This design comes from an exercise in tuning for small area, a short achievable clock period and few clock cycles per item on the open sky130 flow, not from production work.
At most, simulation tests tie the RTL to the original design; equivalence was not proved.
The series may have gaps, and a smaller design here may also do less where the tests do not look.
No functional check of the RTL was part of runs 13 to 15.

===== flow/design.v =====
module sse_acc (
	input  logic        clk,
	input  logic        rst,
	input  logic        ps1,
	input  logic [7:0]  pe1,
	input  logic [24:0] pu1,
	input  logic        v5,
	input  logic        l5,
	output logic        out_valid,
	output logic [31:0] Y
);
	localparam logic [31:0] NAN = 32'h7f800001;
	logic [31:0] acc;
	logic        v6, l6, fresh;
	logic        ps;
	logic [7:0]  pe;
	logic        pNaN, pInf;   
	logic [23:0] yp;
	logic [3:0]  shH;    
	logic [7:0]  shL;    
	logic        selP;
	logic        as;
	logic [7:0]  ae;
	logic [22:0] af;
	assign {as, ae, af} = acc;
	logic aNaN, aInf, aZ, pZ;
	assign aNaN = (&ae) & (|af);
	assign aInf = (&ae) & ~(|af);
	assign aZ = fresh | ~(|ae);
	assign pZ = ~(|pe);
	logic normal;
	assign normal = ~aZ & ~aNaN & ~aInf & ~pNaN & ~pInf & ~pZ;
	logic [23:0] ya;
	logic [24:0] S, S1;
	logic        ovf;
	logic [7:0]  E, E1;
	logic [23:0] ma, yh;
	assign ma = {1'b1, af};
	always_comb begin
		for (int i = 0; i < 24; i++) begin
			yh[i] = (shH[0] & ma[i]) | (shH[1] & (i + 8 < 24 ? ma[(i + 8) % 24] : 1'b0))
				| (shH[2] & (i + 16 < 24 ? ma[(i + 16) % 24] : 1'b0));
			ya[i] = 0;
			for (int j = 0; j < 8; j++)
				if (i + j < 24) ya[i] = ya[i] | (shL[j] & yh[i + j]);
		end
	end
	sse_cadd #(.W(24), .L(5)) add (.a(ya), .b(yp), .s0(S), .s1(S1));
	assign ovf = S[24];
	assign E = selP ? pe : ae;
	assign E1 = E + 8'd1;
	logic [31:0] nres, pval, res;
	logic        selN, selA, selP2, selNaN;
	assign nres = ovf ? {as, E1, S1[23:1]} : {as, E, S[22:0]};
	assign pval = {ps, pe, aZ ? yp[22:0] : 23'd0};
	assign selN = v6 & normal;
	assign selNaN = v6 & (aZ ? pNaN : (aNaN | pNaN | (aInf & pInf & (as != ps))));
	assign selA = ~v6 | (~aZ & ~aNaN & ~pNaN & (aInf ? (~pInf | (as == ps)) : (~pInf & pZ)));
	assign selP2 = v6 & (aZ ? (~pNaN & ~pZ) : (~aNaN & ~pNaN & ~aInf & pInf));
	assign res = ({32{selN}} & nres) | ({32{selA}} & acc) | ({32{selP2}} & pval) | ({32{selNaN}} & NAN);
	logic [25:0] pinc;
	logic [22:0] f1n;
	logic [23:0] m1n;
	logic [7:0]  e1n;
	sse_inc #(.W(25), .L(5)) inc1 (.a(pu1), .s(pinc));
	assign f1n = pu1[24] ? pinc[23:1] : pu1[22:0];
	assign m1n = {1'b1, f1n};
	assign e1n = pe1;
	logic [23:0] yp0, yp1;
	logic [8:0]  dP0, dA0;
	logic [4:0]  shA0, shA1;
	logic        sel0, sel1, inc;
	logic       ebP;
	logic [8:0] dPa, dPp, dAa, dAp;
	assign ebP = v6 & (aZ | selP);
	assign dPa = {1'b0, ae} - {1'b0, e1n};
	assign dPp = {1'b0, pe} - {1'b0, e1n};
	assign dAa = {1'b0, e1n} - {1'b0, ae};
	assign dAp = {1'b0, e1n} - {1'b0, pe};
	assign dP0 = ebP ? dPp : dPa;
	assign dA0 = ebP ? dAp : dAa;
	assign inc = v6 & ~aZ & ~pZ & ovf;
	assign sel0 = dP0[8];
	assign sel1 = sel0 & (dA0 != 9'd1);
	assign yp0 = sel0 ? m1n : (dP0[7:0] > 8'd23) ? 24'd0 : (m1n >> dP0[4:0]);
	assign yp1 = sel0 ? m1n : {1'b0, yp0[23:1]};
	assign shA0 = ~sel0 ? 5'd0 : (dA0[7:0] > 8'd23) ? 5'd24 : dA0[4:0];
	assign shA1 = ~sel1 ? 5'd0 : (dA0[7:0] > 8'd24) ? 5'd24 : (dA0[4:0] - 5'd1);
	logic azn;
	assign azn = v6 ? (l6 | (aZ & pZ)) : aZ;
	logic [23:0] ypc0, ypc1;
	logic [3:0]  shH0, shH1;
	logic [7:0]  shL0, shL1;
	assign ypc0 = azn ? m1n : yp0;
	assign ypc1 = azn ? m1n : yp1;
	assign shH0 = {1'b0, shA0[4:3] == 2'd2, shA0[4:3] == 2'd1, shA0[4:3] == 2'd0};
	assign shH1 = {1'b0, shA1[4:3] == 2'd2, shA1[4:3] == 2'd1, shA1[4:3] == 2'd0};
	always_comb
		for (int j = 0; j < 8; j++) begin
			shL0[j] = (shA0[2:0] == j);
			shL1[j] = (shA1[2:0] == j);
		end
	always_ff @(posedge clk) begin
		ps <= ps1;
		pe <= e1n;
		pNaN <= (&e1n) & (|f1n);
		pInf <= (&e1n) & ~(|f1n);
		l6 <= l5;
		acc <= res;
		selP <= inc ? sel1 : sel0;
		shH <= inc ? shH1 : shH0;
		shL <= inc ? shL1 : shL0;
		yp <= inc ? ypc1 : ypc0;
		if (rst) begin
			v6 <= 0;
			fresh <= 1;
			out_valid <= 0;
		end
		else begin
			v6 <= v5;
			if (v6) fresh <= l6;
			out_valid <= v6 & l6;
		end
	end
	assign Y = acc;
endmodule
module sse_cadd #(parameter int W = 24, parameter int L = 5) (
	input  logic [W-1:0] a,
	input  logic [W-1:0] b,
	output logic [W:0]   s0,
	output logic [W:0]   s1
);
	logic [W-1:0] g [0:L];
	logic [W-1:0] t [0:L];
	logic [W-1:0] h;
	assign g[0] = a & b;
	assign t[0] = a | b;
	assign h = a ^ b;
	genvar l, i;
	generate
		for (l = 0; l < L; l++) begin : g_lvl
			for (i = 0; i < W; i++) begin : g_bit
				if (i >= (1 << l)) begin : g_op
					assign g[l + 1][i] = g[l][i] | (t[l][i] & g[l][i - (1 << l)]);
					assign t[l + 1][i] = t[l][i] & t[l][i - (1 << l)];
				end
				else begin : g_pass
					assign g[l + 1][i] = g[l][i];
					assign t[l + 1][i] = t[l][i];
				end
			end
		end
	endgenerate
	assign s0 = {g[L][W-1], h ^ {g[L][W-2:0], 1'b0}};
	assign s1 = {g[L][W-1] | t[L][W-1], h ^ {g[L][W-2:0] | t[L][W-2:0], 1'b1}};
endmodule
module sse_add #(parameter int W = 24, parameter int L = 5) (
	input  logic [W-1:0] a,
	input  logic [W-1:0] b,
	input  logic         ci,
	output logic [W:0]   s
);
	logic [W:0] g [0:L];
	logic [W:0] p [0:L];
	assign g[0] = {a & b, ci};
	assign p[0] = {a ^ b, 1'b0};
	genvar l, i;
	generate
		for (l = 0; l < L; l++) begin : g_lvl
			for (i = 0; i <= W; i++) begin : g_bit
				if ((i >> l) & 1) begin : g_op
					assign g[l + 1][i] = g[l][i] | (p[l][i] & g[l][((i >> l) << l) - 1]);
					assign p[l + 1][i] = p[l][i] & p[l][((i >> l) << l) - 1];
				end
				else begin : g_pass
					assign g[l + 1][i] = g[l][i];
					assign p[l + 1][i] = p[l][i];
				end
			end
		end
	endgenerate
	assign s = {g[L][W], p[0][W:1] ^ g[L][W-1:0]};
endmodule
module sse_inc #(parameter int W = 24, parameter int L = 5) (
	input  logic [W-1:0] a,
	output logic [W:0]   s
);
	logic [W-1:0] p [0:L];
	assign p[0] = a;
	genvar l, i;
	generate
		for (l = 0; l < L; l++) begin : g_lvl
			for (i = 0; i < W; i++) begin : g_bit
				if ((i >> l) & 1) begin : g_op
					assign p[l + 1][i] = p[l][i] & p[l][((i >> l) << l) - 1];
				end
				else begin : g_pass
					assign p[l + 1][i] = p[l][i];
				end
			end
		end
	endgenerate
	assign s = {p[L][W-1], a ^ {p[L][W-2:0], 1'b1}};
endmodule
module sse_sq_tree (
	input  logic [22:0] f,
	output logic [47:0] q0,
	output logic [47:0] q1
);
	wire t1 = ~(~(f[0] & f[17]) ^ ~(f[1] & f[16]));
	wire t2 = ~(f[0] & f[17]) | ~(f[1] & f[16]);
	wire t3 = ~(~(f[0] & f[18]) ^ ~(f[1] & f[17]));
	wire t4 = ~(f[0] & f[18]) | ~(f[1] & f[17]);
	wire t5, t6;
	sse_fa ut5 (.a(~(f[0] & f[19])), .b(~(f[1] & f[18])), .c(~(f[2] & f[17])), .s(t5), .co(t6));
	wire t7 = ~(~(f[3] & f[16]) ^ ~(f[4] & f[15]));
	wire t8 = ~(f[3] & f[16]) | ~(f[4] & f[15]);
	wire t9, t10;
	sse_fa ut9 (.a(~(f[0] & f[20])), .b(~(f[1] & f[19])), .c(~(f[2] & f[18])), .s(t9), .co(t10));
	wire t11 = ~(~(f[3] & f[17]) ^ ~(f[4] & f[16]));
	wire t12 = ~(f[3] & f[17]) | ~(f[4] & f[16]);
	wire t13, t14;
	sse_fa ut13 (.a(~(f[0] & f[21])), .b(~(f[1] & f[20])), .c(~(f[2] & f[19])), .s(t13), .co(t14));
	wire t15, t16;
	sse_fa ut15 (.a(~(f[3] & f[18])), .b(~(f[4] & f[17])), .c(~(f[5] & f[16])), .s(t15), .co(t16));
	wire t17 = ~(~(f[6] & f[15]) ^ ~(f[7] & f[14]));
	wire t18 = ~(f[6] & f[15]) | ~(f[7] & f[14]);
	wire t19, t20;
	sse_fa ut19 (.a(~(f[0] & f[22])), .b(~(f[1] & f[21])), .c(~(f[2] & f[20])), .s(t19), .co(t20));
	wire t21, t22;
	sse_fa ut21 (.a(~(f[3] & f[19])), .b(~(f[4] & f[18])), .c(~(f[5] & f[17])), .s(t21), .co(t22));
	wire t23 = ~(~(f[6] & f[16]) ^ ~(f[7] & f[15]));
	wire t24 = ~(f[6] & f[16]) | ~(f[7] & f[15]);
	wire t25, t26;
	sse_fa ut25 (.a(~f[0]), .b(~(f[1] & f[22])), .c(~(f[2] & f[21])), .s(t25), .co(t26));
	wire t27, t28;
	sse_fa ut27 (.a(~(f[3] & f[20])), .b(~(f[4] & f[19])), .c(~(f[5] & f[18])), .s(t27), .co(t28));
	wire t29, t30;
	sse_fa ut29 (.a(~(f[6] & f[17])), .b(~(f[7] & f[16])), .c(~(f[8] & f[15])), .s(t29), .co(t30));
	wire t31 = ~(~(f[9] & f[14]) ^ ~(f[10] & f[13]));
	wire t32 = ~(f[9] & f[14]) | ~(f[10] & f[13]);
	wire t33, t34;
	sse_fa ut33 (.a(~f[1]), .b(~(f[2] & f[22])), .c(~(f[3] & f[21])), .s(t33), .co(t34));
	wire t35, t36;
	sse_fa ut35 (.a(~(f[4] & f[20])), .b(~(f[5] & f[19])), .c(~(f[6] & f[18])), .s(t35), .co(t36));
	wire t37, t38;
	sse_fa ut37 (.a(~(f[7] & f[17])), .b(~(f[8] & f[16])), .c(~(f[9] & f[15])), .s(t37), .co(t38));
	wire t39, t40;
	sse_fa ut39 (.a(~f[2]), .b(~(f[3] & f[22])), .c(~(f[4] & f[21])), .s(t39), .co(t40));
	wire t41, t42;
	sse_fa ut41 (.a(~(f[5] & f[20])), .b(~(f[6] & f[19])), .c(~(f[7] & f[18])), .s(t41), .co(t42));
	wire t43, t44;
	sse_fa ut43 (.a(~(f[8] & f[17])), .b(~(f[9] & f[16])), .c(~(f[10] & f[15])), .s(t43), .co(t44));
	wire t45, t46;
	sse_fa ut45 (.a(~f[3]), .b(~(f[4] & f[22])), .c(~(f[5] & f[21])), .s(t45), .co(t46));
	wire t47, t48;
	sse_fa ut47 (.a(~(f[6] & f[20])), .b(~(f[7] & f[19])), .c(~(f[8] & f[18])), .s(t47), .co(t48));
	wire t49, t50;
	sse_fa ut49 (.a(~f[4]), .b(~(f[5] & f[22])), .c(~(f[6] & f[21])), .s(t49), .co(t50));
	wire t51, t52;
	sse_fa ut51 (.a(~(f[7] & f[20])), .b(~(f[8] & f[19])), .c(~(f[9] & f[18])), .s(t51), .co(t52));
	wire t53, t54;
	sse_fa ut53 (.a(~f[5]), .b(~(f[6] & f[22])), .c(~(f[7] & f[21])), .s(t53), .co(t54));
	wire t55, t56;
	sse_fa ut55 (.a(~f[6]), .b(~(f[7] & f[22])), .c(~(f[8] & f[21])), .s(t55), .co(t56));
	wire t57 = ~(~(f[0] & f[11]) ^ ~(f[1] & f[10]));
	wire t58 = ~(f[0] & f[11]) | ~(f[1] & f[10]);
	wire t59 = ~(~(f[0] & f[12]) ^ ~(f[1] & f[11]));
	wire t60 = ~(f[0] & f[12]) | ~(f[1] & f[11]);
	wire t61, t62;
	sse_fa ut61 (.a(~(f[0] & f[13])), .b(~(f[1] & f[12])), .c(~(f[2] & f[11])), .s(t61), .co(t62));
	wire t63 = ~(~(f[3] & f[10]) ^ ~(f[4] & f[9]));
	wire t64 = ~(f[3] & f[10]) | ~(f[4] & f[9]);
	wire t65, t66;
	sse_fa ut65 (.a(~(f[0] & f[14])), .b(~(f[1] & f[13])), .c(~(f[2] & f[12])), .s(t65), .co(t66));
	wire t67 = ~(~(f[3] & f[11]) ^ ~(f[4] & f[10]));
	wire t68 = ~(f[3] & f[11]) | ~(f[4] & f[10]);
	wire t69, t70;
	sse_fa ut69 (.a(~(f[0] & f[15])), .b(~(f[1] & f[14])), .c(~(f[2] & f[13])), .s(t69), .co(t70));
	wire t71, t72;
	sse_fa ut71 (.a(~(f[3] & f[12])), .b(~(f[4] & f[11])), .c(~(f[5] & f[10])), .s(t71), .co(t72));
	wire t73 = ~(~(f[6] & f[9]) ^ ~(f[7] & f[8]));
	wire t74 = ~(f[6] & f[9]) | ~(f[7] & f[8]);
	wire t75, t76;
	sse_fa ut75 (.a(~(f[0] & f[16])), .b(~(f[1] & f[15])), .c(~(f[2] & f[14])), .s(t75), .co(t76));
	wire t77, t78;
	sse_fa ut77 (.a(~(f[3] & f[13])), .b(~(f[4] & f[12])), .c(~(f[5] & f[11])), .s(t77), .co(t78));
	wire t79 = ~(~(f[6] & f[10]) ^ ~(f[7] & f[9]));
	wire t80 = ~(f[6] & f[10]) | ~(f[7] & f[9]);
	wire t81, t82;
	sse_fa ut81 (.a(t1), .b(~(f[2] & f[15])), .c(~(f[3] & f[14])), .s(t81), .co(t82));
	wire t83, t84;
	sse_fa ut83 (.a(~(f[4] & f[13])), .b(~(f[5] & f[12])), .c(~(f[6] & f[11])), .s(t83), .co(t84));
	wire t85, t86;
	sse_fa ut85 (.a(~(f[7] & f[10])), .b(~(f[8] & f[9])), .c(~f[9]), .s(t85), .co(t86));
	wire t87, t88;
	sse_fa ut87 (.a(t2), .b(t3), .c(~(f[2] & f[16])), .s(t87), .co(t88));
	wire t89, t90;
	sse_fa ut89 (.a(~(f[3] & f[15])), .b(~(f[4] & f[14])), .c(~(f[5] & f[13])), .s(t89), .co(t90));
	wire t91, t92;
	sse_fa ut91 (.a(~(f[6] & f[12])), .b(~(f[7] & f[11])), .c(~(f[8] & f[10])), .s(t91), .co(t92));
	wire t93, t94;
	sse_fa ut93 (.a(t4), .b(t5), .c(t7), .s(t93), .co(t94));
	wire t95, t96;
	sse_fa ut95 (.a(~(f[5] & f[14])), .b(~(f[6] & f[13])), .c(~(f[7] & f[12])), .s(t95), .co(t96));
	wire t97, t98;
	sse_fa ut97 (.a(~(f[8] & f[11])), .b(~(f[9] & f[10])), .c(~f[10]), .s(t97), .co(t98));
	wire t99, t100;
	sse_fa ut99 (.a(t6), .b(t8), .c(t9), .s(t99), .co(t100));
	wire t101, t102;
	sse_fa ut101 (.a(t11), .b(~(f[5] & f[15])), .c(~(f[6] & f[14])), .s(t101), .co(t102));
	wire t103, t104;
	sse_fa ut103 (.a(~(f[7] & f[13])), .b(~(f[8] & f[12])), .c(~(f[9] & f[11])), .s(t103), .co(t104));
	wire t105, t106;
	sse_fa ut105 (.a(t10), .b(t12), .c(t13), .s(t105), .co(t106));
	wire t107, t108;
	sse_fa ut107 (.a(t15), .b(t17), .c(~(f[8] & f[13])), .s(t107), .co(t108));
	wire t109, t110;
	sse_fa ut109 (.a(~(f[9] & f[12])), .b(~(f[10] & f[11])), .c(~f[11]), .s(t109), .co(t110));
	wire t111, t112;
	sse_fa ut111 (.a(t14), .b(t16), .c(t18), .s(t111), .co(t112));
	wire t113, t114;
	sse_fa ut113 (.a(t19), .b(t21), .c(t23), .s(t113), .co(t114));
	wire t115, t116;
	sse_fa ut115 (.a(~(f[8] & f[14])), .b(~(f[9] & f[13])), .c(~(f[10] & f[12])), .s(t115), .co(t116));
	wire t117, t118;
	sse_fa ut117 (.a(t20), .b(t22), .c(t24), .s(t117), .co(t118));
	wire t119, t120;
	sse_fa ut119 (.a(t25), .b(t27), .c(t29), .s(t119), .co(t120));
	wire t121, t122;
	sse_fa ut121 (.a(t31), .b(~(f[11] & f[12])), .c(~f[12]), .s(t121), .co(t122));
	wire t123, t124;
	sse_fa ut123 (.a(t26), .b(t28), .c(t30), .s(t123), .co(t124));
	wire t125, t126;
	sse_fa ut125 (.a(t32), .b(t33), .c(t35), .s(t125), .co(t126));
	wire t127, t128;
	sse_fa ut127 (.a(t37), .b(~(f[10] & f[14])), .c(~(f[11] & f[13])), .s(t127), .co(t128));
	wire t129, t130;
	sse_fa ut129 (.a(t34), .b(t36), .c(t38), .s(t129), .co(t130));
	wire t131, t132;
	sse_fa ut131 (.a(t39), .b(t41), .c(t43), .s(t131), .co(t132));
	wire t133, t134;
	sse_fa ut133 (.a(~(f[11] & f[14])), .b(~(f[12] & f[13])), .c(~f[13]), .s(t133), .co(t134));
	wire t135, t136;
	sse_fa ut135 (.a(t40), .b(t42), .c(t44), .s(t135), .co(t136));
	wire t137, t138;
	sse_fa ut137 (.a(t45), .b(t47), .c(~(f[9] & f[17])), .s(t137), .co(t138));
	wire t139, t140;
	sse_fa ut139 (.a(~(f[10] & f[16])), .b(~(f[11] & f[15])), .c(~(f[12] & f[14])), .s(t139), .co(t140));
	wire t141, t142;
	sse_fa ut141 (.a(t46), .b(t48), .c(t49), .s(t141), .co(t142));
	wire t143, t144;
	sse_fa ut143 (.a(t51), .b(~(f[10] & f[17])), .c(~(f[11] & f[16])), .s(t143), .co(t144));
	wire t145, t146;
	sse_fa ut145 (.a(~(f[12] & f[15])), .b(~(f[13] & f[14])), .c(~f[14]), .s(t145), .co(t146));
	wire t147, t148;
	sse_fa ut147 (.a(t50), .b(t52), .c(t53), .s(t147), .co(t148));
	wire t149, t150;
	sse_fa ut149 (.a(~(f[8] & f[20])), .b(~(f[9] & f[19])), .c(~(f[10] & f[18])), .s(t149), .co(t150));
	wire t151, t152;
	sse_fa ut151 (.a(~(f[11] & f[17])), .b(~(f[12] & f[16])), .c(~(f[13] & f[15])), .s(t151), .co(t152));
	wire t153, t154;
	sse_fa ut153 (.a(t54), .b(t55), .c(~(f[9] & f[20])), .s(t153), .co(t154));
	wire t155, t156;
	sse_fa ut155 (.a(~(f[10] & f[19])), .b(~(f[11] & f[18])), .c(~(f[12] & f[17])), .s(t155), .co(t156));
	wire t157, t158;
	sse_fa ut157 (.a(~(f[13] & f[16])), .b(~(f[14] & f[15])), .c(~f[15]), .s(t157), .co(t158));
	wire t159, t160;
	sse_fa ut159 (.a(t56), .b(~f[7]), .c(~(f[8] & f[22])), .s(t159), .co(t160));
	wire t161, t162;
	sse_fa ut161 (.a(~(f[9] & f[21])), .b(~(f[10] & f[20])), .c(~(f[11] & f[19])), .s(t161), .co(t162));
	wire t163, t164;
	sse_fa ut163 (.a(~(f[12] & f[18])), .b(~(f[13] & f[17])), .c(~(f[14] & f[16])), .s(t163), .co(t164));
	wire t165, t166;
	sse_fa ut165 (.a(~f[8]), .b(~(f[9] & f[22])), .c(~(f[10] & f[21])), .s(t165), .co(t166));
	wire t167, t168;
	sse_fa ut167 (.a(~(f[11] & f[20])), .b(~(f[12] & f[19])), .c(~(f[13] & f[18])), .s(t167), .co(t168));
	wire t169, t170;
	sse_fa ut169 (.a(~(f[14] & f[17])), .b(~(f[15] & f[16])), .c(~f[16]), .s(t169), .co(t170));
	wire t171, t172;
	sse_fa ut171 (.a(~f[9]), .b(~(f[10] & f[22])), .c(~(f[11] & f[21])), .s(t171), .co(t172));
	wire t173, t174;
	sse_fa ut173 (.a(~(f[12] & f[20])), .b(~(f[13] & f[19])), .c(~(f[14] & f[18])), .s(t173), .co(t174));
	wire t175, t176;
	sse_fa ut175 (.a(~f[10]), .b(~(f[11] & f[22])), .c(~(f[12] & f[21])), .s(t175), .co(t176));
	wire t177, t178;
	sse_fa ut177 (.a(~(f[13] & f[20])), .b(~(f[14] & f[19])), .c(~(f[15] & f[18])), .s(t177), .co(t178));
	wire t179, t180;
	sse_fa ut179 (.a(~f[11]), .b(~(f[12] & f[22])), .c(~(f[13] & f[21])), .s(t179), .co(t180));
	wire t181, t182;
	sse_fa ut181 (.a(~f[12]), .b(~(f[13] & f[22])), .c(~(f[14] & f[21])), .s(t181), .co(t182));
	wire t183 = ~(~(f[0] & f[7]) ^ ~(f[1] & f[6]));
	wire t184 = ~(f[0] & f[7]) | ~(f[1] & f[6]);
	wire t185 = ~(~(f[0] & f[8]) ^ ~(f[1] & f[7]));
	wire t186 = ~(f[0] & f[8]) | ~(f[1] & f[7]);
	wire t187, t188;
	sse_fa ut187 (.a(~(f[0] & f[9])), .b(~(f[1] & f[8])), .c(~(f[2] & f[7])), .s(t187), .co(t188));
	wire t189 = ~(~(f[3] & f[6]) ^ ~(f[4] & f[5]));
	wire t190 = ~(f[3] & f[6]) | ~(f[4] & f[5]);
	wire t191, t192;
	sse_fa ut191 (.a(~(f[0] & f[10])), .b(~(f[1] & f[9])), .c(~(f[2] & f[8])), .s(t191), .co(t192));
	wire t193 = ~(~(f[3] & f[7]) ^ ~(f[4] & f[6]));
	wire t194 = ~(f[3] & f[7]) | ~(f[4] & f[6]);
	wire t195, t196;
	sse_fa ut195 (.a(t57), .b(~(f[2] & f[9])), .c(~(f[3] & f[8])), .s(t195), .co(t196));
	wire t197, t198;
	sse_fa ut197 (.a(~(f[4] & f[7])), .b(~(f[5] & f[6])), .c(~f[6]), .s(t197), .co(t198));
	wire t199, t200;
	sse_fa ut199 (.a(t58), .b(t59), .c(~(f[2] & f[10])), .s(t199), .co(t200));
	wire t201, t202;
	sse_fa ut201 (.a(~(f[3] & f[9])), .b(~(f[4] & f[8])), .c(~(f[5] & f[7])), .s(t201), .co(t202));
	wire t203, t204;
	sse_fa ut203 (.a(t60), .b(t61), .c(t63), .s(t203), .co(t204));
	wire t205, t206;
	sse_fa ut205 (.a(~(f[5] & f[8])), .b(~(f[6] & f[7])), .c(~f[7]), .s(t205), .co(t206));
	wire t207, t208;
	sse_fa ut207 (.a(t62), .b(t64), .c(t65), .s(t207), .co(t208));
	wire t209, t210;
	sse_fa ut209 (.a(t67), .b(~(f[5] & f[9])), .c(~(f[6] & f[8])), .s(t209), .co(t210));
	wire t211, t212;
	sse_fa ut211 (.a(t66), .b(t68), .c(t69), .s(t211), .co(t212));
	wire t213, t214;
	sse_fa ut213 (.a(t71), .b(t73), .c(~f[8]), .s(t213), .co(t214));
	wire t215, t216;
	sse_fa ut215 (.a(t70), .b(t72), .c(t74), .s(t215), .co(t216));
	wire t217, t218;
	sse_fa ut217 (.a(t75), .b(t77), .c(t79), .s(t217), .co(t218));
	wire t219, t220;
	sse_fa ut219 (.a(t76), .b(t78), .c(t80), .s(t219), .co(t220));
	wire t221, t222;
	sse_fa ut221 (.a(t81), .b(t83), .c(t85), .s(t221), .co(t222));
	wire t223, t224;
	sse_fa ut223 (.a(t82), .b(t84), .c(t86), .s(t223), .co(t224));
	wire t225, t226;
	sse_fa ut225 (.a(t87), .b(t89), .c(t91), .s(t225), .co(t226));
	wire t227, t228;
	sse_fa ut227 (.a(t88), .b(t90), .c(t92), .s(t227), .co(t228));
	wire t229, t230;
	sse_fa ut229 (.a(t93), .b(t95), .c(t97), .s(t229), .co(t230));
	wire t231, t232;
	sse_fa ut231 (.a(t94), .b(t96), .c(t98), .s(t231), .co(t232));
	wire t233, t234;
	sse_fa ut233 (.a(t99), .b(t101), .c(t103), .s(t233), .co(t234));
	wire t235, t236;
	sse_fa ut235 (.a(t100), .b(t102), .c(t104), .s(t235), .co(t236));
	wire t237, t238;
	sse_fa ut237 (.a(t105), .b(t107), .c(t109), .s(t237), .co(t238));
	wire t239, t240;
	sse_fa ut239 (.a(t106), .b(t108), .c(t110), .s(t239), .co(t240));
	wire t241, t242;
	sse_fa ut241 (.a(t111), .b(t113), .c(t115), .s(t241), .co(t242));
	wire t243, t244;
	sse_fa ut243 (.a(t112), .b(t114), .c(t116), .s(t243), .co(t244));
	wire t245, t246;
	sse_fa ut245 (.a(t117), .b(t119), .c(t121), .s(t245), .co(t246));
	wire t247, t248;
	sse_fa ut247 (.a(t118), .b(t120), .c(t122), .s(t247), .co(t248));
	wire t249, t250;
	sse_fa ut249 (.a(t123), .b(t125), .c(t127), .s(t249), .co(t250));
	wire t251, t252;
	sse_fa ut251 (.a(t124), .b(t126), .c(t128), .s(t251), .co(t252));
	wire t253, t254;
	sse_fa ut253 (.a(t129), .b(t131), .c(t133), .s(t253), .co(t254));
	wire t255, t256;
	sse_fa ut255 (.a(t130), .b(t132), .c(t134), .s(t255), .co(t256));
	wire t257, t258;
	sse_fa ut257 (.a(t135), .b(t137), .c(t139), .s(t257), .co(t258));
	wire t259, t260;
	sse_fa ut259 (.a(t136), .b(t138), .c(t140), .s(t259), .co(t260));
	wire t261, t262;
	sse_fa ut261 (.a(t141), .b(t143), .c(t145), .s(t261), .co(t262));
	wire t263, t264;
	sse_fa ut263 (.a(t142), .b(t144), .c(t146), .s(t263), .co(t264));
	wire t265, t266;
	sse_fa ut265 (.a(t147), .b(t149), .c(t151), .s(t265), .co(t266));
	wire t267, t268;
	sse_fa ut267 (.a(t148), .b(t150), .c(t152), .s(t267), .co(t268));
	wire t269, t270;
	sse_fa ut269 (.a(t153), .b(t155), .c(t157), .s(t269), .co(t270));
	wire t271, t272;
	sse_fa ut271 (.a(t154), .b(t156), .c(t158), .s(t271), .co(t272));
	wire t273, t274;
	sse_fa ut273 (.a(t159), .b(t161), .c(t163), .s(t273), .co(t274));
	wire t275, t276;
	sse_fa ut275 (.a(t160), .b(t162), .c(t164), .s(t275), .co(t276));
	wire t277, t278;
	sse_fa ut277 (.a(t165), .b(t167), .c(t169), .s(t277), .co(t278));
	wire t279, t280;
	sse_fa ut279 (.a(t166), .b(t168), .c(t170), .s(t279), .co(t280));
	wire t281, t282;
	sse_fa ut281 (.a(t171), .b(t173), .c(~(f[15] & f[17])), .s(t281), .co(t282));
	wire t283, t284;
	sse_fa ut283 (.a(t172), .b(t174), .c(t175), .s(t283), .co(t284));
	wire t285, t286;
	sse_fa ut285 (.a(t177), .b(~(f[16] & f[17])), .c(~f[17]), .s(t285), .co(t286));
	wire t287, t288;
	sse_fa ut287 (.a(t176), .b(t178), .c(t179), .s(t287), .co(t288));
	wire t289, t290;
	sse_fa ut289 (.a(~(f[14] & f[20])), .b(~(f[15] & f[19])), .c(~(f[16] & f[18])), .s(t289), .co(t290));
	wire t291, t292;
	sse_fa ut291 (.a(t180), .b(t181), .c(~(f[15] & f[20])), .s(t291), .co(t292));
	wire t293, t294;
	sse_fa ut293 (.a(~(f[16] & f[19])), .b(~(f[17] & f[18])), .c(~f[18]), .s(t293), .co(t294));
	wire t295, t296;
	sse_fa ut295 (.a(t182), .b(~f[13]), .c(~(f[14] & f[22])), .s(t295), .co(t296));
	wire t297, t298;
	sse_fa ut297 (.a(~(f[15] & f[21])), .b(~(f[16] & f[20])), .c(~(f[17] & f[19])), .s(t297), .co(t298));
	wire t299, t300;
	sse_fa ut299 (.a(~f[14]), .b(~(f[15] & f[22])), .c(~(f[16] & f[21])), .s(t299), .co(t300));
	wire t301, t302;
	sse_fa ut301 (.a(~(f[17] & f[20])), .b(~(f[18] & f[19])), .c(~f[19]), .s(t301), .co(t302));
	wire t303, t304;
	sse_fa ut303 (.a(~f[15]), .b(~(f[16] & f[22])), .c(~(f[17] & f[21])), .s(t303), .co(t304));
	wire t305, t306;
	sse_fa ut305 (.a(~f[16]), .b(~(f[17] & f[22])), .c(~(f[18] & f[21])), .s(t305), .co(t306));
	wire t307 = ~(~(f[0] & f[5]) ^ ~(f[1] & f[4]));
	wire t308 = ~(f[0] & f[5]) | ~(f[1] & f[4]);
	wire t309 = ~(~(f[0] & f[6]) ^ ~(f[1] & f[5]));
	wire t310 = ~(f[0] & f[6]) | ~(f[1] & f[5]);
	wire t311, t312;
	sse_fa ut311 (.a(t183), .b(~(f[2] & f[5])), .c(~(f[3] & f[4])), .s(t311), .co(t312));
	wire t313, t314;
	sse_fa ut313 (.a(t184), .b(t185), .c(~(f[2] & f[6])), .s(t313), .co(t314));
	wire t315, t316;
	sse_fa ut315 (.a(t186), .b(t187), .c(t189), .s(t315), .co(t316));
	wire t317, t318;
	sse_fa ut317 (.a(t188), .b(t190), .c(t191), .s(t317), .co(t318));
	wire t319, t320;
	sse_fa ut319 (.a(t192), .b(t194), .c(t195), .s(t319), .co(t320));
	wire t321, t322;
	sse_fa ut321 (.a(t196), .b(t198), .c(t199), .s(t321), .co(t322));
	wire t323, t324;
	sse_fa ut323 (.a(t200), .b(t202), .c(t203), .s(t323), .co(t324));
	wire t325, t326;
	sse_fa ut325 (.a(t204), .b(t206), .c(t207), .s(t325), .co(t326));
	wire t327, t328;
	sse_fa ut327 (.a(t208), .b(t210), .c(t211), .s(t327), .co(t328));
	wire t329, t330;
	sse_fa ut329 (.a(t212), .b(t214), .c(t215), .s(t329), .co(t330));
	wire t331, t332;
	sse_fa ut331 (.a(t216), .b(t218), .c(t219), .s(t331), .co(t332));
	wire t333, t334;
	sse_fa ut333 (.a(t220), .b(t222), .c(t223), .s(t333), .co(t334));
	wire t335, t336;
	sse_fa ut335 (.a(t224), .b(t226), .c(t227), .s(t335), .co(t336));
	wire t337, t338;
	sse_fa ut337 (.a(t228), .b(t230), .c(t231), .s(t337), .co(t338));
	wire t339, t340;
	sse_fa ut339 (.a(t232), .b(t234), .c(t235), .s(t339), .co(t340));
	wire t341, t342;
	sse_fa ut341 (.a(t236), .b(t238), .c(t239), .s(t341), .co(t342));
	wire t343, t344;
	sse_fa ut343 (.a(t240), .b(t242), .c(t243), .s(t343), .co(t344));
	wire t345, t346;
	sse_fa ut345 (.a(t244), .b(t246), .c(t247), .s(t345), .co(t346));
	wire t347, t348;
	sse_fa ut347 (.a(t248), .b(t250), .c(t251), .s(t347), .co(t348));
	wire t349, t350;
	sse_fa ut349 (.a(t252), .b(t254), .c(t255), .s(t349), .co(t350));
	wire t351, t352;
	sse_fa ut351 (.a(t256), .b(t258), .c(t259), .s(t351), .co(t352));
	wire t353, t354;
	sse_fa ut353 (.a(t260), .b(t262), .c(t263), .s(t353), .co(t354));
	wire t355, t356;
	sse_fa ut355 (.a(t264), .b(t266), .c(t267), .s(t355), .co(t356));
	wire t357, t358;
	sse_fa ut357 (.a(t268), .b(t270), .c(t271), .s(t357), .co(t358));
	wire t359, t360;
	sse_fa ut359 (.a(t272), .b(t274), .c(t275), .s(t359), .co(t360));
	wire t361, t362;
	sse_fa ut361 (.a(t276), .b(t278), .c(t279), .s(t361), .co(t362));
	wire t363, t364;
	sse_fa ut363 (.a(t280), .b(t282), .c(t283), .s(t363), .co(t364));
	wire t365, t366;
	sse_fa ut365 (.a(t284), .b(t286), .c(t287), .s(t365), .co(t366));
	wire t367, t368;
	sse_fa ut367 (.a(t288), .b(t290), .c(t291), .s(t367), .co(t368));
	wire t369, t370;
	sse_fa ut369 (.a(t292), .b(t294), .c(t295), .s(t369), .co(t370));
	wire t371, t372;
	sse_fa ut371 (.a(t296), .b(t298), .c(t299), .s(t371), .co(t372));
	wire t373, t374;
	sse_fa ut373 (.a(t300), .b(t302), .c(t303), .s(t373), .co(t374));
	wire t375, t376;
	sse_fa ut375 (.a(t304), .b(t305), .c(~(f[19] & f[20])), .s(t375), .co(t376));
	wire t377, t378;
	sse_fa ut377 (.a(t306), .b(~f[17]), .c(~(f[18] & f[22])), .s(t377), .co(t378));
	wire t379, t380;
	sse_fa ut379 (.a(~f[18]), .b(~(f[19] & f[22])), .c(~(f[20] & f[21])), .s(t379), .co(t380));
	wire t381 = ~(~(f[0] & f[3]) ^ ~(f[1] & f[2]));
	wire t382 = ~(f[0] & f[3]) | ~(f[1] & f[2]);
	wire t383 = ~(~(f[0] & f[4]) ^ ~(f[1] & f[3]));
	wire t384 = ~(f[0] & f[4]) | ~(f[1] & f[3]);
	wire t385, t386;
	sse_fa ut385 (.a(t307), .b(~(f[2] & f[3])), .c(~f[3]), .s(t385), .co(t386));
	wire t387, t388;
	sse_fa ut387 (.a(t308), .b(t309), .c(~(f[2] & f[4])), .s(t387), .co(t388));
	wire t389, t390;
	sse_fa ut389 (.a(t310), .b(t311), .c(~f[4]), .s(t389), .co(t390));
	wire t391, t392;
	sse_fa ut391 (.a(t312), .b(t313), .c(~(f[3] & f[5])), .s(t391), .co(t392));
	wire t393, t394;
	sse_fa ut393 (.a(t314), .b(t315), .c(~f[5]), .s(t393), .co(t394));
	wire t395, t396;
	sse_fa ut395 (.a(t316), .b(t317), .c(t193), .s(t395), .co(t396));
	wire t397, t398;
	sse_fa ut397 (.a(t318), .b(t319), .c(t197), .s(t397), .co(t398));
	wire t399, t400;
	sse_fa ut399 (.a(t320), .b(t321), .c(t201), .s(t399), .co(t400));
	wire t401, t402;
	sse_fa ut401 (.a(t322), .b(t323), .c(t205), .s(t401), .co(t402));
	wire t403, t404;
	sse_fa ut403 (.a(t324), .b(t325), .c(t209), .s(t403), .co(t404));
	wire t405, t406;
	sse_fa ut405 (.a(t326), .b(t327), .c(t213), .s(t405), .co(t406));
	wire t407, t408;
	sse_fa ut407 (.a(t328), .b(t329), .c(t217), .s(t407), .co(t408));
	wire t409, t410;
	sse_fa ut409 (.a(t330), .b(t331), .c(t221), .s(t409), .co(t410));
	wire t411, t412;
	sse_fa ut411 (.a(t332), .b(t333), .c(t225), .s(t411), .co(t412));
	wire t413, t414;
	sse_fa ut413 (.a(t334), .b(t335), .c(t229), .s(t413), .co(t414));
	wire t415, t416;
	sse_fa ut415 (.a(t336), .b(t337), .c(t233), .s(t415), .co(t416));
	wire t417, t418;
	sse_fa ut417 (.a(t338), .b(t339), .c(t237), .s(t417), .co(t418));
	wire t419, t420;
	sse_fa ut419 (.a(t340), .b(t341), .c(t241), .s(t419), .co(t420));
	wire t421, t422;
	sse_fa ut421 (.a(t342), .b(t343), .c(t245), .s(t421), .co(t422));
	wire t423, t424;
	sse_fa ut423 (.a(t344), .b(t345), .c(t249), .s(t423), .co(t424));
	wire t425, t426;
	sse_fa ut425 (.a(t346), .b(t347), .c(t253), .s(t425), .co(t426));
	wire t427, t428;
	sse_fa ut427 (.a(t348), .b(t349), .c(t257), .s(t427), .co(t428));
	wire t429, t430;
	sse_fa ut429 (.a(t350), .b(t351), .c(t261), .s(t429), .co(t430));
	wire t431, t432;
	sse_fa ut431 (.a(t352), .b(t353), .c(t265), .s(t431), .co(t432));
	wire t433, t434;
	sse_fa ut433 (.a(t354), .b(t355), .c(t269), .s(t433), .co(t434));
	wire t435, t436;
	sse_fa ut435 (.a(t356), .b(t357), .c(t273), .s(t435), .co(t436));
	wire t437, t438;
	sse_fa ut437 (.a(t358), .b(t359), .c(t277), .s(t437), .co(t438));
	wire t439, t440;
	sse_fa ut439 (.a(t360), .b(t361), .c(t281), .s(t439), .co(t440));
	wire t441, t442;
	sse_fa ut441 (.a(t362), .b(t363), .c(t285), .s(t441), .co(t442));
	wire t443, t444;
	sse_fa ut443 (.a(t364), .b(t365), .c(t289), .s(t443), .co(t444));
	wire t445, t446;
	sse_fa ut445 (.a(t366), .b(t367), .c(t293), .s(t445), .co(t446));
	wire t447, t448;
	sse_fa ut447 (.a(t368), .b(t369), .c(t297), .s(t447), .co(t448));
	wire t449, t450;
	sse_fa ut449 (.a(t370), .b(t371), .c(t301), .s(t449), .co(t450));
	wire t451, t452;
	sse_fa ut451 (.a(t372), .b(t373), .c(~(f[18] & f[20])), .s(t451), .co(t452));
	wire t453, t454;
	sse_fa ut453 (.a(t374), .b(t375), .c(~f[20]), .s(t453), .co(t454));
	wire t455, t456;
	sse_fa ut455 (.a(t376), .b(t377), .c(~(f[19] & f[21])), .s(t455), .co(t456));
	wire t457, t458;
	sse_fa ut457 (.a(t378), .b(t379), .c(~f[21]), .s(t457), .co(t458));
	wire t459, t460;
	sse_fa ut459 (.a(t380), .b(~f[19]), .c(~(f[20] & f[22])), .s(t459), .co(t460));
	wire t461, t462;
	sse_fa ut461 (.a(~f[20]), .b(~(f[21] & f[22])), .c(~f[22]), .s(t461), .co(t462));
	assign q0[0] = ~f[0];
	assign q1[0] = 1'b1;
	assign q0[1] = 1'b1;
	assign q1[1] = 1'b1;
	assign q0[2] = ~(f[0] & f[1]);
	assign q1[2] = ~f[1];
	assign q0[3] = ~(f[0] & f[2]);
	assign q1[3] = 1'b1;
	assign q0[4] = t381;
	assign q1[4] = ~f[2];
	assign q0[5] = t382;
	assign q1[5] = t383;
	assign q0[6] = t384;
	assign q1[6] = t385;
	assign q0[7] = t386;
	assign q1[7] = t387;
	assign q0[8] = t388;
	assign q1[8] = t389;
	assign q0[9] = t390;
	assign q1[9] = t391;
	assign q0[10] = t392;
	assign q1[10] = t393;
	assign q0[11] = t394;
	assign q1[11] = t395;
	assign q0[12] = t396;
	assign q1[12] = t397;
	assign q0[13] = t398;
	assign q1[13] = t399;
	assign q0[14] = t400;
	assign q1[14] = t401;
	assign q0[15] = t402;
	assign q1[15] = t403;
	assign q0[16] = t404;
	assign q1[16] = t405;
	assign q0[17] = t406;
	assign q1[17] = t407;
	assign q0[18] = t408;
	assign q1[18] = t409;
	assign q0[19] = t410;
	assign q1[19] = t411;
	assign q0[20] = t412;
	assign q1[20] = t413;
	assign q0[21] = t414;
	assign q1[21] = t415;
	assign q0[22] = t416;
	assign q1[22] = t417;
	assign q0[23] = t418;
	assign q1[23] = t419;
	assign q0[24] = t420;
	assign q1[24] = t421;
	assign q0[25] = t422;
	assign q1[25] = t423;
	assign q0[26] = t424;
	assign q1[26] = t425;
	assign q0[27] = t426;
	assign q1[27] = t427;
	assign q0[28] = t428;
	assign q1[28] = t429;
	assign q0[29] = t430;
	assign q1[29] = t431;
	assign q0[30] = t432;
	assign q1[30] = t433;
	assign q0[31] = t434;
	assign q1[31] = t435;
	assign q0[32] = t436;
	assign q1[32] = t437;
	assign q0[33] = t438;
	assign q1[33] = t439;
	assign q0[34] = t440;
	assign q1[34] = t441;
	assign q0[35] = t442;
	assign q1[35] = t443;
	assign q0[36] = t444;
	assign q1[36] = t445;
	assign q0[37] = t446;
	assign q1[37] = t447;
	assign q0[38] = t448;
	assign q1[38] = t449;
	assign q0[39] = t450;
	assign q1[39] = t451;
	assign q0[40] = t452;
	assign q1[40] = t453;
	assign q0[41] = t454;
	assign q1[41] = t455;
	assign q0[42] = t456;
	assign q1[42] = t457;
	assign q0[43] = t458;
	assign q1[43] = t459;
	assign q0[44] = t460;
	assign q1[44] = t461;
	assign q0[45] = t462;
	assign q1[45] = ~f[21];
	assign q0[46] = 1'b0;
	assign q1[46] = ~f[22];
	assign q0[47] = 1'b1;
	assign q1[47] = 1'b1;
endmodule
module sse_sq_sum (
	input  logic [47:0] q0,
	input  logic [47:0] q1,
	output logic [47:0] P
);
	logic [48:0] s;
	sse_add #(.W(48), .L(6)) add (.a(q0), .b(q1), .ci(1'b1), .s(s));
	assign P = ~s[47:0];
endmodule
module sse_fa (
	input  logic a, b, c,
	output logic s, co
);
	assign s = a ^ b ^ c;
	assign co = (a & b) | (a & c) | (b & c);
endmodule
module SSE (
	input  logic        clk,
	input  logic        rst,
	input  logic        in_valid,
	input  logic        in_last,
	input  logic [31:0] A,
	input  logic [31:0] B,
	output logic        in_ready,
	output logic        out_valid,
	output logic [31:0] Y
);
	localparam logic [31:0] NAN = 32'h7f800001;
	logic v0, v2, v3, v4, v5;
	logic l0, l2, l3, l4, l5;
	always_ff @(posedge clk) begin
		if (rst) begin
			in_ready <= 0;
			{v0, v2, v3, v4, v5} <= 0;
		end
		else begin
			in_ready <= 1;
			v0 <= in_valid & in_ready;
			{v2, v3, v4, v5} <= {v0, v2, v3, v4};
		end
		{l0, l2, l3, l4, l5} <= {in_last, l0, l2, l3, l4};
	end
	logic        sA, sB;
	logic [7:0]  eA, eB;
	logic [22:0] fA, fB;
	assign {sA, eA, fA} = A;
	assign {sB, eB, fB} = B;
	logic nanA, nanB, infA, infB, zA, zB;
	assign nanA = (&eA) & (|fA);
	assign nanB = (&eB) & (|fB);
	assign infA = (&eA) & ~(|fA);
	assign infB = (&eB) & ~(|fB);
	assign zA = ~(|eA);
	assign zB = ~(|eB);
	logic        spec;
	logic [31:0] sval;
	always_comb begin
		spec = 1;
		if (nanA | nanB) sval = NAN;
		else if (infA & infB) sval = (sA == sB) ? A : NAN;
		else if (infA) sval = A;
		else if (infB) sval = B;
		else if (zA & zB) sval = 0;
		else if (zA) sval = {~sB, B[30:0]};
		else if (zB) sval = A;
		else begin
			spec = 0;
			sval = A;
		end
	end
	logic [8:0]  dAB;
	logic [7:0]  dBA;
	logic        aLess, eEq, fLess, swp;
	assign dAB = {1'b0, eA} - {1'b0, eB};
	assign dBA = eB - eA;
	assign aLess = dAB[8];
	assign eEq = (eA == eB);
	assign fLess = fA < fB;
	assign swp = A[30:0] < B[30:0];    
	logic [22:0] x0, y0;
	logic [4:0]  k0;
	logic [7:0]  e0;
	logic        s0, sub0;
	always_ff @(posedge clk) begin
		y0 <= swp ? fA : fB;
		if (spec) begin
			x0 <= sval[22:0];
			k0 <= 5'd24;
			e0 <= sval[30:23];
			s0 <= sval[31];
			sub0 <= 0;
		end
		else begin
			x0 <= swp ? fB : fA;
			k0 <= aLess ? ((dBA > 8'd23) ? 5'd24 : dBA[4:0]) : ((dAB[7:0] > 8'd23) ? 5'd24 : dAB[4:0]);
			e0 <= aLess ? eB : eA;
			s0 <= (sA == sB) ? (swp ^ sA) : sA;
			sub0 <= (sA == sB);
		end
	end
	logic [23:0] y1;
	assign y1 = {1'b1, y0} >> k0;
	logic [24:0] sum2;
	sse_add #(.W(24), .L(5)) add1 (.a({1'b1, x0}), .b(sub0 ? ~y1 : y1), .ci(sub0), .s(sum2));
	logic [24:0] r2;
	logic [7:0]  e2;
	logic        s2, sub2;
	always_ff @(posedge clk) begin
		r2 <= {sum2[24] & ~sub0, sum2[23:0]};
		e2 <= e0;
		s2 <= s0;
		sub2 <= sub0;
	end
	logic [24:0] inc3;
	logic [25:0] inc3x;
	assign inc3 = inc3x[24:0];
	sse_inc #(.W(25), .L(5)) inc1 (.a(r2), .s(inc3x));
	logic [31:0] zx;
	logic [7:0]  nz1;
	logic [15:0] nc1;
	logic [3:0]  nz2;
	logic [11:0] nc2;
	logic [1:0]  nz3;
	logic [7:0]  nc3;
	logic [4:0]  lz;
	assign zx = {r2[23:0], 8'hff};
	genvar gi;
	generate
		for (gi = 0; gi < 8; gi++) begin : g_l1
			logic [3:0] q;
			assign q = zx[4 * gi +: 4];
			assign nz1[gi] = |q;
			assign nc1[2 * gi +: 2] = q[3] ? 2'd0 : q[2] ? 2'd1 : q[1] ? 2'd2 : 2'd3;
		end
		for (gi = 0; gi < 4; gi++) begin : g_l2
			assign nz2[gi] = nz1[2 * gi + 1] | nz1[2 * gi];
			assign nc2[3 * gi +: 3] = nz1[2 * gi + 1] ? {1'b0, nc1[4 * gi + 2 +: 2]} : {1'b1, nc1[4 * gi +: 2]};
		end
		for (gi = 0; gi < 2; gi++) begin : g_l3
			assign nz3[gi] = nz2[2 * gi + 1] | nz2[2 * gi];
			assign nc3[4 * gi +: 4] = nz2[2 * gi + 1] ? {1'b0, nc2[6 * gi + 3 +: 3]} : {1'b1, nc2[6 * gi +: 3]};
		end
	endgenerate
	assign lz = nz3[1] ? {1'b0, nc3[7:4]} : {1'b1, nc3[3:0]};
	logic [23:0] n1;
	assign n1 = r2[23:0] << lz;
	logic        s3;
	logic [7:0]  e3;
	logic [4:0]  lz3;
	logic [22:0] f3;
	always_ff @(posedge clk) begin
		if (sub2) begin
			if (r2[23:0] == 0) begin
				s3 <= 0;
				e3 <= 0;
				lz3 <= 0;
			end
			else begin
				s3 <= s2;
				e3 <= e2;
				lz3 <= lz;
			end
			f3 <= n1[22:0];
		end
		else begin
			s3 <= s2;
			e3 <= r2[24] ? e2 + 8'd1 : e2;
			lz3 <= 0;
			f3 <= r2[24] ? inc3[23:1] : r2[22:0];
		end
	end
	logic        sd;
	logic [7:0]  ed;
	logic [22:0] fd;
	assign sd = s3;
	assign ed = e3 - {3'd0, lz3};
	assign fd = f3;
	logic [9:0] ex4;
	assign ex4 = {1'b0, ed, 1'b0} - 10'd127;
	logic [47:0] q0, q1;
	sse_sq_tree sq (.f(fd), .q0(q0), .q1(q1));
	logic spec4, ssp4, esp4, nsp4;
	always_comb begin
		spec4 = 1;
		ssp4 = 0;
		esp4 = 1;
		nsp4 = 0;
		if ((&ed) & (|fd)) nsp4 = 1;
		else if (&ed) ssp4 = sd;
		else if (~(|ed)) esp4 = 0;
		else if (~ex4[9] & (ex4[8:0] > 9'd254)) ;
		else if (ex4[9] | (ex4 == 0)) esp4 = 0;
		else spec4 = 0;
	end
	logic [47:0] r40, r41;
	logic [7:0]  e4;
	logic        spec5i, ssp5i, esp5i, nsp5i;
	always_ff @(posedge clk) begin
		r40 <= q0;
		r41 <= q1;
		e4 <= ex4[7:0];
		spec5i <= spec4;
		ssp5i <= ssp4;
		esp5i <= esp4;
		nsp5i <= nsp4;
	end
	logic [47:0] P;
	logic [24:0] U;
	sse_sq_sum sqs (.q0(r40), .q1(r41), .P(P));
	assign U = P[47:23];
	logic        ps5;
	logic [7:0]  pe5;
	logic [24:0] pu5;
	always_comb begin
		if (spec5i) begin
			ps5 = ssp5i;
			pe5 = {8{esp5i}};
			pu5 = {24'd0, nsp5i};
		end
		else begin
			ps5 = 0;
			pe5 = U[24] ? e4 + 8'd1 : e4;
			pu5 = U;
		end
	end
	logic        ps1;
	logic [7:0]  pe1;
	logic [24:0] pu1;
	always_ff @(posedge clk) begin
		ps1 <= ps5;
		pe1 <= pe5;
		pu1 <= pu5;
	end
	sse_acc acc (
		.clk(clk), .rst(rst),
		.ps1(ps1), .pe1(pe1), .pu1(pu1), .v5(v5), .l5(l5),
		.out_valid(out_valid), .Y(Y)
	);
endmodule

===== flow/standard.sh =====
#!/bin/bash
# synth_recipe.tcl (not shown) runs the flow's synth.tcl, then flattens the netlist and writes it again
# the make line also repeats each setting of config.mk as NAME=value (left out here)
make -C /OpenROAD-flow-scripts/flow DESIGN_CONFIG=/design/flow/config.mk WORK_HOME=/design/flow/orfs CLKGATE_MAP_FILE= SYNTH_SCRIPT=/design/flow/synth_recipe.tcl "${@:-finish}"

===== flow/flow/run.sh =====
#!/bin/bash
set -euo pipefail
bash standard.sh SETUP_SLACK_MARGIN=6.0 "BUFFER_PORTS_ARGS=-buffer_cell sky130_fd_sc_hd__buf_1" finish > standard.log 2>&1

===== flow/config.mk =====
export PLATFORM = sky130hd
export DESIGN_NAME = SSE
export DESIGN_NICKNAME = SSE
export VERILOG_FILES = /design/flow/design.v
export SDC_FILE = /design/flow/constraint.sdc
export NUM_CORES = 4
export LEC_CHECK = 0
export CAP_MARGIN = 20
export CORE_MARGIN = 2
export CORE_UTILIZATION = 40
export CTS_CLUSTER_DIAMETER = 100
export CTS_CLUSTER_SIZE = 30
export PLACE_DENSITY = 0.6
export SETUP_SLACK_MARGIN = 5
export SLEW_MARGIN = 20
export SYNTH_HIERARCHICAL = 1
export SYNTH_MINIMUM_KEEP_SIZE = 0

===== flow/constraint.sdc =====
create_clock -name core_clock -period 10.0 [get_ports {clk}]
set_input_delay 2.0000 -clock core_clock [delete_from_list [all_inputs] [get_ports {clk}]]
set_output_delay 2.0000 -clock core_clock [all_outputs]
set_load 0.01 [all_outputs]

### Wiring heat map, run 1

Scale bar: 100 µm. 29 x 29 tiles, from black (low) to pale yellow (high), scaled to the fullest tile. Values are wire area over tile area, all layers added.
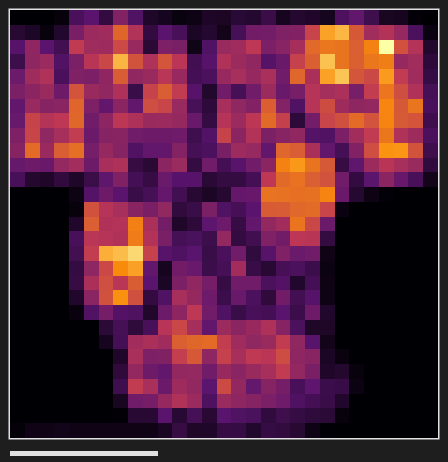
- tiles over half the peak: 15%
- densest ninth of the die: north-east
- fullest tile: 0.69
- mean over tiles: 0.18
- emptiest ninth of the die: south-east

### The clock tree on the layout, run 1

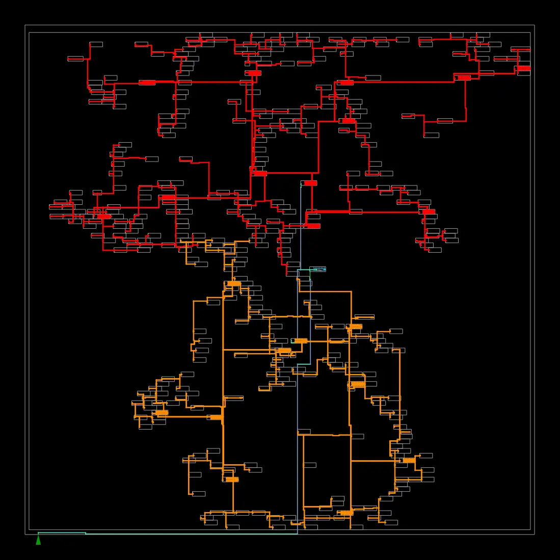
sequential cell count: 368
CTS Root Buffer Type: sky130_fd_sc_hd__clkbuf_16
H-tree lvl count: 1
total clock buffers created by CTS: 23
number of clock sinks seen by CTS: 368

==> impl_results.md, run 1 <==
* Layout cells sized above 1 at 14.23%
* Placer congestion estimate at 0.9604
* Net total in the final layout at 4187
* Synth Area per Inst at 8.832 µm²
* WL per Instance at 19.70 µm
* Type of destination of the critical path: flop
* Antenna Diode Count at 0
* Master of the slowest instance on the critical path: sky130_fd_sc_hd__or4_1
* Number of endpoints with negative hold slack in the final report at 0
* Chip width at 289.9 µm
* Vias after detailed routing at 27.35k
* F_max at 252.1 MHz
* Crit-path leading delay family: simple AND/OR/NAND/NOR gates
* Initial antenna violation count at 0
* Number of filler instances in the final layout at 7914
* Starting density of the core at 40.52%
* Global Route met2 Usage at 36.84%
* Row count at 104
* Met3 layer usage reported by global route at 2.214%
* Data arrival time at the worst-slack endpoint at 4.47 ns
* Number of DRC violations after detailed-routing iteration 0 at 2175
* Vias in the first global route at 26.53k
* Worst path max stage delay at 0.57 ns
* Synth Instances at 3701
* Clock tree from TritonCTS: built
* Placed wire-length estimate at 69590 µm
* Detailed-router iteration count before antenna repair at 13
* Category of the worst setup path launch point: primary input
* Worst hold path class: reg -> reg
* Max-slew violation count at 0
* Transition time of the tightest slew-check pin at 1.111 ns
* Tcrit/Tclk final at 39.66%
* Reg-to-reg setup timing slack at 6.07 ns
* Post-cts hold buffer count at 0
* First-pass GRT wire length at 147800 µm
* Critical Setup Path Class: in -> reg
* Buf+Inv Stages, Crit Path at 1
* Highest fanout seen on the critical path at 17
* Combined area of all synthesized cells at 0.03269 mm²
* Final clock skew at 0.05292 ns
* Avg Vias per Cell at 5.750
* Global Route Usage Sum at 21.44%
* RSZ-0062 raised after global routing: true
* Insertion delay of the later-clocked pin in the worst-skew pair at 0.61 ns
* Number of port buffers at 101
* Final min period at 3.966 ns
* Total die area at 0.08402 mm²
* Max Cap Viol at 0
* Maximum buffer depth of the clock tree at 3
* Result of the run: finished clean
* Chip Height at 289.9 µm
* Placeable Area at 0.08068 mm²
* Number of top-level pins at 102
* YS warnings at 19
* Gr busiest metal: met2
* Cell-by-cell listing of the critical path: clkbuf_2, or4_1, nor2_1, nor3_1, nand2_2, and3_1, nand3_2, o22ai_1
* Overflow left after global routing at 0
* Worst setup path startpoint: A[24]
* Syn-to-layout area delta at 9.929%
* Setup TNS Final at 0 ns
* Capture instance of the worst register-to-register path: acc.acc[16]
* Pin count of the biggest net entering global routing at 40
* Cell count of the worst reg-to-reg path at 16
* Cell count along the critical path at 8
* Routed Wire Length at 93720 µm
* Finished Layout Cells at 4757
* Timing endpoint of the critical path: x0[3]
* Placed cell count at 4638
* DRC Markers at 0
* Total of endpoints with negative setup slack in the final report at 0
* Most frequent cells in the layout: sky130_fd_sc_hd__nand2_1 (412), sky130_fd_sc_hd__dfxtp_1 (338), sky130_fd_sc_hd__inv_1 (276), sky130_fd_sc_hd__fa_1 (218), sky130_fd_sc_hd__nor2_1 (210)
* Number of antenna-violating nets in the routed design at 0
* Relative slew margins at 25.96%
* Startpoint of the worst-slack reg-to-reg timing path: acc.shH[0]
* Met1 GRT Util at 28.23%
* Critical path required time at 10.51 ns
* Most common library cell in the layout ignoring fill and taps: sky130_fd_sc_hd__nand2_1
* Clk pin slew, worst setup/hold paths at 0.11 ns
Testbench counts for the RTL of run 1, summed over its fixed seeds: cycles 8,146, items 8,082.
### Metal 4, run 1

Cells faint in the background.
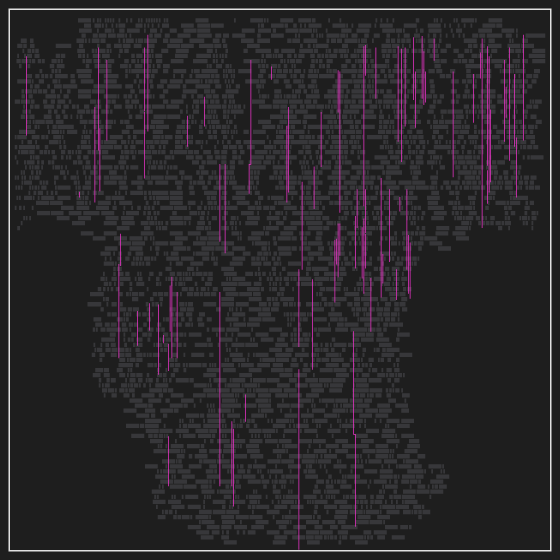
- share of all routed wire: 3.4%
- nets with wire on the layer: 76
- longest straight run: 104 µm
- main direction: vertical

run 1: what timing repair did:
| item | CTS | global route |
|---|---|---|
| setup buffers | 22 | 52 |
| gates resized for setup | 150 | 123 |
| setup endpoints to repair | 141 | 118 |
| pin swaps | 13 | 52 |
| cloned | 1 | 3 |
run 1: sequential cells by signal (all words and copies together), names as in the netlist, 5 cells and up:
register / cells
lz3: 5
r40: 48
e0: 8
e3: 8
r41: 48
pu1: 25
y0: 23
acc.pe: 8
e4: 7
f3: 23
e2: 8
k0: 5
acc.acc: 32
acc.shL: 8
x0: 23
acc.yp: 24
r2: 25
pe1: 8
run 1: cell type report:
cell class,instances,area (µm²),share of cell area [%]
tap,1060,1326,3.691
multi-input combinational,2779,23690,65.94
timing repair buffer,222,1483,4.126
clock inverter,16,284.0,0.7904
inverter,287,1106,3.078
clock buffer,24,589.3,1.640
sequential,368,7445,20.72
timing repair inverter,1,7.507,0.02089
run 1: per-layer routing:
layer / part of all wire (%) / wire length [µm] / up-vias
li1: - / - / 12890
met1: 43 / 40170 / 13350
met2: 48 / 45390 / 922
met3: 5.3 / 4964 / 191
met4: 3.4 / 3201 / 0
met5: 0 / 0 / -
run 1: through the flow:
step                      worst slack [ns]  area (µm²)  hold slack, ns  util, %
after floorplan                      5.899       32840          0.3096        -
after CTS                            5.997       34900          0.3388    43.26
after global routing                 5.904       35930          0.3441    44.54
final                                6.034       35930          0.3355    44.54
after detailed placement             3.966       33270          0.3121    41.24
after global placement               4.098       33270          0.3110    41.23
run 1: how the worst min path moves through the flow:
stage	from	to	cells past startpoint
floorplan	l5	acc.l6	0
global placement	l3	l4	0
detailed placement	e0[3]	e2[3]	0
CTS	e0[4]	e2[4]	0
global route	l3	l4	0
finish	l3	l4	0
### Sequential cells coloured by netlist name, run 1

Scale bar: 100 µm.
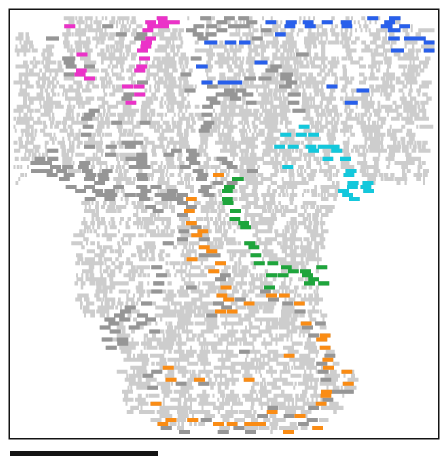

--- run 2 (diff from run 1) ---
--- a/flow/config.mk
+++ b/flow/config.mk
@@ -7,10 +7,10 @@
 export LEC_CHECK = 0
 export CAP_MARGIN = 20
 export CORE_MARGIN = 2
-export CORE_UTILIZATION = 40
+export CORE_UTILIZATION = 68
 export CTS_CLUSTER_DIAMETER = 100
 export CTS_CLUSTER_SIZE = 30
-export PLACE_DENSITY = 0.6
+export PLACE_DENSITY = 0.82
 export SETUP_SLACK_MARGIN = 5
 export SLEW_MARGIN = 20
 export SYNTH_HIERARCHICAL = 1
### Sequential cells coloured by netlist name, run 2

Scale bar: 50 µm.
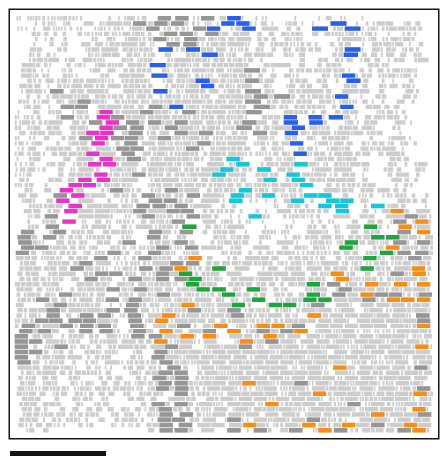
- cyan: `acc.yp` (placed flops 24)
- orange: `r41` (placed flops 48)
- green: `pu1` (placed flops 25)
- blue: `acc.acc` (placed flops 32)
- magenta: `y0` (placed flops 23)
- not coloured: 216

### Routing congestion map, run 2

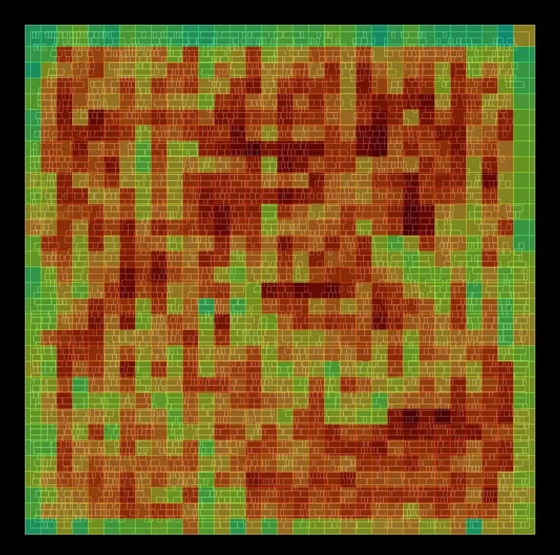
met3 layer usage reported by global route: 6.401%
met1 GRT Util: 47.47%
Global Route met2 Usage: 65.78%

==> run 2 against run 1 <==
  * Still clean on timing, DRC and antenna
  * Synthesized cell count stayed put
  * Wire length rose by 5.1%
  * Non-clock buffer count shrank 12
  * Area after synthesis stayed put
  * Clock-buffer cell count shrank 3
  * Die area decreased by 41%
  * Critical endpoint is now k0[4]
==> impl_results.md, run 2 <==
* Master of the slowest instance on the critical path: sky130_fd_sc_hd__a221oi_1
* Final clock skew at 0.02858 ns (-0.02435 ns)
* F_max at 248.8 MHz (-1.3%)
* Placer congestion estimate at 0.9975 (+3.9%)
* Number of top-level pins at 102 (unchanged)
* Antenna Diode Count at 0 (unchanged)
* Net total in the final layout at 4173 (-0.33%)
* Vias in the first global route at 28.81k (+8.6%)
* Highest fanout seen on the critical path at 6 (-11)
* Hold Startpoint: e0[0]
* Clock tree from TritonCTS: built
* H-tree lvl count at 1 (unchanged)
* Syn-to-layout area delta at 7.273%
* Synth Instances at 3701 (unchanged)
* Layout cells sized above 1 at 13.54% (-0.68 points)
* Worst setup path startpoint: B[23]
* Buf+Inv Stages, Crit Path at 4 (+3)
* Initial antenna violation count at 0 (unchanged)
* Starting density of the core at 68.75% (+28 points)
* Number of DRC violations after detailed-routing iteration 0 at 3718 (+71%)
* Result of the run: finished clean
* Synth Area per Inst at 8.832 µm² (unchanged)
* Type of destination of the critical path: flop
* Number of filler instances in the final layout at 3430 (-57%)
* CTS Root Buffer Type: sky130_fd_sc_hd__clkbuf_16
* Overflow left after global routing at 0 (unchanged)
* Startpoint of the worst-slack reg-to-reg timing path: acc.shH[0]
* YS warnings at 19 (unchanged)
* Slack of the critical path at 5.980 ns (-0.05314 ns)
* Detailed-router iteration count before antenna repair at 8 (-5)
* Row count at 80 (-23%)
* Worst path max stage delay at 0.39 ns (-0.18 ns)
* Total die area at 0.04984 mm² (-41%)
* Max-slew violation count at 0 (unchanged)
* Setup TNS Final at 0 ns (unchanged)
* Register area at 0.007443 mm² (about the same)
* Tcrit/Tclk final at 40.20% (+0.53 points)
* Reg-to-reg setup timing slack at 6.07 ns (about the same)
* Worst hold path class: reg -> reg
* Chip Height at 223.3 µm (-23%)
* Critical path required time at 10.52 ns (about the same)
* Cell-by-cell listing of the critical path: clkbuf_4, inv_1, ha_1, inv_1, fa_1, a21o_1, nand4_1, and3_1, a221o_1, nand4_1, buf_4, nor2_4, a221oi_1, a21o_1
* DRC Markers at 0 (unchanged)
* Post-Place Setup Slack at 4.058 ns (+0.09215 ns)
* Insertion delay of the later-clocked pin in the worst-skew pair at 0.57 ns (-0.04 ns)
* Maximum buffer depth of the clock tree at 3 (unchanged)
* Relative slew margins at 20.88% (-5.1 points)
* Crit-path leading delay family: compound AO/OA/AOI/OAI gates
* Most common library cell in the layout ignoring fill and taps: sky130_fd_sc_hd__nand2_1
* Critical Setup Path Class: in -> reg
* Chip width at 223.3 µm (-23%)
* Clk pin slew, worst setup/hold paths at 0.11 ns (about the same)
* Max Cap Viol at 0 (unchanged)
* Number of antenna-violating nets in the routed design at 0 (unchanged)
* Total clock buffers created by CTS at 19 (-17%)
* Placed wire-length estimate at 72150 µm (+3.7%)
* Transition time of the tightest slew-check pin at 1.178 ns (+0.06719 ns)
* Data arrival time at the worst-slack endpoint at 4.54 ns (+0.07 ns)
* Combined area of all synthesized cells at 0.03269 mm² (unchanged)
* Placeable Area at 0.04755 mm² (-41%)
* Final min period at 4.020 ns (+0.05314 ns)
* Area of the multi-input gates at 0.02370 mm² (about the same)
* Total of endpoints with negative setup slack in the final report at 0 (unchanged)
* Category of the worst setup path launch point: primary input
* Leading registers by flop count: r40 x48, r41 x48, acc.acc x32
* RSZ-0062 raised after global routing: true
* Post-cts hold buffer count at 0 (unchanged)
* Avg Vias per Cell at 6.766 (+18%)
* Number of endpoints with negative hold slack in the final report at 0 (unchanged)
* Number of clock sinks seen by CTS at 368 (unchanged)
* Most frequent cells in the layout: sky130_fd_sc_hd__nand2_1 (415), sky130_fd_sc_hd__dfxtp_1 (335), sky130_fd_sc_hd__inv_1 (274), sky130_fd_sc_hd__fa_1 (218), sky130_fd_sc_hd__nor2_1 (212)
* Pin count of the biggest net entering global routing at 40 (unchanged)
* Number of port buffers at 101 (unchanged)
* First-pass GRT wire length at 153700 µm (+4.0%)
### Wiring heat map, run 2

Scale bar: 50 µm. 22 x 22 tiles, from black (low) to pale yellow (high), scaled to the fullest tile. Values are wire area over tile area, all layers added.
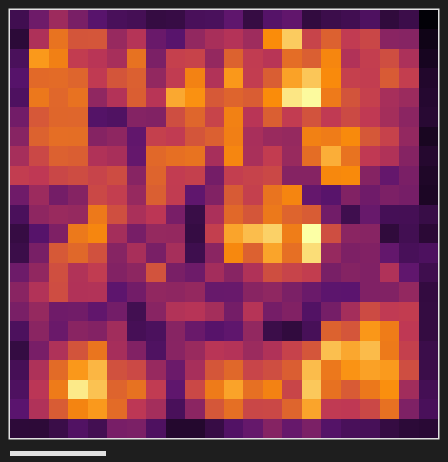
Routed Wire Length: 98460 µm
Global Route Usage Sum: 38.26%
WL per Instance: 22.94 µm
vias after detailed routing: 29.04k

run 2: final cells by class:
cell class              count  share of cell area, %
well taps                 615                  2.194
inverters                 287                  3.176
repair inverters            1                0.02141
clock buffers              21                  1.377
flip-flops and latches    368                  21.23
multi-input cells        2781                  67.58
clock inverters             9                 0.3961
repair buffers            210                  4.025
run 2: what timing repair did:
action | 4_1_cts | 5_1_grt
endpoints found under the setup margin | 137 | 140
gates cloned | 5 | 3
gates resized for setup | 135 | 143
setup buffers | 19 | 46
pin swaps | 16 | 53
run 2: worst register-to-register path, delay by kind of cell (launching register included):
kind	cells	cell delay [ns]
AO/OA/AOI/OAI	8	1.46
buffers and inverters	4	0.55
adder cells (fa/ha/maj)	2	0.52
AND/OR/NAND/NOR	3	0.42
flip-flops	1	0.39
multiplexers	1	0.29
XOR/XNOR	1	0.19
run 2: path summary, 6_finish.rpt:
check                endpoint  depth (start not counted)
hold reg to reg         e2[0]                          0
setup / recovery        k0[4]                         14
hold / removal          e2[0]                          0
setup reg to reg  acc.acc[20]                         19
run 2: routing by layer:
layer  GRT usage [%]  up-vias  wire length [µm]
li1                -    12860                 -
met1           47.47    14000             36970
met2           65.78     1783             47450
met3           6.401      401              8463
met4           16.90        0              5576
met5               0        -                 0
run 2: through the flow:
step / std cells / hold slack, ns / instance area [µm²] / utilization (%)
after detailed placement: 4189 / 0.3121 / 32690 / 68.75
final: 4292 / 0.3385 / 35060 / 73.75
after CTS: 4243 / 0.3384 / 34080 / 71.68
after global routing: 4292 / 0.3439 / 35060 / 73.75
after global placement: 4188 / 0.3104 / 32670 / 68.72
after floorplan: 3706 / 0.3096 / 32840 / -
### The clock tree on the layout, run 2

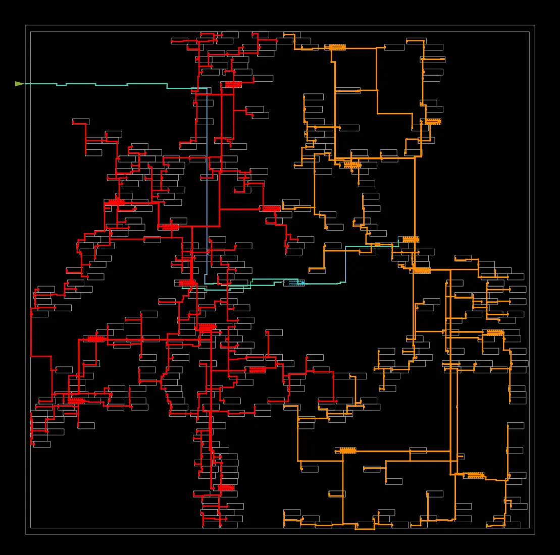

--- run 3 (diff from run 2) ---
--- a/flow/config.mk
+++ b/flow/config.mk
@@ -7,10 +7,10 @@
 export LEC_CHECK = 0
 export CAP_MARGIN = 20
 export CORE_MARGIN = 2
-export CORE_UTILIZATION = 68
+export CORE_UTILIZATION = 55
 export CTS_CLUSTER_DIAMETER = 100
 export CTS_CLUSTER_SIZE = 30
-export PLACE_DENSITY = 0.82
+export PLACE_DENSITY = 0.72
 export SETUP_SLACK_MARGIN = 5
 export SLEW_MARGIN = 20
 export SYNTH_HIERARCHICAL = 1
### The clock tree on the layout, run 3

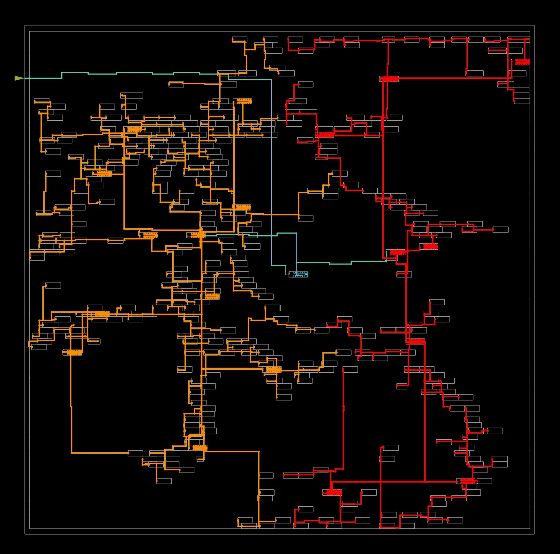
total clock buffers created by CTS: 20

### Routing congestion map, run 3

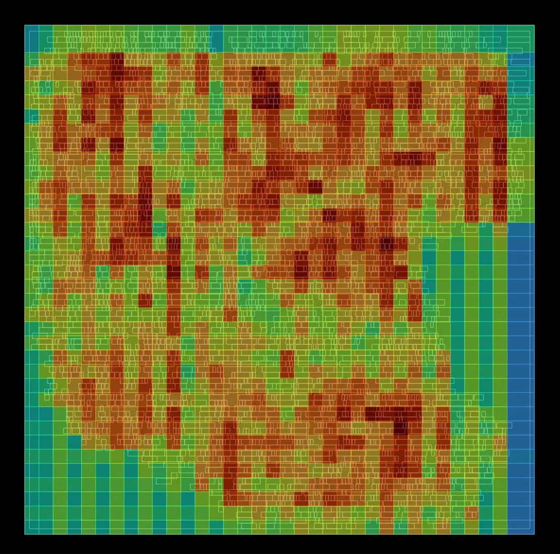
WL per Instance: 20.12 µm
Final Core Density: 60.41%
Global Route Usage Sum: 28.19%
met1 GRT Util: 38.21%

==> run 3 against run 2 <==
  * Synthesized cell count unchanged
  * Area after synthesis is the same
  * Register-to-register slack got worse by 0.09 ns
  * Setup slack worse by 0.0031 ns
  * Core utilization down 13 points
  * Final area grew 1.5%
  * Final cell count is 4.2% higher
  * Clock skew fell by 0.0021 ns
  * Worst hold slack got worse by 0.0095 ns
  * Critical endpoint is now acc.yp[13]
==> impl_results.md, run 3 <==
* Result of the run: finished clean
* Chip Height at 247.8 µm (+11%)
* Number of antenna-violating nets in the routed design at 0 (unchanged)
* Number of clock sinks seen by CTS at 368 (unchanged)
* Max Cap Viol at 0 (unchanged)
* Finished Layout Cells at 4471 (+4.2%)
* Placed cell count at 4345 (+3.7%)
* Highest fanout seen on the critical path at 6 (unchanged)
* H-tree lvl count at 1 (unchanged)
* Critical Setup Path Class: reg -> reg
* Crit-path leading delay family: compound AO/OA/AOI/OAI gates
* Reg-to-reg setup timing slack at 5.98 ns (-0.09 ns)
* Net total in the final layout at 4193 (+0.48%)
* Most common library cell in the layout ignoring fill and taps: sky130_fd_sc_hd__nand2_1
* Maximum buffer depth of the clock tree at 3 (unchanged)
* Chip width at 247.8 µm (+11%)
* Most frequent cells in the layout: sky130_fd_sc_hd__nand2_1 (412), sky130_fd_sc_hd__dfxtp_1 (337), sky130_fd_sc_hd__inv_1 (277), sky130_fd_sc_hd__fa_1 (218), sky130_fd_sc_hd__nor2_1 (210)
* Vias in the first global route at 25.89k (-10%)
* First-pass GRT wire length at 140000 µm (-8.9%)
* Synth Instances at 3701 (unchanged)
* Cell-by-cell listing of the critical path: nor4_4, a21oi_2, buf_6, a21oi_4, buf_4, mux2_4, ha_4, a21o_1, a21o_1, or4_1, o221ai_2, nand2_2, nor2_4, buf_4, a21oi_1, a221oi_2
* Layout cells sized above 1 at 14.14% (+0.60 points)
* Placer congestion estimate at 0.9926 (-0.49%)
* YS warnings at 19 (unchanged)
* Syn-to-layout area delta at 8.869%
* F_max at 248.6 MHz (about the same)
* Cell depth of the worst min-delay path at 0 (unchanged)
* End of the worst hold path: l3
* Total of endpoints with negative setup slack in the final report at 0 (unchanged)
* Clk pin slew, worst setup/hold paths at 0.11 ns (about the same)
* Insertion delay of the later-clocked pin in the worst-skew pair at 0.58 ns (about the same)
* Max-slew violation count at 0 (unchanged)
* Setup TNS Final at 0 ns (unchanged)
* DRC Markers at 0 (unchanged)
* Data arrival time at the worst-slack endpoint at 4.49 ns (-0.05 ns)
* Startpoint of the worst-slack reg-to-reg timing path: acc.acc[30]
* Worst hold path class: reg -> reg
* Post-cts hold buffer count at 0 (unchanged)
* Placed wire-length estimate at 65970 µm (-8.6%)
* Row count at 89 (+11%)
* Final clock skew at 0.02649 ns (-0.002093 ns)
* Hold Startpoint: l2
* Overflow left after global routing at 0 (unchanged)
* Starting density of the core at 55.49% (-13 points)
* Detailed-router iteration count before antenna repair at 9 (+1)
* Antenna Diode Count at 0 (unchanged)
* Placeable Area at 0.05891 mm² (+24%)
* Number of top-level pins at 102 (unchanged)
* Routed Wire Length at 89970 µm (-8.6%)
* Capture instance of the worst register-to-register path: acc.yp[13]
* Transition time of the tightest slew-check pin at 1.180 ns (+0.002532 ns)
* Final min period at 4.023 ns (+0.003100 ns)
* WHS at 0.3290 ns (-0.009524 ns)
* Number of endpoints with negative hold slack in the final report at 0 (unchanged)
* Number of port buffers at 101 (unchanged)
* Pin count of the biggest net entering global routing at 40 (unchanged)
* CTS Root Buffer Type: sky130_fd_sc_hd__clkbuf_16
* Tcrit/Tclk final at 40.23% (about the same)
* Master of the slowest instance on the critical path: sky130_fd_sc_hd__or4_1
* Type of destination of the critical path: flop
* Clock tree from TritonCTS: built
* Number of DRC violations after detailed-routing iteration 0 at 2822 (-24%)
* Critical path required time at 10.47 ns (-0.05 ns)
* Leading registers by flop count: r40 x48, r41 x48, acc.acc x32
* Relative slew margins at 21.31% (+0.44 points)
* Cell count of the worst reg-to-reg path at 16 (-3)
* Category of the worst setup path launch point: flop
### Placement density heat map, run 3

Scale bar: 50 µm. 25 x 25 tiles, from black (low) to pale yellow (high), 0 to 100% covered.
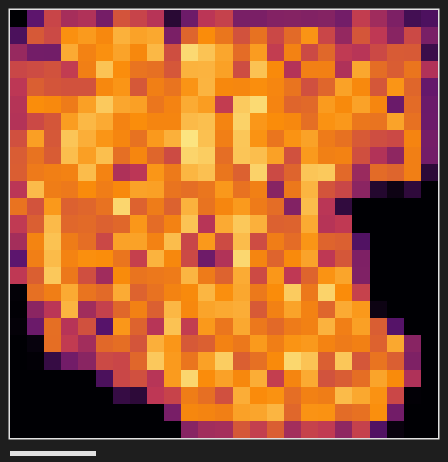
- nearly empty tiles: 13%
- emptiest ninth of the die: south-west
- tiles over 75% full: 27%
- fullest tile: 94%

## run 3: metrics by stage
step,worst slack [ns],area [µm²]
3_3_place_gp,4.839,32870
3_5_place_dp,4.739,32870
6_report,5.977,35590
4_1_cts,6.002,34300
5_1_grt,5.848,35590
2_1_floorplan,5.899,32840
## run 3: worst reg2reg max path: cells and delay by family (launching register included)
kind / cells / cell delay [ns]
compound gates: 7 / 1.25
mux: 1 / 0.32
buf+inv: 3 / 0.46
simple gates: 4 / 1.22
fa+ha+maj: 1 / 0.27
flops: 1 / 0.37
## run 3: area by class of cell
cell class,count,area (µm²)
Clock buffer,21,514.2
Inverter,287,1127
Fill cell,4998,23320
Multi-Input combinational cell,2781,23770
Sequential cell,368,7441
Tap cell,773,967.2
Clock inverter,11,205.2
Timing Repair Buffer,229,1559
Timing Repair inverter,1,5.005
## run 3: per-layer routing
| metal | routed length (µm) | up-vias | track usage [%] |
|---|---|---|---|
| met5 | 0 | - | 0 |
| met4 | 3636 | 0 | 9.528 |
| met3 | 6342 | 263 | 3.212 |
| met2 | 42590 | 1299 | 46.74 |
| met1 | 37390 | 13500 | 38.21 |
| li1 | - | 12910 | - |
## run 3: worst max path at each step
| stage | cells after the start | to | startpoint | slack [ns] |
|---|---|---|---|---|
| 2_1_floorplan | 12 | k0[2] | A[23] | 5.90 |
| 3_3_place_gp | 17 | acc.shL[5] | acc.shH[0] | 4.84 |
| 3_5_place_dp | 17 | acc.shL[5] | acc.shH[0] | 4.74 |
| 4_1_cts | 16 | r2[23] | k0[0] | 6.00 |
| 5_1_grt | 16 | acc.yp[13] | acc.acc[30] | 5.85 |
| 6_report | 16 | acc.yp[13] | acc.acc[30] | 5.98 |
## run 3: repair_timing
item	4_1_cts	5_1_grt
pin swaps	16	62
buffers inserted	19	68
cloned	4	3
endpoints found under the hold margin	0	0
resized for setup	127	153
setup endpoints to repair	141	127
### Sequential cells coloured by netlist name, run 3

Scale bar: 50 µm.
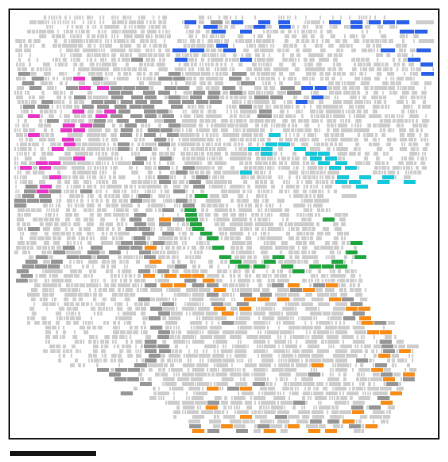

--- run 4 (diff from run 3) ---
==> flow/flow/run.sh (replaced) <==
#!/bin/bash
set -euo pipefail
bash standard.sh SETUP_SLACK_MARGIN=6.2 "BUFFER_PORTS_ARGS=-buffer_cell sky130_fd_sc_hd__buf_1" finish > standard.log 2>&1
--- a/flow/config.mk
+++ b/flow/config.mk
@@ -7,10 +7,10 @@
 export LEC_CHECK = 0
 export CAP_MARGIN = 20
 export CORE_MARGIN = 2
-export CORE_UTILIZATION = 55
+export CORE_UTILIZATION = 40
 export CTS_CLUSTER_DIAMETER = 100
 export CTS_CLUSTER_SIZE = 30
-export PLACE_DENSITY = 0.72
+export PLACE_DENSITY = 0.6
 export SETUP_SLACK_MARGIN = 5
 export SLEW_MARGIN = 20
 export SYNTH_HIERARCHICAL = 1
### Sequential cells coloured by netlist name, run 4

Scale bar: 100 µm.
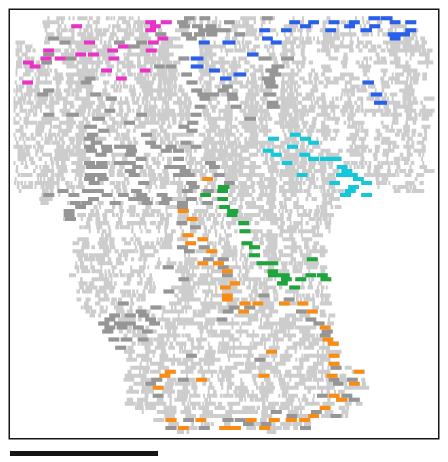
- cyan: `acc.yp` (placed flops 24)
- orange: `r41` (placed flops 48)
- green: `pu1` (placed flops 25; where centre)
- blue: `acc.acc` (placed flops 32)
- magenta: `y0` (placed flops 23; where north-west)
- not coloured: 216

### The clock tree on the layout, run 4

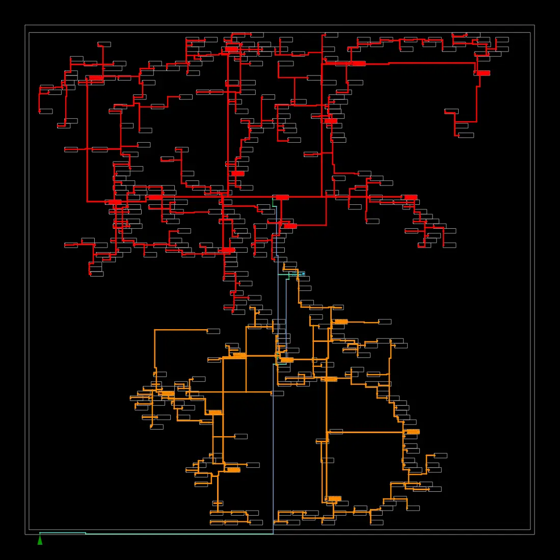
total clock buffers created by CTS: 22

==> run 4 against run 3 <==
  * Still clean on timing, DRC and antenna
  * Final cell count is 7.7% higher
  * Synthesized cell count is the same
  * Clock-buffer cell count rose by 1
==> impl_results.md, run 4 <==
* Result of the run: finished clean
* Final clock skew at 0.06335 ns (+0.03686 ns)
* Detailed-router iteration count before antenna repair at 6 (-3)
* Layout cells sized above 1 at 18.12% (+4.0 points)
* Reg-to-reg setup timing slack at 6.09 ns (+0.11 ns)
* Most common library cell in the layout ignoring fill and taps: sky130_fd_sc_hd__nand2_1
* Net total in the final layout at 4244 (+1.2%)
* Area of the multi-input gates at 0.02444 mm² (+2.8%)
* Cell depth of the worst min-delay path at 0 (unchanged)
* DRC Markers at 0 (unchanged)
* Number of filler instances in the final layout at 7812 (+56%)
* End of the worst hold path: s2
* Number of top-level pins at 102 (unchanged)
* WHS at 0.3370 ns (+0.008041 ns)
* Top Metal Used: met4
* Relative slew margins at 28.49% (+7.2 points)
* Clk pin slew, worst setup/hold paths at 0.11 ns (about the same)
* Maximum buffer depth of the clock tree at 3 (unchanged)
* Pin count of the biggest net entering global routing at 40 (unchanged)
* Finished Layout Cells at 4815 (+7.7%)
* F_max at 255.7 MHz (+2.9%)
* Transition time of the tightest slew-check pin at 1.070 ns (-0.1100 ns)
* Post-cts hold buffer count at 0 (unchanged)
* Number of DRC violations after detailed-routing iteration 0 at 2402 (-15%)
* Cell-by-cell listing of the critical path: nor4_4, a21oi_2, buf_6, a21oi_4, mux2_4, inv_2, ha_4, inv_2, fa_2, a21o_1, a21o_4, xnor2_4, nor2_4, a221o_1, mux2_4, a22o_1
* Crit-path leading delay family: compound AO/OA/AOI/OAI gates
* Chip Height at 289.9 µm (+17%)
* Placed wire-length estimate at 70770 µm (+7.3%)
* Category of the worst setup path launch point: flop
* Most frequent cells in the layout: sky130_fd_sc_hd__nand2_1 (407), sky130_fd_sc_hd__dfxtp_1 (336), sky130_fd_sc_hd__inv_1 (270), sky130_fd_sc_hd__fa_1 (216), sky130_fd_sc_hd__nor2_1 (202)
* Row count at 104 (+17%)
* Total of endpoints with negative setup slack in the final report at 0 (unchanged)
* First-pass GRT wire length at 153200 µm (+9.4%)
* CTS Root Buffer Type: sky130_fd_sc_hd__clkbuf_16
* Placeable Area at 0.08068 mm² (+37%)
* Critical Setup Path Class: reg -> reg
* Cell count along the critical path at 16 (unchanged)
* Placed cell count at 4637 (+6.7%)
* Starting density of the core at 40.52% (-15 points)
* Overflow left after global routing at 0 (unchanged)
* Hold Startpoint: s0
* Insertion delay of the later-clocked pin in the worst-skew pair at 0.61 ns (+0.03 ns)
* Placer congestion estimate at 0.9628 (-3.0%)
* Max Cap Viol at 0 (unchanged)
* Number of clock sinks seen by CTS at 368 (unchanged)
* Clock tree from TritonCTS: built
* Data arrival time at the worst-slack endpoint at 4.41 ns (-0.08 ns)
* Routed Wire Length at 97600 µm (+8.5%)
* Met1 Wirelength at 41690 µm (+11%)
* Setup TNS Final at 0 ns (unchanged)
* Max-slew violation count at 0 (unchanged)
* Synth Instances at 3701 (unchanged)
* Number of endpoints with negative hold slack in the final report at 0 (unchanged)
* Cell count of the worst reg-to-reg path at 16 (unchanged)
### Routing congestion map, run 4

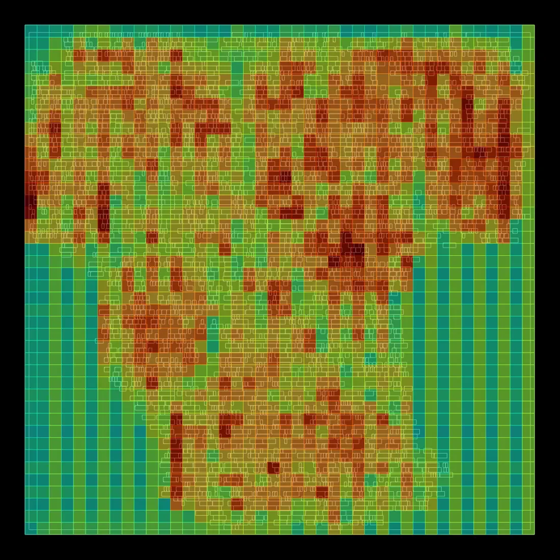
Global Route Usage Sum: 22.31%
Global Route met2 Usage: 38.46%
WL per Instance: 20.27 µm

[run 4: cell types whose count changed in the layout (fill, tap and decap cells not counted), moves of 11 or more]
cell                      before  now
sky130_fd_sc_hd__a21oi_2      11   24
sky130_fd_sc_hd__buf_6         5   16
sky130_fd_sc_hd__o21ai_0     107   93
sky130_fd_sc_hd__a21oi_1     170  156
sky130_fd_sc_hd__buf_4       110  145
[run 4: how the worst max path moves through the flow]
stage,startpoint,endpoint,slack [ns]
after global placement,acc.shH[0],acc.shL[5],3.69
after global routing,acc.shH[0],acc.acc[17],5.95
after detailed placement,acc.shH[0],acc.shL[5],3.59
after CTS,acc.acc[27],acc.yp[4],6.14
after floorplan,A[23],k0[2],5.90
final,acc.acc[27],acc.yp[2],6.09
[run 4: per-layer routing]
metal / GRT usage, % / vias up
met5: 0 / -
met4: 7.215 / 0
met3: 2.091 / 190
met2: 38.46 / 974
met1: 29.41 / 13670
li1: - / 12980
[run 4: cell type report]
class / instances / area share [%]
Clock buffer: 22 / 1.481
Timing Repair Buffer: 278 / 5.512
Inverter: 287 / 2.971
Timing Repair inverter: 1 / 0.02019
Sequential cell: 368 / 20.03
Multi-Input combinational cell: 2781 / 65.72
Tap cell: 1060 / 3.567
Clock inverter: 16 / 0.6898
Antenna cell: 2 / 0.01346
[run 4: per-stage QoR]
step	cell area, µm²	utilization (%)	worst slack (ns)
3_5_place_dp	33340	41.32	3.589
4_1_cts	35780	44.35	6.143
5_1_grt	37180	46.09	5.955
3_3_place_gp	33340	41.32	3.691
2_1_floorplan	32960	-	5.900
6_report	37180	46.09	6.090
[run 4: timing repair]
item | in CTS | in global routing
endpoints found under the setup margin | 148 | 131
gates resized for setup | 245 | 184
setup buffers | 66 | 61
cloned | 6 | 5
pin swaps | 72 | 95
### Metal 4, run 4

Cells faint in the background.
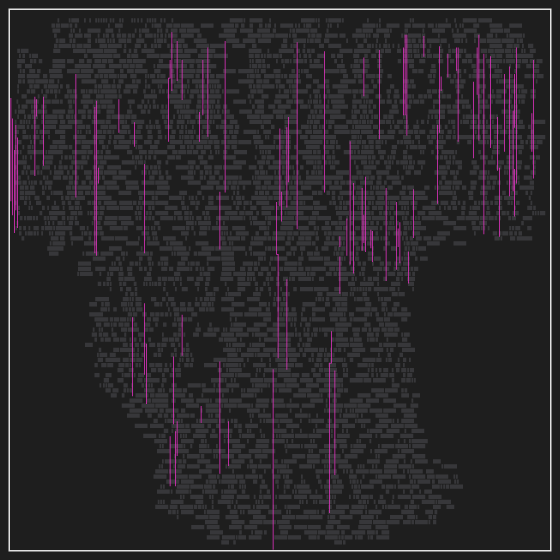

--- run 5 (diff from run 4) ---
==> flow/flow/run.sh (replaced) <==
#!/bin/bash
set -euo pipefail
bash standard.sh SETUP_SLACK_MARGIN=5.6 "BUFFER_PORTS_ARGS=-buffer_cell sky130_fd_sc_hd__buf_1" finish > standard.log 2>&1
### Metal 4, run 5

Cells faint in the background.
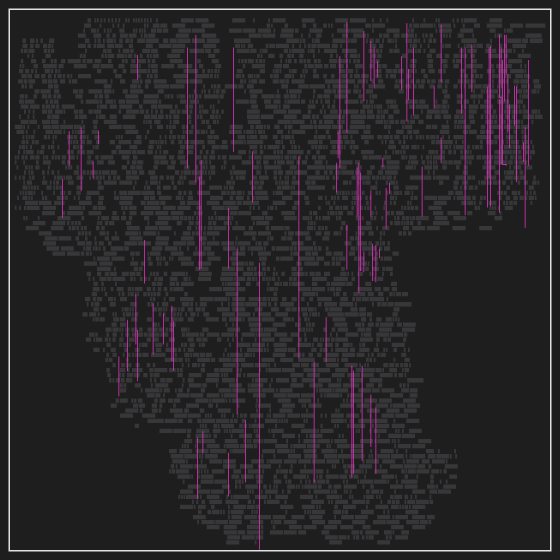
Routed Wire Length: 91510 µm
vias after detailed routing: 27.08k

### The clock tree on the layout, run 5

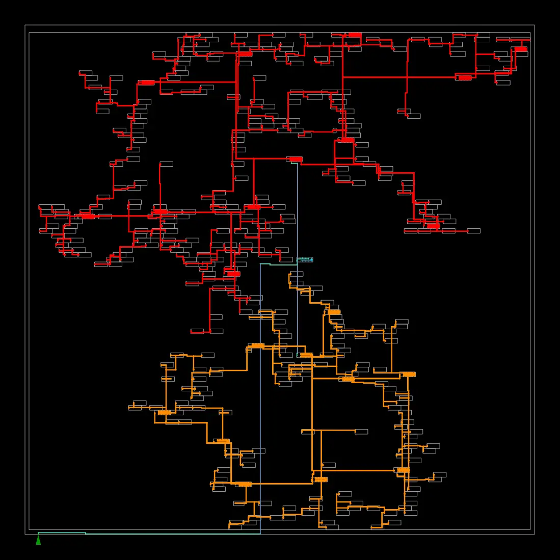
total clock buffers created by CTS: 23

==> run 5 against run 4 <==
  * Final area shrank 7.0%
  * Worst hold slack lost 0.00091 ns
  * Synthesized cell count is the same
  * Final cell count shrank 2.6%
  * Critical path type unchanged
  * Critical endpoint is now acc.yp[6]
==> impl_results.md, run 5 <==
* Type of destination of the critical path: flop
* Insertion delay of the later-clocked pin in the worst-skew pair at 0.62 ns (about the same)
* Combined area of all synthesized cells at 0.03269 mm²
* Chip width at 289.9 µm
* Overflow left after global routing at 0 (unchanged)
* Number of antenna-violating nets in the routed design at 0
* Avg Vias per Cell at 5.775
* Net total in the final layout at 4121 (-2.9%)
* Total of endpoints with negative setup slack in the final report at 0 (unchanged)
* Transition time of the tightest slew-check pin at 1.016 ns (-0.05402 ns)
* H-tree lvl count at 1
* Final min period at 4.204 ns
* Layout cells sized above 1 at 9.397% (-8.7 points)
* Global Route Usage Sum at 21.13% (-1.2 points)
* Most common library cell in the layout ignoring fill and taps: sky130_fd_sc_hd__nand2_1
* Cell count of the worst reg-to-reg path at 17 (+1)
* CTS Root Buffer Type: sky130_fd_sc_hd__clkbuf_16
* Post-Place Setup Slack at 4.043 ns (+0.4543 ns)
* Master of the slowest instance on the critical path: sky130_fd_sc_hd__dfxtp_1
* YS warnings at 19
* Antenna Diode Count at 0 (-2)
* Clk pin slew, worst setup/hold paths at 0.11 ns (about the same)
* RSZ-0062 raised after global routing: true
* Number of top-level pins at 102 (unchanged)
* Critical path required time at 10.57 ns
* Number of DRC violations after detailed-routing iteration 0 at 2247 (-6.5%)
* Total die area at 0.08402 mm²
* Initial antenna violation count at 1
* Pin count of the biggest net entering global routing at 39 (-2.5%)
* Max-slew violation count at 0 (unchanged)
* Placed wire-length estimate at 69040 µm (-2.4%)
* Detailed-router iteration count before antenna repair at 8 (+2)
* Data arrival time at the worst-slack endpoint at 4.77 ns (+0.36 ns)
* Placer congestion estimate at 0.9723 (+0.99%)
* Category of the worst setup path launch point: flop
* Setup TNS Final at 0 ns (unchanged)
* Number of clock sinks seen by CTS at 368 (unchanged)
* Placeable Area at 0.08068 mm² (unchanged)
* Chip Height at 289.9 µm (unchanged)
* Max Cap Viol at 0 (unchanged)
* Buf+Inv Stages, Crit Path at 3
* First-pass GRT wire length at 146600 µm (-4.3%)
* Slack of the critical path at 5.796 ns (-0.2935 ns)
* Timing endpoint of the critical path: acc.yp[6]
* Cell count along the critical path at 17 (+1)
* Tcrit/Tclk final at 42.04%
* Critical Setup Path Class: reg -> reg
* Placed cell count at 4639 (+0.043%)
* Worst hold path class: reg -> reg
* Clock tree from TritonCTS: built
* Vias in the first global route at 26.84k
* Number of port buffers at 101
* Worst path max stage delay at 0.39 ns
* Starting density of the core at 40.52% (unchanged)
* Maximum buffer depth of the clock tree at 3 (unchanged)
* Final clock skew at 0.06843 ns (+0.005081 ns)
* F_max at 237.9 MHz (-7.0%)
* Highest fanout seen on the critical path at 10
* Number of endpoints with negative hold slack in the final report at 0 (unchanged)
* Worst setup path startpoint: acc.acc[25]
* Most frequent cells in the layout: sky130_fd_sc_hd__nand2_1 (419), sky130_fd_sc_hd__dfxtp_1 (348), sky130_fd_sc_hd__inv_1 (281), sky130_fd_sc_hd__fa_1 (220), sky130_fd_sc_hd__nor2_1 (217)
* Leading registers by flop count: r40 x48, r41 x48, acc.acc x32
* Row count at 104 (unchanged)
* WL per Instance at 19.52 µm (-3.7%)
* Reg-to-reg setup timing slack at 5.80 ns (-0.29 ns)
* Crit-path leading delay family: compound AO/OA/AOI/OAI gates
* Finished Layout Cells at 4689 (-2.6%)
* DRC Markers at 0 (unchanged)
* Result of the run: finished clean
* Capture instance of the worst register-to-register path: acc.yp[6]
* Cell-by-cell listing of the critical path: nor4_1, a21oi_1, buf_4, a21oi_4, mux2_2, inv_1, ha_1, inv_1, fa_2, a21o_1, a21o_2, xnor2_4, nand2_1, a211oi_1, a211oi_1, o32ai_1, a31o_2
* Synth Area per Inst at 8.832 µm²
* Startpoint of the worst-slack reg-to-reg timing path: acc.acc[25]
* Relative slew margins at 32.15% (+3.7 points)
* Synth Instances at 3701 (unchanged)
* Syn-to-layout area delta at 5.749%
### Placement density heat map, run 5

Scale bar: 100 µm. 29 x 29 tiles, from black (low) to pale yellow (high), 0 to 100% covered.
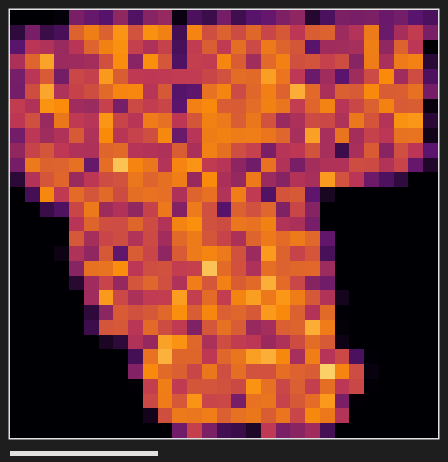
- mean over tiles: 40%
- emptiest ninth of the die: south-west
- tiles over 75% full: 4.6%
- nearly empty tiles: 26%
- fullest tile: 90%

run 5: worst min-delay path by stage:
| stage | end | depth (start not counted) | startpoint |
|---|---|---|---|
| 2_1_floorplan | acc.l6 | 0 | l5 |
| 3_3_place_gp | l5 | 0 | l4 |
| 3_5_place_dp | l3 | 0 | l2 |
| 4_1_cts | e2[0] | 0 | e0[0] |
| 5_1_grt | e2[7] | 0 | e0[7] |
| 6_report | e2[0] | 0 | e0[0] |
run 5: layout make-up:
cell class,instances,area (µm²)
repair inverters,1,5.005
fillers,8047,46110
well taps,1060,1326
flip-flops and latches,368,7412
clock inverters,15,237.7
inverters,287,1087
repair buffers,156,848.3
clock buffers,23,575.6
multi-input cells,2779,23070
run 5: timing repair:
item	4_1_cts	5_1_grt
setup endpoints to repair	73	59
gates cloned	1	1
buffers inserted	5	5
pin swaps	3	7
hold buffers	0	0
gates resized for setup	35	77
run 5: metrics by stage:
step | area (µm²) | util (%) | hold slack (ns)
3_3_place_gp | 33180 | 41.13 | 0.3101
6_report | 34570 | 42.85 | 0.3361
4_1_cts | 34150 | 42.33 | 0.3376
2_1_floorplan | 32710 | - | 0.3096
5_1_grt | 34570 | 42.85 | 0.3417
3_5_place_dp | 33190 | 41.14 | 0.3121
run 5: metal layers:
layer	GRT usage, %	routed length [µm]	vias to the layer above
met4	7.177	3058	0
met1	27.90	39260	13180
li1	-	-	12750
met2	36.02	43900	969
met5	0	0	-
met3	2.214	5297	177
### Sequential cells coloured by netlist name, run 5

Scale bar: 100 µm.
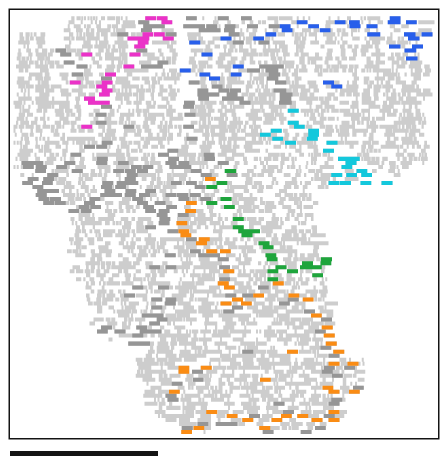

--- run 6 (diff from run 5) ---
==> flow/flow/run.sh (replaced) <==
#!/bin/bash
set -euo pipefail
bash standard.sh SETUP_SLACK_MARGIN=5.8 "BUFFER_PORTS_ARGS=-buffer_cell sky130_fd_sc_hd__buf_1" finish > standard.log 2>&1
### Sequential cells coloured by netlist name, run 6

Scale bar: 100 µm.
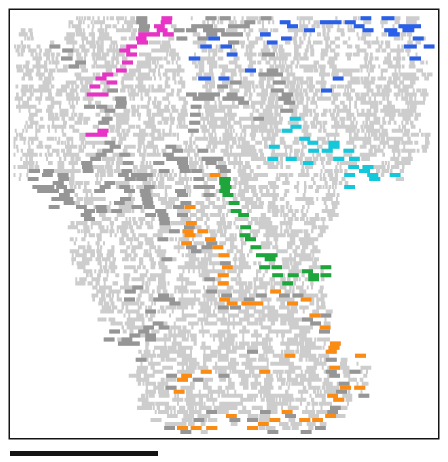
- cyan: `acc.yp` (placed flops 24)
- green: `pu1` (placed flops 25; where centre)
- orange: `r41` (placed flops 48)
- blue: `acc.acc` (placed flops 32)
- magenta: `y0` (placed flops 23; where north-west)
- not coloured: 216

### Wiring heat map, run 6

Scale bar: 100 µm. 29 x 29 tiles, from black (low) to pale yellow (high), scaled to the fullest tile. Values are wire area over tile area, all layers added.
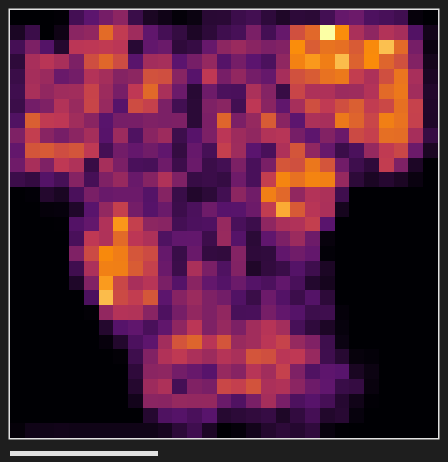
WL per Instance: 19.44 µm
vias after detailed routing: 27.12k
Global Route Usage Sum: 21.18%

### Placement density heat map, run 6

Scale bar: 100 µm. 29 x 29 tiles, from black (low) to pale yellow (high), 0 to 100% covered.
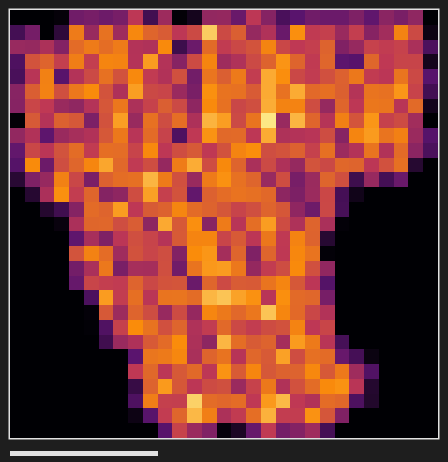
- fullest tile: 95%
- tiles over 75% full: 6.5%
- nearly empty tiles: 25%
- mean over tiles: 40%

==> run 6 against run 5 <==
  * Synthesized cell count is the same
  * Final cell count grew 0.53%
  * Final area grew 1.5%
  * Clock-buffer cell count is the same
  * Via count grew 0.17%
  * Register-to-register slack gained 0.10 ns
  * Wire length grew 0.14%
  * Core utilization grew 0.64 points
  * Setup slack gained 0.10 ns
  * Clock skew grew 0.0034 ns
  * Critical path depth grew 1
  * Critical path type unchanged
  * Critical endpoint is now acc.shL[5]
==> impl_results.md, run 6 <==
* Placeable Area at 0.08068 mm² (unchanged)
* Number of top-level pins at 102 (unchanged)
* Number of antenna-violating nets in the routed design at 0 (unchanged)
* Placer congestion estimate at 0.9601 (-1.3%)
* Type of destination of the critical path: flop
* Worst hold path class: reg -> reg
* Data arrival time at the worst-slack endpoint at 4.62 ns (-0.15 ns)
* Leading registers by flop count: r40 x48, r41 x48, acc.acc x32
* Clk pin slew, worst setup/hold paths at 0.12 ns (about the same)
* Tcrit/Tclk final at 41.02% (-1.0 points)
* Max-slew violation count at 0 (unchanged)
* Vias in the first global route at 26.59k (-0.90%)
* Total of endpoints with negative setup slack in the final report at 0 (unchanged)
* Most frequent cells in the layout: sky130_fd_sc_hd__nand2_1 (415), sky130_fd_sc_hd__dfxtp_1 (343), sky130_fd_sc_hd__inv_1 (281), sky130_fd_sc_hd__fa_1 (220), sky130_fd_sc_hd__nor2_1 (211)
* WHS at 0.3223 ns (-0.01385 ns)
* Total clock buffers created by CTS at 22 (-4.3%)
* Critical path required time at 10.52 ns (-0.05 ns)
* Cell-by-cell listing of the critical path: clkbuf_4, a22o_2, a222oi_1, nand3_1, inv_1, ha_2, inv_1, a21oi_4, a21boi_2, o21ai_0, a21o_1, o21ai_4, buf_12, and3_1, buf_12, a21o_1, a211o_1, nor3_1
* Master of the slowest instance on the critical path: sky130_fd_sc_hd__dfxtp_4
* Chip width at 289.9 µm (unchanged)
* Synth Instances at 3701 (unchanged)
* Worst path max stage delay at 0.37 ns (-0.02 ns)
* Syn-to-layout area delta at 7.338%
* Chip Height at 289.9 µm (unchanged)
* Antenna Diode Count at 0 (unchanged)
* Overflow left after global routing at 0 (unchanged)
* Relative slew margins at 24.95% (-7.2 points)
* Net total in the final layout at 4146 (+0.61%)
* DRC Markers at 0 (unchanged)
* Number of clock sinks seen by CTS at 368 (unchanged)
* Layout cells sized above 1 at 11.30% (+1.9 points)
* Maximum buffer depth of the clock tree at 3 (unchanged)
* Number of filler instances in the final layout at 7955 (-1.1%)
* CTS Root Buffer Type: sky130_fd_sc_hd__clkbuf_16
* Area post-placement at 0.03318 mm² (about the same)
* Area of all placed cells without fillers at 0.03509 mm² (+1.5%)
* Starting density of the core at 40.52% (unchanged)
* H-tree lvl count at 1 (unchanged)
* Routed Wire Length at 91640 µm (+0.14%)
* Final min period at 4.102 ns (-0.1019 ns)
* Post-cts hold buffer count at 0 (unchanged)
* Clock tree from TritonCTS: built
* F_max at 243.8 MHz (+2.5%)
* Transition time of the tightest slew-check pin at 1.124 ns (+0.1079 ns)
* Pin count of the biggest net entering global routing at 39 (unchanged)
* Insertion delay of the later-clocked pin in the worst-skew pair at 0.61 ns (about the same)
* Category of the worst setup path launch point: flop
* Setup TNS Final at 0 ns (unchanged)
* YS warnings at 19 (unchanged)
* Total die area at 0.08402 mm² (unchanged)
* Post-Place Setup Slack at 4.144 ns (+0.1008 ns)
* Row count at 104 (unchanged)
* Synth Area per Inst at 8.832 µm² (unchanged)
* Combined area of all synthesized cells at 0.03269 mm² (unchanged)
* Placed wire-length estimate at 68970 µm (-0.11%)
* Max Cap Viol at 0 (unchanged)
* Slack of the critical path at 5.898 ns (+0.1019 ns)
* Final Core Density at 43.49% (+0.64 points)
* Number of DRC violations after detailed-routing iteration 0 at 2257 (+0.45%)
* Highest fanout seen on the critical path at 26 (+16)
* RSZ-0062 raised after global routing: true
* First-pass GRT wire length at 146700 µm (about the same)
* Detailed-router iteration count before antenna repair at 7 (-1)
* Finished Layout Cells at 4714 (+0.53%)
* Result of the run: finished clean
* Initial antenna violation count at 0 (-1)
* Most common library cell in the layout ignoring fill and taps: sky130_fd_sc_hd__nand2_1
* Avg Vias per Cell at 5.754 (-0.36%)
* Final clock skew at 0.07182 ns (+0.003390 ns)
* Number of endpoints with negative hold slack in the final report at 0 (unchanged)
* Placed cell count at 4636 (-0.065%)
* Number of port buffers at 101 (unchanged)
* Critical Setup Path Class: reg -> reg
-- run 6: critical path: cells and delay by family, from the launching register on --
kind / cells / cell delay, ns
AOI/OAI and AO/OA: 9 / 2.07
adders and majority gates: 1 / 0.28
buffers and inverters: 5 / 0.73
DFF: 1 / 0.37
and+or+nand+nor: 3 / 0.56
-- run 6: cell type report --
cell class | count | area [µm²] | share of cell area [%]
sequential | 368 | 7423 | 21.16
timing repair inverter | 1 | 5.005 | 0.01426
timing repair buffer | 182 | 1096 | 3.124
tap | 1060 | 1326 | 3.780
clock inverter | 14 | 236.5 | 0.6740
clock buffer | 23 | 564.3 | 1.608
inverter | 287 | 1105 | 3.149
multi-input combinational | 2779 | 23330 | 66.49
-- run 6: timing repair --
item	in CTS	in global routing
endpoints found under the setup margin	103	103
setup buffers	12	26
cloned	2	1
pin swaps	8	19
gates resized for setup	79	103
-- run 6: per-layer routing --
metal  global-route usage (%)  part of all wire (%)  vias up
li1                         -                     -    12810
met1                    28.08                    43    13230
met2                    36.39                    48      891
met3                    1.861                   5.4      188
met4                    6.911                   3.5        0
met5                        0                     0        -
-- run 6: worst paths after layout --
check                           startpoint  cells past startpoint          to  slack, ns
worst max-delay path            acc.shH[0]                     18  acc.shL[5]       5.90
worst min register to register          s0                      0          s2       0.32
worst max register to register  acc.shH[0]                     18  acc.shL[5]       5.90
worst min-delay path                    s0                      0          s2       0.32
### The clock tree on the layout, run 6

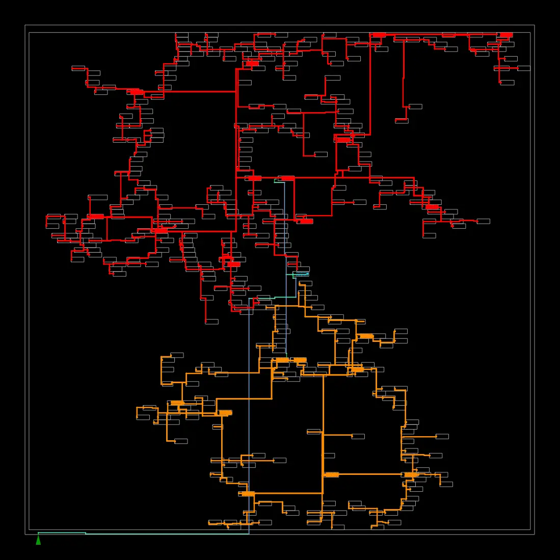

--- run 7 (diff from run 6) ---
--- a/flow/config.mk
+++ b/flow/config.mk
@@ -7,10 +7,10 @@
 export LEC_CHECK = 0
 export CAP_MARGIN = 20
 export CORE_MARGIN = 2
-export CORE_UTILIZATION = 40
+export CORE_UTILIZATION = 55
 export CTS_CLUSTER_DIAMETER = 100
 export CTS_CLUSTER_SIZE = 30
-export PLACE_DENSITY = 0.6
+export PLACE_DENSITY = 0.72
 export SETUP_SLACK_MARGIN = 5
 export SLEW_MARGIN = 20
 export SYNTH_HIERARCHICAL = 1
### The clock tree on the layout, run 7

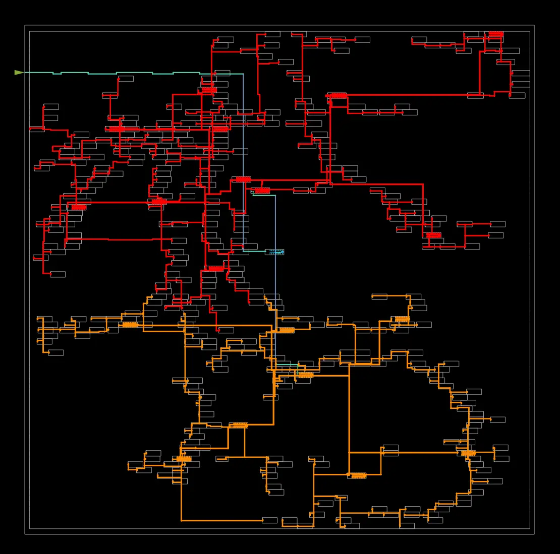
total clock buffers created by CTS: 20

### Placement density heat map, run 7

Scale bar: 50 µm. 25 x 25 tiles, from black (low) to pale yellow (high), 0 to 100% covered.
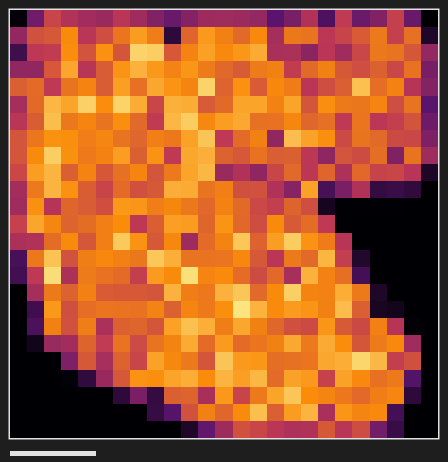
Placeable Area: 0.05891 mm²
starting density of the core: 55.49%
Final Core Density: 58.26%

==> run 7 against run 6 <==
  * Final area shrank 2.2%
  * Still clean on timing, DRC and antenna
  * Wire length down 4.9%
  * Area after synthesis did not move
  * Final cell count is 6.6% lower
  * Register-to-register slack improved by 0.03 ns
  * Global-route usage increased by 6.8 points
  * Critical path type is now in -> reg
  * Sequential share of layout area is 0.47 points higher
==> impl_results.md, run 7 <==
* Result of the run: finished clean
* Maximum buffer depth of the clock tree at 3 (unchanged)
* DRC Markers at 0 (unchanged)
* Overflow left after global routing at 0 (unchanged)
* Finished Layout Cells at 4404 (-6.6%)
* Number of clock sinks seen by CTS at 368 (unchanged)
* Transition time of the tightest slew-check pin at 1.081 ns (-0.04335 ns)
* Reg-to-reg setup timing slack at 5.93 ns (+0.03 ns)
* F_max at 243.0 MHz (-0.32%)
* Tcrit/Tclk final at 41.15% (+0.13 points)
* Placer congestion estimate at 1.001 (+4.3%)
* Insertion delay of the later-clocked pin in the worst-skew pair at 0.60 ns (about the same)
* Max Cap Viol at 0 (unchanged)
* Area post-placement at 0.03280 mm² (-1.1%)
* Max-slew violation count at 0 (unchanged)
* Clock tree from TritonCTS: built
* Number of top-level pins at 102 (unchanged)
* Avg Vias per Cell at 6.189 (+7.6%)
* Layout cells sized above 1 at 10.13% (-1.2 points)
* Synth Instances at 3701 (unchanged)
* Relative slew margins at 27.79% (+2.8 points)
* Placed cell count at 4346 (-6.3%)
* Syn-to-layout area delta at 4.999%
* RSZ-0062 raised after global routing: true
* H-tree lvl count at 1 (unchanged)
* YS warnings at 19 (unchanged)
* Vias after detailed routing at 27.26k (+0.49%)
* Setup TNS Final at 0 ns (unchanged)
* Number of port buffers at 101 (unchanged)
* First-pass GRT wire length at 138900 µm (-5.3%)
* Combined area of all synthesized cells at 0.03269 mm² (unchanged)
* Slack of the critical path at 5.885 ns (-0.01325 ns)
* Row count at 89 (-14%)
* Most frequent cells in the layout: sky130_fd_sc_hd__nand2_1 (419), sky130_fd_sc_hd__dfxtp_1 (344), sky130_fd_sc_hd__inv_1 (281), sky130_fd_sc_hd__fa_1 (221), sky130_fd_sc_hd__nor2_1 (214)
* Final min period at 4.115 ns (+0.01325 ns)
* Buf+Inv Stages, Crit Path at 3 (-2)
* Number of endpoints with negative hold slack in the final report at 0 (unchanged)
* Post-Place Setup Slack at 4.664 ns (+0.5199 ns)
* Clk pin slew, worst setup/hold paths at 0.11 ns (about the same)
* Type of destination of the critical path: flop
* Vias in the first global route at 26.11k (-1.8%)
* Routed Wire Length at 87110 µm (-4.9%)
* Crit-path leading delay family: compound AO/OA/AOI/OAI gates
* Detailed-router iteration count before antenna repair at 7 (unchanged)
* Antenna Diode Count at 0 (unchanged)
* Critical Setup Path Class: in -> reg
* Chip Height at 247.8 µm (-15%)
* Placed wire-length estimate at 65710 µm (-4.7%)
* Most common library cell in the layout ignoring fill and taps: sky130_fd_sc_hd__nand2_1
* Net total in the final layout at 4124 (-0.53%)
* Final clock skew at 0.04437 ns (-0.02745 ns)
* Critical path required time at 10.48 ns (-0.04 ns)
* Number of antenna-violating nets in the routed design at 0 (unchanged)
* Data arrival time at the worst-slack endpoint at 4.60 ns (-0.02 ns)
* Total of endpoints with negative setup slack in the final report at 0 (unchanged)
* Category of the worst setup path launch point: primary input
* CTS Root Buffer Type: sky130_fd_sc_hd__clkbuf_16
* Cell-by-cell listing of the critical path: buf_1, inv_1, ha_1, inv_1, fa_1, a21o_1, a21o_1, o221a_2, o21a_1, o2111ai_2, nor4_4, a221oi_1, a21oi_1
* Area of all placed cells without fillers at 0.03432 mm² (-2.2%)
* Synth Area per Inst at 8.832 µm² (unchanged)
* Leading registers by flop count: r40 x48, r41 x48, acc.acc x32
* Pin count of the biggest net entering global routing at 40 (+2.6%)
* Master of the slowest instance on the critical path: sky130_fd_sc_hd__fa_1
* Worst path max stage delay at 0.42 ns (+0.05 ns)
* Total die area at 0.06140 mm² (-27%)
* Highest fanout seen on the critical path at 7 (-73%)
* Chip width at 247.8 µm (-15%)
* Worst hold path class: reg -> reg
* Initial antenna violation count at 0 (unchanged)
* Number of DRC violations after detailed-routing iteration 0 at 2412 (+6.9%)
### Routing congestion map, run 7

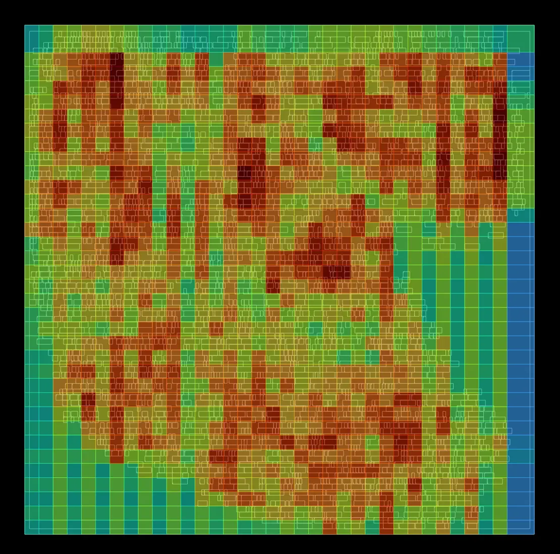
WL per Instance: 19.78 µm
gr busiest metal: met2
met1 GRT Util: 37.07%
Global Route Usage Sum: 28.03%
Global Route met2 Usage: 46.48%

-- run 7: cell types whose count changed in the layout (fill, tap and decap cells not counted), moves of 4 or more --
cell and change:
sky130_fd_sc_hd__nand2_1 +4, sky130_fd_sc_hd__ha_2 -5, sky130_fd_sc_hd__ha_1 +6, sky130_fd_sc_hd__nor2_2 -4, sky130_fd_sc_hd__buf_4 -17, sky130_fd_sc_hd__nand2_2 -5
-- run 7: layout make-up --
type | instances | area [µm²]
timing repair buffer | 160 | 907.1
tap | 773 | 967.2
sequential | 368 | 7422
timing repair inverter | 1 | 5.005
multi-input combinational | 2781 | 23210
clock inverter | 13 | 205.2
inverter | 287 | 1090
fill | 5144 | 24590
clock buffer | 21 | 514.2
-- run 7: path summary, 6_finish.rpt --
path                                     to  cells after the start  startpoint
worst max register to register  acc.acc[29]                     14  acc.shL[2]
worst min-delay path                     l4                      0          l3
worst min register to register           l4                      0          l3
worst max-delay path                  k0[2]                     13       A[23]
-- run 7: what timing repair did --
action	CTS	global route
gates resized for setup	79	67
gates cloned	3	2
setup endpoints to repair	98	113
hold buffers	0	0
pin swaps	5	11
buffers inserted	7	12
-- run 7: through the flow --
| stage | utilization (%) | hold WS (ns) |
|---|---|---|
| final | 58.26 | 0.3319 |
| after global routing | 58.26 | 0.3393 |
| after CTS | 57.59 | 0.3310 |
| after detailed placement | 55.69 | 0.3121 |
| after global placement | 55.66 | 0.3107 |
| after floorplan | - | 0.3096 |
-- run 7: layer usage --
| layer | track usage, % | vias up | routed length, µm |
|---|---|---|---|
| li1 | - | 12760 | - |
| met3 | 3.979 | 212 | 6385 |
| met1 | 37.07 | 13120 | 35980 |
| met4 | 10.60 | 0 | 3466 |
| met5 | 0 | - | 0 |
| met2 | 46.48 | 1166 | 41270 |
### Metal 4, run 7

Cells faint in the background.
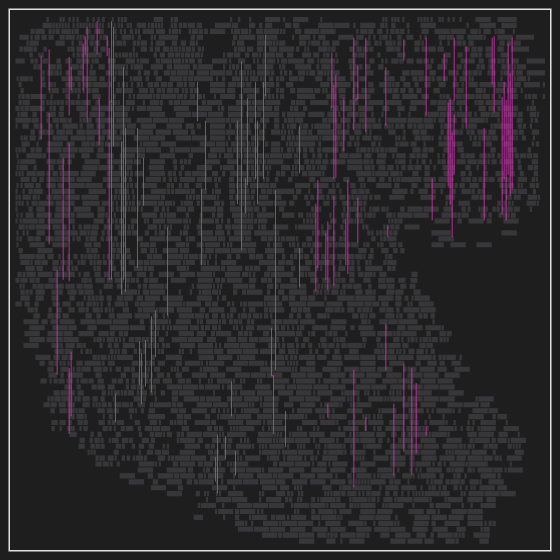

--- run 8 (diff from run 7) ---
--- a/flow/design.v
+++ b/flow/design.v
@@ -820,21 +820,18 @@
 	assign infB = (&eB) & ~(|fB);
 	assign zA = ~(|eA);
 	assign zB = ~(|eB);
-	logic        spec;
-	logic [31:0] sval;
+	logic spec, isNaN, kill, ssgn;
+	assign spec = zA | zB | (&eA) | (&eB);
+	assign isNaN = nanA | nanB | (infA & infB & (sA != sB));
+	assign kill = isNaN | (zA & zB);
 	always_comb begin
-		spec = 1;
-		if (nanA | nanB) sval = NAN;
-		else if (infA & infB) sval = (sA == sB) ? A : NAN;
-		else if (infA) sval = A;
-		else if (infB) sval = B;
-		else if (zA & zB) sval = 0;
-		else if (zA) sval = {~sB, B[30:0]};
-		else if (zB) sval = A;
-		else begin
-			spec = 0;
-			sval = A;
-		end
+		if (nanA | nanB) ssgn = 0;
+		else if (infA & infB) ssgn = (sA == sB) ? sA : 1'b0;
+		else if (infA) ssgn = sA;
+		else if (infB) ssgn = sB;
+		else if (zA & zB) ssgn = 0;
+		else if (zA) ssgn = ~sB;
+		else ssgn = sA;
 	end
 	logic [8:0]  dAB;
 	logic [7:0]  dBA;
@@ -851,17 +848,15 @@
 	logic        s0, sub0;
 	always_ff @(posedge clk) begin
 		y0 <= swp ? fA : fB;
+		x0 <= kill ? {22'd0, isNaN} : swp ? fB : fA;
+		e0 <= aLess ? eB : eA;
 		if (spec) begin
-			x0 <= sval[22:0];
 			k0 <= 5'd24;
-			e0 <= sval[30:23];
-			s0 <= sval[31];
+			s0 <= ssgn;
 			sub0 <= 0;
 		end
 		else begin
-			x0 <= swp ? fB : fA;
 			k0 <= aLess ? ((dBA > 8'd23) ? 5'd24 : dBA[4:0]) : ((dAB[7:0] > 8'd23) ? 5'd24 : dAB[4:0]);
-			e0 <= aLess ? eB : eA;
 			s0 <= (sA == sB) ? (swp ^ sA) : sA;
 			sub0 <= (sA == sB);
 		end
### Metal 4, run 8

Cells faint in the background.
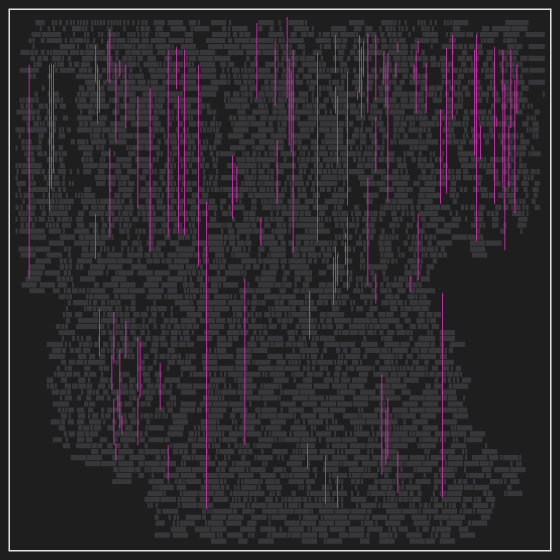
vias after detailed routing: 26.87k
Routed Wire Length: 87130 µm

### Wiring heat map, run 8

Scale bar: 50 µm. 25 x 25 tiles, from black (low) to pale yellow (high), scaled to the fullest tile. Values are wire area over tile area, all layers added.
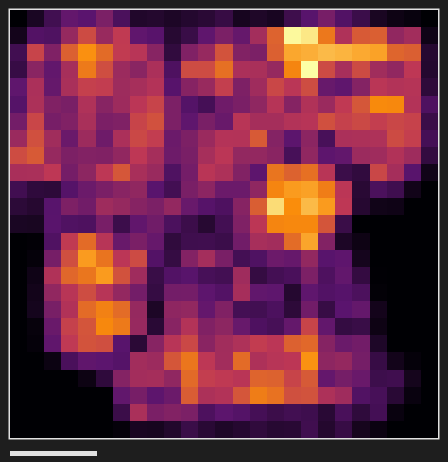
Global Route Usage Sum: 28.10%
WL per Instance: 20.08 µm

==> run 8 against run 7 <==
  * Still clean on timing, DRC and antenna
  * Synthesized cell count decreased by 1.6%
  * Non-clock buffer count decreased by 1
  * Wire length about the same
  * Final cell count decreased by 1.5%
  * Final area decreased by 0.47%
  * Global-route usage increased by 0.076 points
  * Area after synthesis decreased by 1.1%
  * Via count decreased by 1.4%
  * Setup slack got worse by 0.026 ns
  * Critical path depth decreased by 2
==> impl_results.md, run 8 <==
* Result of the run: finished clean
* Leading registers by flop count: r40 x48, r41 x48, acc.acc x32
* Cell count of the worst reg-to-reg path at 13 (-1)
* Chip width at 246.5 µm (-0.53%)
* Row count at 88 (-1.1%)
* Max-slew violation count at 0 (unchanged)
* Detailed-router iteration count before antenna repair at 10 (+3)
* Met3 layer usage reported by global route at 4.118% (+0.14 points)
* Clock tree from TritonCTS: built
* Overflow left after global routing at 0 (unchanged)
* Timing endpoint of the critical path: x0[0]
* Top Metal Used: met4
* Insertion delay of the later-clocked pin in the worst-skew pair at 0.60 ns (about the same)
* Synth Area per Inst at 8.877 µm² (+0.51%)
* Number of top-level pins at 102 (unchanged)
* Placed cell count at 4279 (-1.5%)
* Clk pin slew, worst setup/hold paths at 0.12 ns (about the same)
* Maximum buffer depth of the clock tree at 3 (unchanged)
* Critical Setup Path Class: in -> reg
* Area of all placed cells without fillers at 0.03416 mm² (-0.47%)
* Net total in the final layout at 4066 (-1.4%)
* Initial antenna violation count at 0 (unchanged)
* Syn-to-layout area delta at 5.637%
* Capture instance of the worst register-to-register path: acc.yp[2]
* Placer congestion estimate at 1.012 (+1.0%)
* Max Cap Viol at 0 (unchanged)
* Total of endpoints with negative setup slack in the final report at 0 (unchanged)
* H-tree lvl count at 1 (unchanged)
* RSZ-0062 raised after global routing: true
* Tcrit/Tclk final at 41.42% (+0.26 points)
* Final clock skew at 0.03159 ns (-0.01277 ns)
* Transition time of the tightest slew-check pin at 1.068 ns (-0.01332 ns)
* Worst hold path class: reg -> reg
* Critical path required time at 10.51 ns (+0.03 ns)
* Number of port buffers at 101 (unchanged)
* Placed wire-length estimate at 65160 µm (-0.83%)
* DRC Markers at 0 (unchanged)
* Global Route met2 Usage at 47.04% (+0.57 points)
* Number of antenna-violating nets in the routed design at 0 (unchanged)
* Total die area at 0.06075 mm² (-1.1%)
* Met2 Wirelength at 41300 µm (about the same)
* Category of the worst setup path launch point: primary input
* Type of destination of the critical path: flop
* Relative slew margins at 28.73% (+0.95 points)
* Worst setup path startpoint: A[23]
* Layout cells sized above 1 at 10.46% (+0.33 points)
* Avg Vias per Cell at 6.192 (about the same)
* Gr busiest metal: met2
* Most common library cell in the layout ignoring fill and taps: sky130_fd_sc_hd__nand2_1
* Antenna Diode Count at 0 (unchanged)
* Placeable Area at 0.05792 mm² (-1.7%)
* Highest fanout seen on the critical path at 12 (+5)
* Combined area of all synthesized cells at 0.03234 mm² (-1.1%)
* Finished Layout Cells at 4339 (-1.5%)
* Most frequent cells in the layout: sky130_fd_sc_hd__nand2_1 (421), sky130_fd_sc_hd__dfxtp_1 (341), sky130_fd_sc_hd__inv_1 (282), sky130_fd_sc_hd__fa_1 (221), sky130_fd_sc_hd__nor2_1 (216)
* First-pass GRT wire length at 137900 µm (-0.70%)
* Total clock buffers created by CTS at 21 (+5.0%)
* Number of endpoints with negative hold slack in the final report at 0 (unchanged)
* Met3 wire len at 6305 µm (-1.3%)
* Reg-to-reg setup timing slack at 5.93 ns (about the same)
* Setup TNS Final at 0 ns (unchanged)
* Cell depth of the worst min-delay path at 0 (unchanged)
* Final min period at 4.142 ns (+0.02647 ns)
* Met1 GRT Util at 36.89% (-0.18 points)
* Data arrival time at the worst-slack endpoint at 4.65 ns (+0.05 ns)
* Vias in the first global route at 25.58k (-2.0%)
* Area post-placement at 0.03252 mm² (-0.87%)
* Met1 Wirelength at 36030 µm (+0.13%)
* CTS Root Buffer Type: sky130_fd_sc_hd__clkbuf_16
* Number of clock sinks seen by CTS at 368 (unchanged)
* Startpoint of the worst-slack reg-to-reg timing path: acc.acc[30]
* Chip Height at 246.5 µm (-0.53%)
* F_max at 241.5 MHz (-0.64%)
* Pin count of the biggest net entering global routing at 39 (-2.5%)
* Synth Instances at 3643 (-1.6%)
* Number of DRC violations after detailed-routing iteration 0 at 2595 (+7.6%)
* Starting density of the core at 55.84% (+0.35 points)
* YS warnings at 19 (unchanged)
Testbench counts for the RTL of run 8, summed over its fixed seeds: cycles 8,146, items 8,082.
### Sequential cells coloured by netlist name, run 8

Scale bar: 50 µm.
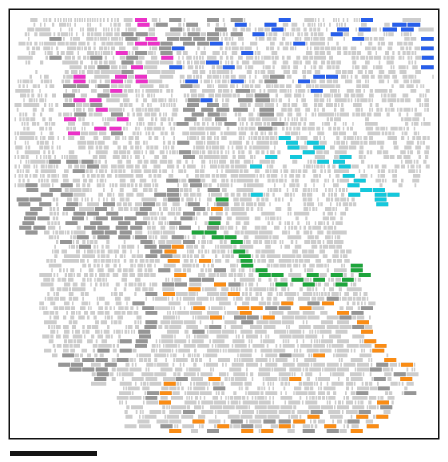
Final Core Density: 58.99%
register area: 0.007428 mm²
sequential cell area share: 21.74%

[run 8: repair_timing]
action / in CTS / in global routing
pin swaps: 6 / 14
resized for setup: 66 / 86
buffers inserted: 6 / 12
hold buffers: 0 / 0
endpoints found under the setup margin: 115 / 109
gates cloned: 3 / 4
[run 8: worst min-delay path by stage]
stage	start	end	slack, ns
2_1_floorplan	l5	acc.l6	0.31
3_3_place_gp	l2	l3	0.31
3_5_place_dp	e0[6]	e2[6]	0.31
4_1_cts	e0[6]	e2[6]	0.34
5_1_grt	e0[2]	e2[2]	0.34
6_report	e0[1]	e2[1]	0.34
[run 8: critical path: stages]
cell and delay, ns:
sky130_fd_sc_hd__buf_1 0.22, sky130_fd_sc_hd__inv_1 0.08, sky130_fd_sc_hd__ha_1 0.30, sky130_fd_sc_hd__nand4_1 0.14
sky130_fd_sc_hd__or4_4 0.56, sky130_fd_sc_hd__or3_1 0.37, sky130_fd_sc_hd__o221ai_4 0.20, sky130_fd_sc_hd__buf_4 0.16
sky130_fd_sc_hd__buf_12 0.14, sky130_fd_sc_hd__mux2_4 0.30, sky130_fd_sc_hd__a21o_1 0.17
[run 8: per-stage QoR]
step	setup WS (ns)	hold slack [ns]	util (%)
2_1_floorplan	5.778	0.3096	-
3_3_place_gp	4.778	0.3106	56.15
3_5_place_dp	4.742	0.3121	56.15
4_1_cts	5.787	0.3352	58.12
5_1_grt	5.742	0.3417	58.99
6_report	5.858	0.3353	58.99
[run 8: area by class of cell]
| cell class | count | area, µm² |
|---|---|---|
| Fill cell | 5143 | 23750 |
| Multi-Input combinational cell | 2720 | 22940 |
| Sequential cell | 368 | 7428 |
| Inverter | 291 | 1114 |
| Timing Repair Buffer | 159 | 967.2 |
| Tap cell | 765 | 957.2 |
| Clock buffer | 22 | 529.3 |
| Clock inverter | 13 | 224.0 |
| Timing Repair inverter | 1 | 5.005 |
### The clock tree on the layout, run 8

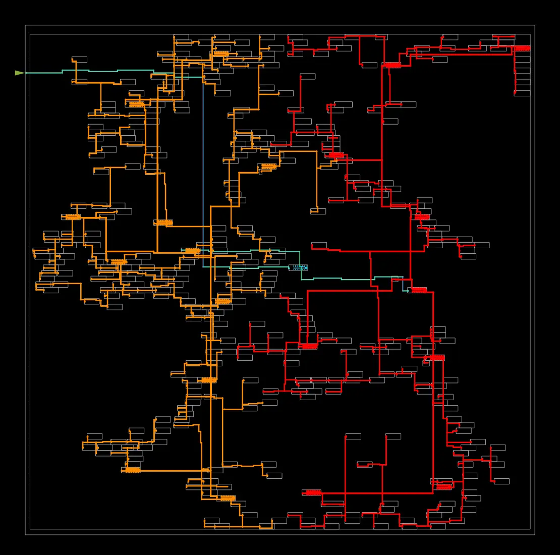

--- run 9 (diff from run 8) ---
--- a/flow/config.mk
+++ b/flow/config.mk
@@ -9,7 +9,7 @@
 export CORE_MARGIN = 2
 export CORE_UTILIZATION = 55
 export CTS_CLUSTER_DIAMETER = 100
-export CTS_CLUSTER_SIZE = 30
+export CTS_CLUSTER_SIZE = 26
 export PLACE_DENSITY = 0.72
 export SETUP_SLACK_MARGIN = 5
 export SLEW_MARGIN = 20
### The clock tree on the layout, run 9

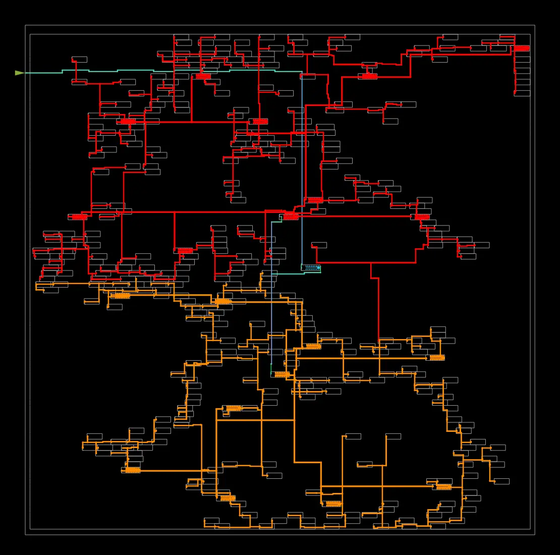
total clock buffers created by CTS: 21

### Wiring heat map, run 9

Scale bar: 50 µm. 25 x 25 tiles, from black (low) to pale yellow (high), scaled to the fullest tile. Values are wire area over tile area, all layers added.
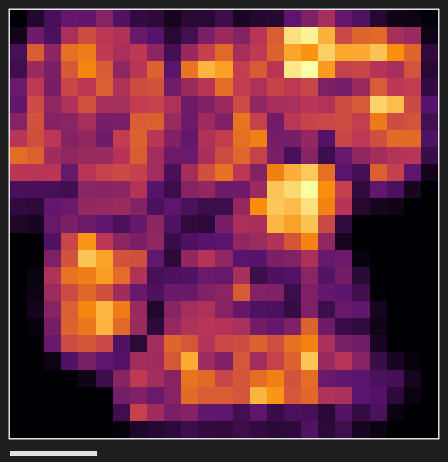
- emptiest ninth of the die: south-east
- fullest tile: 0.66
- mean over tiles: 0.24

==> run 9 against run 8 <==
  * Fmax is 0.53% higher
  * Largest cell class unchanged
  * Still clean
  * Register-to-register slack worse by 0.02 ns
  * Non-clock buffer count is 1 lower
  * First-iteration DRC count is 4.2% lower
  * Wire length is 0.42% lower
==> impl_results.md, run 9 <==
* Result of the run: finished clean
* Count of multi-input combinational gates at 2720 (unchanged)
* Sequential cell area share at 21.84% (+0.099 points)
* Number of filler instances in the final layout at 5172 (+0.56%)
* Combined area of all synthesized cells at 0.03234 mm² (unchanged)
* Initial antenna violation count at 0 (unchanged)
* Most frequent cells in the layout: sky130_fd_sc_hd__nand2_1 (421), sky130_fd_sc_hd__dfxtp_1 (344), sky130_fd_sc_hd__inv_1 (282), sky130_fd_sc_hd__fa_1 (221), sky130_fd_sc_hd__nor2_1 (216)
* Reg-to-reg setup timing slack at 5.91 ns (-0.02 ns)
* Chip width at 246.5 µm (unchanged)
* Antenna Diode Count at 0 (unchanged)
* Cell count along the critical path at 10 (-1)
* Area of all placed cells without fillers at 0.03398 mm² (-0.53%)
* Register area at 0.007422 mm² (about the same)
* Layout cells sized above 1 at 10.22% (-0.24 points)
* Clock buffer count in the final layout at 24 (+9.1%)
* Cell-by-cell listing of the critical path: buf_1, inv_1, ha_1, nand4_1, or4_4, or3_1, o221ai_4, buf_12, mux2_4, a21o_1
* Routed Wire Length at 86760 µm (-0.42%)
* Cell count of the worst reg-to-reg path at 15 (+2)
* Finished Layout Cells at 4335 (-0.092%)
* Avg Vias per Cell at 6.173 (-0.31%)
* F_max at 242.7 MHz (+0.53%)
* Critical Setup Path Class: in -> reg
* RSZ-0062 raised after global routing: true
* Category of the worst setup path launch point: primary input
* Number of top-level pins at 102 (unchanged)
* Number of antenna-violating nets in the routed design at 0 (unchanged)
* Placed cell count at 4279 (unchanged)
* Total die area at 0.06075 mm² (unchanged)
* Area of the multi-input gates at 0.02291 mm² (-0.10%)
* Maximum buffer depth of the clock tree at 3 (unchanged)
* Tap cell count at 765 (unchanged)
* Most common library cell in the layout ignoring fill and taps: sky130_fd_sc_hd__nand2_1
* YS warnings at 19 (unchanged)
* Number of clock sinks seen by CTS at 368 (unchanged)
* Inverters at 292 (unchanged)
* Final min period at 4.120 ns (-0.02189 ns)
* CTS Root Buffer Type: sky130_fd_sc_hd__clkbuf_16
* Timing endpoint of the critical path: x0[0]
* Number of DRC violations after detailed-routing iteration 0 at 2486 (-4.2%)
* DRC Markers at 0 (unchanged)
* WHS at 0.3298 ns (-0.005432 ns)
* Chip Height at 246.5 µm (unchanged)
* Max-slew violation count at 0 (unchanged)
* Clock network share of area at 1.974% (-0.23 points)
* Row count at 88 (unchanged)
* Sequential cell count at 368 (unchanged)
* Tcrit/Tclk final at 41.20% (-0.22 points)
* Clock tree from TritonCTS: built
* Net total in the final layout at 4065 (-0.025%)
* Layout buffering overhead excluding clock cells at 2.655% (-0.18 points)
* Number of endpoints with negative hold slack in the final report at 0 (unchanged)
* Vias in the first global route at 25.56k (-0.086%)
* Transition time of the tightest slew-check pin at 1.068 ns (+0.0006544 ns)
* Final clock skew at 0.03330 ns (+0.001712 ns)
* Area post-placement at 0.03252 mm² (unchanged)
* Type of destination of the critical path: flop
* Crit-path leading delay family: simple AND/OR/NAND/NOR gates
* Setup TNS Final at 0 ns (unchanged)
* Max Cap Viol at 0 (unchanged)
* Insertion delay of the later-clocked pin in the worst-skew pair at 0.58 ns (-0.02 ns)
* Placed wire-length estimate at 65160 µm (unchanged)
* H-tree lvl count at 1 (unchanged)
* Worst setup path startpoint: A[23]
* Worst hold path class: reg -> reg
* Master of the slowest instance on the critical path: sky130_fd_sc_hd__or4_4
* Placeable Area at 0.05792 mm² (unchanged)
* Global Route Usage Sum at 27.94% (-0.16 points)
* Number of port buffers at 101 (unchanged)
* Relative slew margins at 28.69% (-0.044 points)
* Post-cts hold buffer count at 0 (unchanged)
* Startpoint of the worst-slack reg-to-reg timing path: acc.shH[0]
* Vias after detailed routing at 26.76k (-0.41%)
* Worst path max stage delay at 0.56 ns (about the same)
* Syn-to-layout area delta at 5.072%
* Synth Area per Inst at 8.877 µm² (unchanged)
### Placement density heat map, run 9

Scale bar: 50 µm. 25 x 25 tiles, from black (low) to pale yellow (high), 0 to 100% covered.
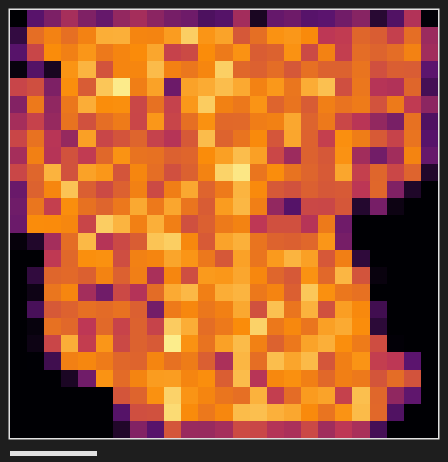
- mean over tiles: 54%
- nearly empty tiles: 12%
- fullest tile: 96%
- tiles over 75% full: 21%

==> run 9: metal layers <==
metal	share of wire, %	track usage (%)	wire, µm
met5	0	0	0
met4	3.9	9.780	3390
met3	7.4	3.922	6408
met2	47	46.71	40960
met1	41	36.96	36010
==> run 9: worst reg2reg max path, cell delays in order (launching register included) <==
cell,delay [ns]
sky130_fd_sc_hd__dfxtp_4,0.42
sky130_fd_sc_hd__buf_4,0.20
sky130_fd_sc_hd__a22o_2,0.34
sky130_fd_sc_hd__a222oi_1,0.34
sky130_fd_sc_hd__nand4_1,0.23
sky130_fd_sc_hd__inv_1,0.14
sky130_fd_sc_hd__ha_1,0.26
sky130_fd_sc_hd__nor2_1,0.06
sky130_fd_sc_hd__or3_1,0.43
sky130_fd_sc_hd__and2_1,0.22
sky130_fd_sc_hd__a211oi_1,0.49
sky130_fd_sc_hd__o41ai_1,0.18
sky130_fd_sc_hd__xor2_1,0.17
sky130_fd_sc_hd__mux2i_1,0.18
sky130_fd_sc_hd__nor2_1,0.06
sky130_fd_sc_hd__a221o_1,0.27
==> run 9: through the flow <==
| step | worst slack, ns | utilization [%] |
|---|---|---|
| after floorplan | 5.778 | - |
| after global placement | 4.778 | 56.15 |
| after detailed placement | 4.742 | 56.15 |
| after CTS | 5.773 | 57.86 |
| after global routing | 5.738 | 58.67 |
| final | 5.880 | 58.67 |
==> run 9: timing repair <==
| item | 4_1_cts | 5_1_grt |
|---|---|---|
| buffers inserted | 6 | 13 |
| pin swaps | 4 | 16 |
| gates cloned | 2 | 3 |
| setup endpoints to repair | 116 | 114 |
| resized for setup | 61 | 82 |
| hold endpoints to repair | 0 | 0 |
==> run 9: worst min path at each step <==
| stage | startpoint | to | slack [ns] | cells past startpoint |
|---|---|---|---|---|
| 3_5_place_dp | e0[6] | e2[6] | 0.31 | 0 |
| 6_report | l3 | l4 | 0.33 | 0 |
| 2_1_floorplan | l5 | acc.l6 | 0.31 | 0 |
| 3_3_place_gp | l2 | l3 | 0.31 | 0 |
| 5_1_grt | l3 | l4 | 0.34 | 0 |
| 4_1_cts | l3 | l4 | 0.33 | 0 |
### Sequential cells coloured by netlist name, run 9

Scale bar: 50 µm.
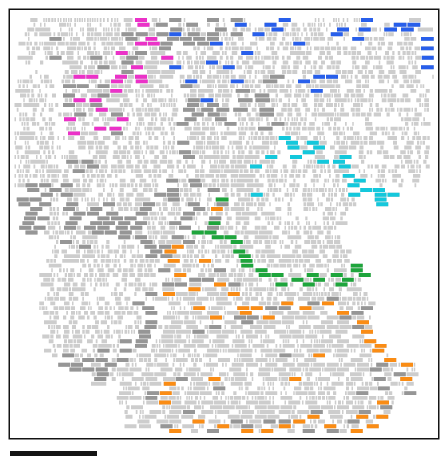

--- run 10 (diff from run 9) ---
==> flow/flow/run.sh (replaced) <==
#!/bin/bash
set -euo pipefail
bash standard.sh SETUP_SLACK_MARGIN=6.2 "BUFFER_PORTS_ARGS=-buffer_cell sky130_fd_sc_hd__buf_1" finish > standard.log 2>&1
### Sequential cells coloured by netlist name, run 10

Scale bar: 50 µm.
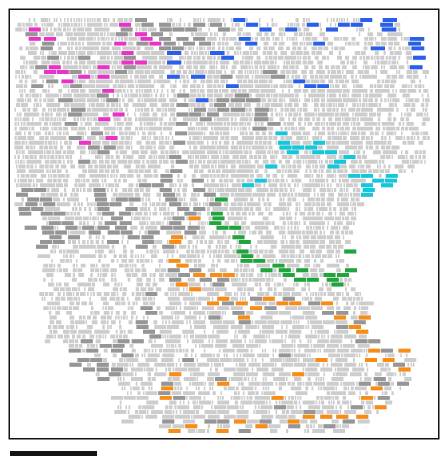
register area: 0.007461 mm²
sequential cell area share: 20.00%
Final Core Density: 64.42%

### Wiring heat map, run 10

Scale bar: 50 µm. 25 x 25 tiles, from black (low) to pale yellow (high), scaled to the fullest tile. Values are wire area over tile area, all layers added.
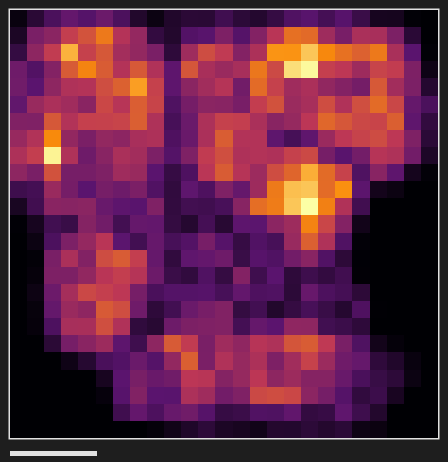
- nearly empty tiles: 16%
- fullest tile: 0.88
- tiles over half the peak: 17%

==> run 10 against run 9 <==
  * Via count up 6.0%
  * Global-route usage up 1.2 points
  * Critical endpoint is now x0[10]
  * First-iteration DRC count up 20%
==> impl_results.md, run 10 <==
* Result of the run: finished clean
* Pin count of the biggest net entering global routing at 39
* Row count at 88 (unchanged)
* Number of clock sinks seen by CTS at 368 (unchanged)
* Placed wire-length estimate at 64310 µm (-1.3%)
* Setup TNS Final at 0 ns (unchanged)
* Most common library cell in the layout ignoring fill and taps: sky130_fd_sc_hd__nand2_1
* Met1 Wirelength at 37500 µm (+4.1%)
* F_max at 248.4 MHz (+2.3%)
* H-tree lvl count at 1 (unchanged)
* Avg Vias per Cell at 6.288 (+1.9%)
* Combined area of all synthesized cells at 0.03234 mm² (unchanged)
* Chip Height at 246.5 µm (unchanged)
* Post-Place Setup Slack at 4.765 ns (+0.02381 ns)
* Max Cap Viol at 0 (unchanged)
* WL per Instance at 20.84 µm
* Slack of the critical path at 5.974 ns (+0.09374 ns)
* Clk pin slew, worst setup/hold paths at 0.11 ns
* Critical Setup Path Class: in -> reg
* Syn-to-layout area delta at 15.38%
* Detailed-router iteration count before antenna repair at 12
* Post-cts hold buffer count at 0 (unchanged)
* Total of endpoints with negative setup slack in the final report at 0
* Number of top-level pins at 102 (unchanged)
* Maximum buffer depth of the clock tree at 3 (unchanged)
* Most frequent cells in the layout: sky130_fd_sc_hd__nand2_1 (412), sky130_fd_sc_hd__dfxtp_1 (333), sky130_fd_sc_hd__inv_1 (265), sky130_fd_sc_hd__fa_1 (216), sky130_fd_sc_hd__nor2_1 (207)
* Relative slew margins at 13.71% (-15 points)
* Routed Wire Length at 94000 µm (+8.3%)
* Max-slew violation count at 0 (unchanged)
* Startpoint of the worst-slack reg-to-reg timing path: acc.acc[30]
* Global Route Usage Sum at 29.10% (+1.2 points)
* Vias after detailed routing at 28.36k (+6.0%)
* Antenna Diode Count at 0 (unchanged)
* Type of destination of the critical path: flop
* Number of antenna-violating nets in the routed design at 0 (unchanged)
* Worst hold path class: reg -> reg
* RSZ-0062 raised after global routing: true
* Worst setup path startpoint: B[17]
* CTS Root Buffer Type: sky130_fd_sc_hd__clkbuf_16
* Number of endpoints with negative hold slack in the final report at 0 (unchanged)
* Overflow left after global routing at 0
* Met2 Wirelength at 44050 µm (+7.6%)
* Total clock buffers created by CTS at 22 (+4.8%)
* Final clock skew at 0.03629 ns (+0.002982 ns)
* Number of port buffers at 101 (unchanged)
* Total die area at 0.06075 mm² (unchanged)
* Highest fanout seen on the critical path at 6
* Final min period at 4.026 ns (-0.09374 ns)
* Category of the worst setup path launch point: primary input
* Insertion delay of the later-clocked pin in the worst-skew pair at 0.60 ns (+0.02 ns)
* Met3 wire len at 7486 µm (+17%)
* First-pass GRT wire length at 143200 µm
* Layout cells sized above 1 at 20.16% (+9.9 points)
* YS warnings at 19 (unchanged)
* Transition time of the tightest slew-check pin at 1.294 ns (+0.2262 ns)
* Net total in the final layout at 4236 (+4.2%)
* Critical path required time at 10.47 ns
* Chip width at 246.5 µm (unchanged)
* Leading registers by flop count: r40 x48, r41 x48, acc.acc x32
* Data arrival time at the worst-slack endpoint at 4.50 ns
* Synth Instances at 3643
* Hold Startpoint: e0[1]
* Clock tree from TritonCTS: built
* Top Metal Used: met4
* Tcrit/Tclk final at 40.26% (-0.94 points)
* Placer congestion estimate at 1.026
* Synth Area per Inst at 8.877 µm² (unchanged)
* DRC Markers at 0 (unchanged)
* Initial antenna violation count at 0 (unchanged)
* Vias in the first global route at 26.66k (+4.3%)
* Number of DRC violations after detailed-routing iteration 0 at 2977 (+20%)
### Placement density heat map, run 10

Scale bar: 50 µm. 25 x 25 tiles, from black (low) to pale yellow (high), 0 to 100% covered.
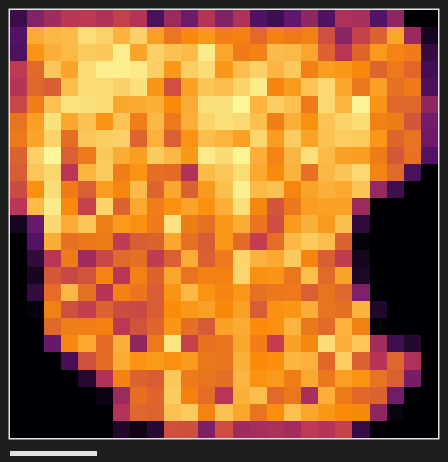
Placeable Area: 0.05792 mm²
starting density of the core: 55.84%

## run 10: layer usage
| layer | up-vias | track usage (%) |
|---|---|---|
| li1 | 12830 | - |
| met1 | 13690 | 38.69 |
| met2 | 1489 | 47.91 |
| met3 | 346 | 3.388 |
| met4 | 0 | 12.38 |
| met5 | - | 0 |
## run 10: worst max-delay path: stages
cell and delay [ns]:
sky130_fd_sc_hd__buf_4 0.12, sky130_fd_sc_hd__inv_2 0.06, sky130_fd_sc_hd__ha_4 0.27, sky130_fd_sc_hd__nand4_1 0.17, sky130_fd_sc_hd__or4_4 0.58, sky130_fd_sc_hd__or3_4 0.36, sky130_fd_sc_hd__o221ai_4 0.21, sky130_fd_sc_hd__buf_6 0.16
sky130_fd_sc_hd__buf_6 0.13, sky130_fd_sc_hd__buf_16 0.14, sky130_fd_sc_hd__mux2i_4 0.22, sky130_fd_sc_hd__nor2_1 0.07
## run 10: worst paths after layout
path                     end  slack (ns)  cells after the start
setup / recovery      x0[10]        5.97                     12
hold reg to reg        e2[1]        0.33                      0
hold / removal         e2[1]        0.33                      0
setup reg to reg  acc.shL[1]        6.04                     18
## run 10: timing repair
action | in CTS | in global routing
resized for setup | 282 | 264
gates cloned | 11 | 7
setup endpoints to repair | 151 | 132
setup buffers | 89 | 86
pin swaps | 56 | 119
## run 10: area by class of cell
type	instances	area (µm²)
multi-input combinational	2721	24230
fill	4584	20600
sequential	368	7461
timing repair buffer	327	2766
inverter	291	1125
tap	765	957.2
clock buffer	25	593.1
clock inverter	12	175.2
timing repair inverter	1	7.507
## run 10: through the flow
step	area [µm²]	hold WS (ns)	std cells
floorplan	32590	0.3096	3648
global placement	32590	0.3102	4280
detailed placement	32590	0.3121	4280
CTS	35350	0.3303	4417
global route	37310	0.3355	4510
finish	37310	0.3303	4510
### The clock tree on the layout, run 10

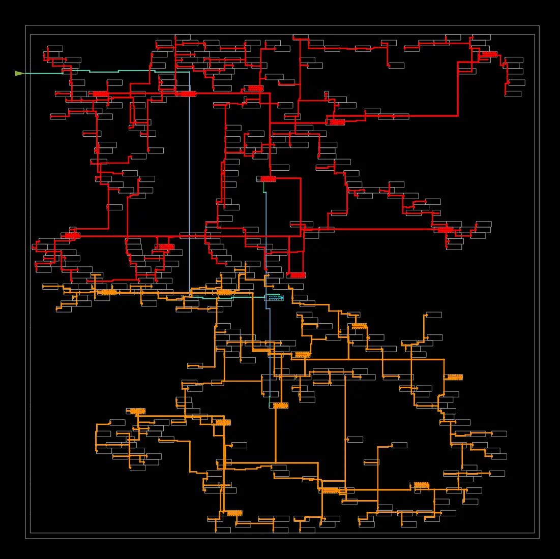

--- run 11 (diff from run 10) ---
==> flow/flow/run.sh (replaced) <==
#!/bin/bash
set -euo pipefail
bash standard.sh SETUP_SLACK_MARGIN=6.0 "BUFFER_PORTS_ARGS=-buffer_cell sky130_fd_sc_hd__buf_1" finish > standard.log 2>&1
### The clock tree on the layout, run 11

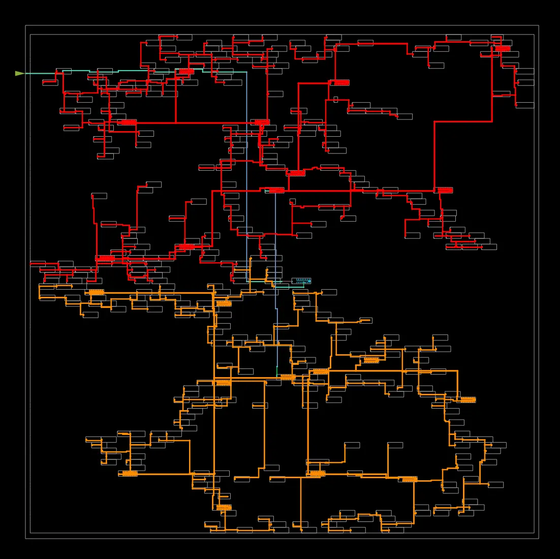
total clock buffers created by CTS: 22

### Wiring heat map, run 11

Scale bar: 50 µm. 25 x 25 tiles, from black (low) to pale yellow (high), scaled to the fullest tile. Values are wire area over tile area, all layers added.
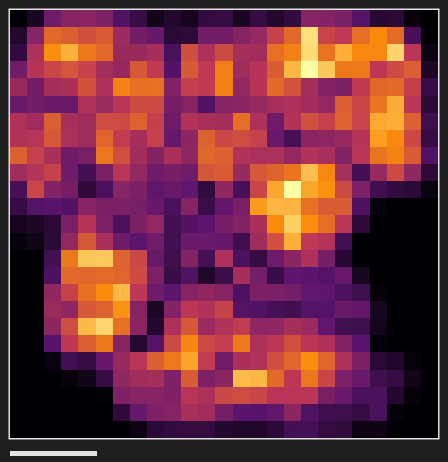
- fullest tile: 0.68
- emptiest ninth of the die: south-east
- mean over tiles: 0.24

==> run 11 against run 10 <==
  * Final cell count fell by 2.9%
  * Register-to-register slack improved by 0.05 ns
  * First-iteration DRC count fell by 9.4%
  * Fmax grew 0.18%
  * Non-clock buffer count fell by 133
  * Area after synthesis stayed put
  * Core utilization shrank 4.2 points
  * Critical path type unchanged
  * Critical endpoint is now x0[22]
==> impl_results.md, run 11 <==
* Result of the run: finished clean
* Critical Setup Path Class: in -> reg
* Transition time of the tightest slew-check pin at 1.135 ns (-0.1591 ns)
* Net total in the final layout at 4103 (-3.1%)
* Vias in the first global route at 25.90k (-2.9%)
* Routed Wire Length at 89010 µm (-5.3%)
* Setup TNS Final at 0 ns (unchanged)
* Placed wire-length estimate at 64980 µm (+1.0%)
* Chip Height at 246.5 µm (unchanged)
* Final clock skew at 0.03842 ns (+0.002129 ns)
* Post-Place Setup Slack at 4.541 ns (-0.2247 ns)
* Placer congestion estimate at 0.9759 (-4.9%)
* Relative slew margins at 24.21% (+11 points)
* Startpoint of the worst-slack reg-to-reg timing path: acc.acc[28]
* Worst setup path startpoint: B[19]
* Most common library cell in the layout ignoring fill and taps: sky130_fd_sc_hd__nand2_1
* End of the worst hold path: l4
* Syn-to-layout area delta at 7.784%
* Total die area at 0.06075 mm² (unchanged)
* Row count at 88 (unchanged)
* Cell depth of the worst min-delay path at 0 (unchanged)
* WHS at 0.3302 ns (-0.0001300 ns)
* Number of DRC violations after detailed-routing iteration 0 at 2697 (-9.4%)
* DRC Markers at 0 (unchanged)
* Reg-to-reg setup timing slack at 6.09 ns (+0.05 ns)
* Synth Area per Inst at 8.877 µm² (unchanged)
* Pin count of the biggest net entering global routing at 39 (unchanged)
* CTS Root Buffer Type: sky130_fd_sc_hd__clkbuf_16
* Capture instance of the worst register-to-register path: acc.yp[2]
* First-pass GRT wire length at 138500 µm (-3.3%)
* Leading registers by flop count: r40 x48, r41 x48, acc.acc x32
* Cell count of the worst reg-to-reg path at 13 (-5)
* Worst hold path class: reg -> reg
* Number of antenna-violating nets in the routed design at 0 (unchanged)
* WL per Instance at 20.34 µm (-2.4%)
* Tcrit/Tclk final at 40.19% (-0.072 points)
* Overflow left after global routing at 0 (unchanged)
* Most frequent cells in the layout: sky130_fd_sc_hd__nand2_1 (417), sky130_fd_sc_hd__dfxtp_1 (339), sky130_fd_sc_hd__inv_1 (279), sky130_fd_sc_hd__fa_1 (220), sky130_fd_sc_hd__nor2_1 (212)
* Clk pin slew, worst setup/hold paths at 0.10 ns (about the same)
* Max Cap Viol at 0 (unchanged)
* H-tree lvl count at 1 (unchanged)
* Max-slew violation count at 0 (unchanged)
* Avg Vias per Cell at 6.166 (-1.9%)
* Type of destination of the critical path: flop
* Detailed-router iteration count before antenna repair at 8 (-4)
* Data arrival time at the worst-slack endpoint at 4.47 ns (-0.03 ns)
* Layout cells sized above 1 at 13.10% (-7.1 points)
* Critical path required time at 10.45 ns (-0.02 ns)
* Initial antenna violation count at 1 (+1)
* Category of the worst setup path launch point: primary input
* Clock tree from TritonCTS: built
* Synth Instances at 3643 (unchanged)
* Number of port buffers at 101 (unchanged)
* Maximum buffer depth of the clock tree at 3 (unchanged)
* YS warnings at 19 (unchanged)
* Number of clock sinks seen by CTS at 368 (unchanged)
* RSZ-0062 raised after global routing: true
* Highest fanout seen on the critical path at 8 (+2)
* Number of top-level pins at 102 (unchanged)
* Starting density of the core at 55.84% (unchanged)
* Vias after detailed routing at 26.99k (-4.8%)
* Total of endpoints with negative setup slack in the final report at 0 (unchanged)
* Hold Startpoint: l3
* Chip width at 246.5 µm (unchanged)
* Post-cts hold buffer count at 0 (unchanged)
* Global Route Usage Sum at 28.24% (-0.86 points)
* Placeable Area at 0.05792 mm² (unchanged)
* F_max at 248.8 MHz (+0.18%)
* Slack of the critical path at 5.981 ns (+0.007230 ns)
* Final min period at 4.019 ns (-0.007230 ns)
* Combined area of all synthesized cells at 0.03234 mm² (unchanged)
* Number of endpoints with negative hold slack in the final report at 0 (unchanged)
* Insertion delay of the later-clocked pin in the worst-skew pair at 0.59 ns (about the same)
### Placement density heat map, run 11

Scale bar: 50 µm. 25 x 25 tiles, from black (low) to pale yellow (high), 0 to 100% covered.
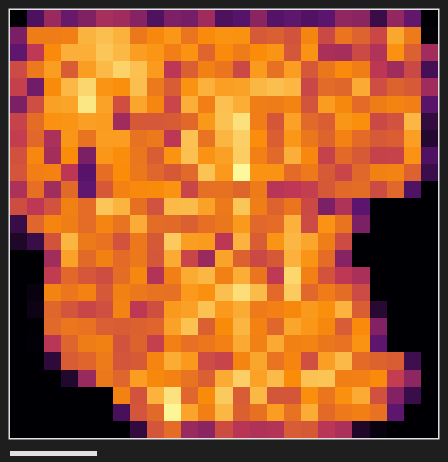
- tiles over 75% full: 25%
- mean over tiles: 56%
- emptiest ninth of the die: south-west
- fullest tile: 99%
- nearly empty tiles: 13%

## run 11: area by class of cell
cell class                 instances  area, µm²
antenna                            1      2.502
fill                            5086      23060
clock buffer                      24      589.3
inverter                         291       1124
timing repair buffer             194       1310
tap                              765      957.2
multi-input combinational       2721      23260
sequential                       368       7443
timing repair inverter             1      5.005
clock inverter                    12      161.4
## run 11: worst max path at each step
stage,to,slack (ns),cells past startpoint
global route,acc.yp[0],5.90,14
CTS,acc.acc[29],5.96,17
floorplan,y0[15],5.83,10
detailed placement,x0[0],4.54,10
global placement,x0[0],4.60,10
finish,x0[22],5.98,10
## run 11: layer usage
metal  share of wire, %  GRT usage [%]  up-vias
li1                   -              -    12560
met1                 42          37.66    13040
met2                 46          45.76     1173
met3                7.6          4.325      217
met4                4.3          11.61        0
met5                  0              0        -
## run 11: timing repair
item / in CTS / in global routing
buffers inserted: 15 / 34
setup endpoints to repair: 134 / 126
pin swaps: 17 / 39
gates cloned: 4 / 7
resized for setup: 115 / 133
## run 11: critical path: stages
cell	delay (ns)
sky130_fd_sc_hd__buf_2	0.12
sky130_fd_sc_hd__inv_1	0.05
sky130_fd_sc_hd__ha_1	0.29
sky130_fd_sc_hd__nand4_1	0.19
sky130_fd_sc_hd__or4_4	0.53
sky130_fd_sc_hd__or3_4	0.35
sky130_fd_sc_hd__o221ai_4	0.30
sky130_fd_sc_hd__buf_4	0.27
sky130_fd_sc_hd__mux2i_2	0.27
sky130_fd_sc_hd__nor2_1	0.08
## run 11: through the flow
stage / utilization [%] / cells / area (µm²)
6_report: 60.18 / 4377 / 34860
5_1_grt: 60.18 / 4377 / 34860
4_1_cts: 58.60 / 4335 / 33940
3_5_place_dp: 56.21 / 4280 / 32560
3_3_place_gp: 56.20 / 4279 / 32550
2_1_floorplan: - / 3648 / 32540
### Metal 4, run 11

Cells faint in the background.
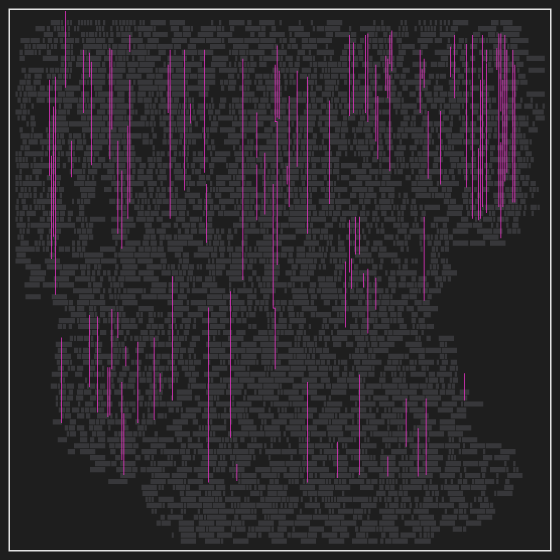

--- run 12 (diff from run 11) ---
--- a/flow/design.v
+++ b/flow/design.v
@@ -843,26 +843,27 @@
 	assign fLess = fA < fB;
 	assign swp = A[30:0] < B[30:0];    
 	logic [22:0] x0, y0;
+	logic        h0;
 	logic [4:0]  k0;
 	logic [7:0]  e0;
 	logic        s0, sub0;
 	always_ff @(posedge clk) begin
-		y0 <= swp ? fA : fB;
+		y0 <= spec ? 23'd0 : swp ? fA : fB;
+		h0 <= ~spec;
 		x0 <= kill ? {22'd0, isNaN} : swp ? fB : fA;
 		e0 <= aLess ? eB : eA;
+		k0 <= aLess ? ((dBA > 8'd23) ? 5'd24 : dBA[4:0]) : ((dAB[7:0] > 8'd23) ? 5'd24 : dAB[4:0]);
 		if (spec) begin
-			k0 <= 5'd24;
 			s0 <= ssgn;
 			sub0 <= 0;
 		end
 		else begin
-			k0 <= aLess ? ((dBA > 8'd23) ? 5'd24 : dBA[4:0]) : ((dAB[7:0] > 8'd23) ? 5'd24 : dAB[4:0]);
 			s0 <= (sA == sB) ? (swp ^ sA) : sA;
 			sub0 <= (sA == sB);
 		end
 	end
 	logic [23:0] y1;
-	assign y1 = {1'b1, y0} >> k0;
+	assign y1 = {h0, y0} >> k0;
 	logic [24:0] sum2;
 	sse_add #(.W(24), .L(5)) add1 (.a({1'b1, x0}), .b(sub0 ? ~y1 : y1), .ci(sub0), .s(sum2));
 	logic [24:0] r2;
### Metal 4, run 12

Cells faint in the background.
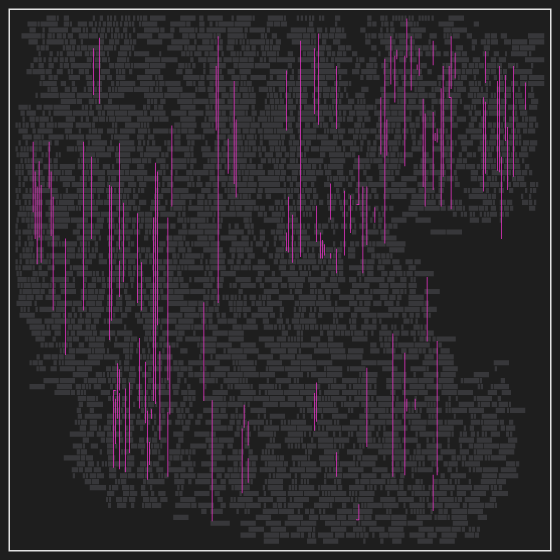
Routed Wire Length: 87310 µm
vias after detailed routing: 27.14k

### Placement density heat map, run 12

Scale bar: 50 µm. 25 x 25 tiles, from black (low) to pale yellow (high), 0 to 100% covered.
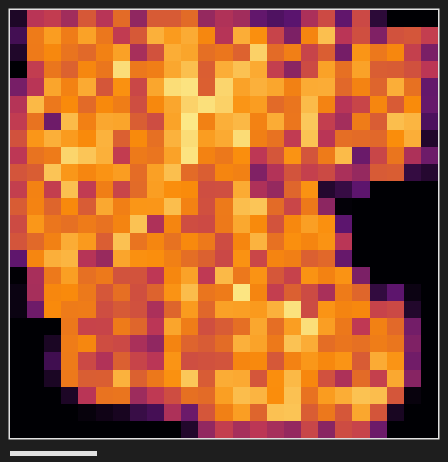
- nearly empty tiles: 12%
- fullest tile: 95%
- mean over tiles: 56%
- tiles over 75% full: 25%

### Sequential cells coloured by netlist name, run 12

Scale bar: 50 µm.
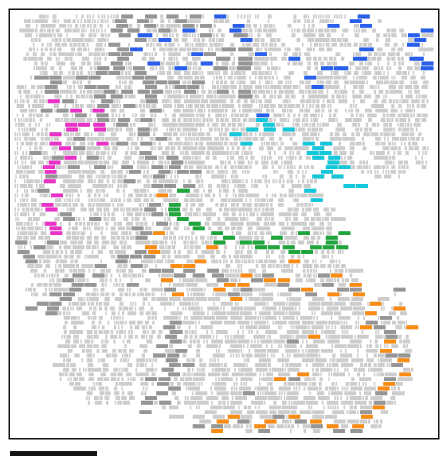
- orange: `r41` (placed flops 48)
- magenta: `y0` (placed flops 23)
- blue: `acc.acc` (placed flops 32)
- green: `pu1` (placed flops 25)
- cyan: `acc.yp` (placed flops 24)

==> run 12 against run 11 <==
  * Still clean on timing, DRC and antenna
  * Clock skew decreased by 0.0068 ns
  * Global-route usage decreased by 0.33 points
  * Core utilization decreased by 0.34 points
  * Critical path depth up 6
  * Non-clock buffer count increased by 28
  * Fmax rose by 1.8%
  * Final area up 0.75%
  * Area after synthesis increased by 0.55%
  * Wire length shrank 1.9%
  * Largest cell class unchanged
==> impl_results.md, run 12 <==
* Result of the run: finished clean
* Number of DRC violations after detailed-routing iteration 0 at 2507 (-7.0%)
* Worst path max stage delay at 0.49 ns (-0.04 ns)
* Worst hold path class: reg -> reg
* Maximum buffer depth of the clock tree at 3 (unchanged)
* Most frequent cells in the layout: sky130_fd_sc_hd__nand2_1 (419), sky130_fd_sc_hd__dfxtp_1 (337), sky130_fd_sc_hd__inv_1 (272), sky130_fd_sc_hd__nor2_1 (240), sky130_fd_sc_hd__fa_1 (218)
* Placeable Area at 0.05869 mm² (+1.3%)
* Number of top-level pins at 102 (unchanged)
* Data arrival time at the worst-slack endpoint at 4.44 ns (-0.03 ns)
* Critical Setup Path Class: reg -> reg
* Insertion delay of the later-clocked pin in the worst-skew pair at 0.58 ns (about the same)
* Layout cells sized above 1 at 12.93% (-0.17 points)
* Max-slew violation count at 0 (unchanged)
* Vias in the first global route at 25.74k (-0.60%)
* Placer congestion estimate at 1.018 (+4.3%)
* Starting density of the core at 55.41% (-0.43 points)
* Category of the worst setup path launch point: flop
* Cell-by-cell listing of the critical path: nor4_4, a21oi_2, buf_6, a21oi_4, buf_4, buf_4, mux2_2, ha_4, a21o_1, a21o_1, or4_1, o221ai_2, nand2_2, nor2_4, a21oi_1, a221oi_2
* Detailed-router iteration count before antenna repair at 10 (+2)
* Tcrit/Tclk final at 39.48% (-0.71 points)
* Setup TNS Final at 0 ns (unchanged)
* Synth Area per Inst at 8.843 µm² (-0.38%)
* Cell count of the worst reg-to-reg path at 16 (+3)
* Total die area at 0.06108 mm² (+0.54%)
* Row count at 89 (+1.1%)
* Clock tree from TritonCTS: built
* Highest fanout seen on the critical path at 7 (-1)
* Combined area of all synthesized cells at 0.03252 mm² (+0.55%)
* Clk pin slew, worst setup/hold paths at 0.10 ns (about the same)
* First-pass GRT wire length at 138100 µm (-0.32%)
* Capture instance of the worst register-to-register path: acc.yp[14]
* RSZ-0062 raised after global routing: true
* Reg-to-reg setup timing slack at 6.05 ns (-0.04 ns)
* Post-Place Setup Slack at 4.707 ns (+0.1664 ns)
* Synth Instances at 3677 (+0.93%)
* Most common library cell in the layout ignoring fill and taps: sky130_fd_sc_hd__nand2_1
* Slack of the critical path at 6.052 ns (+0.07079 ns)
* Number of port buffers at 101 (unchanged)
* Number of endpoints with negative hold slack in the final report at 0 (unchanged)
* F_max at 253.3 MHz (+1.8%)
* Antenna Diode Count at 0 (-1)
* Startpoint of the worst-slack reg-to-reg timing path: acc.acc[30]
* Master of the slowest instance on the critical path: sky130_fd_sc_hd__or4_1
* Area post-placement at 0.03274 mm² (+0.55%)
* Final min period at 3.948 ns (-0.07079 ns)
* WL per Instance at 19.67 µm (-3.3%)
* YS warnings at 19 (unchanged)
* Cell count along the critical path at 16 (+6)
* Chip Height at 247.2 µm (+0.27%)
* Transition time of the tightest slew-check pin at 1.121 ns (-0.01405 ns)
* Initial antenna violation count at 1 (unchanged)
* Buf+Inv Stages, Crit Path at 3 (unchanged)
* Total of endpoints with negative setup slack in the final report at 0 (unchanged)
* Type of destination of the critical path: flop
* Pin count of the biggest net entering global routing at 49 (+26%)
* Final clock skew at 0.03161 ns (-0.006802 ns)
* Leading registers by flop count: r40 x48, r41 x48, acc.acc x32
* Total clock buffers created by CTS at 21 (-4.5%)
* Area of all placed cells without fillers at 0.03512 mm² (+0.75%)
* H-tree lvl count at 1 (unchanged)
* Net total in the final layout at 4159 (+1.4%)
* Max Cap Viol at 0 (unchanged)
* Avg Vias per Cell at 6.115 (-0.83%)
* Placed wire-length estimate at 63850 µm (-1.7%)
* Overflow left after global routing at 0 (unchanged)
* Worst setup path startpoint: acc.acc[30]
* DRC Markers at 0 (unchanged)
* Critical path required time at 10.49 ns (+0.04 ns)
* Number of clock sinks seen by CTS at 369 (+0.27%)
* Global Route Usage Sum at 27.91% (-0.33 points)
* CTS Root Buffer Type: sky130_fd_sc_hd__clkbuf_16
* Relative slew margins at 24.56% (+0.35 points)
* Timing endpoint of the critical path: acc.yp[14]
* Crit-path leading delay family: compound AO/OA/AOI/OAI gates
* Number of antenna-violating nets in the routed design at 0 (unchanged)
* Number of filler instances in the final layout at 5087 (+0.020%)
* Chip width at 247.2 µm (+0.27%)
* Syn-to-layout area delta at 8.000%
Testbench counts for the RTL of run 12, summed over its fixed seeds: cycles 8,146, items 8,082.
==> run 12: how the worst min path moves through the flow <==
stage | from | to | slack [ns] | cells after the start
6_report | e0[6] | e2[6] | 0.32 | 0
5_1_grt | e0[3] | e2[3] | 0.34 | 0
4_1_cts | e0[6] | e2[6] | 0.33 | 0
3_5_place_dp | e0[3] | e2[3] | 0.31 | 0
3_3_place_gp | e0[6] | e2[6] | 0.31 | 0
2_1_floorplan | l5 | acc.l6 | 0.31 | 0
==> run 12: cell type report <==
| class | count | area, µm² | share of cell area, % |
|---|---|---|---|
| repair buffers | 222 | 1465 | 4.172 |
| flip-flops and latches | 369 | 7467 | 21.26 |
| multi-input cells | 2757 | 23440 | 66.75 |
| well taps | 773 | 967.2 | 2.754 |
| inverters | 284 | 1094 | 3.114 |
| clock buffers | 24 | 556.8 | 1.585 |
| clock inverters | 10 | 127.6 | 0.3634 |
==> run 12: stage by stage <==
step | util, % | std cells | hold slack, ns
3_3_place_gp | 55.78 | 4319 | 0.3104
5_1_grt | 59.84 | 4439 | 0.3392
2_1_floorplan | - | 3682 | 0.3096
6_report | 59.84 | 4439 | 0.3219
3_5_place_dp | 55.78 | 4319 | 0.3121
4_1_cts | 57.93 | 4372 | 0.3298
==> run 12: what timing repair did <==
item	in CTS	in global routing
pin swaps	12	56
buffers inserted	15	62
cloned	4	5
hold buffers	0	0
setup endpoints to repair	123	133
resized for setup	93	133
==> run 12: routing by layer <==
metal / share of wire [%] / global-route usage (%) / up-vias
met5: 0.015 / 0 / -
met4: 4.3 / 10.12 / 2
met3: 7.0 / 3.647 / 254
met2: 47 / 45.53 / 1181
met1: 42 / 37.85 / 13030
li1: - / - / 12680
### Wiring heat map, run 12

Scale bar: 50 µm. 25 x 25 tiles, from black (low) to pale yellow (high), scaled to the fullest tile. Values are wire area over tile area, all layers added.
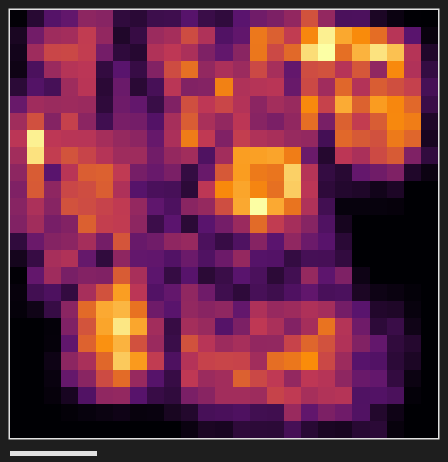

--- run 13 (diff from run 12) ---
--- a/flow/design.v
+++ b/flow/design.v
@@ -835,45 +835,48 @@
 	end
 	logic [8:0]  dAB;
 	logic [7:0]  dBA;
-	logic        aLess, eEq, fLess, swp;
+	logic        aLess, eEq, fLess, swp, neg;
 	assign dAB = {1'b0, eA} - {1'b0, eB};
 	assign dBA = eB - eA;
 	assign aLess = dAB[8];
 	assign eEq = (eA == eB);
 	assign fLess = fA < fB;
 	assign swp = A[30:0] < B[30:0];    
+	assign neg = eEq & fLess & (sA == sB);
 	logic [22:0] x0, y0;
-	logic        h0;
 	logic [4:0]  k0;
 	logic [7:0]  e0;
-	logic        s0, sub0;
+	logic        s0, sub0, neg0;
 	always_ff @(posedge clk) begin
-		y0 <= spec ? 23'd0 : swp ? fA : fB;
-		h0 <= ~spec;
-		x0 <= kill ? {22'd0, isNaN} : swp ? fB : fA;
+		y0 <= aLess ? fA : fB;
+		x0 <= kill ? {22'd0, isNaN} : aLess ? fB : fA;
 		e0 <= aLess ? eB : eA;
-		k0 <= aLess ? ((dBA > 8'd23) ? 5'd24 : dBA[4:0]) : ((dAB[7:0] > 8'd23) ? 5'd24 : dAB[4:0]);
 		if (spec) begin
+			k0 <= 5'd24;
 			s0 <= ssgn;
 			sub0 <= 0;
+			neg0 <= 0;
 		end
 		else begin
+			k0 <= aLess ? ((dBA > 8'd23) ? 5'd24 : dBA[4:0]) : ((dAB[7:0] > 8'd23) ? 5'd24 : dAB[4:0]);
 			s0 <= (sA == sB) ? (swp ^ sA) : sA;
 			sub0 <= (sA == sB);
+			neg0 <= neg;
 		end
 	end
 	logic [23:0] y1;
-	assign y1 = {h0, y0} >> k0;
+	assign y1 = {1'b1, y0} >> k0;
 	logic [24:0] sum2;
-	sse_add #(.W(24), .L(5)) add1 (.a({1'b1, x0}), .b(sub0 ? ~y1 : y1), .ci(sub0), .s(sum2));
+	sse_add #(.W(24), .L(5)) add1 (.a({1'b1, x0}), .b(sub0 ? ~y1 : y1), .ci(sub0 & ~neg0), .s(sum2));
 	logic [24:0] r2;
 	logic [7:0]  e2;
-	logic        s2, sub2;
+	logic        s2, sub2, neg2;
 	always_ff @(posedge clk) begin
 		r2 <= {sum2[24] & ~sub0, sum2[23:0]};
 		e2 <= e0;
 		s2 <= s0;
 		sub2 <= sub0;
+		neg2 <= neg0;
 	end
 	logic [24:0] inc3;
 	logic [25:0] inc3x;
@@ -887,7 +890,9 @@
 	logic [1:0]  nz3;
 	logic [7:0]  nc3;
 	logic [4:0]  lz;
-	assign zx = {r2[23:0], 8'hff};
+	logic [23:0] rr;     
+	assign rr = r2[23:0] ^ {24{neg2}};
+	assign zx = {rr, 8'hff};
 	genvar gi;
 	generate
 		for (gi = 0; gi < 8; gi++) begin : g_l1
@@ -907,14 +912,14 @@
 	endgenerate
 	assign lz = nz3[1] ? {1'b0, nc3[7:4]} : {1'b1, nc3[3:0]};
 	logic [23:0] n1;
-	assign n1 = r2[23:0] << lz;
+	assign n1 = rr << lz;
 	logic        s3;
 	logic [7:0]  e3;
 	logic [4:0]  lz3;
 	logic [22:0] f3;
 	always_ff @(posedge clk) begin
 		if (sub2) begin
-			if (r2[23:0] == 0) begin
+			if (rr == 0) begin
 				s3 <= 0;
 				e3 <= 0;
 				lz3 <= 0;
### Wiring heat map, run 13

Scale bar: 50 µm. 25 x 25 tiles, from black (low) to pale yellow (high), scaled to the fullest tile. Values are wire area over tile area, all layers added.
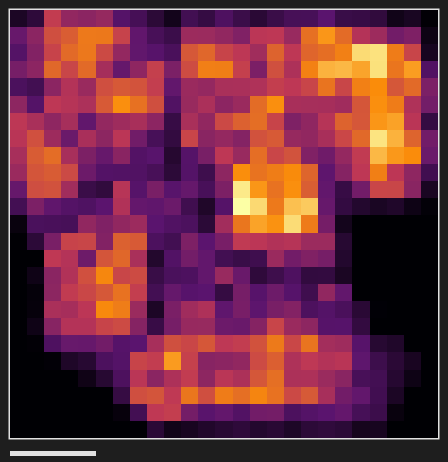
Global Route Usage Sum: 28.84%
WL per Instance: 20.19 µm

### Placement density heat map, run 13

Scale bar: 50 µm. 25 x 25 tiles, from black (low) to pale yellow (high), 0 to 100% covered.
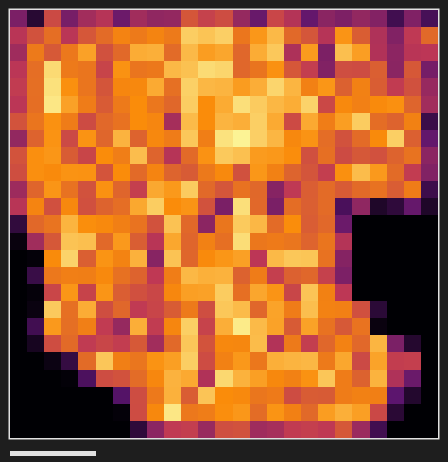
- nearly empty tiles: 12%
- fullest tile: 97%
- mean over tiles: 56%
- emptiest ninth of the die: south-west
- tiles over 75% full: 26%

### Metal 4, run 13

Cells faint in the background.
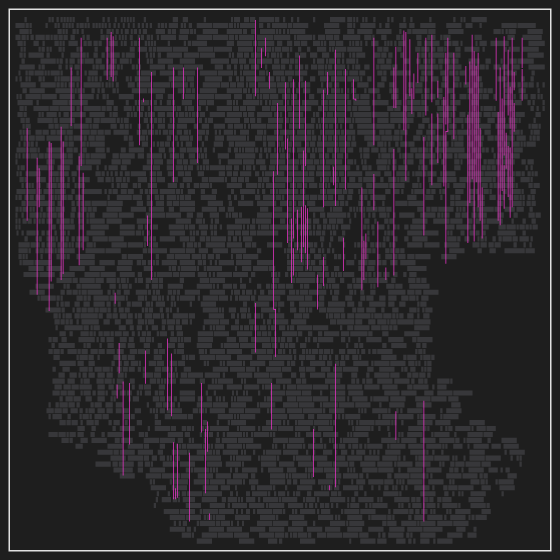
- nets with wire on the layer: 108
- longest straight run: 95.2 µm
- share of all routed wire: 4.5%

==> run 13 against run 12 <==
  * Register-to-register slack got worse by 0.03 ns
  * Global-route usage rose by 0.93 points
  * Die area rose by 0.58%
  * Wire length rose by 5.0%
  * Sequential share of layout area fell by 0.32 points
  * Still clean on timing, DRC and antenna
  * Clock skew rose by 0.013 ns
  * Core utilization rose by 0.74 points
  * Critical path depth rose by 2
  * Flip-flop and latch count rose by 1
  * Critical endpoint is now acc.acc[22]
==> impl_results.md, run 13 <==
* Combined area of all synthesized cells at 0.03271 mm² (+0.58%)
* Post-Place Setup Slack at 4.161 ns (-0.5464 ns)
* Tcrit/Tclk final at 39.77% (+0.29 points)
* Placed wire-length estimate at 65900 µm (+3.2%)
* Avg Vias per Cell at 6.198 (+1.4%)
* Met3 wire len at 6754 µm (+10%)
* Register area at 0.007475 mm² (+0.10%)
* CTS Root Buffer Type: sky130_fd_sc_hd__clkbuf_16
* Type of destination of the critical path: flop
* Layout buffering overhead excluding clock cells at 4.688% (+0.52 points)
* Clock network share of area at 2.027% (+0.078 points)
* Critical Setup Path Class: reg -> reg
* Clock tree from TritonCTS: built
* Worst hold path class: reg -> reg
* Overflow left after global routing at 0 (unchanged)
* Critical path required time at 10.47 ns (-0.02 ns)
* Met1 Wirelength at 37860 µm (+3.7%)
* Number of filler instances in the final layout at 5043 (-0.86%)
* Number of port buffers at 101 (unchanged)
* Met3 layer usage reported by global route at 3.774% (+0.13 points)
* Count of multi-input combinational gates at 2823 (+2.4%)
* Final clock skew at 0.04449 ns (+0.01288 ns)
* Reg-to-reg setup timing slack at 6.02 ns (-0.03 ns)
* Detailed-router iteration count before antenna repair at 7 (-3)
* Chip Height at 247.9 µm (+0.29%)
* Met1 GRT Util at 39.08% (+1.2 points)
* Worst setup path startpoint: acc.acc[22]
* Max Cap Viol at 0 (unchanged)
* Tap cell count at 773 (unchanged)
* Top Metal Used: met4
* Row count at 89 (unchanged)
* Vias in the first global route at 26.41k (+2.6%)
* Result of the run: finished clean
* Slack of the critical path at 6.023 ns (-0.02948 ns)
* Number of DRC violations after detailed-routing iteration 0 at 2719 (+8.5%)
* Pin count of the biggest net entering global routing at 69 (+41%)
* H-tree lvl count at 1 (unchanged)
* Starting density of the core at 55.52% (+0.11 points)
* Largest class: multi-input combinational cells
* Number of antenna-violating nets in the routed design at 0 (unchanged)
* Multi-input combinational area share at 66.49% (-0.26 points)
* Number of endpoints with negative hold slack in the final report at 0 (unchanged)
* Routed Wire Length at 91710 µm (+5.0%)
* RSZ-0062 raised after global routing: true
* Synth Area per Inst at 8.694 µm² (-1.7%)
* F_max at 251.4 MHz (-0.74%)
* Final min period at 3.977 ns (+0.02948 ns)
* Most common library cell in the layout ignoring fill and taps: sky130_fd_sc_hd__nand2_1
* Number of top-level pins at 102 (unchanged)
* Startpoint of the worst-slack reg-to-reg timing path: acc.acc[22]
* Antenna Diode Count at 0 (unchanged)
* Total clock buffers created by CTS at 22 (+4.8%)
* First-pass GRT wire length at 143200 µm (+3.7%)
* Cell depth of the worst min-delay path at 0 (unchanged)
* Most frequent cells in the layout: sky130_fd_sc_hd__nand2_1 (489), sky130_fd_sc_hd__dfxtp_1 (340), sky130_fd_sc_hd__inv_1 (281), sky130_fd_sc_hd__fa_1 (217), sky130_fd_sc_hd__ha_1 (192)
* Total of endpoints with negative setup slack in the final report at 0 (unchanged)
* Net total in the final layout at 4264 (+2.5%)
* Data arrival time at the worst-slack endpoint at 4.44 ns (about the same)
* Chip width at 247.9 µm (+0.29%)
* Clock buffer count in the final layout at 23 (-4.2%)
* Post-cts hold buffer count at 0 (unchanged)
* Transition time of the tightest slew-check pin at 1.132 ns (+0.01117 ns)
* Capture instance of the worst register-to-register path: acc.acc[22]
* Hold Startpoint: l0
* Leading registers by flop count: r40 x48, r41 x48, acc.acc x32
* End of the worst hold path: l2
* Syn-to-layout area delta at 9.105%
* Sequential cell area share at 20.95% (-0.32 points)
* Initial antenna violation count at 0 (-1)
* Synth Instances at 3762 (+2.3%)
* Cell count of the worst reg-to-reg path at 18 (+2)
* Met2 Wirelength at 43010 µm (+5.2%)
* Insertion delay of the later-clocked pin in the worst-skew pair at 0.60 ns (+0.02 ns)
* Global Route met2 Usage at 46.83% (+1.3 points)
* Inverters at 294 (+3.5%)
* WHS at 0.3338 ns (+0.01196 ns)
* Category of the worst setup path launch point: flop
* Max-slew violation count at 0 (unchanged)
* Setup TNS Final at 0 ns (unchanged)
* Sequential cell count at 370 (+0.27%)
* Clk pin slew, worst setup/hold paths at 0.09 ns (about the same)
* Area of the multi-input gates at 0.02373 mm² (+1.2%)
* Timing endpoint of the critical path: acc.acc[22]
* Highest fanout seen on the critical path at 13 (+6)
* Vias after detailed routing at 28.16k (+3.7%)
* Placeable Area at 0.05891 mm² (+0.38%)
* YS warnings at 19 (unchanged)
* Placer congestion estimate at 0.9767 (-4.0%)
* Maximum buffer depth of the clock tree at 3 (unchanged)
* Layout cells sized above 1 at 13.34% (+0.41 points)
* Gr busiest metal: met2
* Number of clock sinks seen by CTS at 370 (+0.27%)
* Relative slew margins at 24.04% (-0.52 points)
* Total of plain and repair buffers excluding clock buffers at 249 (+12%)
* DRC Markers at 0 (unchanged)
* Total die area at 0.06143 mm² (+0.58%)
[run 13: changes by cell type in the layout (fill, tap and decap cells not counted), sizes merged, moves of 6 or more]
cell | previous run | this run
xnor2 | 95 | 116
o22ai | 30 | 36
o21ai | 113 | 144
inv | 284 | 294
o21bai | 15 | 9
nor4 | 62 | 53
and3 | 23 | 31
nor2 | 253 | 199
nor3 | 56 | 64
buf | 215 | 244
mux2i | 196 | 151
nand2 | 426 | 501
[run 13: critical path: stages, from the launching register on]
cell	delay (ns)
sky130_fd_sc_hd__dfxtp_2	0.50
sky130_fd_sc_hd__a22oi_1	0.13
sky130_fd_sc_hd__nand2_2	0.18
sky130_fd_sc_hd__a22oi_1	0.12
sky130_fd_sc_hd__nand4_1	0.18
sky130_fd_sc_hd__ha_2	0.21
sky130_fd_sc_hd__inv_2	0.05
sky130_fd_sc_hd__fa_2	0.42
sky130_fd_sc_hd__o21bai_4	0.18
sky130_fd_sc_hd__a211oi_2	0.09
sky130_fd_sc_hd__buf_4	0.17
sky130_fd_sc_hd__o21ai_4	0.17
sky130_fd_sc_hd__nand2_2	0.11
sky130_fd_sc_hd__o21ai_4	0.19
sky130_fd_sc_hd__buf_12	0.16
sky130_fd_sc_hd__buf_4	0.22
sky130_fd_sc_hd__mux2i_1	0.42
sky130_fd_sc_hd__nor2_1	0.07
sky130_fd_sc_hd__a221o_1	0.27
[run 13: repair_timing]
action	CTS	global route
pin swaps	21	65
setup endpoints to repair	122	131
resized for setup	114	168
buffers inserted	26	74
gates cloned	7	4
[run 13: stage by stage]
step	instances	util, %	area (µm²)
2_1_floorplan	3767	-	32810
3_3_place_gp	4398	55.80	32870
3_5_place_dp	4398	55.80	32870
4_1_cts	4465	58.23	34300
5_1_grt	4543	60.58	35690
6_report	4543	60.58	35690
### Routing congestion map, run 13

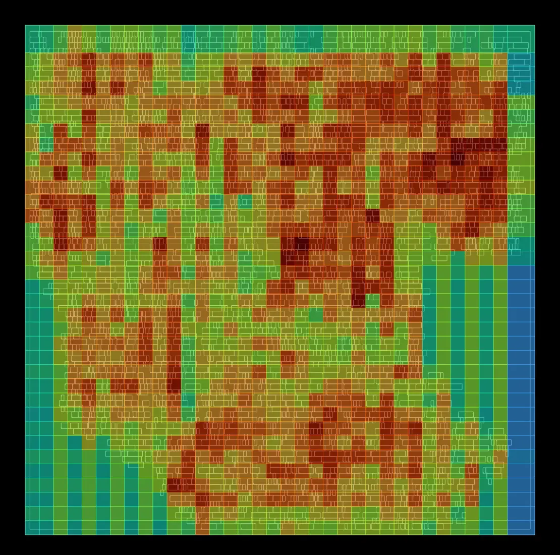

--- run 14 (diff from run 13) ---
--- a/flow/design.v
+++ b/flow/design.v
@@ -820,18 +820,21 @@
 	assign infB = (&eB) & ~(|fB);
 	assign zA = ~(|eA);
 	assign zB = ~(|eB);
-	logic spec, isNaN, kill, ssgn;
-	assign spec = zA | zB | (&eA) | (&eB);
-	assign isNaN = nanA | nanB | (infA & infB & (sA != sB));
-	assign kill = isNaN | (zA & zB);
+	logic        spec;
+	logic [31:0] sval;
 	always_comb begin
-		if (nanA | nanB) ssgn = 0;
-		else if (infA & infB) ssgn = (sA == sB) ? sA : 1'b0;
-		else if (infA) ssgn = sA;
-		else if (infB) ssgn = sB;
-		else if (zA & zB) ssgn = 0;
-		else if (zA) ssgn = ~sB;
-		else ssgn = sA;
+		spec = 1;
+		if (nanA | nanB) sval = NAN;
+		else if (infA & infB) sval = (sA == sB) ? A : NAN;
+		else if (infA) sval = A;
+		else if (infB) sval = B;
+		else if (zA & zB) sval = 0;
+		else if (zA) sval = {~sB, B[30:0]};
+		else if (zB) sval = A;
+		else begin
+			spec = 0;
+			sval = A;
+		end
 	end
 	logic [8:0]  dAB;
 	logic [7:0]  dBA;
@@ -841,7 +844,7 @@
 	assign aLess = dAB[8];
 	assign eEq = (eA == eB);
 	assign fLess = fA < fB;
-	assign swp = A[30:0] < B[30:0];    
+	assign swp = aLess | (eEq & fLess);
 	assign neg = eEq & fLess & (sA == sB);
 	logic [22:0] x0, y0;
 	logic [4:0]  k0;
@@ -849,16 +852,18 @@
 	logic        s0, sub0, neg0;
 	always_ff @(posedge clk) begin
 		y0 <= aLess ? fA : fB;
-		x0 <= kill ? {22'd0, isNaN} : aLess ? fB : fA;
-		e0 <= aLess ? eB : eA;
 		if (spec) begin
+			x0 <= sval[22:0];
 			k0 <= 5'd24;
-			s0 <= ssgn;
+			e0 <= sval[30:23];
+			s0 <= sval[31];
 			sub0 <= 0;
 			neg0 <= 0;
 		end
 		else begin
+			x0 <= aLess ? fB : fA;
 			k0 <= aLess ? ((dBA > 8'd23) ? 5'd24 : dBA[4:0]) : ((dAB[7:0] > 8'd23) ? 5'd24 : dAB[4:0]);
+			e0 <= aLess ? eB : eA;
 			s0 <= (sA == sB) ? (swp ^ sA) : sA;
 			sub0 <= (sA == sB);
 			neg0 <= neg;
--- a/flow/config.mk
+++ b/flow/config.mk
@@ -7,10 +7,10 @@
 export LEC_CHECK = 0
 export CAP_MARGIN = 20
 export CORE_MARGIN = 2
-export CORE_UTILIZATION = 55
+export CORE_UTILIZATION = 40
 export CTS_CLUSTER_DIAMETER = 100
-export CTS_CLUSTER_SIZE = 26
-export PLACE_DENSITY = 0.72
+export CTS_CLUSTER_SIZE = 30
+export PLACE_DENSITY = 0.6
 export SETUP_SLACK_MARGIN = 5
 export SLEW_MARGIN = 20
 export SYNTH_HIERARCHICAL = 1
### Routing congestion map, run 14

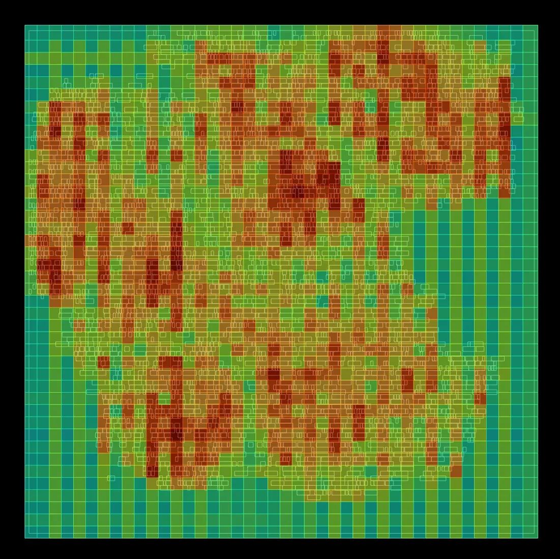
Final Core Density: 44.72%
met1 GRT Util: 30.17%
WL per Instance: 19.65 µm

### Metal 4, run 14

Cells faint in the background.
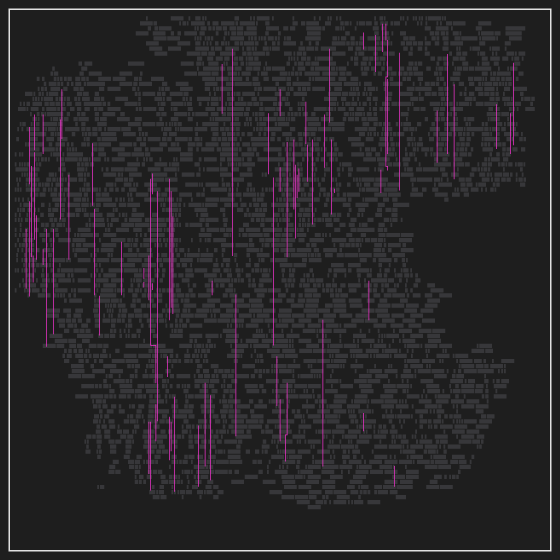
Routed Wire Length: 95280 µm
vias after detailed routing: 28.06k

==> run 14 against run 13 <==
  * Clock-buffer cell count stayed put
  * Final cell count is 6.8% higher
  * Sequential share of layout area is 0.56 points lower
  * Critical endpoint is now k0[2]
  * Die area is 38% higher
  * Critical path type is now in -> reg
==> impl_results.md, run 14 <==
* Number of endpoints with negative hold slack in the final report at 0 (unchanged)
* Cell-by-cell listing of the critical path: buf_12, buf_12, ha_4, inv_2, fa_2, a21o_1, a21oi_4, nor2b_1, nor3_2, a21oi_1, a21oi_1, a31oi_2, a2111oi_4, buf_4, nand2b_1, a311oi_1
* Slack of the critical path at 5.944 ns (-0.07872 ns)
* Worst path max stage delay at 0.41 ns (-0.09 ns)
* Total die area at 0.08493 mm² (+38%)
* Most common library cell in the layout ignoring fill and taps: sky130_fd_sc_hd__nand2_1
* Category of the worst setup path launch point: primary input
* Transition time of the tightest slew-check pin at 1.127 ns (-0.005736 ns)
* Relative slew margins at 24.79% (+0.75 points)
* Insertion delay of the later-clocked pin in the worst-skew pair at 0.60 ns (about the same)
* H-tree lvl count at 1 (unchanged)
* Result of the run: finished clean
* Chip Height at 291.4 µm (+18%)
* Leading registers by flop count: r40 x48, r41 x48, acc.acc x32
* Number of filler instances in the final layout at 8008 (+59%)
* Placeable Area at 0.08198 mm² (+39%)
* Max-slew violation count at 0 (unchanged)
* Net total in the final layout at 4270 (+0.14%)
* Combined area of all synthesized cells at 0.03305 mm² (+1.0%)
* Overflow left after global routing at 0 (unchanged)
* Final clock skew at 0.02938 ns (-0.01511 ns)
* Cell depth of the worst min-delay path at 0 (unchanged)
* Max Cap Viol at 0 (unchanged)
* F_max at 246.5 MHz (-1.9%)
* Worst setup path startpoint: A[23]
* Cell count of the worst reg-to-reg path at 17 (-1)
* Initial antenna violation count at 0 (unchanged)
* Antenna Diode Count at 0 (unchanged)
* Critical path required time at 10.50 ns (+0.03 ns)
* Setup TNS Final at 0 ns (unchanged)
* Total clock buffers created by CTS at 22 (unchanged)
* End of the worst hold path: l5
* Post-Place Setup Slack at 4.313 ns (+0.1523 ns)
* Number of port buffers at 101 (unchanged)
* Global Route Usage Sum at 21.74% (-7.1 points)
* Final min period at 4.056 ns (+0.07872 ns)
* Avg Vias per Cell at 5.786 (-6.6%)
* Number of clock sinks seen by CTS at 370 (unchanged)
* Placed wire-length estimate at 69310 µm (+5.2%)
* Maximum buffer depth of the clock tree at 3 (unchanged)
* Register area at 0.007475 mm² (unchanged)
* Row count at 105 (+18%)
* Area of the multi-input gates at 0.02437 mm² (+2.7%)
* Crit-path leading delay family: compound AO/OA/AOI/OAI gates
* Clk pin slew, worst setup/hold paths at 0.11 ns (+0.02 ns)
* Placer congestion estimate at 0.9277 (-5.0%)
* CTS Root Buffer Type: sky130_fd_sc_hd__clkbuf_16
* Highest fanout seen on the critical path at 4 (-9)
* Placed cell count at 4714 (+7.2%)
* YS warnings at 19 (unchanged)
* Post-cts hold buffer count at 0 (unchanged)
* Synth Area per Inst at 8.729 µm² (+0.40%)
* Most frequent cells in the layout: sky130_fd_sc_hd__nand2_1 (458), sky130_fd_sc_hd__dfxtp_1 (342), sky130_fd_sc_hd__inv_1 (260), sky130_fd_sc_hd__fa_1 (218), sky130_fd_sc_hd__nor2_1 (196)
* Detailed-router iteration count before antenna repair at 8 (+1)
* First-pass GRT wire length at 151200 µm (+5.6%)
* Global Route met2 Usage at 36.01% (-11 points)
* Type of destination of the critical path: flop
* Buf+Inv Stages, Crit Path at 4 (unchanged)
* Layout cells sized above 1 at 13.52% (+0.18 points)
* Critical Setup Path Class: in -> reg
* Tcrit/Tclk final at 40.56% (+0.79 points)
* Data arrival time at the worst-slack endpoint at 4.56 ns (+0.12 ns)
* Chip width at 291.4 µm (+18%)
* Capture instance of the worst register-to-register path: acc.acc[29]
* Startpoint of the worst-slack reg-to-reg timing path: acc.shH[0]
* Syn-to-layout area delta at 10.94%
* Master of the slowest instance on the critical path: sky130_fd_sc_hd__a2111oi_4
* Number of DRC violations after detailed-routing iteration 0 at 2635 (-3.1%)
* Number of top-level pins at 102 (unchanged)
* Finished Layout Cells at 4850 (+6.8%)
* Pin count of the biggest net entering global routing at 40 (-42%)
* Starting density of the core at 40.31% (-15 points)
* Met3 layer usage reported by global route at 2.016% (-1.8 points)
* DRC Markers at 0 (unchanged)
* Number of antenna-violating nets in the routed design at 0 (unchanged)
* RSZ-0062 raised after global routing: true
* Hold Startpoint: l4
* Total of endpoints with negative setup slack in the final report at 0 (unchanged)
* Vias in the first global route at 27.09k (+2.5%)
* Reg-to-reg setup timing slack at 6.02 ns (about the same)
* Clock tree from TritonCTS: built
* Synth Instances at 3786 (+0.64%)
* Worst hold path class: reg -> reg
* Gr busiest metal: met2
### Sequential cells coloured by netlist name, run 14

Scale bar: 100 µm.
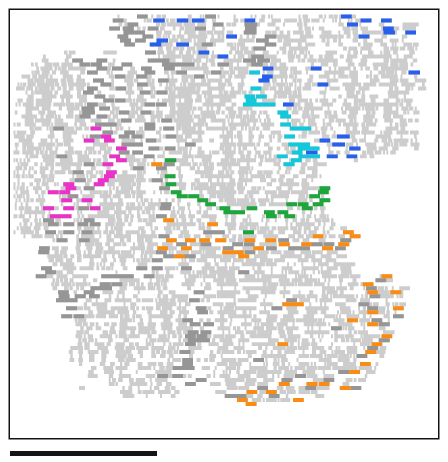
- magenta: `y0` (placed flops 23; where west)
- orange: `r41` (placed flops 48)
- cyan: `acc.yp` (placed flops 24)
- green: `pu1` (placed flops 25)
- blue: `acc.acc` (placed flops 32)
- not coloured: 218

run 14: worst reg2reg max path: cells and delay by family, from the launching register on:
family / cells / cell delay, ns
simple gates: 5 / 1.35
buf+inv: 5 / 0.71
flops: 1 / 0.42
fa+ha+maj: 1 / 0.28
compound gates: 6 / 1.14
run 14: what timing repair did:
action / CTS / global route
hold endpoints to repair: 0 / 0
endpoints found under the setup margin: 150 / 145
gates cloned: 8 / 4
gates resized for setup: 120 / 192
pin swaps: 26 / 45
setup buffers: 30 / 56
run 14: per-stage QoR:
stage	area [µm²]	hold WS (ns)
floorplan	33220	0.3096
global placement	33620	0.3102
detailed placement	33620	0.3121
CTS	35240	0.3378
global route	36660	0.3383
finish	36660	0.3276
run 14: final cells by class:
cell class	instances	area share, %
Multi-Input combinational cell	2864	66.46
Sequential cell	370	20.39
Timing Repair Buffer	231	4.263
Tap cell	1070	3.652
Inverter	276	2.996
Clock buffer	23	1.570
Clock inverter	15	0.6518
Timing Repair inverter	1	0.02048
run 14: worst max-delay path by stage:
| stage | depth (start not counted) | endpoint | slack, ns |
|---|---|---|---|
| 2_1_floorplan | 14 | k0[4] | 5.57 |
| 3_3_place_gp | 13 | x0[2] | 4.37 |
| 3_5_place_dp | 13 | x0[10] | 4.31 |
| 4_1_cts | 15 | k0[4] | 5.91 |
| 5_1_grt | 16 | acc.shH[0] | 5.82 |
| 6_report | 16 | k0[2] | 5.94 |
run 14: layer usage:
layer,wire length (µm),share of wire [%]
met2,44840,47
met1,41450,44
met3,6120,6.4
met5,0,0
met4,2871,3.0
### Wiring heat map, run 14

Scale bar: 100 µm. 29 x 29 tiles, from black (low) to pale yellow (high), scaled to the fullest tile. Values are wire area over tile area, all layers added.
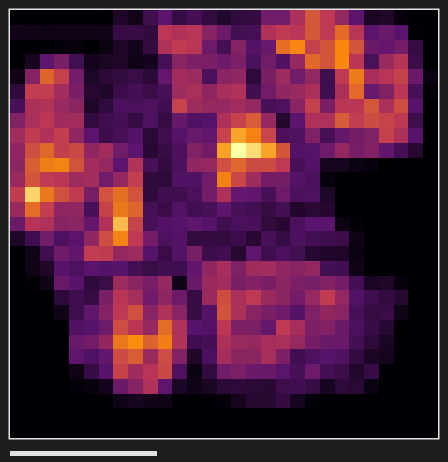

--- run 15 (diff from run 14) ---
--- a/flow/design.v
+++ b/flow/design.v
@@ -11,7 +11,8 @@
 );
 	localparam logic [31:0] NAN = 32'h7f800001;
 	logic [31:0] acc;
-	logic        v6, l6, fresh;
+	logic        v6, l6;
+	logic        aZ;     
 	logic        ps;
 	logic [7:0]  pe;
 	logic        pNaN, pInf;   
@@ -23,10 +24,9 @@
 	logic [7:0]  ae;
 	logic [22:0] af;
 	assign {as, ae, af} = acc;
-	logic aNaN, aInf, aZ, pZ;
+	logic aNaN, aInf, pZ;
 	assign aNaN = (&ae) & (|af);
 	assign aInf = (&ae) & ~(|af);
-	assign aZ = fresh | ~(|ae);
 	assign pZ = ~(|pe);
 	logic normal;
 	assign normal = ~aZ & ~aNaN & ~aInf & ~pNaN & ~pInf & ~pZ;
@@ -70,9 +70,8 @@
 	logic [8:0]  dP0, dA0;
 	logic [4:0]  shA0, shA1;
 	logic        sel0, sel1, inc;
-	logic       ebP;
+	logic       ebP;     
 	logic [8:0] dPa, dPp, dAa, dAp;
-	assign ebP = v6 & (aZ | selP);
 	assign dPa = {1'b0, ae} - {1'b0, e1n};
 	assign dPp = {1'b0, pe} - {1'b0, e1n};
 	assign dAa = {1'b0, e1n} - {1'b0, ae};
@@ -108,17 +107,18 @@
 		l6 <= l5;
 		acc <= res;
 		selP <= inc ? sel1 : sel0;
+		ebP <= v5 & (azn | (inc ? sel1 : sel0));
 		shH <= inc ? shH1 : shH0;
 		shL <= inc ? shL1 : shL0;
 		yp <= inc ? ypc1 : ypc0;
 		if (rst) begin
 			v6 <= 0;
-			fresh <= 1;
+			aZ <= 1;
 			out_valid <= 0;
 		end
 		else begin
 			v6 <= v5;
-			if (v6) fresh <= l6;
+			aZ <= azn;
 			out_valid <= v6 & l6;
 		end
 	end
### Wiring heat map, run 15

Scale bar: 100 µm. 29 x 29 tiles, from black (low) to pale yellow (high), scaled to the fullest tile. Values are wire area over tile area, all layers added.
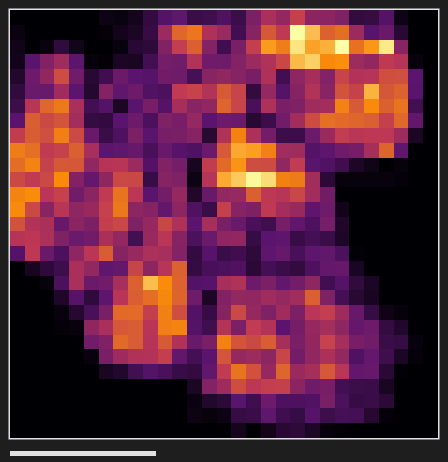
- mean over tiles: 0.18
- tiles over half the peak: 19%
- nearly empty tiles: 23%
- fullest tile: 0.64

### The clock tree on the layout, run 15

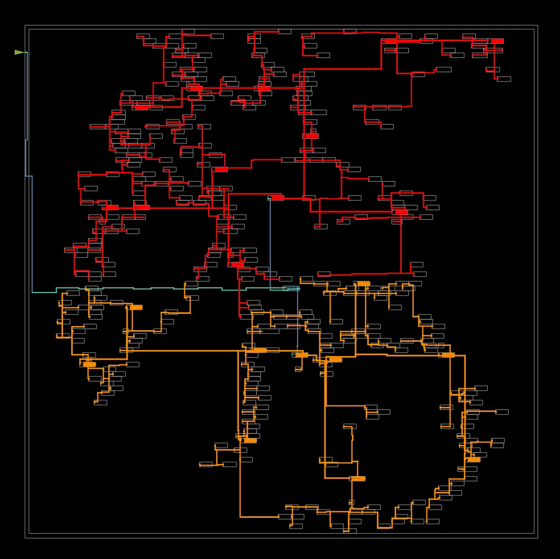
number of clock sinks seen by CTS: 371
total clock buffers created by CTS: 23
sequential cell count: 371

### Sequential cells coloured by netlist name, run 15

Scale bar: 100 µm.
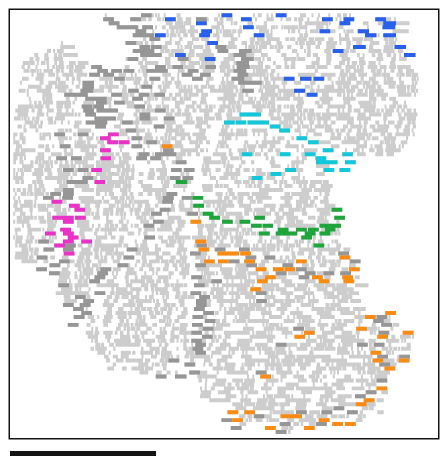
- green: `pu1` (placed flops 25)
- blue: `acc.acc` (placed flops 32)
- orange: `r41` (placed flops 48)
- magenta: `y0` (placed flops 23; where west)
- cyan: `acc.yp` (placed flops 24)
- not coloured: 219

==> run 15 against run 14 <==
  * Largest cell class unchanged
  * Final cell count grew 0.56%
  * First-iteration DRC count shrank 13%
  * Fmax grew 0.51%
  * Clock skew grew 0.0029 ns
==> impl_results.md, run 15 <==
* Met2 Wirelength at 45170 µm (+0.72%)
* Synth Instances at 3830 (+1.2%)
* First-pass GRT wire length at 151700 µm (+0.33%)
* Crit-path leading delay family: compound AO/OA/AOI/OAI gates
* Routed Wire Length at 95370 µm (about the same)
* Gr busiest metal: met2
* DRC Markers at 0 (unchanged)
* YS warnings at 19 (unchanged)
* Number of endpoints with negative hold slack in the final report at 0 (unchanged)
* Global Route Usage Sum at 21.69% (-0.050 points)
* Data arrival time at the worst-slack endpoint at 4.56 ns (about the same)
* WHS at 0.3325 ns (+0.004888 ns)
* Critical path required time at 10.52 ns (+0.02 ns)
* Cell-by-cell listing of the critical path: a222oi_1, nor2b_1, a21oi_2, nand4_1, ha_2, inv_2, fa_2, o21bai_4, a211oi_4, o21ai_4, nand2_2, o21ai_4, buf_12, or3b_4, buf_12, a41o_4, nor2_4, a32oi_2, nor3b_2
* Tcrit/Tclk final at 40.35% (-0.21 points)
* Startpoint of the worst-slack reg-to-reg timing path: acc.acc[8]
* Met1 GRT Util at 29.07% (-1.1 points)
* CTS Root Buffer Type: sky130_fd_sc_hd__clkbuf_16
* Row count at 106 (+0.95%)
* Avg Vias per Cell at 5.719 (-1.2%)
* Chip width at 293.3 µm (+0.65%)
* Capture instance of the worst register-to-register path: acc.shL[1]
* Max-slew violation count at 0 (unchanged)
* Initial antenna violation count at 0 (unchanged)
* Total of cells resized after clock tree synthesis at 112 (-6.7%)
* Syn-to-layout area delta at 8.849%
* Met3 wire len at 5607 µm (-8.4%)
* Result of the run: finished clean
* Max Cap Viol at 0 (unchanged)
* Cell count of the worst reg-to-reg path at 19 (+2)
* Category of the worst setup path launch point: flop
* Most common library cell in the layout ignoring fill and taps: sky130_fd_sc_hd__nand2_1
* Pin count of the biggest net entering global routing at 47 (+18%)
* Cell count along the critical path at 19 (+3)
* Antenna Diode Count at 0 (unchanged)
* Insertion delay of the later-clocked pin in the worst-skew pair at 0.60 ns (about the same)
* Relative slew margins at 29.30% (+4.5 points)
* Number of port buffers at 101 (unchanged)
* Total of endpoints with negative setup slack in the final report at 0 (unchanged)
* Placer congestion estimate at 0.9234 (-0.46%)
* RSZ-0062 raised after global routing: true
* Number of DRC violations after detailed-routing iteration 0 at 2305 (-13%)
* Total die area at 0.08603 mm² (+1.3%)
* Placed wire-length estimate at 70930 µm (+2.3%)
* Combined area of all synthesized cells at 0.03348 mm² (+1.3%)
* Overflow left after global routing at 0 (unchanged)
* Placed cell count at 4772 (+1.2%)
* Worst path max stage delay at 0.57 ns (+0.16 ns)
* Transition time of the tightest slew-check pin at 1.059 ns (-0.06768 ns)
* Detailed-router iteration count before antenna repair at 6 (-2)
* Buf+Inv Stages, Crit Path at 3 (-1)
* Clk pin slew, worst setup/hold paths at 0.11 ns (about the same)
* Setup TNS Final at 0 ns (unchanged)
* H-tree lvl count at 1 (unchanged)
* F_max at 247.8 MHz (+0.51%)
* Chip Height at 293.3 µm (+0.65%)
* Worst hold path class: reg -> reg
* Most frequent cells in the layout: sky130_fd_sc_hd__nand2_1 (452), sky130_fd_sc_hd__dfxtp_1 (346), sky130_fd_sc_hd__inv_1 (273), sky130_fd_sc_hd__nor2_1 (224), sky130_fd_sc_hd__fa_1 (218)
* Vias after detailed routing at 27.89k (-0.61%)
* Post-cts hold buffer count at 0 (unchanged)
* Maximum buffer depth of the clock tree at 3 (unchanged)
* Starting density of the core at 40.20% (-0.11 points)
* Highest fanout seen on the critical path at 5 (+1)
* Buffers inserted during post-CTS setup optimization at 18 (-40%)
* Net total in the final layout at 4285 (+0.35%)
* Layout cells sized above 1 at 12.48% (-1.0 points)
* Reg-to-reg setup timing slack at 5.96 ns (-0.06 ns)
* Top Metal Used: met4
* Met1 Wirelength at 41180 µm (-0.64%)
* Finished Layout Cells at 4877 (+0.56%)
* Leading registers by flop count: r40 x48, r41 x48, acc.acc x32
* WL per Instance at 19.56 µm (-0.46%)
* Critical Setup Path Class: reg -> reg
* Cell depth of the worst min-delay path at 0 (unchanged)
* Number of antenna-violating nets in the routed design at 0 (unchanged)
* Placeable Area at 0.08329 mm² (+1.6%)
* Final clock skew at 0.03224 ns (+0.002861 ns)
* Global Route met2 Usage at 36.33% (+0.31 points)
* Synth Area per Inst at 8.742 µm² (+0.15%)
* Hold Startpoint: l4
* End of the worst hold path: l5
* Type of destination of the critical path: flop
* Met3 layer usage reported by global route at 2.368% (+0.35 points)
* Master of the slowest instance on the critical path: sky130_fd_sc_hd__dfxtp_1
* Number of top-level pins at 102 (unchanged)
* Final min period at 4.035 ns (-0.02071 ns)
* Vias in the first global route at 27.02k (-0.23%)
* Clock tree from TritonCTS: built
## run 15: cell count changes in the layout (fill, tap and decap cells not counted), sizes merged, moves of 10 or more
cell   before  now
nor2b      72   58
mux4       24   34
inv       281  292
mux2i     159  145
nand3      77   87
a21o       57   42
buf       227  203
nor2      212  242
## run 15: worst register-to-register path: stages, from the launching register on
cell	delay [ns]
sky130_fd_sc_hd__dfxtp_1	0.57
sky130_fd_sc_hd__a222oi_1	0.15
sky130_fd_sc_hd__nor2b_1	0.16
sky130_fd_sc_hd__a21oi_2	0.04
sky130_fd_sc_hd__nand4_1	0.14
sky130_fd_sc_hd__ha_2	0.20
sky130_fd_sc_hd__inv_2	0.05
sky130_fd_sc_hd__fa_2	0.39
sky130_fd_sc_hd__o21bai_4	0.19
sky130_fd_sc_hd__a211oi_4	0.09
sky130_fd_sc_hd__o21ai_4	0.18
sky130_fd_sc_hd__nand2_2	0.11
sky130_fd_sc_hd__o21ai_4	0.20
sky130_fd_sc_hd__buf_12	0.15
sky130_fd_sc_hd__or3b_4	0.40
sky130_fd_sc_hd__buf_12	0.14
sky130_fd_sc_hd__a41o_4	0.25
sky130_fd_sc_hd__nor2_4	0.17
sky130_fd_sc_hd__a32oi_2	0.16
sky130_fd_sc_hd__nor3b_2	0.22
## run 15: how the worst max path moves through the flow
stage / start / endpoint
after floorplan: A[23] / k0[2]
after global placement: acc.shH[0] / acc.shL[3]
after detailed placement: acc.shH[0] / acc.shL[2]
after CTS: acc.acc[14] / acc.shL[2]
after global routing: acc.shH[0] / acc.shL[3]
final: acc.acc[8] / acc.shL[1]
## run 15: area by class of cell
cell class / count / area [µm²]
fill: 8280 / 46850
inverter: 285 / 1095
clock buffer: 24 / 579.3
timing repair inverter: 1 / 7.507
clock inverter: 18 / 255.2
multi-input combinational: 2889 / 24210
sequential: 371 / 7493
tap: 1080 / 1351
timing repair buffer: 209 / 1455
## run 15: per-stage QoR
stage	worst slack, ns	util (%)	area (µm²)
after floorplan	5.845	-	33600
after global placement	4.639	40.90	34070
after detailed placement	4.579	40.90	34070
after CTS	5.930	42.73	35590
after global routing	5.845	43.76	36440
final	5.965	43.76	36440
### Metal 4, run 15

Cells faint in the background.
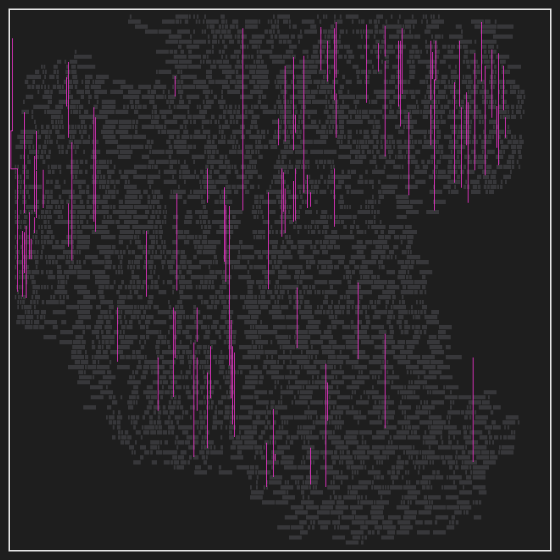

--- run 16: outline of the changes from run 15 ---
flow/design.v: 1013 -> 1003 lines; modules unchanged: 5
  sse_acc: edited, 126 -> 126 lines
  sse_sq_tree: edited, 564 -> 564 lines
  SSE: edited, 229 -> 219 lines
==> module SSE as of run 16 <==
module SSE (
	input  logic        clk,
	input  logic        rst,
	input  logic        in_valid,
	input  logic        in_last,
	input  logic [31:0] A,
	input  logic [31:0] B,
	output logic        in_ready,
	output logic        out_valid,
	output logic [31:0] Y
);
	localparam logic [31:0] NAN = 32'h7f800001;
	logic v0, v2, v3, v4, v5;
	logic l0, l2, l3, l4, l5;
	always_ff @(posedge clk) begin
		if (rst) begin
			in_ready <= 0;
			{v0, v2, v3, v4, v5} <= 0;
		end
		else begin
			in_ready <= 1;
			v0 <= in_valid & in_ready;
			{v2, v3, v4, v5} <= {v0, v2, v3, v4};
		end
		{l0, l2, l3, l4, l5} <= {in_last, l0, l2, l3, l4};
	end
	logic        sA, sB;
	logic [7:0]  eA, eB;
	logic [22:0] fA, fB;
	assign {sA, eA, fA} = A;
	assign {sB, eB, fB} = B;
	logic nanA, nanB, infA, infB, zA, zB;
	assign nanA = (&eA) & (|fA);
	assign nanB = (&eB) & (|fB);
	assign infA = (&eA) & ~(|fA);
	assign infB = (&eB) & ~(|fB);
	assign zA = ~(|eA);
	assign zB = ~(|eB);
	logic spec, isNaN, kill, ssgn;
	assign spec = zA | zB | (&eA) | (&eB);
	assign isNaN = nanA | nanB | (infA & infB & (sA != sB));
	assign kill = isNaN | (zA & zB);
	always_comb begin
		if (nanA | nanB) ssgn = 0;
		else if (infA & infB) ssgn = (sA == sB) ? sA : 1'b0;
		else if (infA) ssgn = sA;
		else if (infB) ssgn = sB;
		else if (zA & zB) ssgn = 0;
		else if (zA) ssgn = ~sB;
		else ssgn = sA;
	end
	logic [8:0]  dAB;
	logic [7:0]  dBA;
	logic        aLess, eEq, fLess, swp;
	assign dAB = {1'b0, eA} - {1'b0, eB};
	assign dBA = eB - eA;
	assign aLess = dAB[8];
	assign eEq = (eA == eB);
	assign fLess = fA < fB;
	assign swp = A[30:0] < B[30:0];    
	logic [22:0] x0, y0;
	logic        h0;
	logic [4:0]  k0;
	logic [7:0]  e0;
	logic        s0, sub0;
	always_ff @(posedge clk) begin
		y0 <= spec ? 23'd0 : swp ? fA : fB;
		h0 <= ~spec;
		x0 <= kill ? {22'd0, isNaN} : swp ? fB : fA;
		e0 <= aLess ? eB : eA;
		k0 <= aLess ? ((dBA > 8'd23) ? 5'd24 : dBA[4:0]) : ((dAB[7:0] > 8'd23) ? 5'd24 : dAB[4:0]);
		if (spec) begin
			s0 <= ssgn;
			sub0 <= 0;
		end
		else begin
			s0 <= (sA == sB) ? (swp ^ sA) : sA;
			sub0 <= (sA == sB);
		end
	end
	logic [23:0] y1;
	assign y1 = {h0, y0} >> k0;
	logic [24:0] sum2;
	sse_add #(.W(24), .L(5)) add1 (.a({1'b1, x0}), .b(sub0 ? ~y1 : y1), .ci(sub0), .s(sum2));
	logic [24:0] r2;
	logic [7:0]  e2;
	logic        s2, sub2;
	always_ff @(posedge clk) begin
		r2 <= {sum2[24] & ~sub0, sum2[23:0]};
		e2 <= e0;
		s2 <= s0;
		sub2 <= sub0;
	end
	logic [24:0] inc3;
	logic [25:0] inc3x;
	assign inc3 = inc3x[24:0];
	sse_inc #(.W(25), .L(5)) inc1 (.a(r2), .s(inc3x));
	logic [31:0] zx;
	logic [7:0]  nz1;
	logic [15:0] nc1;
	logic [3:0]  nz2;
	logic [11:0] nc2;
	logic [1:0]  nz3;
	logic [7:0]  nc3;
	logic [4:0]  lz;
	assign zx = {r2[23:0], 8'hff};
	genvar gi;
	generate
		for (gi = 0; gi < 8; gi++) begin : g_l1
			logic [3:0] q;
			assign q = zx[4 * gi +: 4];
			assign nz1[gi] = |q;
			assign nc1[2 * gi +: 2] = q[3] ? 2'd0 : q[2] ? 2'd1 : q[1] ? 2'd2 : 2'd3;
		end
		for (gi = 0; gi < 4; gi++) begin : g_l2
			assign nz2[gi] = nz1[2 * gi + 1] | nz1[2 * gi];
			assign nc2[3 * gi +: 3] = nz1[2 * gi + 1] ? {1'b0, nc1[4 * gi + 2 +: 2]} : {1'b1, nc1[4 * gi +: 2]};
		end
		for (gi = 0; gi < 2; gi++) begin : g_l3
			assign nz3[gi] = nz2[2 * gi + 1] | nz2[2 * gi];
			assign nc3[4 * gi +: 4] = nz2[2 * gi + 1] ? {1'b0, nc2[6 * gi + 3 +: 3]} : {1'b1, nc2[6 * gi +: 3]};
		end
	endgenerate
	assign lz = nz3[1] ? {1'b0, nc3[7:4]} : {1'b1, nc3[3:0]};
	logic [23:0] n1;
	assign n1 = r2[23:0] << lz;
	logic        s3;
	logic [7:0]  e3;
	logic [4:0]  lz3;
	logic [22:0] f3;
	always_ff @(posedge clk) begin
		if (sub2) begin
			if (r2[23:0] == 0) begin
				s3 <= 0;
				e3 <= 0;
				lz3 <= 0;
			end
			else begin
				s3 <= s2;
				e3 <= e2;
				lz3 <= lz;
			end
			f3 <= n1[22:0];
		end
		else begin
			s3 <= s2;
			e3 <= r2[24] ? e2 + 8'd1 : e2;
			lz3 <= 0;
			f3 <= r2[24] ? inc3[23:1] : r2[22:0];
		end
	end
	logic        sd;
	logic [7:0]  ed;
	logic [22:0] fd;
	assign sd = s3;
	assign ed = e3 - {3'd0, lz3};
	assign fd = f3;
	logic [9:0] ex4;
	assign ex4 = {1'b0, ed, 1'b0} - 10'd127;
	logic [47:0] q0, q1;
	sse_sq_tree sq (.f(fd), .q0(q0), .q1(q1));
	logic spec4, ssp4, esp4, nsp4;
	always_comb begin
		spec4 = 1;
		ssp4 = 0;
		esp4 = 1;
		nsp4 = 0;
		if ((&ed) & (|fd)) nsp4 = 1;
		else if (&ed) ssp4 = sd;
		else if (~(|ed)) esp4 = 0;
		else if (~ex4[9] & (ex4[8:0] > 9'd254)) ;
		else if (ex4[9] | (ex4 == 0)) esp4 = 0;
		else spec4 = 0;
	end
	logic [47:0] r40, r41;
	logic [7:0]  e4;
	logic        spec5i, ssp5i, esp5i, nsp5i;
	always_ff @(posedge clk) begin
		r40 <= q0;
		r41 <= q1;
		e4 <= ex4[7:0];
		spec5i <= spec4;
		ssp5i <= ssp4;
		esp5i <= esp4;
		nsp5i <= nsp4;
	end
	logic [47:0] P;
	logic [24:0] U;
	sse_sq_sum sqs (.q0(r40), .q1(r41), .P(P));
	assign U = P[47:23];
	logic        ps5;
	logic [7:0]  pe5;
	logic [24:0] pu5;
	always_comb begin
		if (spec5i) begin
			ps5 = ssp5i;
			pe5 = {8{esp5i}};
			pu5 = {24'd0, nsp5i};
		end
		else begin
			ps5 = 0;
			pe5 = U[24] ? e4 + 8'd1 : e4;
			pu5 = U;
		end
	end
	logic        ps1;
	logic [7:0]  pe1;
	logic [24:0] pu1;
	always_ff @(posedge clk) begin
		ps1 <= ps5;
		pe1 <= pe5;
		pu1 <= pu5;
	end
	sse_acc acc (
		.clk(clk), .rst(rst),
		.ps1(ps1), .pe1(pe1), .pu1(pu1), .v5(v5), .l5(l5),
		.out_valid(out_valid), .Y(Y)
	);
endmodule
==> flow/flow/run.sh (replaced) <==
#!/bin/bash
set -euo pipefail
bash standard.sh SETUP_SLACK_MARGIN=6.1 "BUFFER_PORTS_ARGS=-buffer_cell sky130_fd_sc_hd__buf_1" finish > standard.log 2>&1
--- a/flow/config.mk
+++ b/flow/config.mk
@@ -8,8 +8,8 @@
 export CAP_MARGIN = 20
 export CORE_MARGIN = 2
-export CORE_UTILIZATION = 40
+export CORE_UTILIZATION = 55
 export CTS_CLUSTER_DIAMETER = 100
-export CTS_CLUSTER_SIZE = 30
-export PLACE_DENSITY = 0.6
+export CTS_CLUSTER_SIZE = 26
+export PLACE_DENSITY = 0.72
 export SETUP_SLACK_MARGIN = 5
 export SLEW_MARGIN = 20
### Metal 4, run 16

Cells faint in the background.
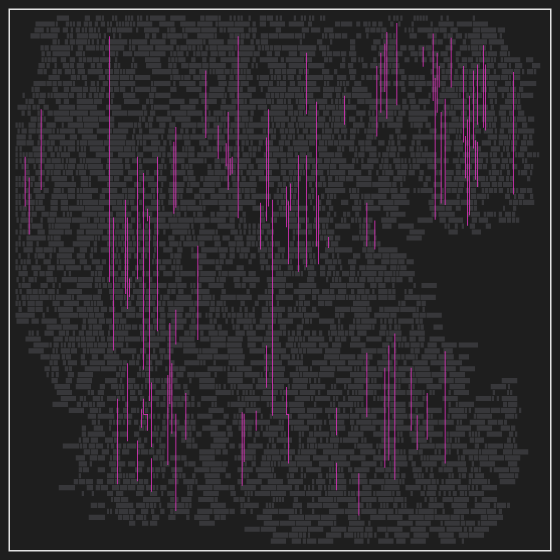
- nets with wire on the layer: 81
- main direction: vertical
- wire length on this layer: 3120 µm
- longest straight run: 112 µm

### Sequential cells coloured by netlist name, run 16

Scale bar: 50 µm.
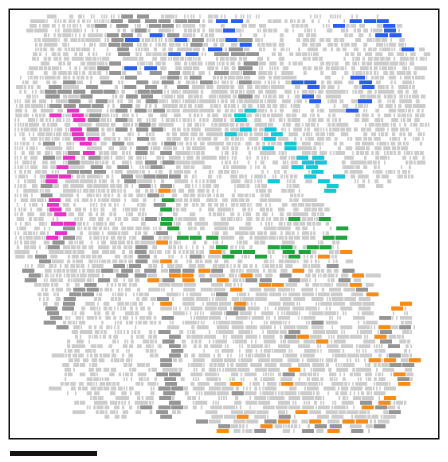
- green: `pu1` (placed flops 25)
- blue: `acc.acc` (placed flops 32)
- cyan: `acc.yp` (placed flops 24)
- magenta: `y0` (placed flops 23)
- orange: `r41` (placed flops 48)

### Routing congestion map, run 16

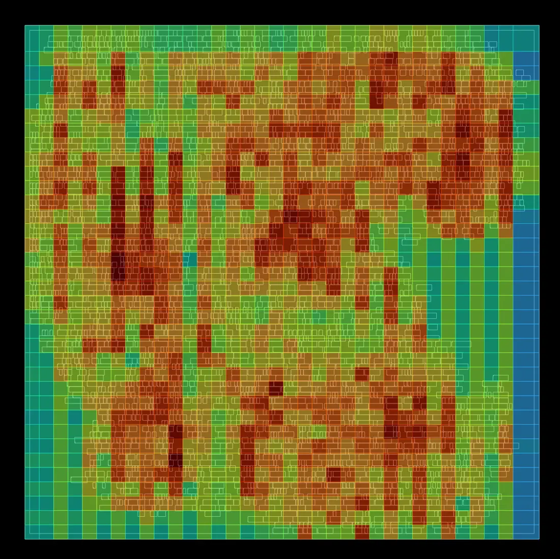
WL per Instance: 19.87 µm
met3 layer usage reported by global route: 2.909%
Global Route Usage Sum: 28.19%

==> run 16 against run 15 <==
  * Still clean on timing, DRC and antenna
  * Die area shrank 29%
  * Clock-buffer cell count is 2 lower
  * Global-route usage rose by 6.5 points
  * Final cell count fell by 8.7%
  * Core utilization rose by 17 points
  * First-iteration DRC count rose by 13%
  * Register-to-register slack better by 0.17 ns
  * Area after synthesis down 2.9%
  * Critical endpoint is now acc.yp[8]
==> impl_results.md, run 16 <==
* Area post-placement at 0.03281 mm² (-3.7%)
* Chip Height at 247.2 µm (-16%)
* Final min period at 3.867 ns (-0.1681 ns)
* Synth Instances at 3677 (-4.0%)
* Worst path max stage delay at 0.49 ns (-0.08 ns)
* Insertion delay of the later-clocked pin in the worst-skew pair at 0.58 ns (-0.02 ns)
* Layout cells sized above 1 at 14.83% (+2.3 points)
* Routed Wire Length at 88530 µm (-7.2%)
* Row count at 89 (-16%)
* Number of DRC violations after detailed-routing iteration 0 at 2615 (+13%)
* Result of the run: finished clean
* Number of clock sinks seen by CTS at 369 (-0.54%)
* Net total in the final layout at 4178 (-2.5%)
* Clk pin slew, worst setup/hold paths at 0.10 ns (about the same)
* Number of filler instances in the final layout at 5011 (-39%)
* Buf+Inv Stages, Crit Path at 3 (unchanged)
* Chip width at 247.2 µm (-16%)
* Type of destination of the critical path: flop
* Vias after detailed routing at 27.35k (-2.0%)
* CTS Root Buffer Type: sky130_fd_sc_hd__clkbuf_16
* Overflow left after global routing at 0 (unchanged)
* Antenna Diode Count at 0 (unchanged)
* Most common library cell in the layout ignoring fill and taps: sky130_fd_sc_hd__nand2_1
* Starting density of the core at 55.41% (+15 points)
* Total clock buffers created by CTS at 20 (-13%)
* Clock tree from TritonCTS: built
* Vias in the first global route at 26.23k (-2.9%)
* Area of all placed cells without fillers at 0.03558 mm² (-2.4%)
* Max Cap Viol at 0 (unchanged)
* Cell-by-cell listing of the critical path: nor4_4, a21oi_4, a21oi_4, buf_4, buf_4, mux2_2, ha_4, a21o_1, a21o_1, or4_1, o221ai_2, nand2_2, nor2_4, buf_12, nand2_2, o32ai_1
* Placer congestion estimate at 1.013 (+9.7%)
* Transition time of the tightest slew-check pin at 1.092 ns (+0.03322 ns)
* Register area at 0.007462 mm² (-0.42%)
* Maximum buffer depth of the clock tree at 3 (unchanged)
* Area of the multi-input gates at 0.02372 mm² (-2.0%)
* H-tree lvl count at 1 (unchanged)
* Master of the slowest instance on the critical path: sky130_fd_sc_hd__or4_1
* Reg-to-reg setup timing slack at 6.13 ns (+0.17 ns)
* Cell count along the critical path at 16 (-3)
* Avg Vias per Cell at 6.138 (+7.3%)
* Most frequent cells in the layout: sky130_fd_sc_hd__nand2_1 (416), sky130_fd_sc_hd__dfxtp_1 (337), sky130_fd_sc_hd__inv_1 (268), sky130_fd_sc_hd__nor2_1 (238), sky130_fd_sc_hd__fa_1 (217)
* Number of port buffers at 101 (unchanged)
* Final clock skew at 0.03674 ns (+0.004493 ns)
* Crit-path leading delay family: compound AO/OA/AOI/OAI gates
* Number of top-level pins at 102 (unchanged)
* F_max at 258.6 MHz (+4.3%)
* Max-slew violation count at 0 (unchanged)
* Hold Startpoint: l4
* Synth Area per Inst at 8.843 µm² (+1.2%)
* Cell count of the worst reg-to-reg path at 16 (-3)
* Worst hold path class: reg -> reg
* Highest fanout seen on the critical path at 5 (unchanged)
* Number of endpoints with negative hold slack in the final report at 0 (unchanged)
* Placeable Area at 0.05869 mm² (-30%)
* Setup TNS Final at 0 ns (unchanged)
* Pin count of the biggest net entering global routing at 44 (-6.4%)
* Category of the worst setup path launch point: flop
* Data arrival time at the worst-slack endpoint at 4.36 ns (-0.20 ns)
* Post-cts hold buffer count at 0 (unchanged)
* Final Core Density at 60.62% (+17 points)
* Timing endpoint of the critical path: acc.yp[8]
* Critical path required time at 10.50 ns (-0.02 ns)
* Total die area at 0.06108 mm² (-29%)
* Slack of the critical path at 6.133 ns (+0.1681 ns)
* Startpoint of the worst-slack reg-to-reg timing path: acc.acc[23]
* Critical Setup Path Class: reg -> reg
Testbench counts for the RTL of run 16, summed over its fixed seeds: cycles 8,146, items 8,082.
run 16: changes by cell type in the layout (fill, tap and decap cells not counted), sizes merged, moves of 9 or more:
cell	before	now
nand2	458	426
mux4	34	22
a21oi	193	178
xnor2	114	94
a221oi	12	25
o21ai	148	113
mux2i	145	196
inv	292	283
nor4	49	62
nand3	87	70
nor3b	15	6
nor2	242	253
o22ai	48	30
buf	203	233
run 16: final cells by class:
cell class,count,share of cell area [%]
Clock buffer,22,1.484
Clock inverter,8,0.2989
Inverter,284,3.123
Multi-Input combinational cell,2755,66.67
Sequential cell,369,20.97
Tap cell,773,2.719
Timing Repair Buffer,241,4.688
Timing Repair inverter,3,0.04572
run 16: how the worst min path moves through the flow:
stage,slack [ns],depth (start not counted),endpoint
3_3_place_gp,0.31,0,l3
2_1_floorplan,0.31,0,acc.l6
6_report,0.33,0,l5
3_5_place_dp,0.31,0,s2
5_1_grt,0.34,0,l5
4_1_cts,0.33,0,l5
run 16: what timing repair did:
action / in CTS / in global routing
pin swaps: 15 / 66
setup buffers: 21 / 76
setup endpoints to repair: 123 / 113
cloned: 5 / 6
resized for setup: 115 / 172
run 16: metrics by stage:
step,instances
global placement,4317
floorplan,3682
CTS,4373
detailed placement,4317
global route,4455
finish,4455
run 16: layer usage:
layer	up-vias	wire (µm)	share of wire (%)	global-route usage, %
li1	12720	-	-	-
met1	13300	36960	42	37.59
met2	1133	42370	48	47.56
met3	193	6073	6.9	2.909
met4	0	3121	3.5	9.816
met5	-	0	0	0
run 16: worst register-to-register path, cell delays in order, from the launching register on:
cell	delay [ns]
sky130_fd_sc_hd__dfxtp_4	0.38
sky130_fd_sc_hd__nor4_4	0.32
sky130_fd_sc_hd__a21oi_4	0.11
sky130_fd_sc_hd__a21oi_4	0.23
sky130_fd_sc_hd__buf_4	0.16
sky130_fd_sc_hd__buf_4	0.11
sky130_fd_sc_hd__mux2_2	0.37
sky130_fd_sc_hd__ha_4	0.17
sky130_fd_sc_hd__a21o_1	0.19
sky130_fd_sc_hd__a21o_1	0.20
sky130_fd_sc_hd__or4_1	0.49
sky130_fd_sc_hd__o221ai_2	0.24
sky130_fd_sc_hd__nand2_2	0.13
sky130_fd_sc_hd__nor2_4	0.19
sky130_fd_sc_hd__buf_12	0.13
sky130_fd_sc_hd__nand2_2	0.09
sky130_fd_sc_hd__o32ai_1	0.27
### The clock tree on the layout, run 16

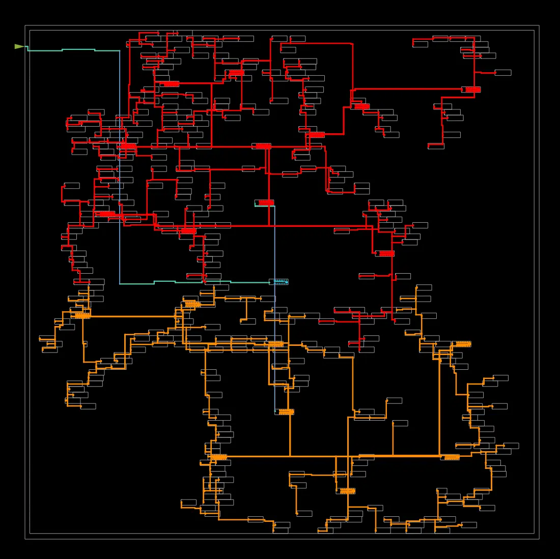

--- run 17 (diff from run 16) ---
==> flow/flow/run.sh (replaced) <==
#!/bin/bash
set -euo pipefail
bash standard.sh SETUP_SLACK_MARGIN=6.0 "BUFFER_PORTS_ARGS=-buffer_cell sky130_fd_sc_hd__buf_1" finish > standard.log 2>&1
### The clock tree on the layout, run 17

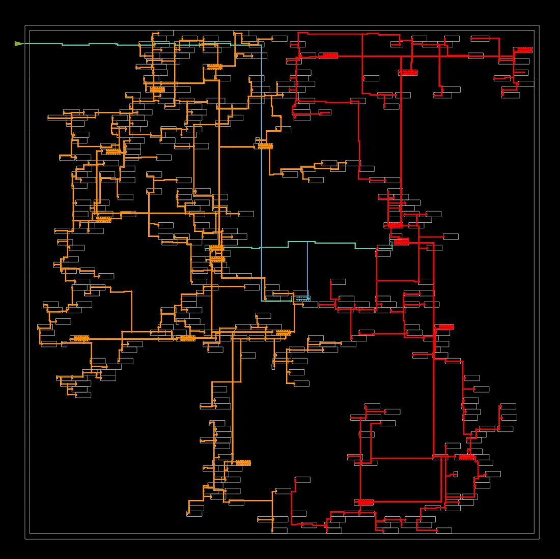
number of clock sinks seen by CTS: 369
total clock buffers created by CTS: 20
sequential cell count: 369

### Sequential cells coloured by netlist name, run 17

Scale bar: 50 µm.
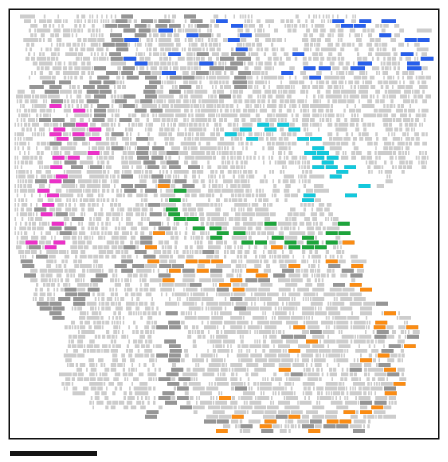
- magenta: `y0` (placed flops 23)
- cyan: `acc.yp` (placed flops 24)
- blue: `acc.acc` (placed flops 32)
- orange: `r41` (placed flops 48)
- green: `pu1` (placed flops 25)

### Metal 4, run 17

Cells faint in the background.
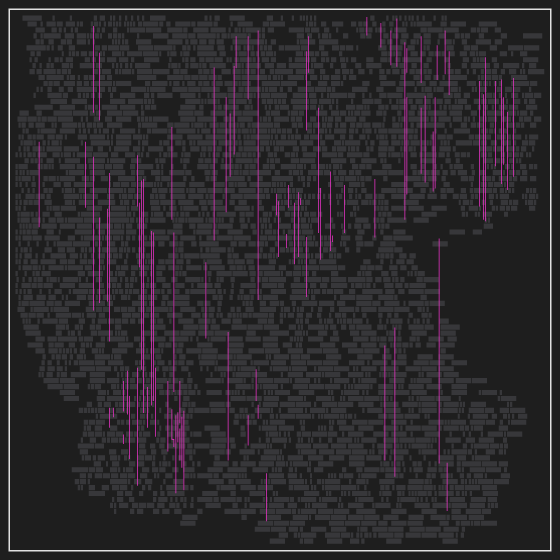
- longest straight run: 123 µm
- nets with wire on the layer: 83

==> run 17 against run 16 <==
  * Register-to-register slack worse by 0.05 ns
  * Highest routed layer unchanged
  * Critical endpoint is now k0[4]
  * Core utilization is 1.2 points lower
  * Still clean
  * Final cell count down 0.83%
  * Global-route usage fell by 0.37 points
  * Clock skew decreased by 0.0073 ns
  * Critical path depth decreased by 3
==> impl_results.md, run 17 <==
* Number of antenna-violating nets in the routed design at 0
* Routed Wire Length at 87780 µm (-0.85%)
* Master of the slowest instance on the critical path: sky130_fd_sc_hd__fa_2
* Maximum buffer depth of the clock tree at 3 (unchanged)
* Cell depth of the worst min-delay path at 0 (unchanged)
* Syn-to-layout area delta at 7.292%
* Most common library cell in the layout ignoring fill and taps: sky130_fd_sc_hd__nand2_1
* YS warnings at 19
* Vias after detailed routing at 27.24k (-0.37%)
* Chip Height at 247.2 µm (unchanged)
* Worst hold path class: reg -> reg
* First-pass GRT wire length at 137400 µm
* F_max at 255.0 MHz (-1.4%)
* Vias in the first global route at 25.73k (-1.9%)
* Placed wire-length estimate at 63690 µm
* Number of top-level pins at 102 (unchanged)
* Cell count of the worst reg-to-reg path at 16 (unchanged)
* Number of DRC violations after detailed-routing iteration 0 at 2713 (+3.7%)
* Hold Startpoint: l3
* WL per Instance at 19.87 µm (about the same)
* Post-cts hold buffer count at 0 (unchanged)
* Total die area at 0.06108 mm² (unchanged)
* Highest fanout seen on the critical path at 7 (+2)
* RSZ-0062 raised after global routing: true
* Data arrival time at the worst-slack endpoint at 4.39 ns (+0.03 ns)
* Overflow left after global routing at 0 (unchanged)
* End of the worst hold path: l4
* CTS Root Buffer Type: sky130_fd_sc_hd__clkbuf_16
* Global Route Usage Sum at 27.82% (-0.37 points)
* Avg Vias per Cell at 6.167 (+0.47%)
* H-tree lvl count at 1 (unchanged)
* Area post-placement at 0.03273 mm² (-0.24%)
* Max-slew violation count at 0 (unchanged)
* Detailed-router iteration count before antenna repair at 6
* Chip width at 247.2 µm (unchanged)
* Pin count of the biggest net entering global routing at 49 (+11%)
* Number of port buffers at 101 (unchanged)
* Cell-by-cell listing of the critical path: clkbuf_4, clkinvlp_4, buf_4, fa_2, a21o_1, a21o_1, nand2_1, o31ai_1, a221o_1, a211oi_4, buf_4, a22oi_1, a21o_1
* Most frequent cells in the layout: sky130_fd_sc_hd__nand2_1 (418), sky130_fd_sc_hd__dfxtp_1 (341), sky130_fd_sc_hd__inv_1 (272), sky130_fd_sc_hd__nor2_1 (239), sky130_fd_sc_hd__fa_1 (217)
* Number of endpoints with negative hold slack in the final report at 0 (unchanged)
* Result of the run: finished clean
* Starting density of the core at 55.41% (unchanged)
* Tcrit/Tclk final at 39.21%
* Startpoint of the worst-slack reg-to-reg timing path: acc.acc[29]
* Clock tree from TritonCTS: built
* Total of endpoints with negative setup slack in the final report at 0
* Capture instance of the worst register-to-register path: acc.shL[1]
* Initial antenna violation count at 0
* Placeable Area at 0.05869 mm² (unchanged)
* Insertion delay of the later-clocked pin in the worst-skew pair at 0.58 ns (about the same)
* Leading registers by flop count: r40 x48, r41 x48, acc.acc x32
* Worst path max stage delay at 0.40 ns (-0.09 ns)
* Final clock skew at 0.02946 ns (-0.007280 ns)
* Worst setup path startpoint: A[24]
* Synth Area per Inst at 8.843 µm² (unchanged)
* Transition time of the tightest slew-check pin at 1.091 ns (-0.001411 ns)
* Combined area of all synthesized cells at 0.03252 mm²
* Final min period at 3.921 ns (+0.05346 ns)
* DRC Markers at 0
* Critical Setup Path Class: in -> reg
* Category of the worst setup path launch point: primary input
* Most frequent cell on the critical path: sky130_fd_sc_hd__a21o_1
* Type of destination of the critical path: flop
* Placer congestion estimate at 0.9916 (-2.1%)
* Area of all placed cells without fillers at 0.03489 mm² (-1.9%)
* Critical path required time at 10.47 ns (-0.03 ns)
* Setup TNS Final at 0 ns (unchanged)
* Max Cap Viol at 0 (unchanged)
* Relative slew margins at 27.28%
* Row count at 89 (unchanged)
* Reg-to-reg setup timing slack at 6.08 ns (-0.05 ns)
* Clk pin slew, worst setup/hold paths at 0.09 ns (about the same)
* Antenna Diode Count at 0 (unchanged)
* Synth Instances at 3677 (unchanged)
* Net total in the final layout at 4139 (-0.93%)
* Layout cells sized above 1 at 12.35% (-2.5 points)
## run 17: worst max path at each step
stage | end | slack, ns | cells past startpoint
CTS | acc.shL[5] | 6.00 | 15
floorplan | k0[4] | 5.89 | 11
finish | k0[4] | 6.08 | 13
global placement | acc.shL[5] | 4.84 | 17
global route | acc.acc[17] | 5.88 | 16
detailed placement | acc.shL[5] | 4.69 | 16
## run 17: repair_timing
item | in CTS | in global routing
setup endpoints to repair | 124 | 120
buffers inserted | 24 | 33
resized for setup | 100 | 122
gates cloned | 5 | 5
pin swaps | 15 | 44
## run 17: worst max-delay path: cells and delay by family
kind	cells	cell delay (ns)
AO/OA/AOI/OAI	7	1.31
buffers and inverters	4	0.62
adder cells (fa/ha/maj)	1	0.40
AND/OR/NAND/NOR	1	0.06
## run 17: area by class of cell
cell class	instances	area, µm²
Fill cell	5052	23800
Multi-Input combinational cell	2757	23450
Sequential cell	369	7460
Timing Repair Buffer	203	1314
Inverter	284	1087
Tap cell	773	967.2
Clock buffer	22	508.0
Clock inverter	10	107.6
## run 17: per-layer routing
metal | GRT usage [%] | share of wire (%) | vias to the layer above
li1 | - | - | 12670
met1 | 37.96 | 42 | 13190
met2 | 45.65 | 48 | 1198
met3 | 3.093 | 6.8 | 189
met4 | 9.869 | 3.6 | 0
met5 | 0 | 0 | -
## run 17: per-stage QoR
stage / util, % / std cells / hold slack, ns / setup WS (ns)
6_report: 59.45 / 4418 / 0.3288 / 6.079
4_1_cts: 57.99 / 4379 / 0.3352 / 6.000
3_5_place_dp: 55.78 / 4318 / 0.3121 / 4.693
3_3_place_gp: 55.77 / 4318 / 0.3097 / 4.840
5_1_grt: 59.45 / 4418 / 0.3400 / 5.877
2_1_floorplan: - / 3682 / 0.3096 / 5.894
### Placement density heat map, run 17

Scale bar: 50 µm. 25 x 25 tiles, from black (low) to pale yellow (high), 0 to 100% covered.
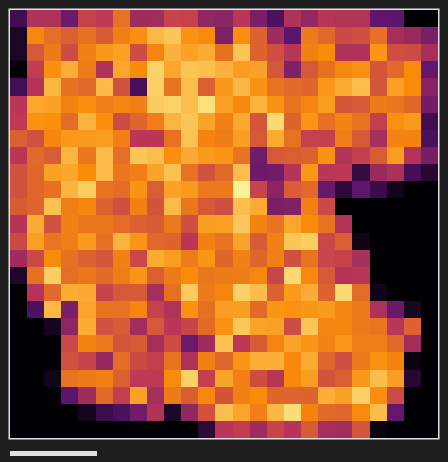

--- run 18 (diff from run 17) ---
--- a/flow/config.mk
+++ b/flow/config.mk
@@ -7,10 +7,10 @@
 export LEC_CHECK = 0
 export CAP_MARGIN = 20
 export CORE_MARGIN = 2
-export CORE_UTILIZATION = 55
+export CORE_UTILIZATION = 65
 export CTS_CLUSTER_DIAMETER = 100
 export CTS_CLUSTER_SIZE = 26
-export PLACE_DENSITY = 0.72
+export PLACE_DENSITY = 0.8
 export SETUP_SLACK_MARGIN = 5
 export SLEW_MARGIN = 20
 export SYNTH_HIERARCHICAL = 1
### Placement density heat map, run 18

Scale bar: 50 µm. 23 x 23 tiles, from black (low) to pale yellow (high), 0 to 100% covered.
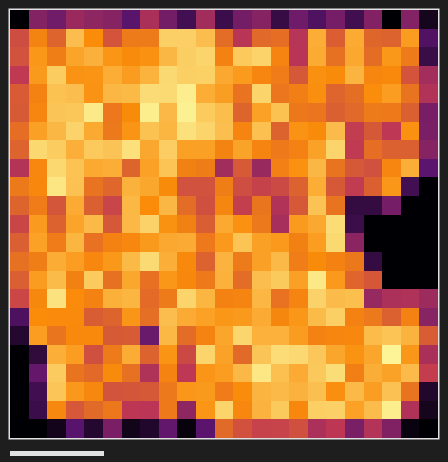
- fullest tile: 98%
- tiles over 75% full: 43%
- emptiest ninth of the die: east
- nearly empty tiles: 5.1%
- mean over tiles: 65%

### Wiring heat map, run 18

Scale bar: 50 µm. 23 x 23 tiles, from black (low) to pale yellow (high), scaled to the fullest tile. Values are wire area over tile area, all layers added.
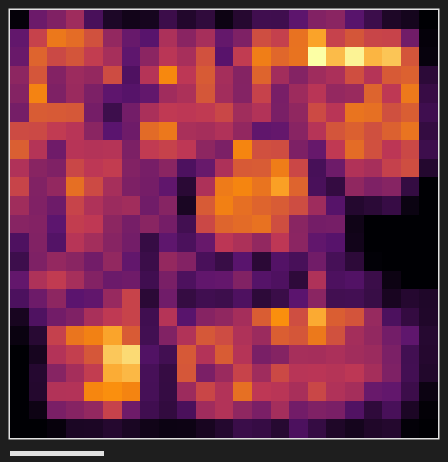
- tiles over half the peak: 27%
- mean over tiles: 0.28
- densest ninth of the die: north-east
- emptiest ninth of the die: east
- nearly empty tiles: 5.5%

==> run 18 against run 17 <==
  * Still clean
  * First-iteration DRC count grew 14%
  * Area after synthesis is the same
  * Largest cell class unchanged
==> impl_results.md, run 18 <==
* Most common library cell in the layout ignoring fill and taps: sky130_fd_sc_hd__nand2_1
* F_max at 252.5 MHz (-0.98%)
* Most frequent cells in the layout: sky130_fd_sc_hd__nand2_1 (421), sky130_fd_sc_hd__dfxtp_1 (343), sky130_fd_sc_hd__inv_1 (275), sky130_fd_sc_hd__nor2_1 (239), sky130_fd_sc_hd__fa_1 (217)
* Antenna Diode Count at 0 (unchanged)
* Avg Vias per Cell at 6.414 (+4.0%)
* Overflow left after global routing at 0 (unchanged)
* Detailed-router iteration count before antenna repair at 9 (+3)
* Net total in the final layout at 4134 (-0.12%)
* Combined area of all synthesized cells at 0.03252 mm² (unchanged)
* Tcrit/Tclk final at 39.60% (+0.39 points)
* Number of top-level pins at 102 (unchanged)
* Total clock buffers created by CTS at 20 (unchanged)
* CTS Root Buffer Type: sky130_fd_sc_hd__clkbuf_16
* Setup TNS Final at 0 ns (unchanged)
* Number of endpoints with negative hold slack in the final report at 0 (unchanged)
* Final min period at 3.960 ns (+0.03884 ns)
* Post-cts hold buffer count at 0 (unchanged)
* Syn-to-layout area delta at 6.303%
* Relative slew margins at 27.36% (+0.082 points)
* Data arrival time at the worst-slack endpoint at 4.42 ns (+0.03 ns)
* Placed wire-length estimate at 63850 µm (+0.25%)
* RSZ-0062 raised after global routing: true
* Critical path required time at 10.46 ns (about the same)
* Row count at 81 (-9.0%)
* Max-slew violation count at 0 (unchanged)
* Synth Instances at 3677 (unchanged)
* Worst path max stage delay at 0.39 ns (about the same)
* Synth Area per Inst at 8.843 µm² (unchanged)
* Cell count of the worst reg-to-reg path at 15 (-1)
* Result of the run: finished clean
* Worst hold path class: reg -> reg
* WHS at 0.3240 ns (-0.004728 ns)
* Number of clock sinks seen by CTS at 369 (unchanged)
* Total die area at 0.05183 mm² (-15%)
* Number of port buffers at 101 (unchanged)
* Highest fanout seen on the critical path at 24 (+17)
* Number of antenna-violating nets in the routed design at 0 (unchanged)
* Routed Wire Length at 87940 µm (+0.19%)
* Transition time of the tightest slew-check pin at 1.088 ns (-0.002716 ns)
* Master of the slowest instance on the critical path: sky130_fd_sc_hd__a221oi_2
* Chip Height at 227.7 µm (-7.9%)
* Maximum buffer depth of the clock tree at 3 (unchanged)
* Leading registers by flop count: r40 x48, r41 x48, acc.acc x32
* WL per Instance at 20.45 µm (+2.9%)
* YS warnings at 19 (unchanged)
* Insertion delay of the later-clocked pin in the worst-skew pair at 0.58 ns (about the same)
* Cell depth of the worst min-delay path at 0 (unchanged)
* Clock tree from TritonCTS: built
* Initial antenna violation count at 0 (unchanged)
* Type of destination of the critical path: flop
* Vias in the first global route at 26.30k (+2.2%)
* Pin count of the biggest net entering global routing at 49 (unchanged)
* Starting density of the core at 66.16% (+11 points)
* Placer congestion estimate at 0.9998 (+0.83%)
* DRC Markers at 0 (unchanged)
* Number of DRC violations after detailed-routing iteration 0 at 3104 (+14%)
* Cell-by-cell listing of the critical path: buf_1, inv_1, ha_1, a21o_1, a21o_1, a21oi_1, o21bai_1, a221oi_2, o211a_2, clkbuf_16, mux2i_1, nor2_1
* Category of the worst setup path launch point: primary input
* Layout cells sized above 1 at 12.10% (-0.24 points)
* Chip width at 227.7 µm (-7.9%)
* Total of endpoints with negative setup slack in the final report at 0 (unchanged)
* Clk pin slew, worst setup/hold paths at 0.11 ns (+0.02 ns)
* Placeable Area at 0.04915 mm² (-16%)
* Vias after detailed routing at 27.58k (+1.2%)
* Critical Setup Path Class: in -> reg
* Most frequent cell on the critical path: sky130_fd_sc_hd__a21o_1
* Final clock skew at 0.02499 ns (-0.004463 ns)
* H-tree lvl count at 1 (unchanged)
* Max Cap Viol at 0 (unchanged)
* First-pass GRT wire length at 136900 µm (-0.38%)
### Routing congestion map, run 18

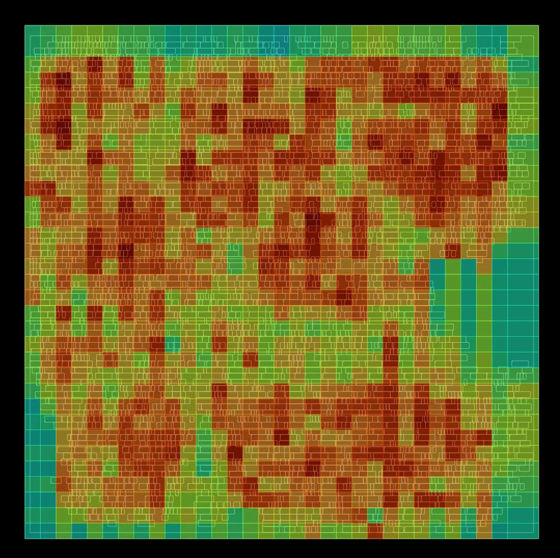
met3 layer usage reported by global route: 4.435%
Global Route Usage Sum: 32.91%
Global Route met2 Usage: 55.51%
Final Core Density: 70.32%
met1 GRT Util: 42.88%

[run 18: layout make-up]
class	count	area, µm²
fill	3801	14590
clock inverter	8	121.4
inverter	284	1089
timing repair inverter	1	5.005
timing repair buffer	200	1259
tap	664	830.8
sequential	369	7450
clock buffer	20	500.5
multi-input combinational	2754	23310
[run 18: per-stage QoR]
step	instance area [µm²]	worst slack, ns	std cells	utilization [%]
finish	34570	6.040	4300	70.32
floorplan	32720	5.894	3682	-
CTS	33760	5.986	4256	68.69
detailed placement	32570	4.755	4206	66.26
global route	34570	5.872	4300	70.32
global placement	32570	4.888	4206	66.26
[run 18: path summary, 6_finish.rpt]
path         startpoint           to  slack, ns
max                B[8]       x0[17]       6.04
min               e0[4]        e2[4]       0.32
max reg2reg  acc.shH[0]  acc.acc[13]       6.08
min reg2reg       e0[4]        e2[4]       0.32
[run 18: worst max-delay path, delay by kind of cell]
family          cells  cell delay [ns]
compound gates      6             1.33
simple gates        1             0.07
buf+inv             3             0.46
fa+ha+maj           1             0.29
mux                 1             0.27
[run 18: timing repair]
action / in CTS / in global routing
pin swaps: 11 / 51
setup endpoints to repair: 139 / 125
cloned: 2 / 6
setup buffers: 20 / 38
gates resized for setup: 90 / 108
[run 18: metal layers]
| layer | track usage, % | vias up | part of all wire [%] |
|---|---|---|---|
| li1 | - | 12630 | - |
| met1 | 42.88 | 13320 | 40 |
| met2 | 55.51 | 1345 | 48 |
| met3 | 4.435 | 289 | 7.4 |
| met4 | 13.20 | 0 | 4.4 |
| met5 | 0 | - | 0 |

## Gallery

Routing congestion map.
Plate I
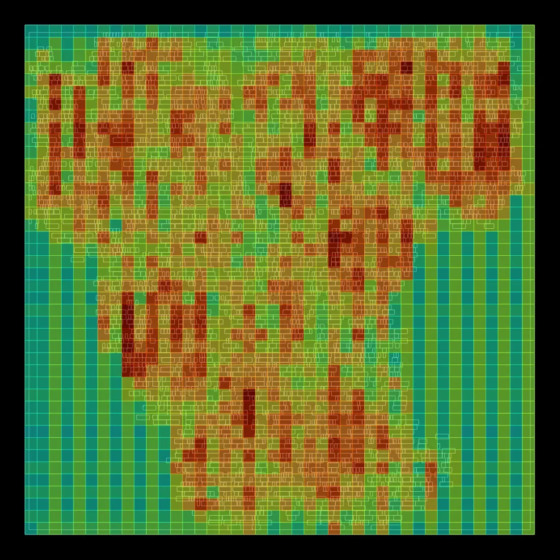
Plate II
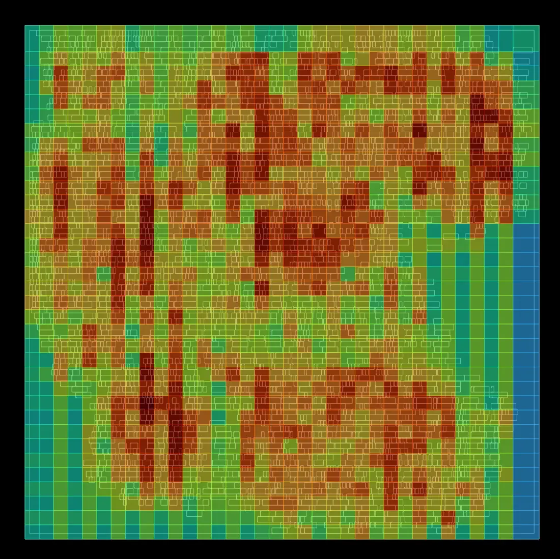
The one with the highest track usage is Plate II.
The one with the highest utilization is Plate II.
Plate I: run 6
Plate II: run 17


==> gallery <==
Metal 4.
Cells faint in the background.
image #1
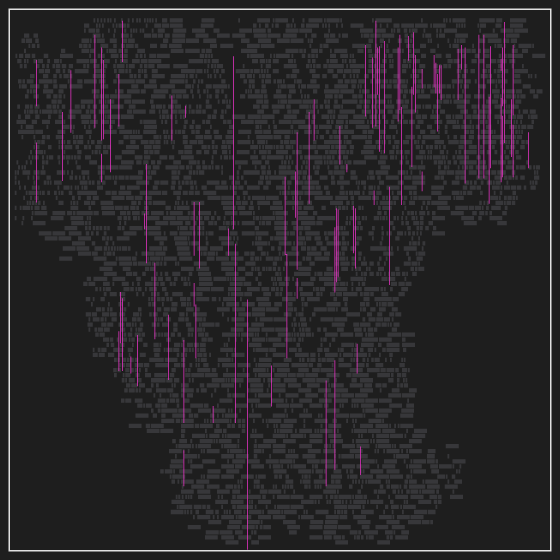
image #2
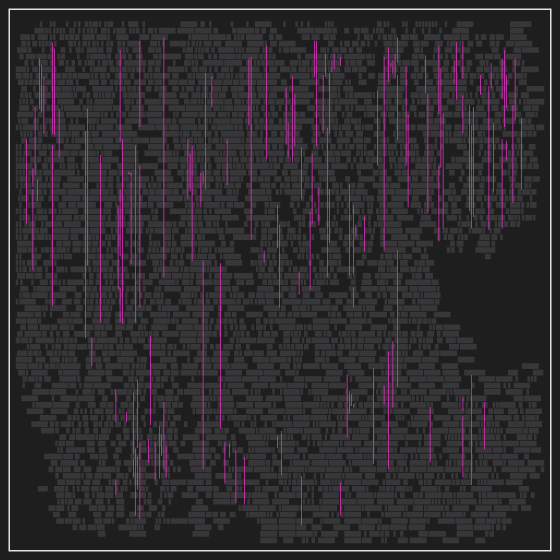
image #3
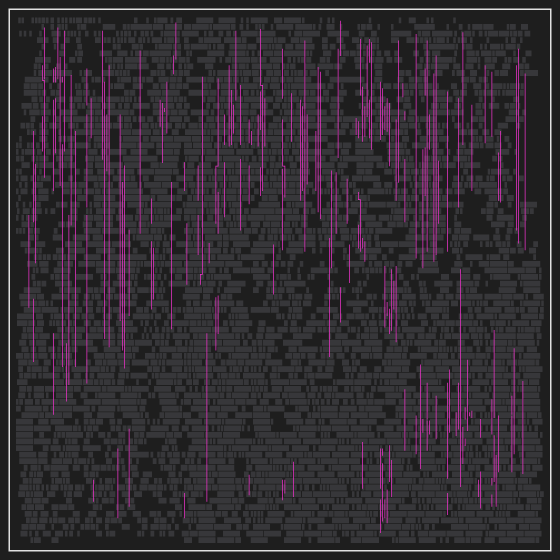
image #4
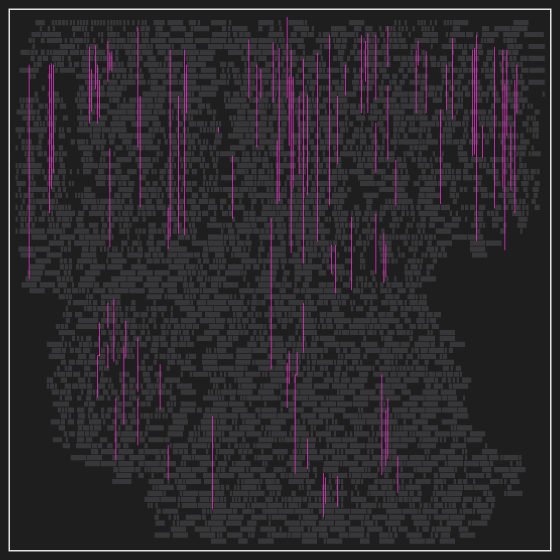
image #5
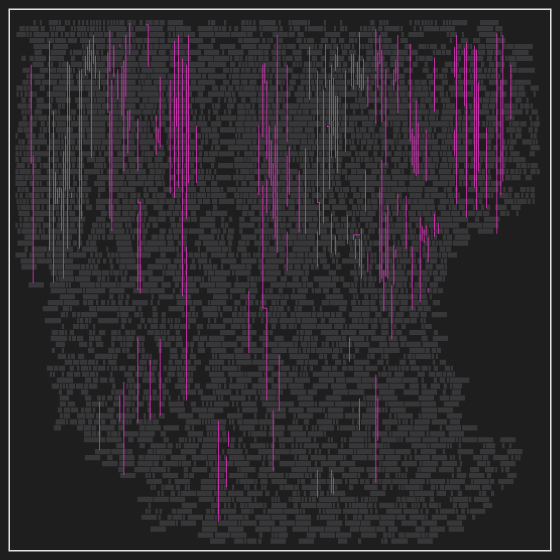
Image #1 is run 6.
Image #4 is run 9.
Image #2 is run 18.
Image #5 is run 10.
Image #3 is run 2.

separate check: timing with driven ports:
In the flow no input, the clock included, has a driving cell. The finished layouts below were timed again as built, in two steps. Step 1 assumes that a clkbuf_16 drives the clock port and a buf_2 every other input. Step 2 moves the port delays by t, midway between the first and last clock arrival at a register: inputs arrive t later, outputs are due t later. That takes back most of the time a late clock gives input paths. Three values: no drivers, after step 1, after step 2; two values: the first two.
| run | t (ns) | setup slack, ns | hold slack, ns | slew at the worst register clock pin (ns) | pins driven straight from the clock port |
|---|---|---|---|---|---|
| run 1 | 0.645 | 6.034 / 6.066 / 5.425 | 0.335 / 0.335 / 0.335 | 0.11 / 0.11 | 1 |
| run 2 | 0.617 | 5.980 / 6.018 / 5.400 | 0.339 / 0.339 / 0.339 | 0.12 / 0.12 | 1 |
| run 3 | 0.635 | 5.977 / 5.977 / 5.483 | 0.329 / 0.329 / 0.329 | 0.12 / 0.12 | 1 |
| run 4 | 0.639 | 6.090 / 6.090 / 5.539 | 0.337 / 0.337 / 0.337 | 0.12 / 0.12 | 1 |
| run 5 | 0.649 | 5.796 / 5.796 / 5.198 | 0.336 / 0.336 / 0.336 | 0.11 / 0.11 | 1 |
| run 6 | 0.639 | 5.898 / 5.898 / 5.340 | 0.322 / 0.322 / 0.322 | 0.12 / 0.12 | 1 |
| run 7 | 0.635 | 5.885 / 5.925 / 5.289 | 0.332 / 0.332 / 0.332 | 0.11 / 0.11 | 1 |
| run 8 | 0.647 | 5.858 / 5.901 / 5.254 | 0.335 / 0.335 / 0.335 | 0.12 / 0.12 | 1 |
| run 9 | 0.631 | 5.880 / 5.906 / 5.290 | 0.330 / 0.330 / 0.330 | 0.11 / 0.11 | 1 |
| run 10 | 0.647 | 5.974 / 6.013 / 5.366 | 0.330 / 0.330 / 0.330 | 0.11 / 0.11 | 1 |
| run 11 | 0.635 | 5.981 / 6.025 / 5.389 | 0.330 / 0.330 / 0.330 | 0.11 / 0.11 | 1 |
| run 12 | 0.633 | 6.052 / 6.052 / 5.507 | 0.322 / 0.322 / 0.322 | 0.11 / 0.11 | 1 |
| run 13 | 0.644 | 6.023 / 6.023 / 5.465 | 0.334 / 0.334 / 0.334 | 0.10 / 0.10 | 1 |
| run 14 | 0.649 | 5.944 / 5.949 / 5.299 | 0.328 / 0.328 / 0.328 | 0.11 / 0.11 | 1 |
| run 15 | 0.655 | 5.965 / 5.965 / 5.429 | 0.333 / 0.333 / 0.333 | 0.11 / 0.11 | 1 |
| run 16 | 0.627 | 6.133 / 6.133 / 5.580 | 0.331 / 0.331 / 0.331 | 0.11 / 0.11 | 1 |
| run 17 | 0.639 | 6.079 / 6.084 / 5.488 | 0.329 / 0.329 / 0.329 | 0.11 / 0.11 | 1 |
| run 18 | 0.631 | 6.040 / 6.079 / 5.448 | 0.324 / 0.324 / 0.324 | 0.11 / 0.11 | 1 |
After both steps setup and hold are still met in every run listed. For run 14, which loses most, drivers alone change the setup slack by +0.005 ns; drivers and shift together by -0.645 ns.
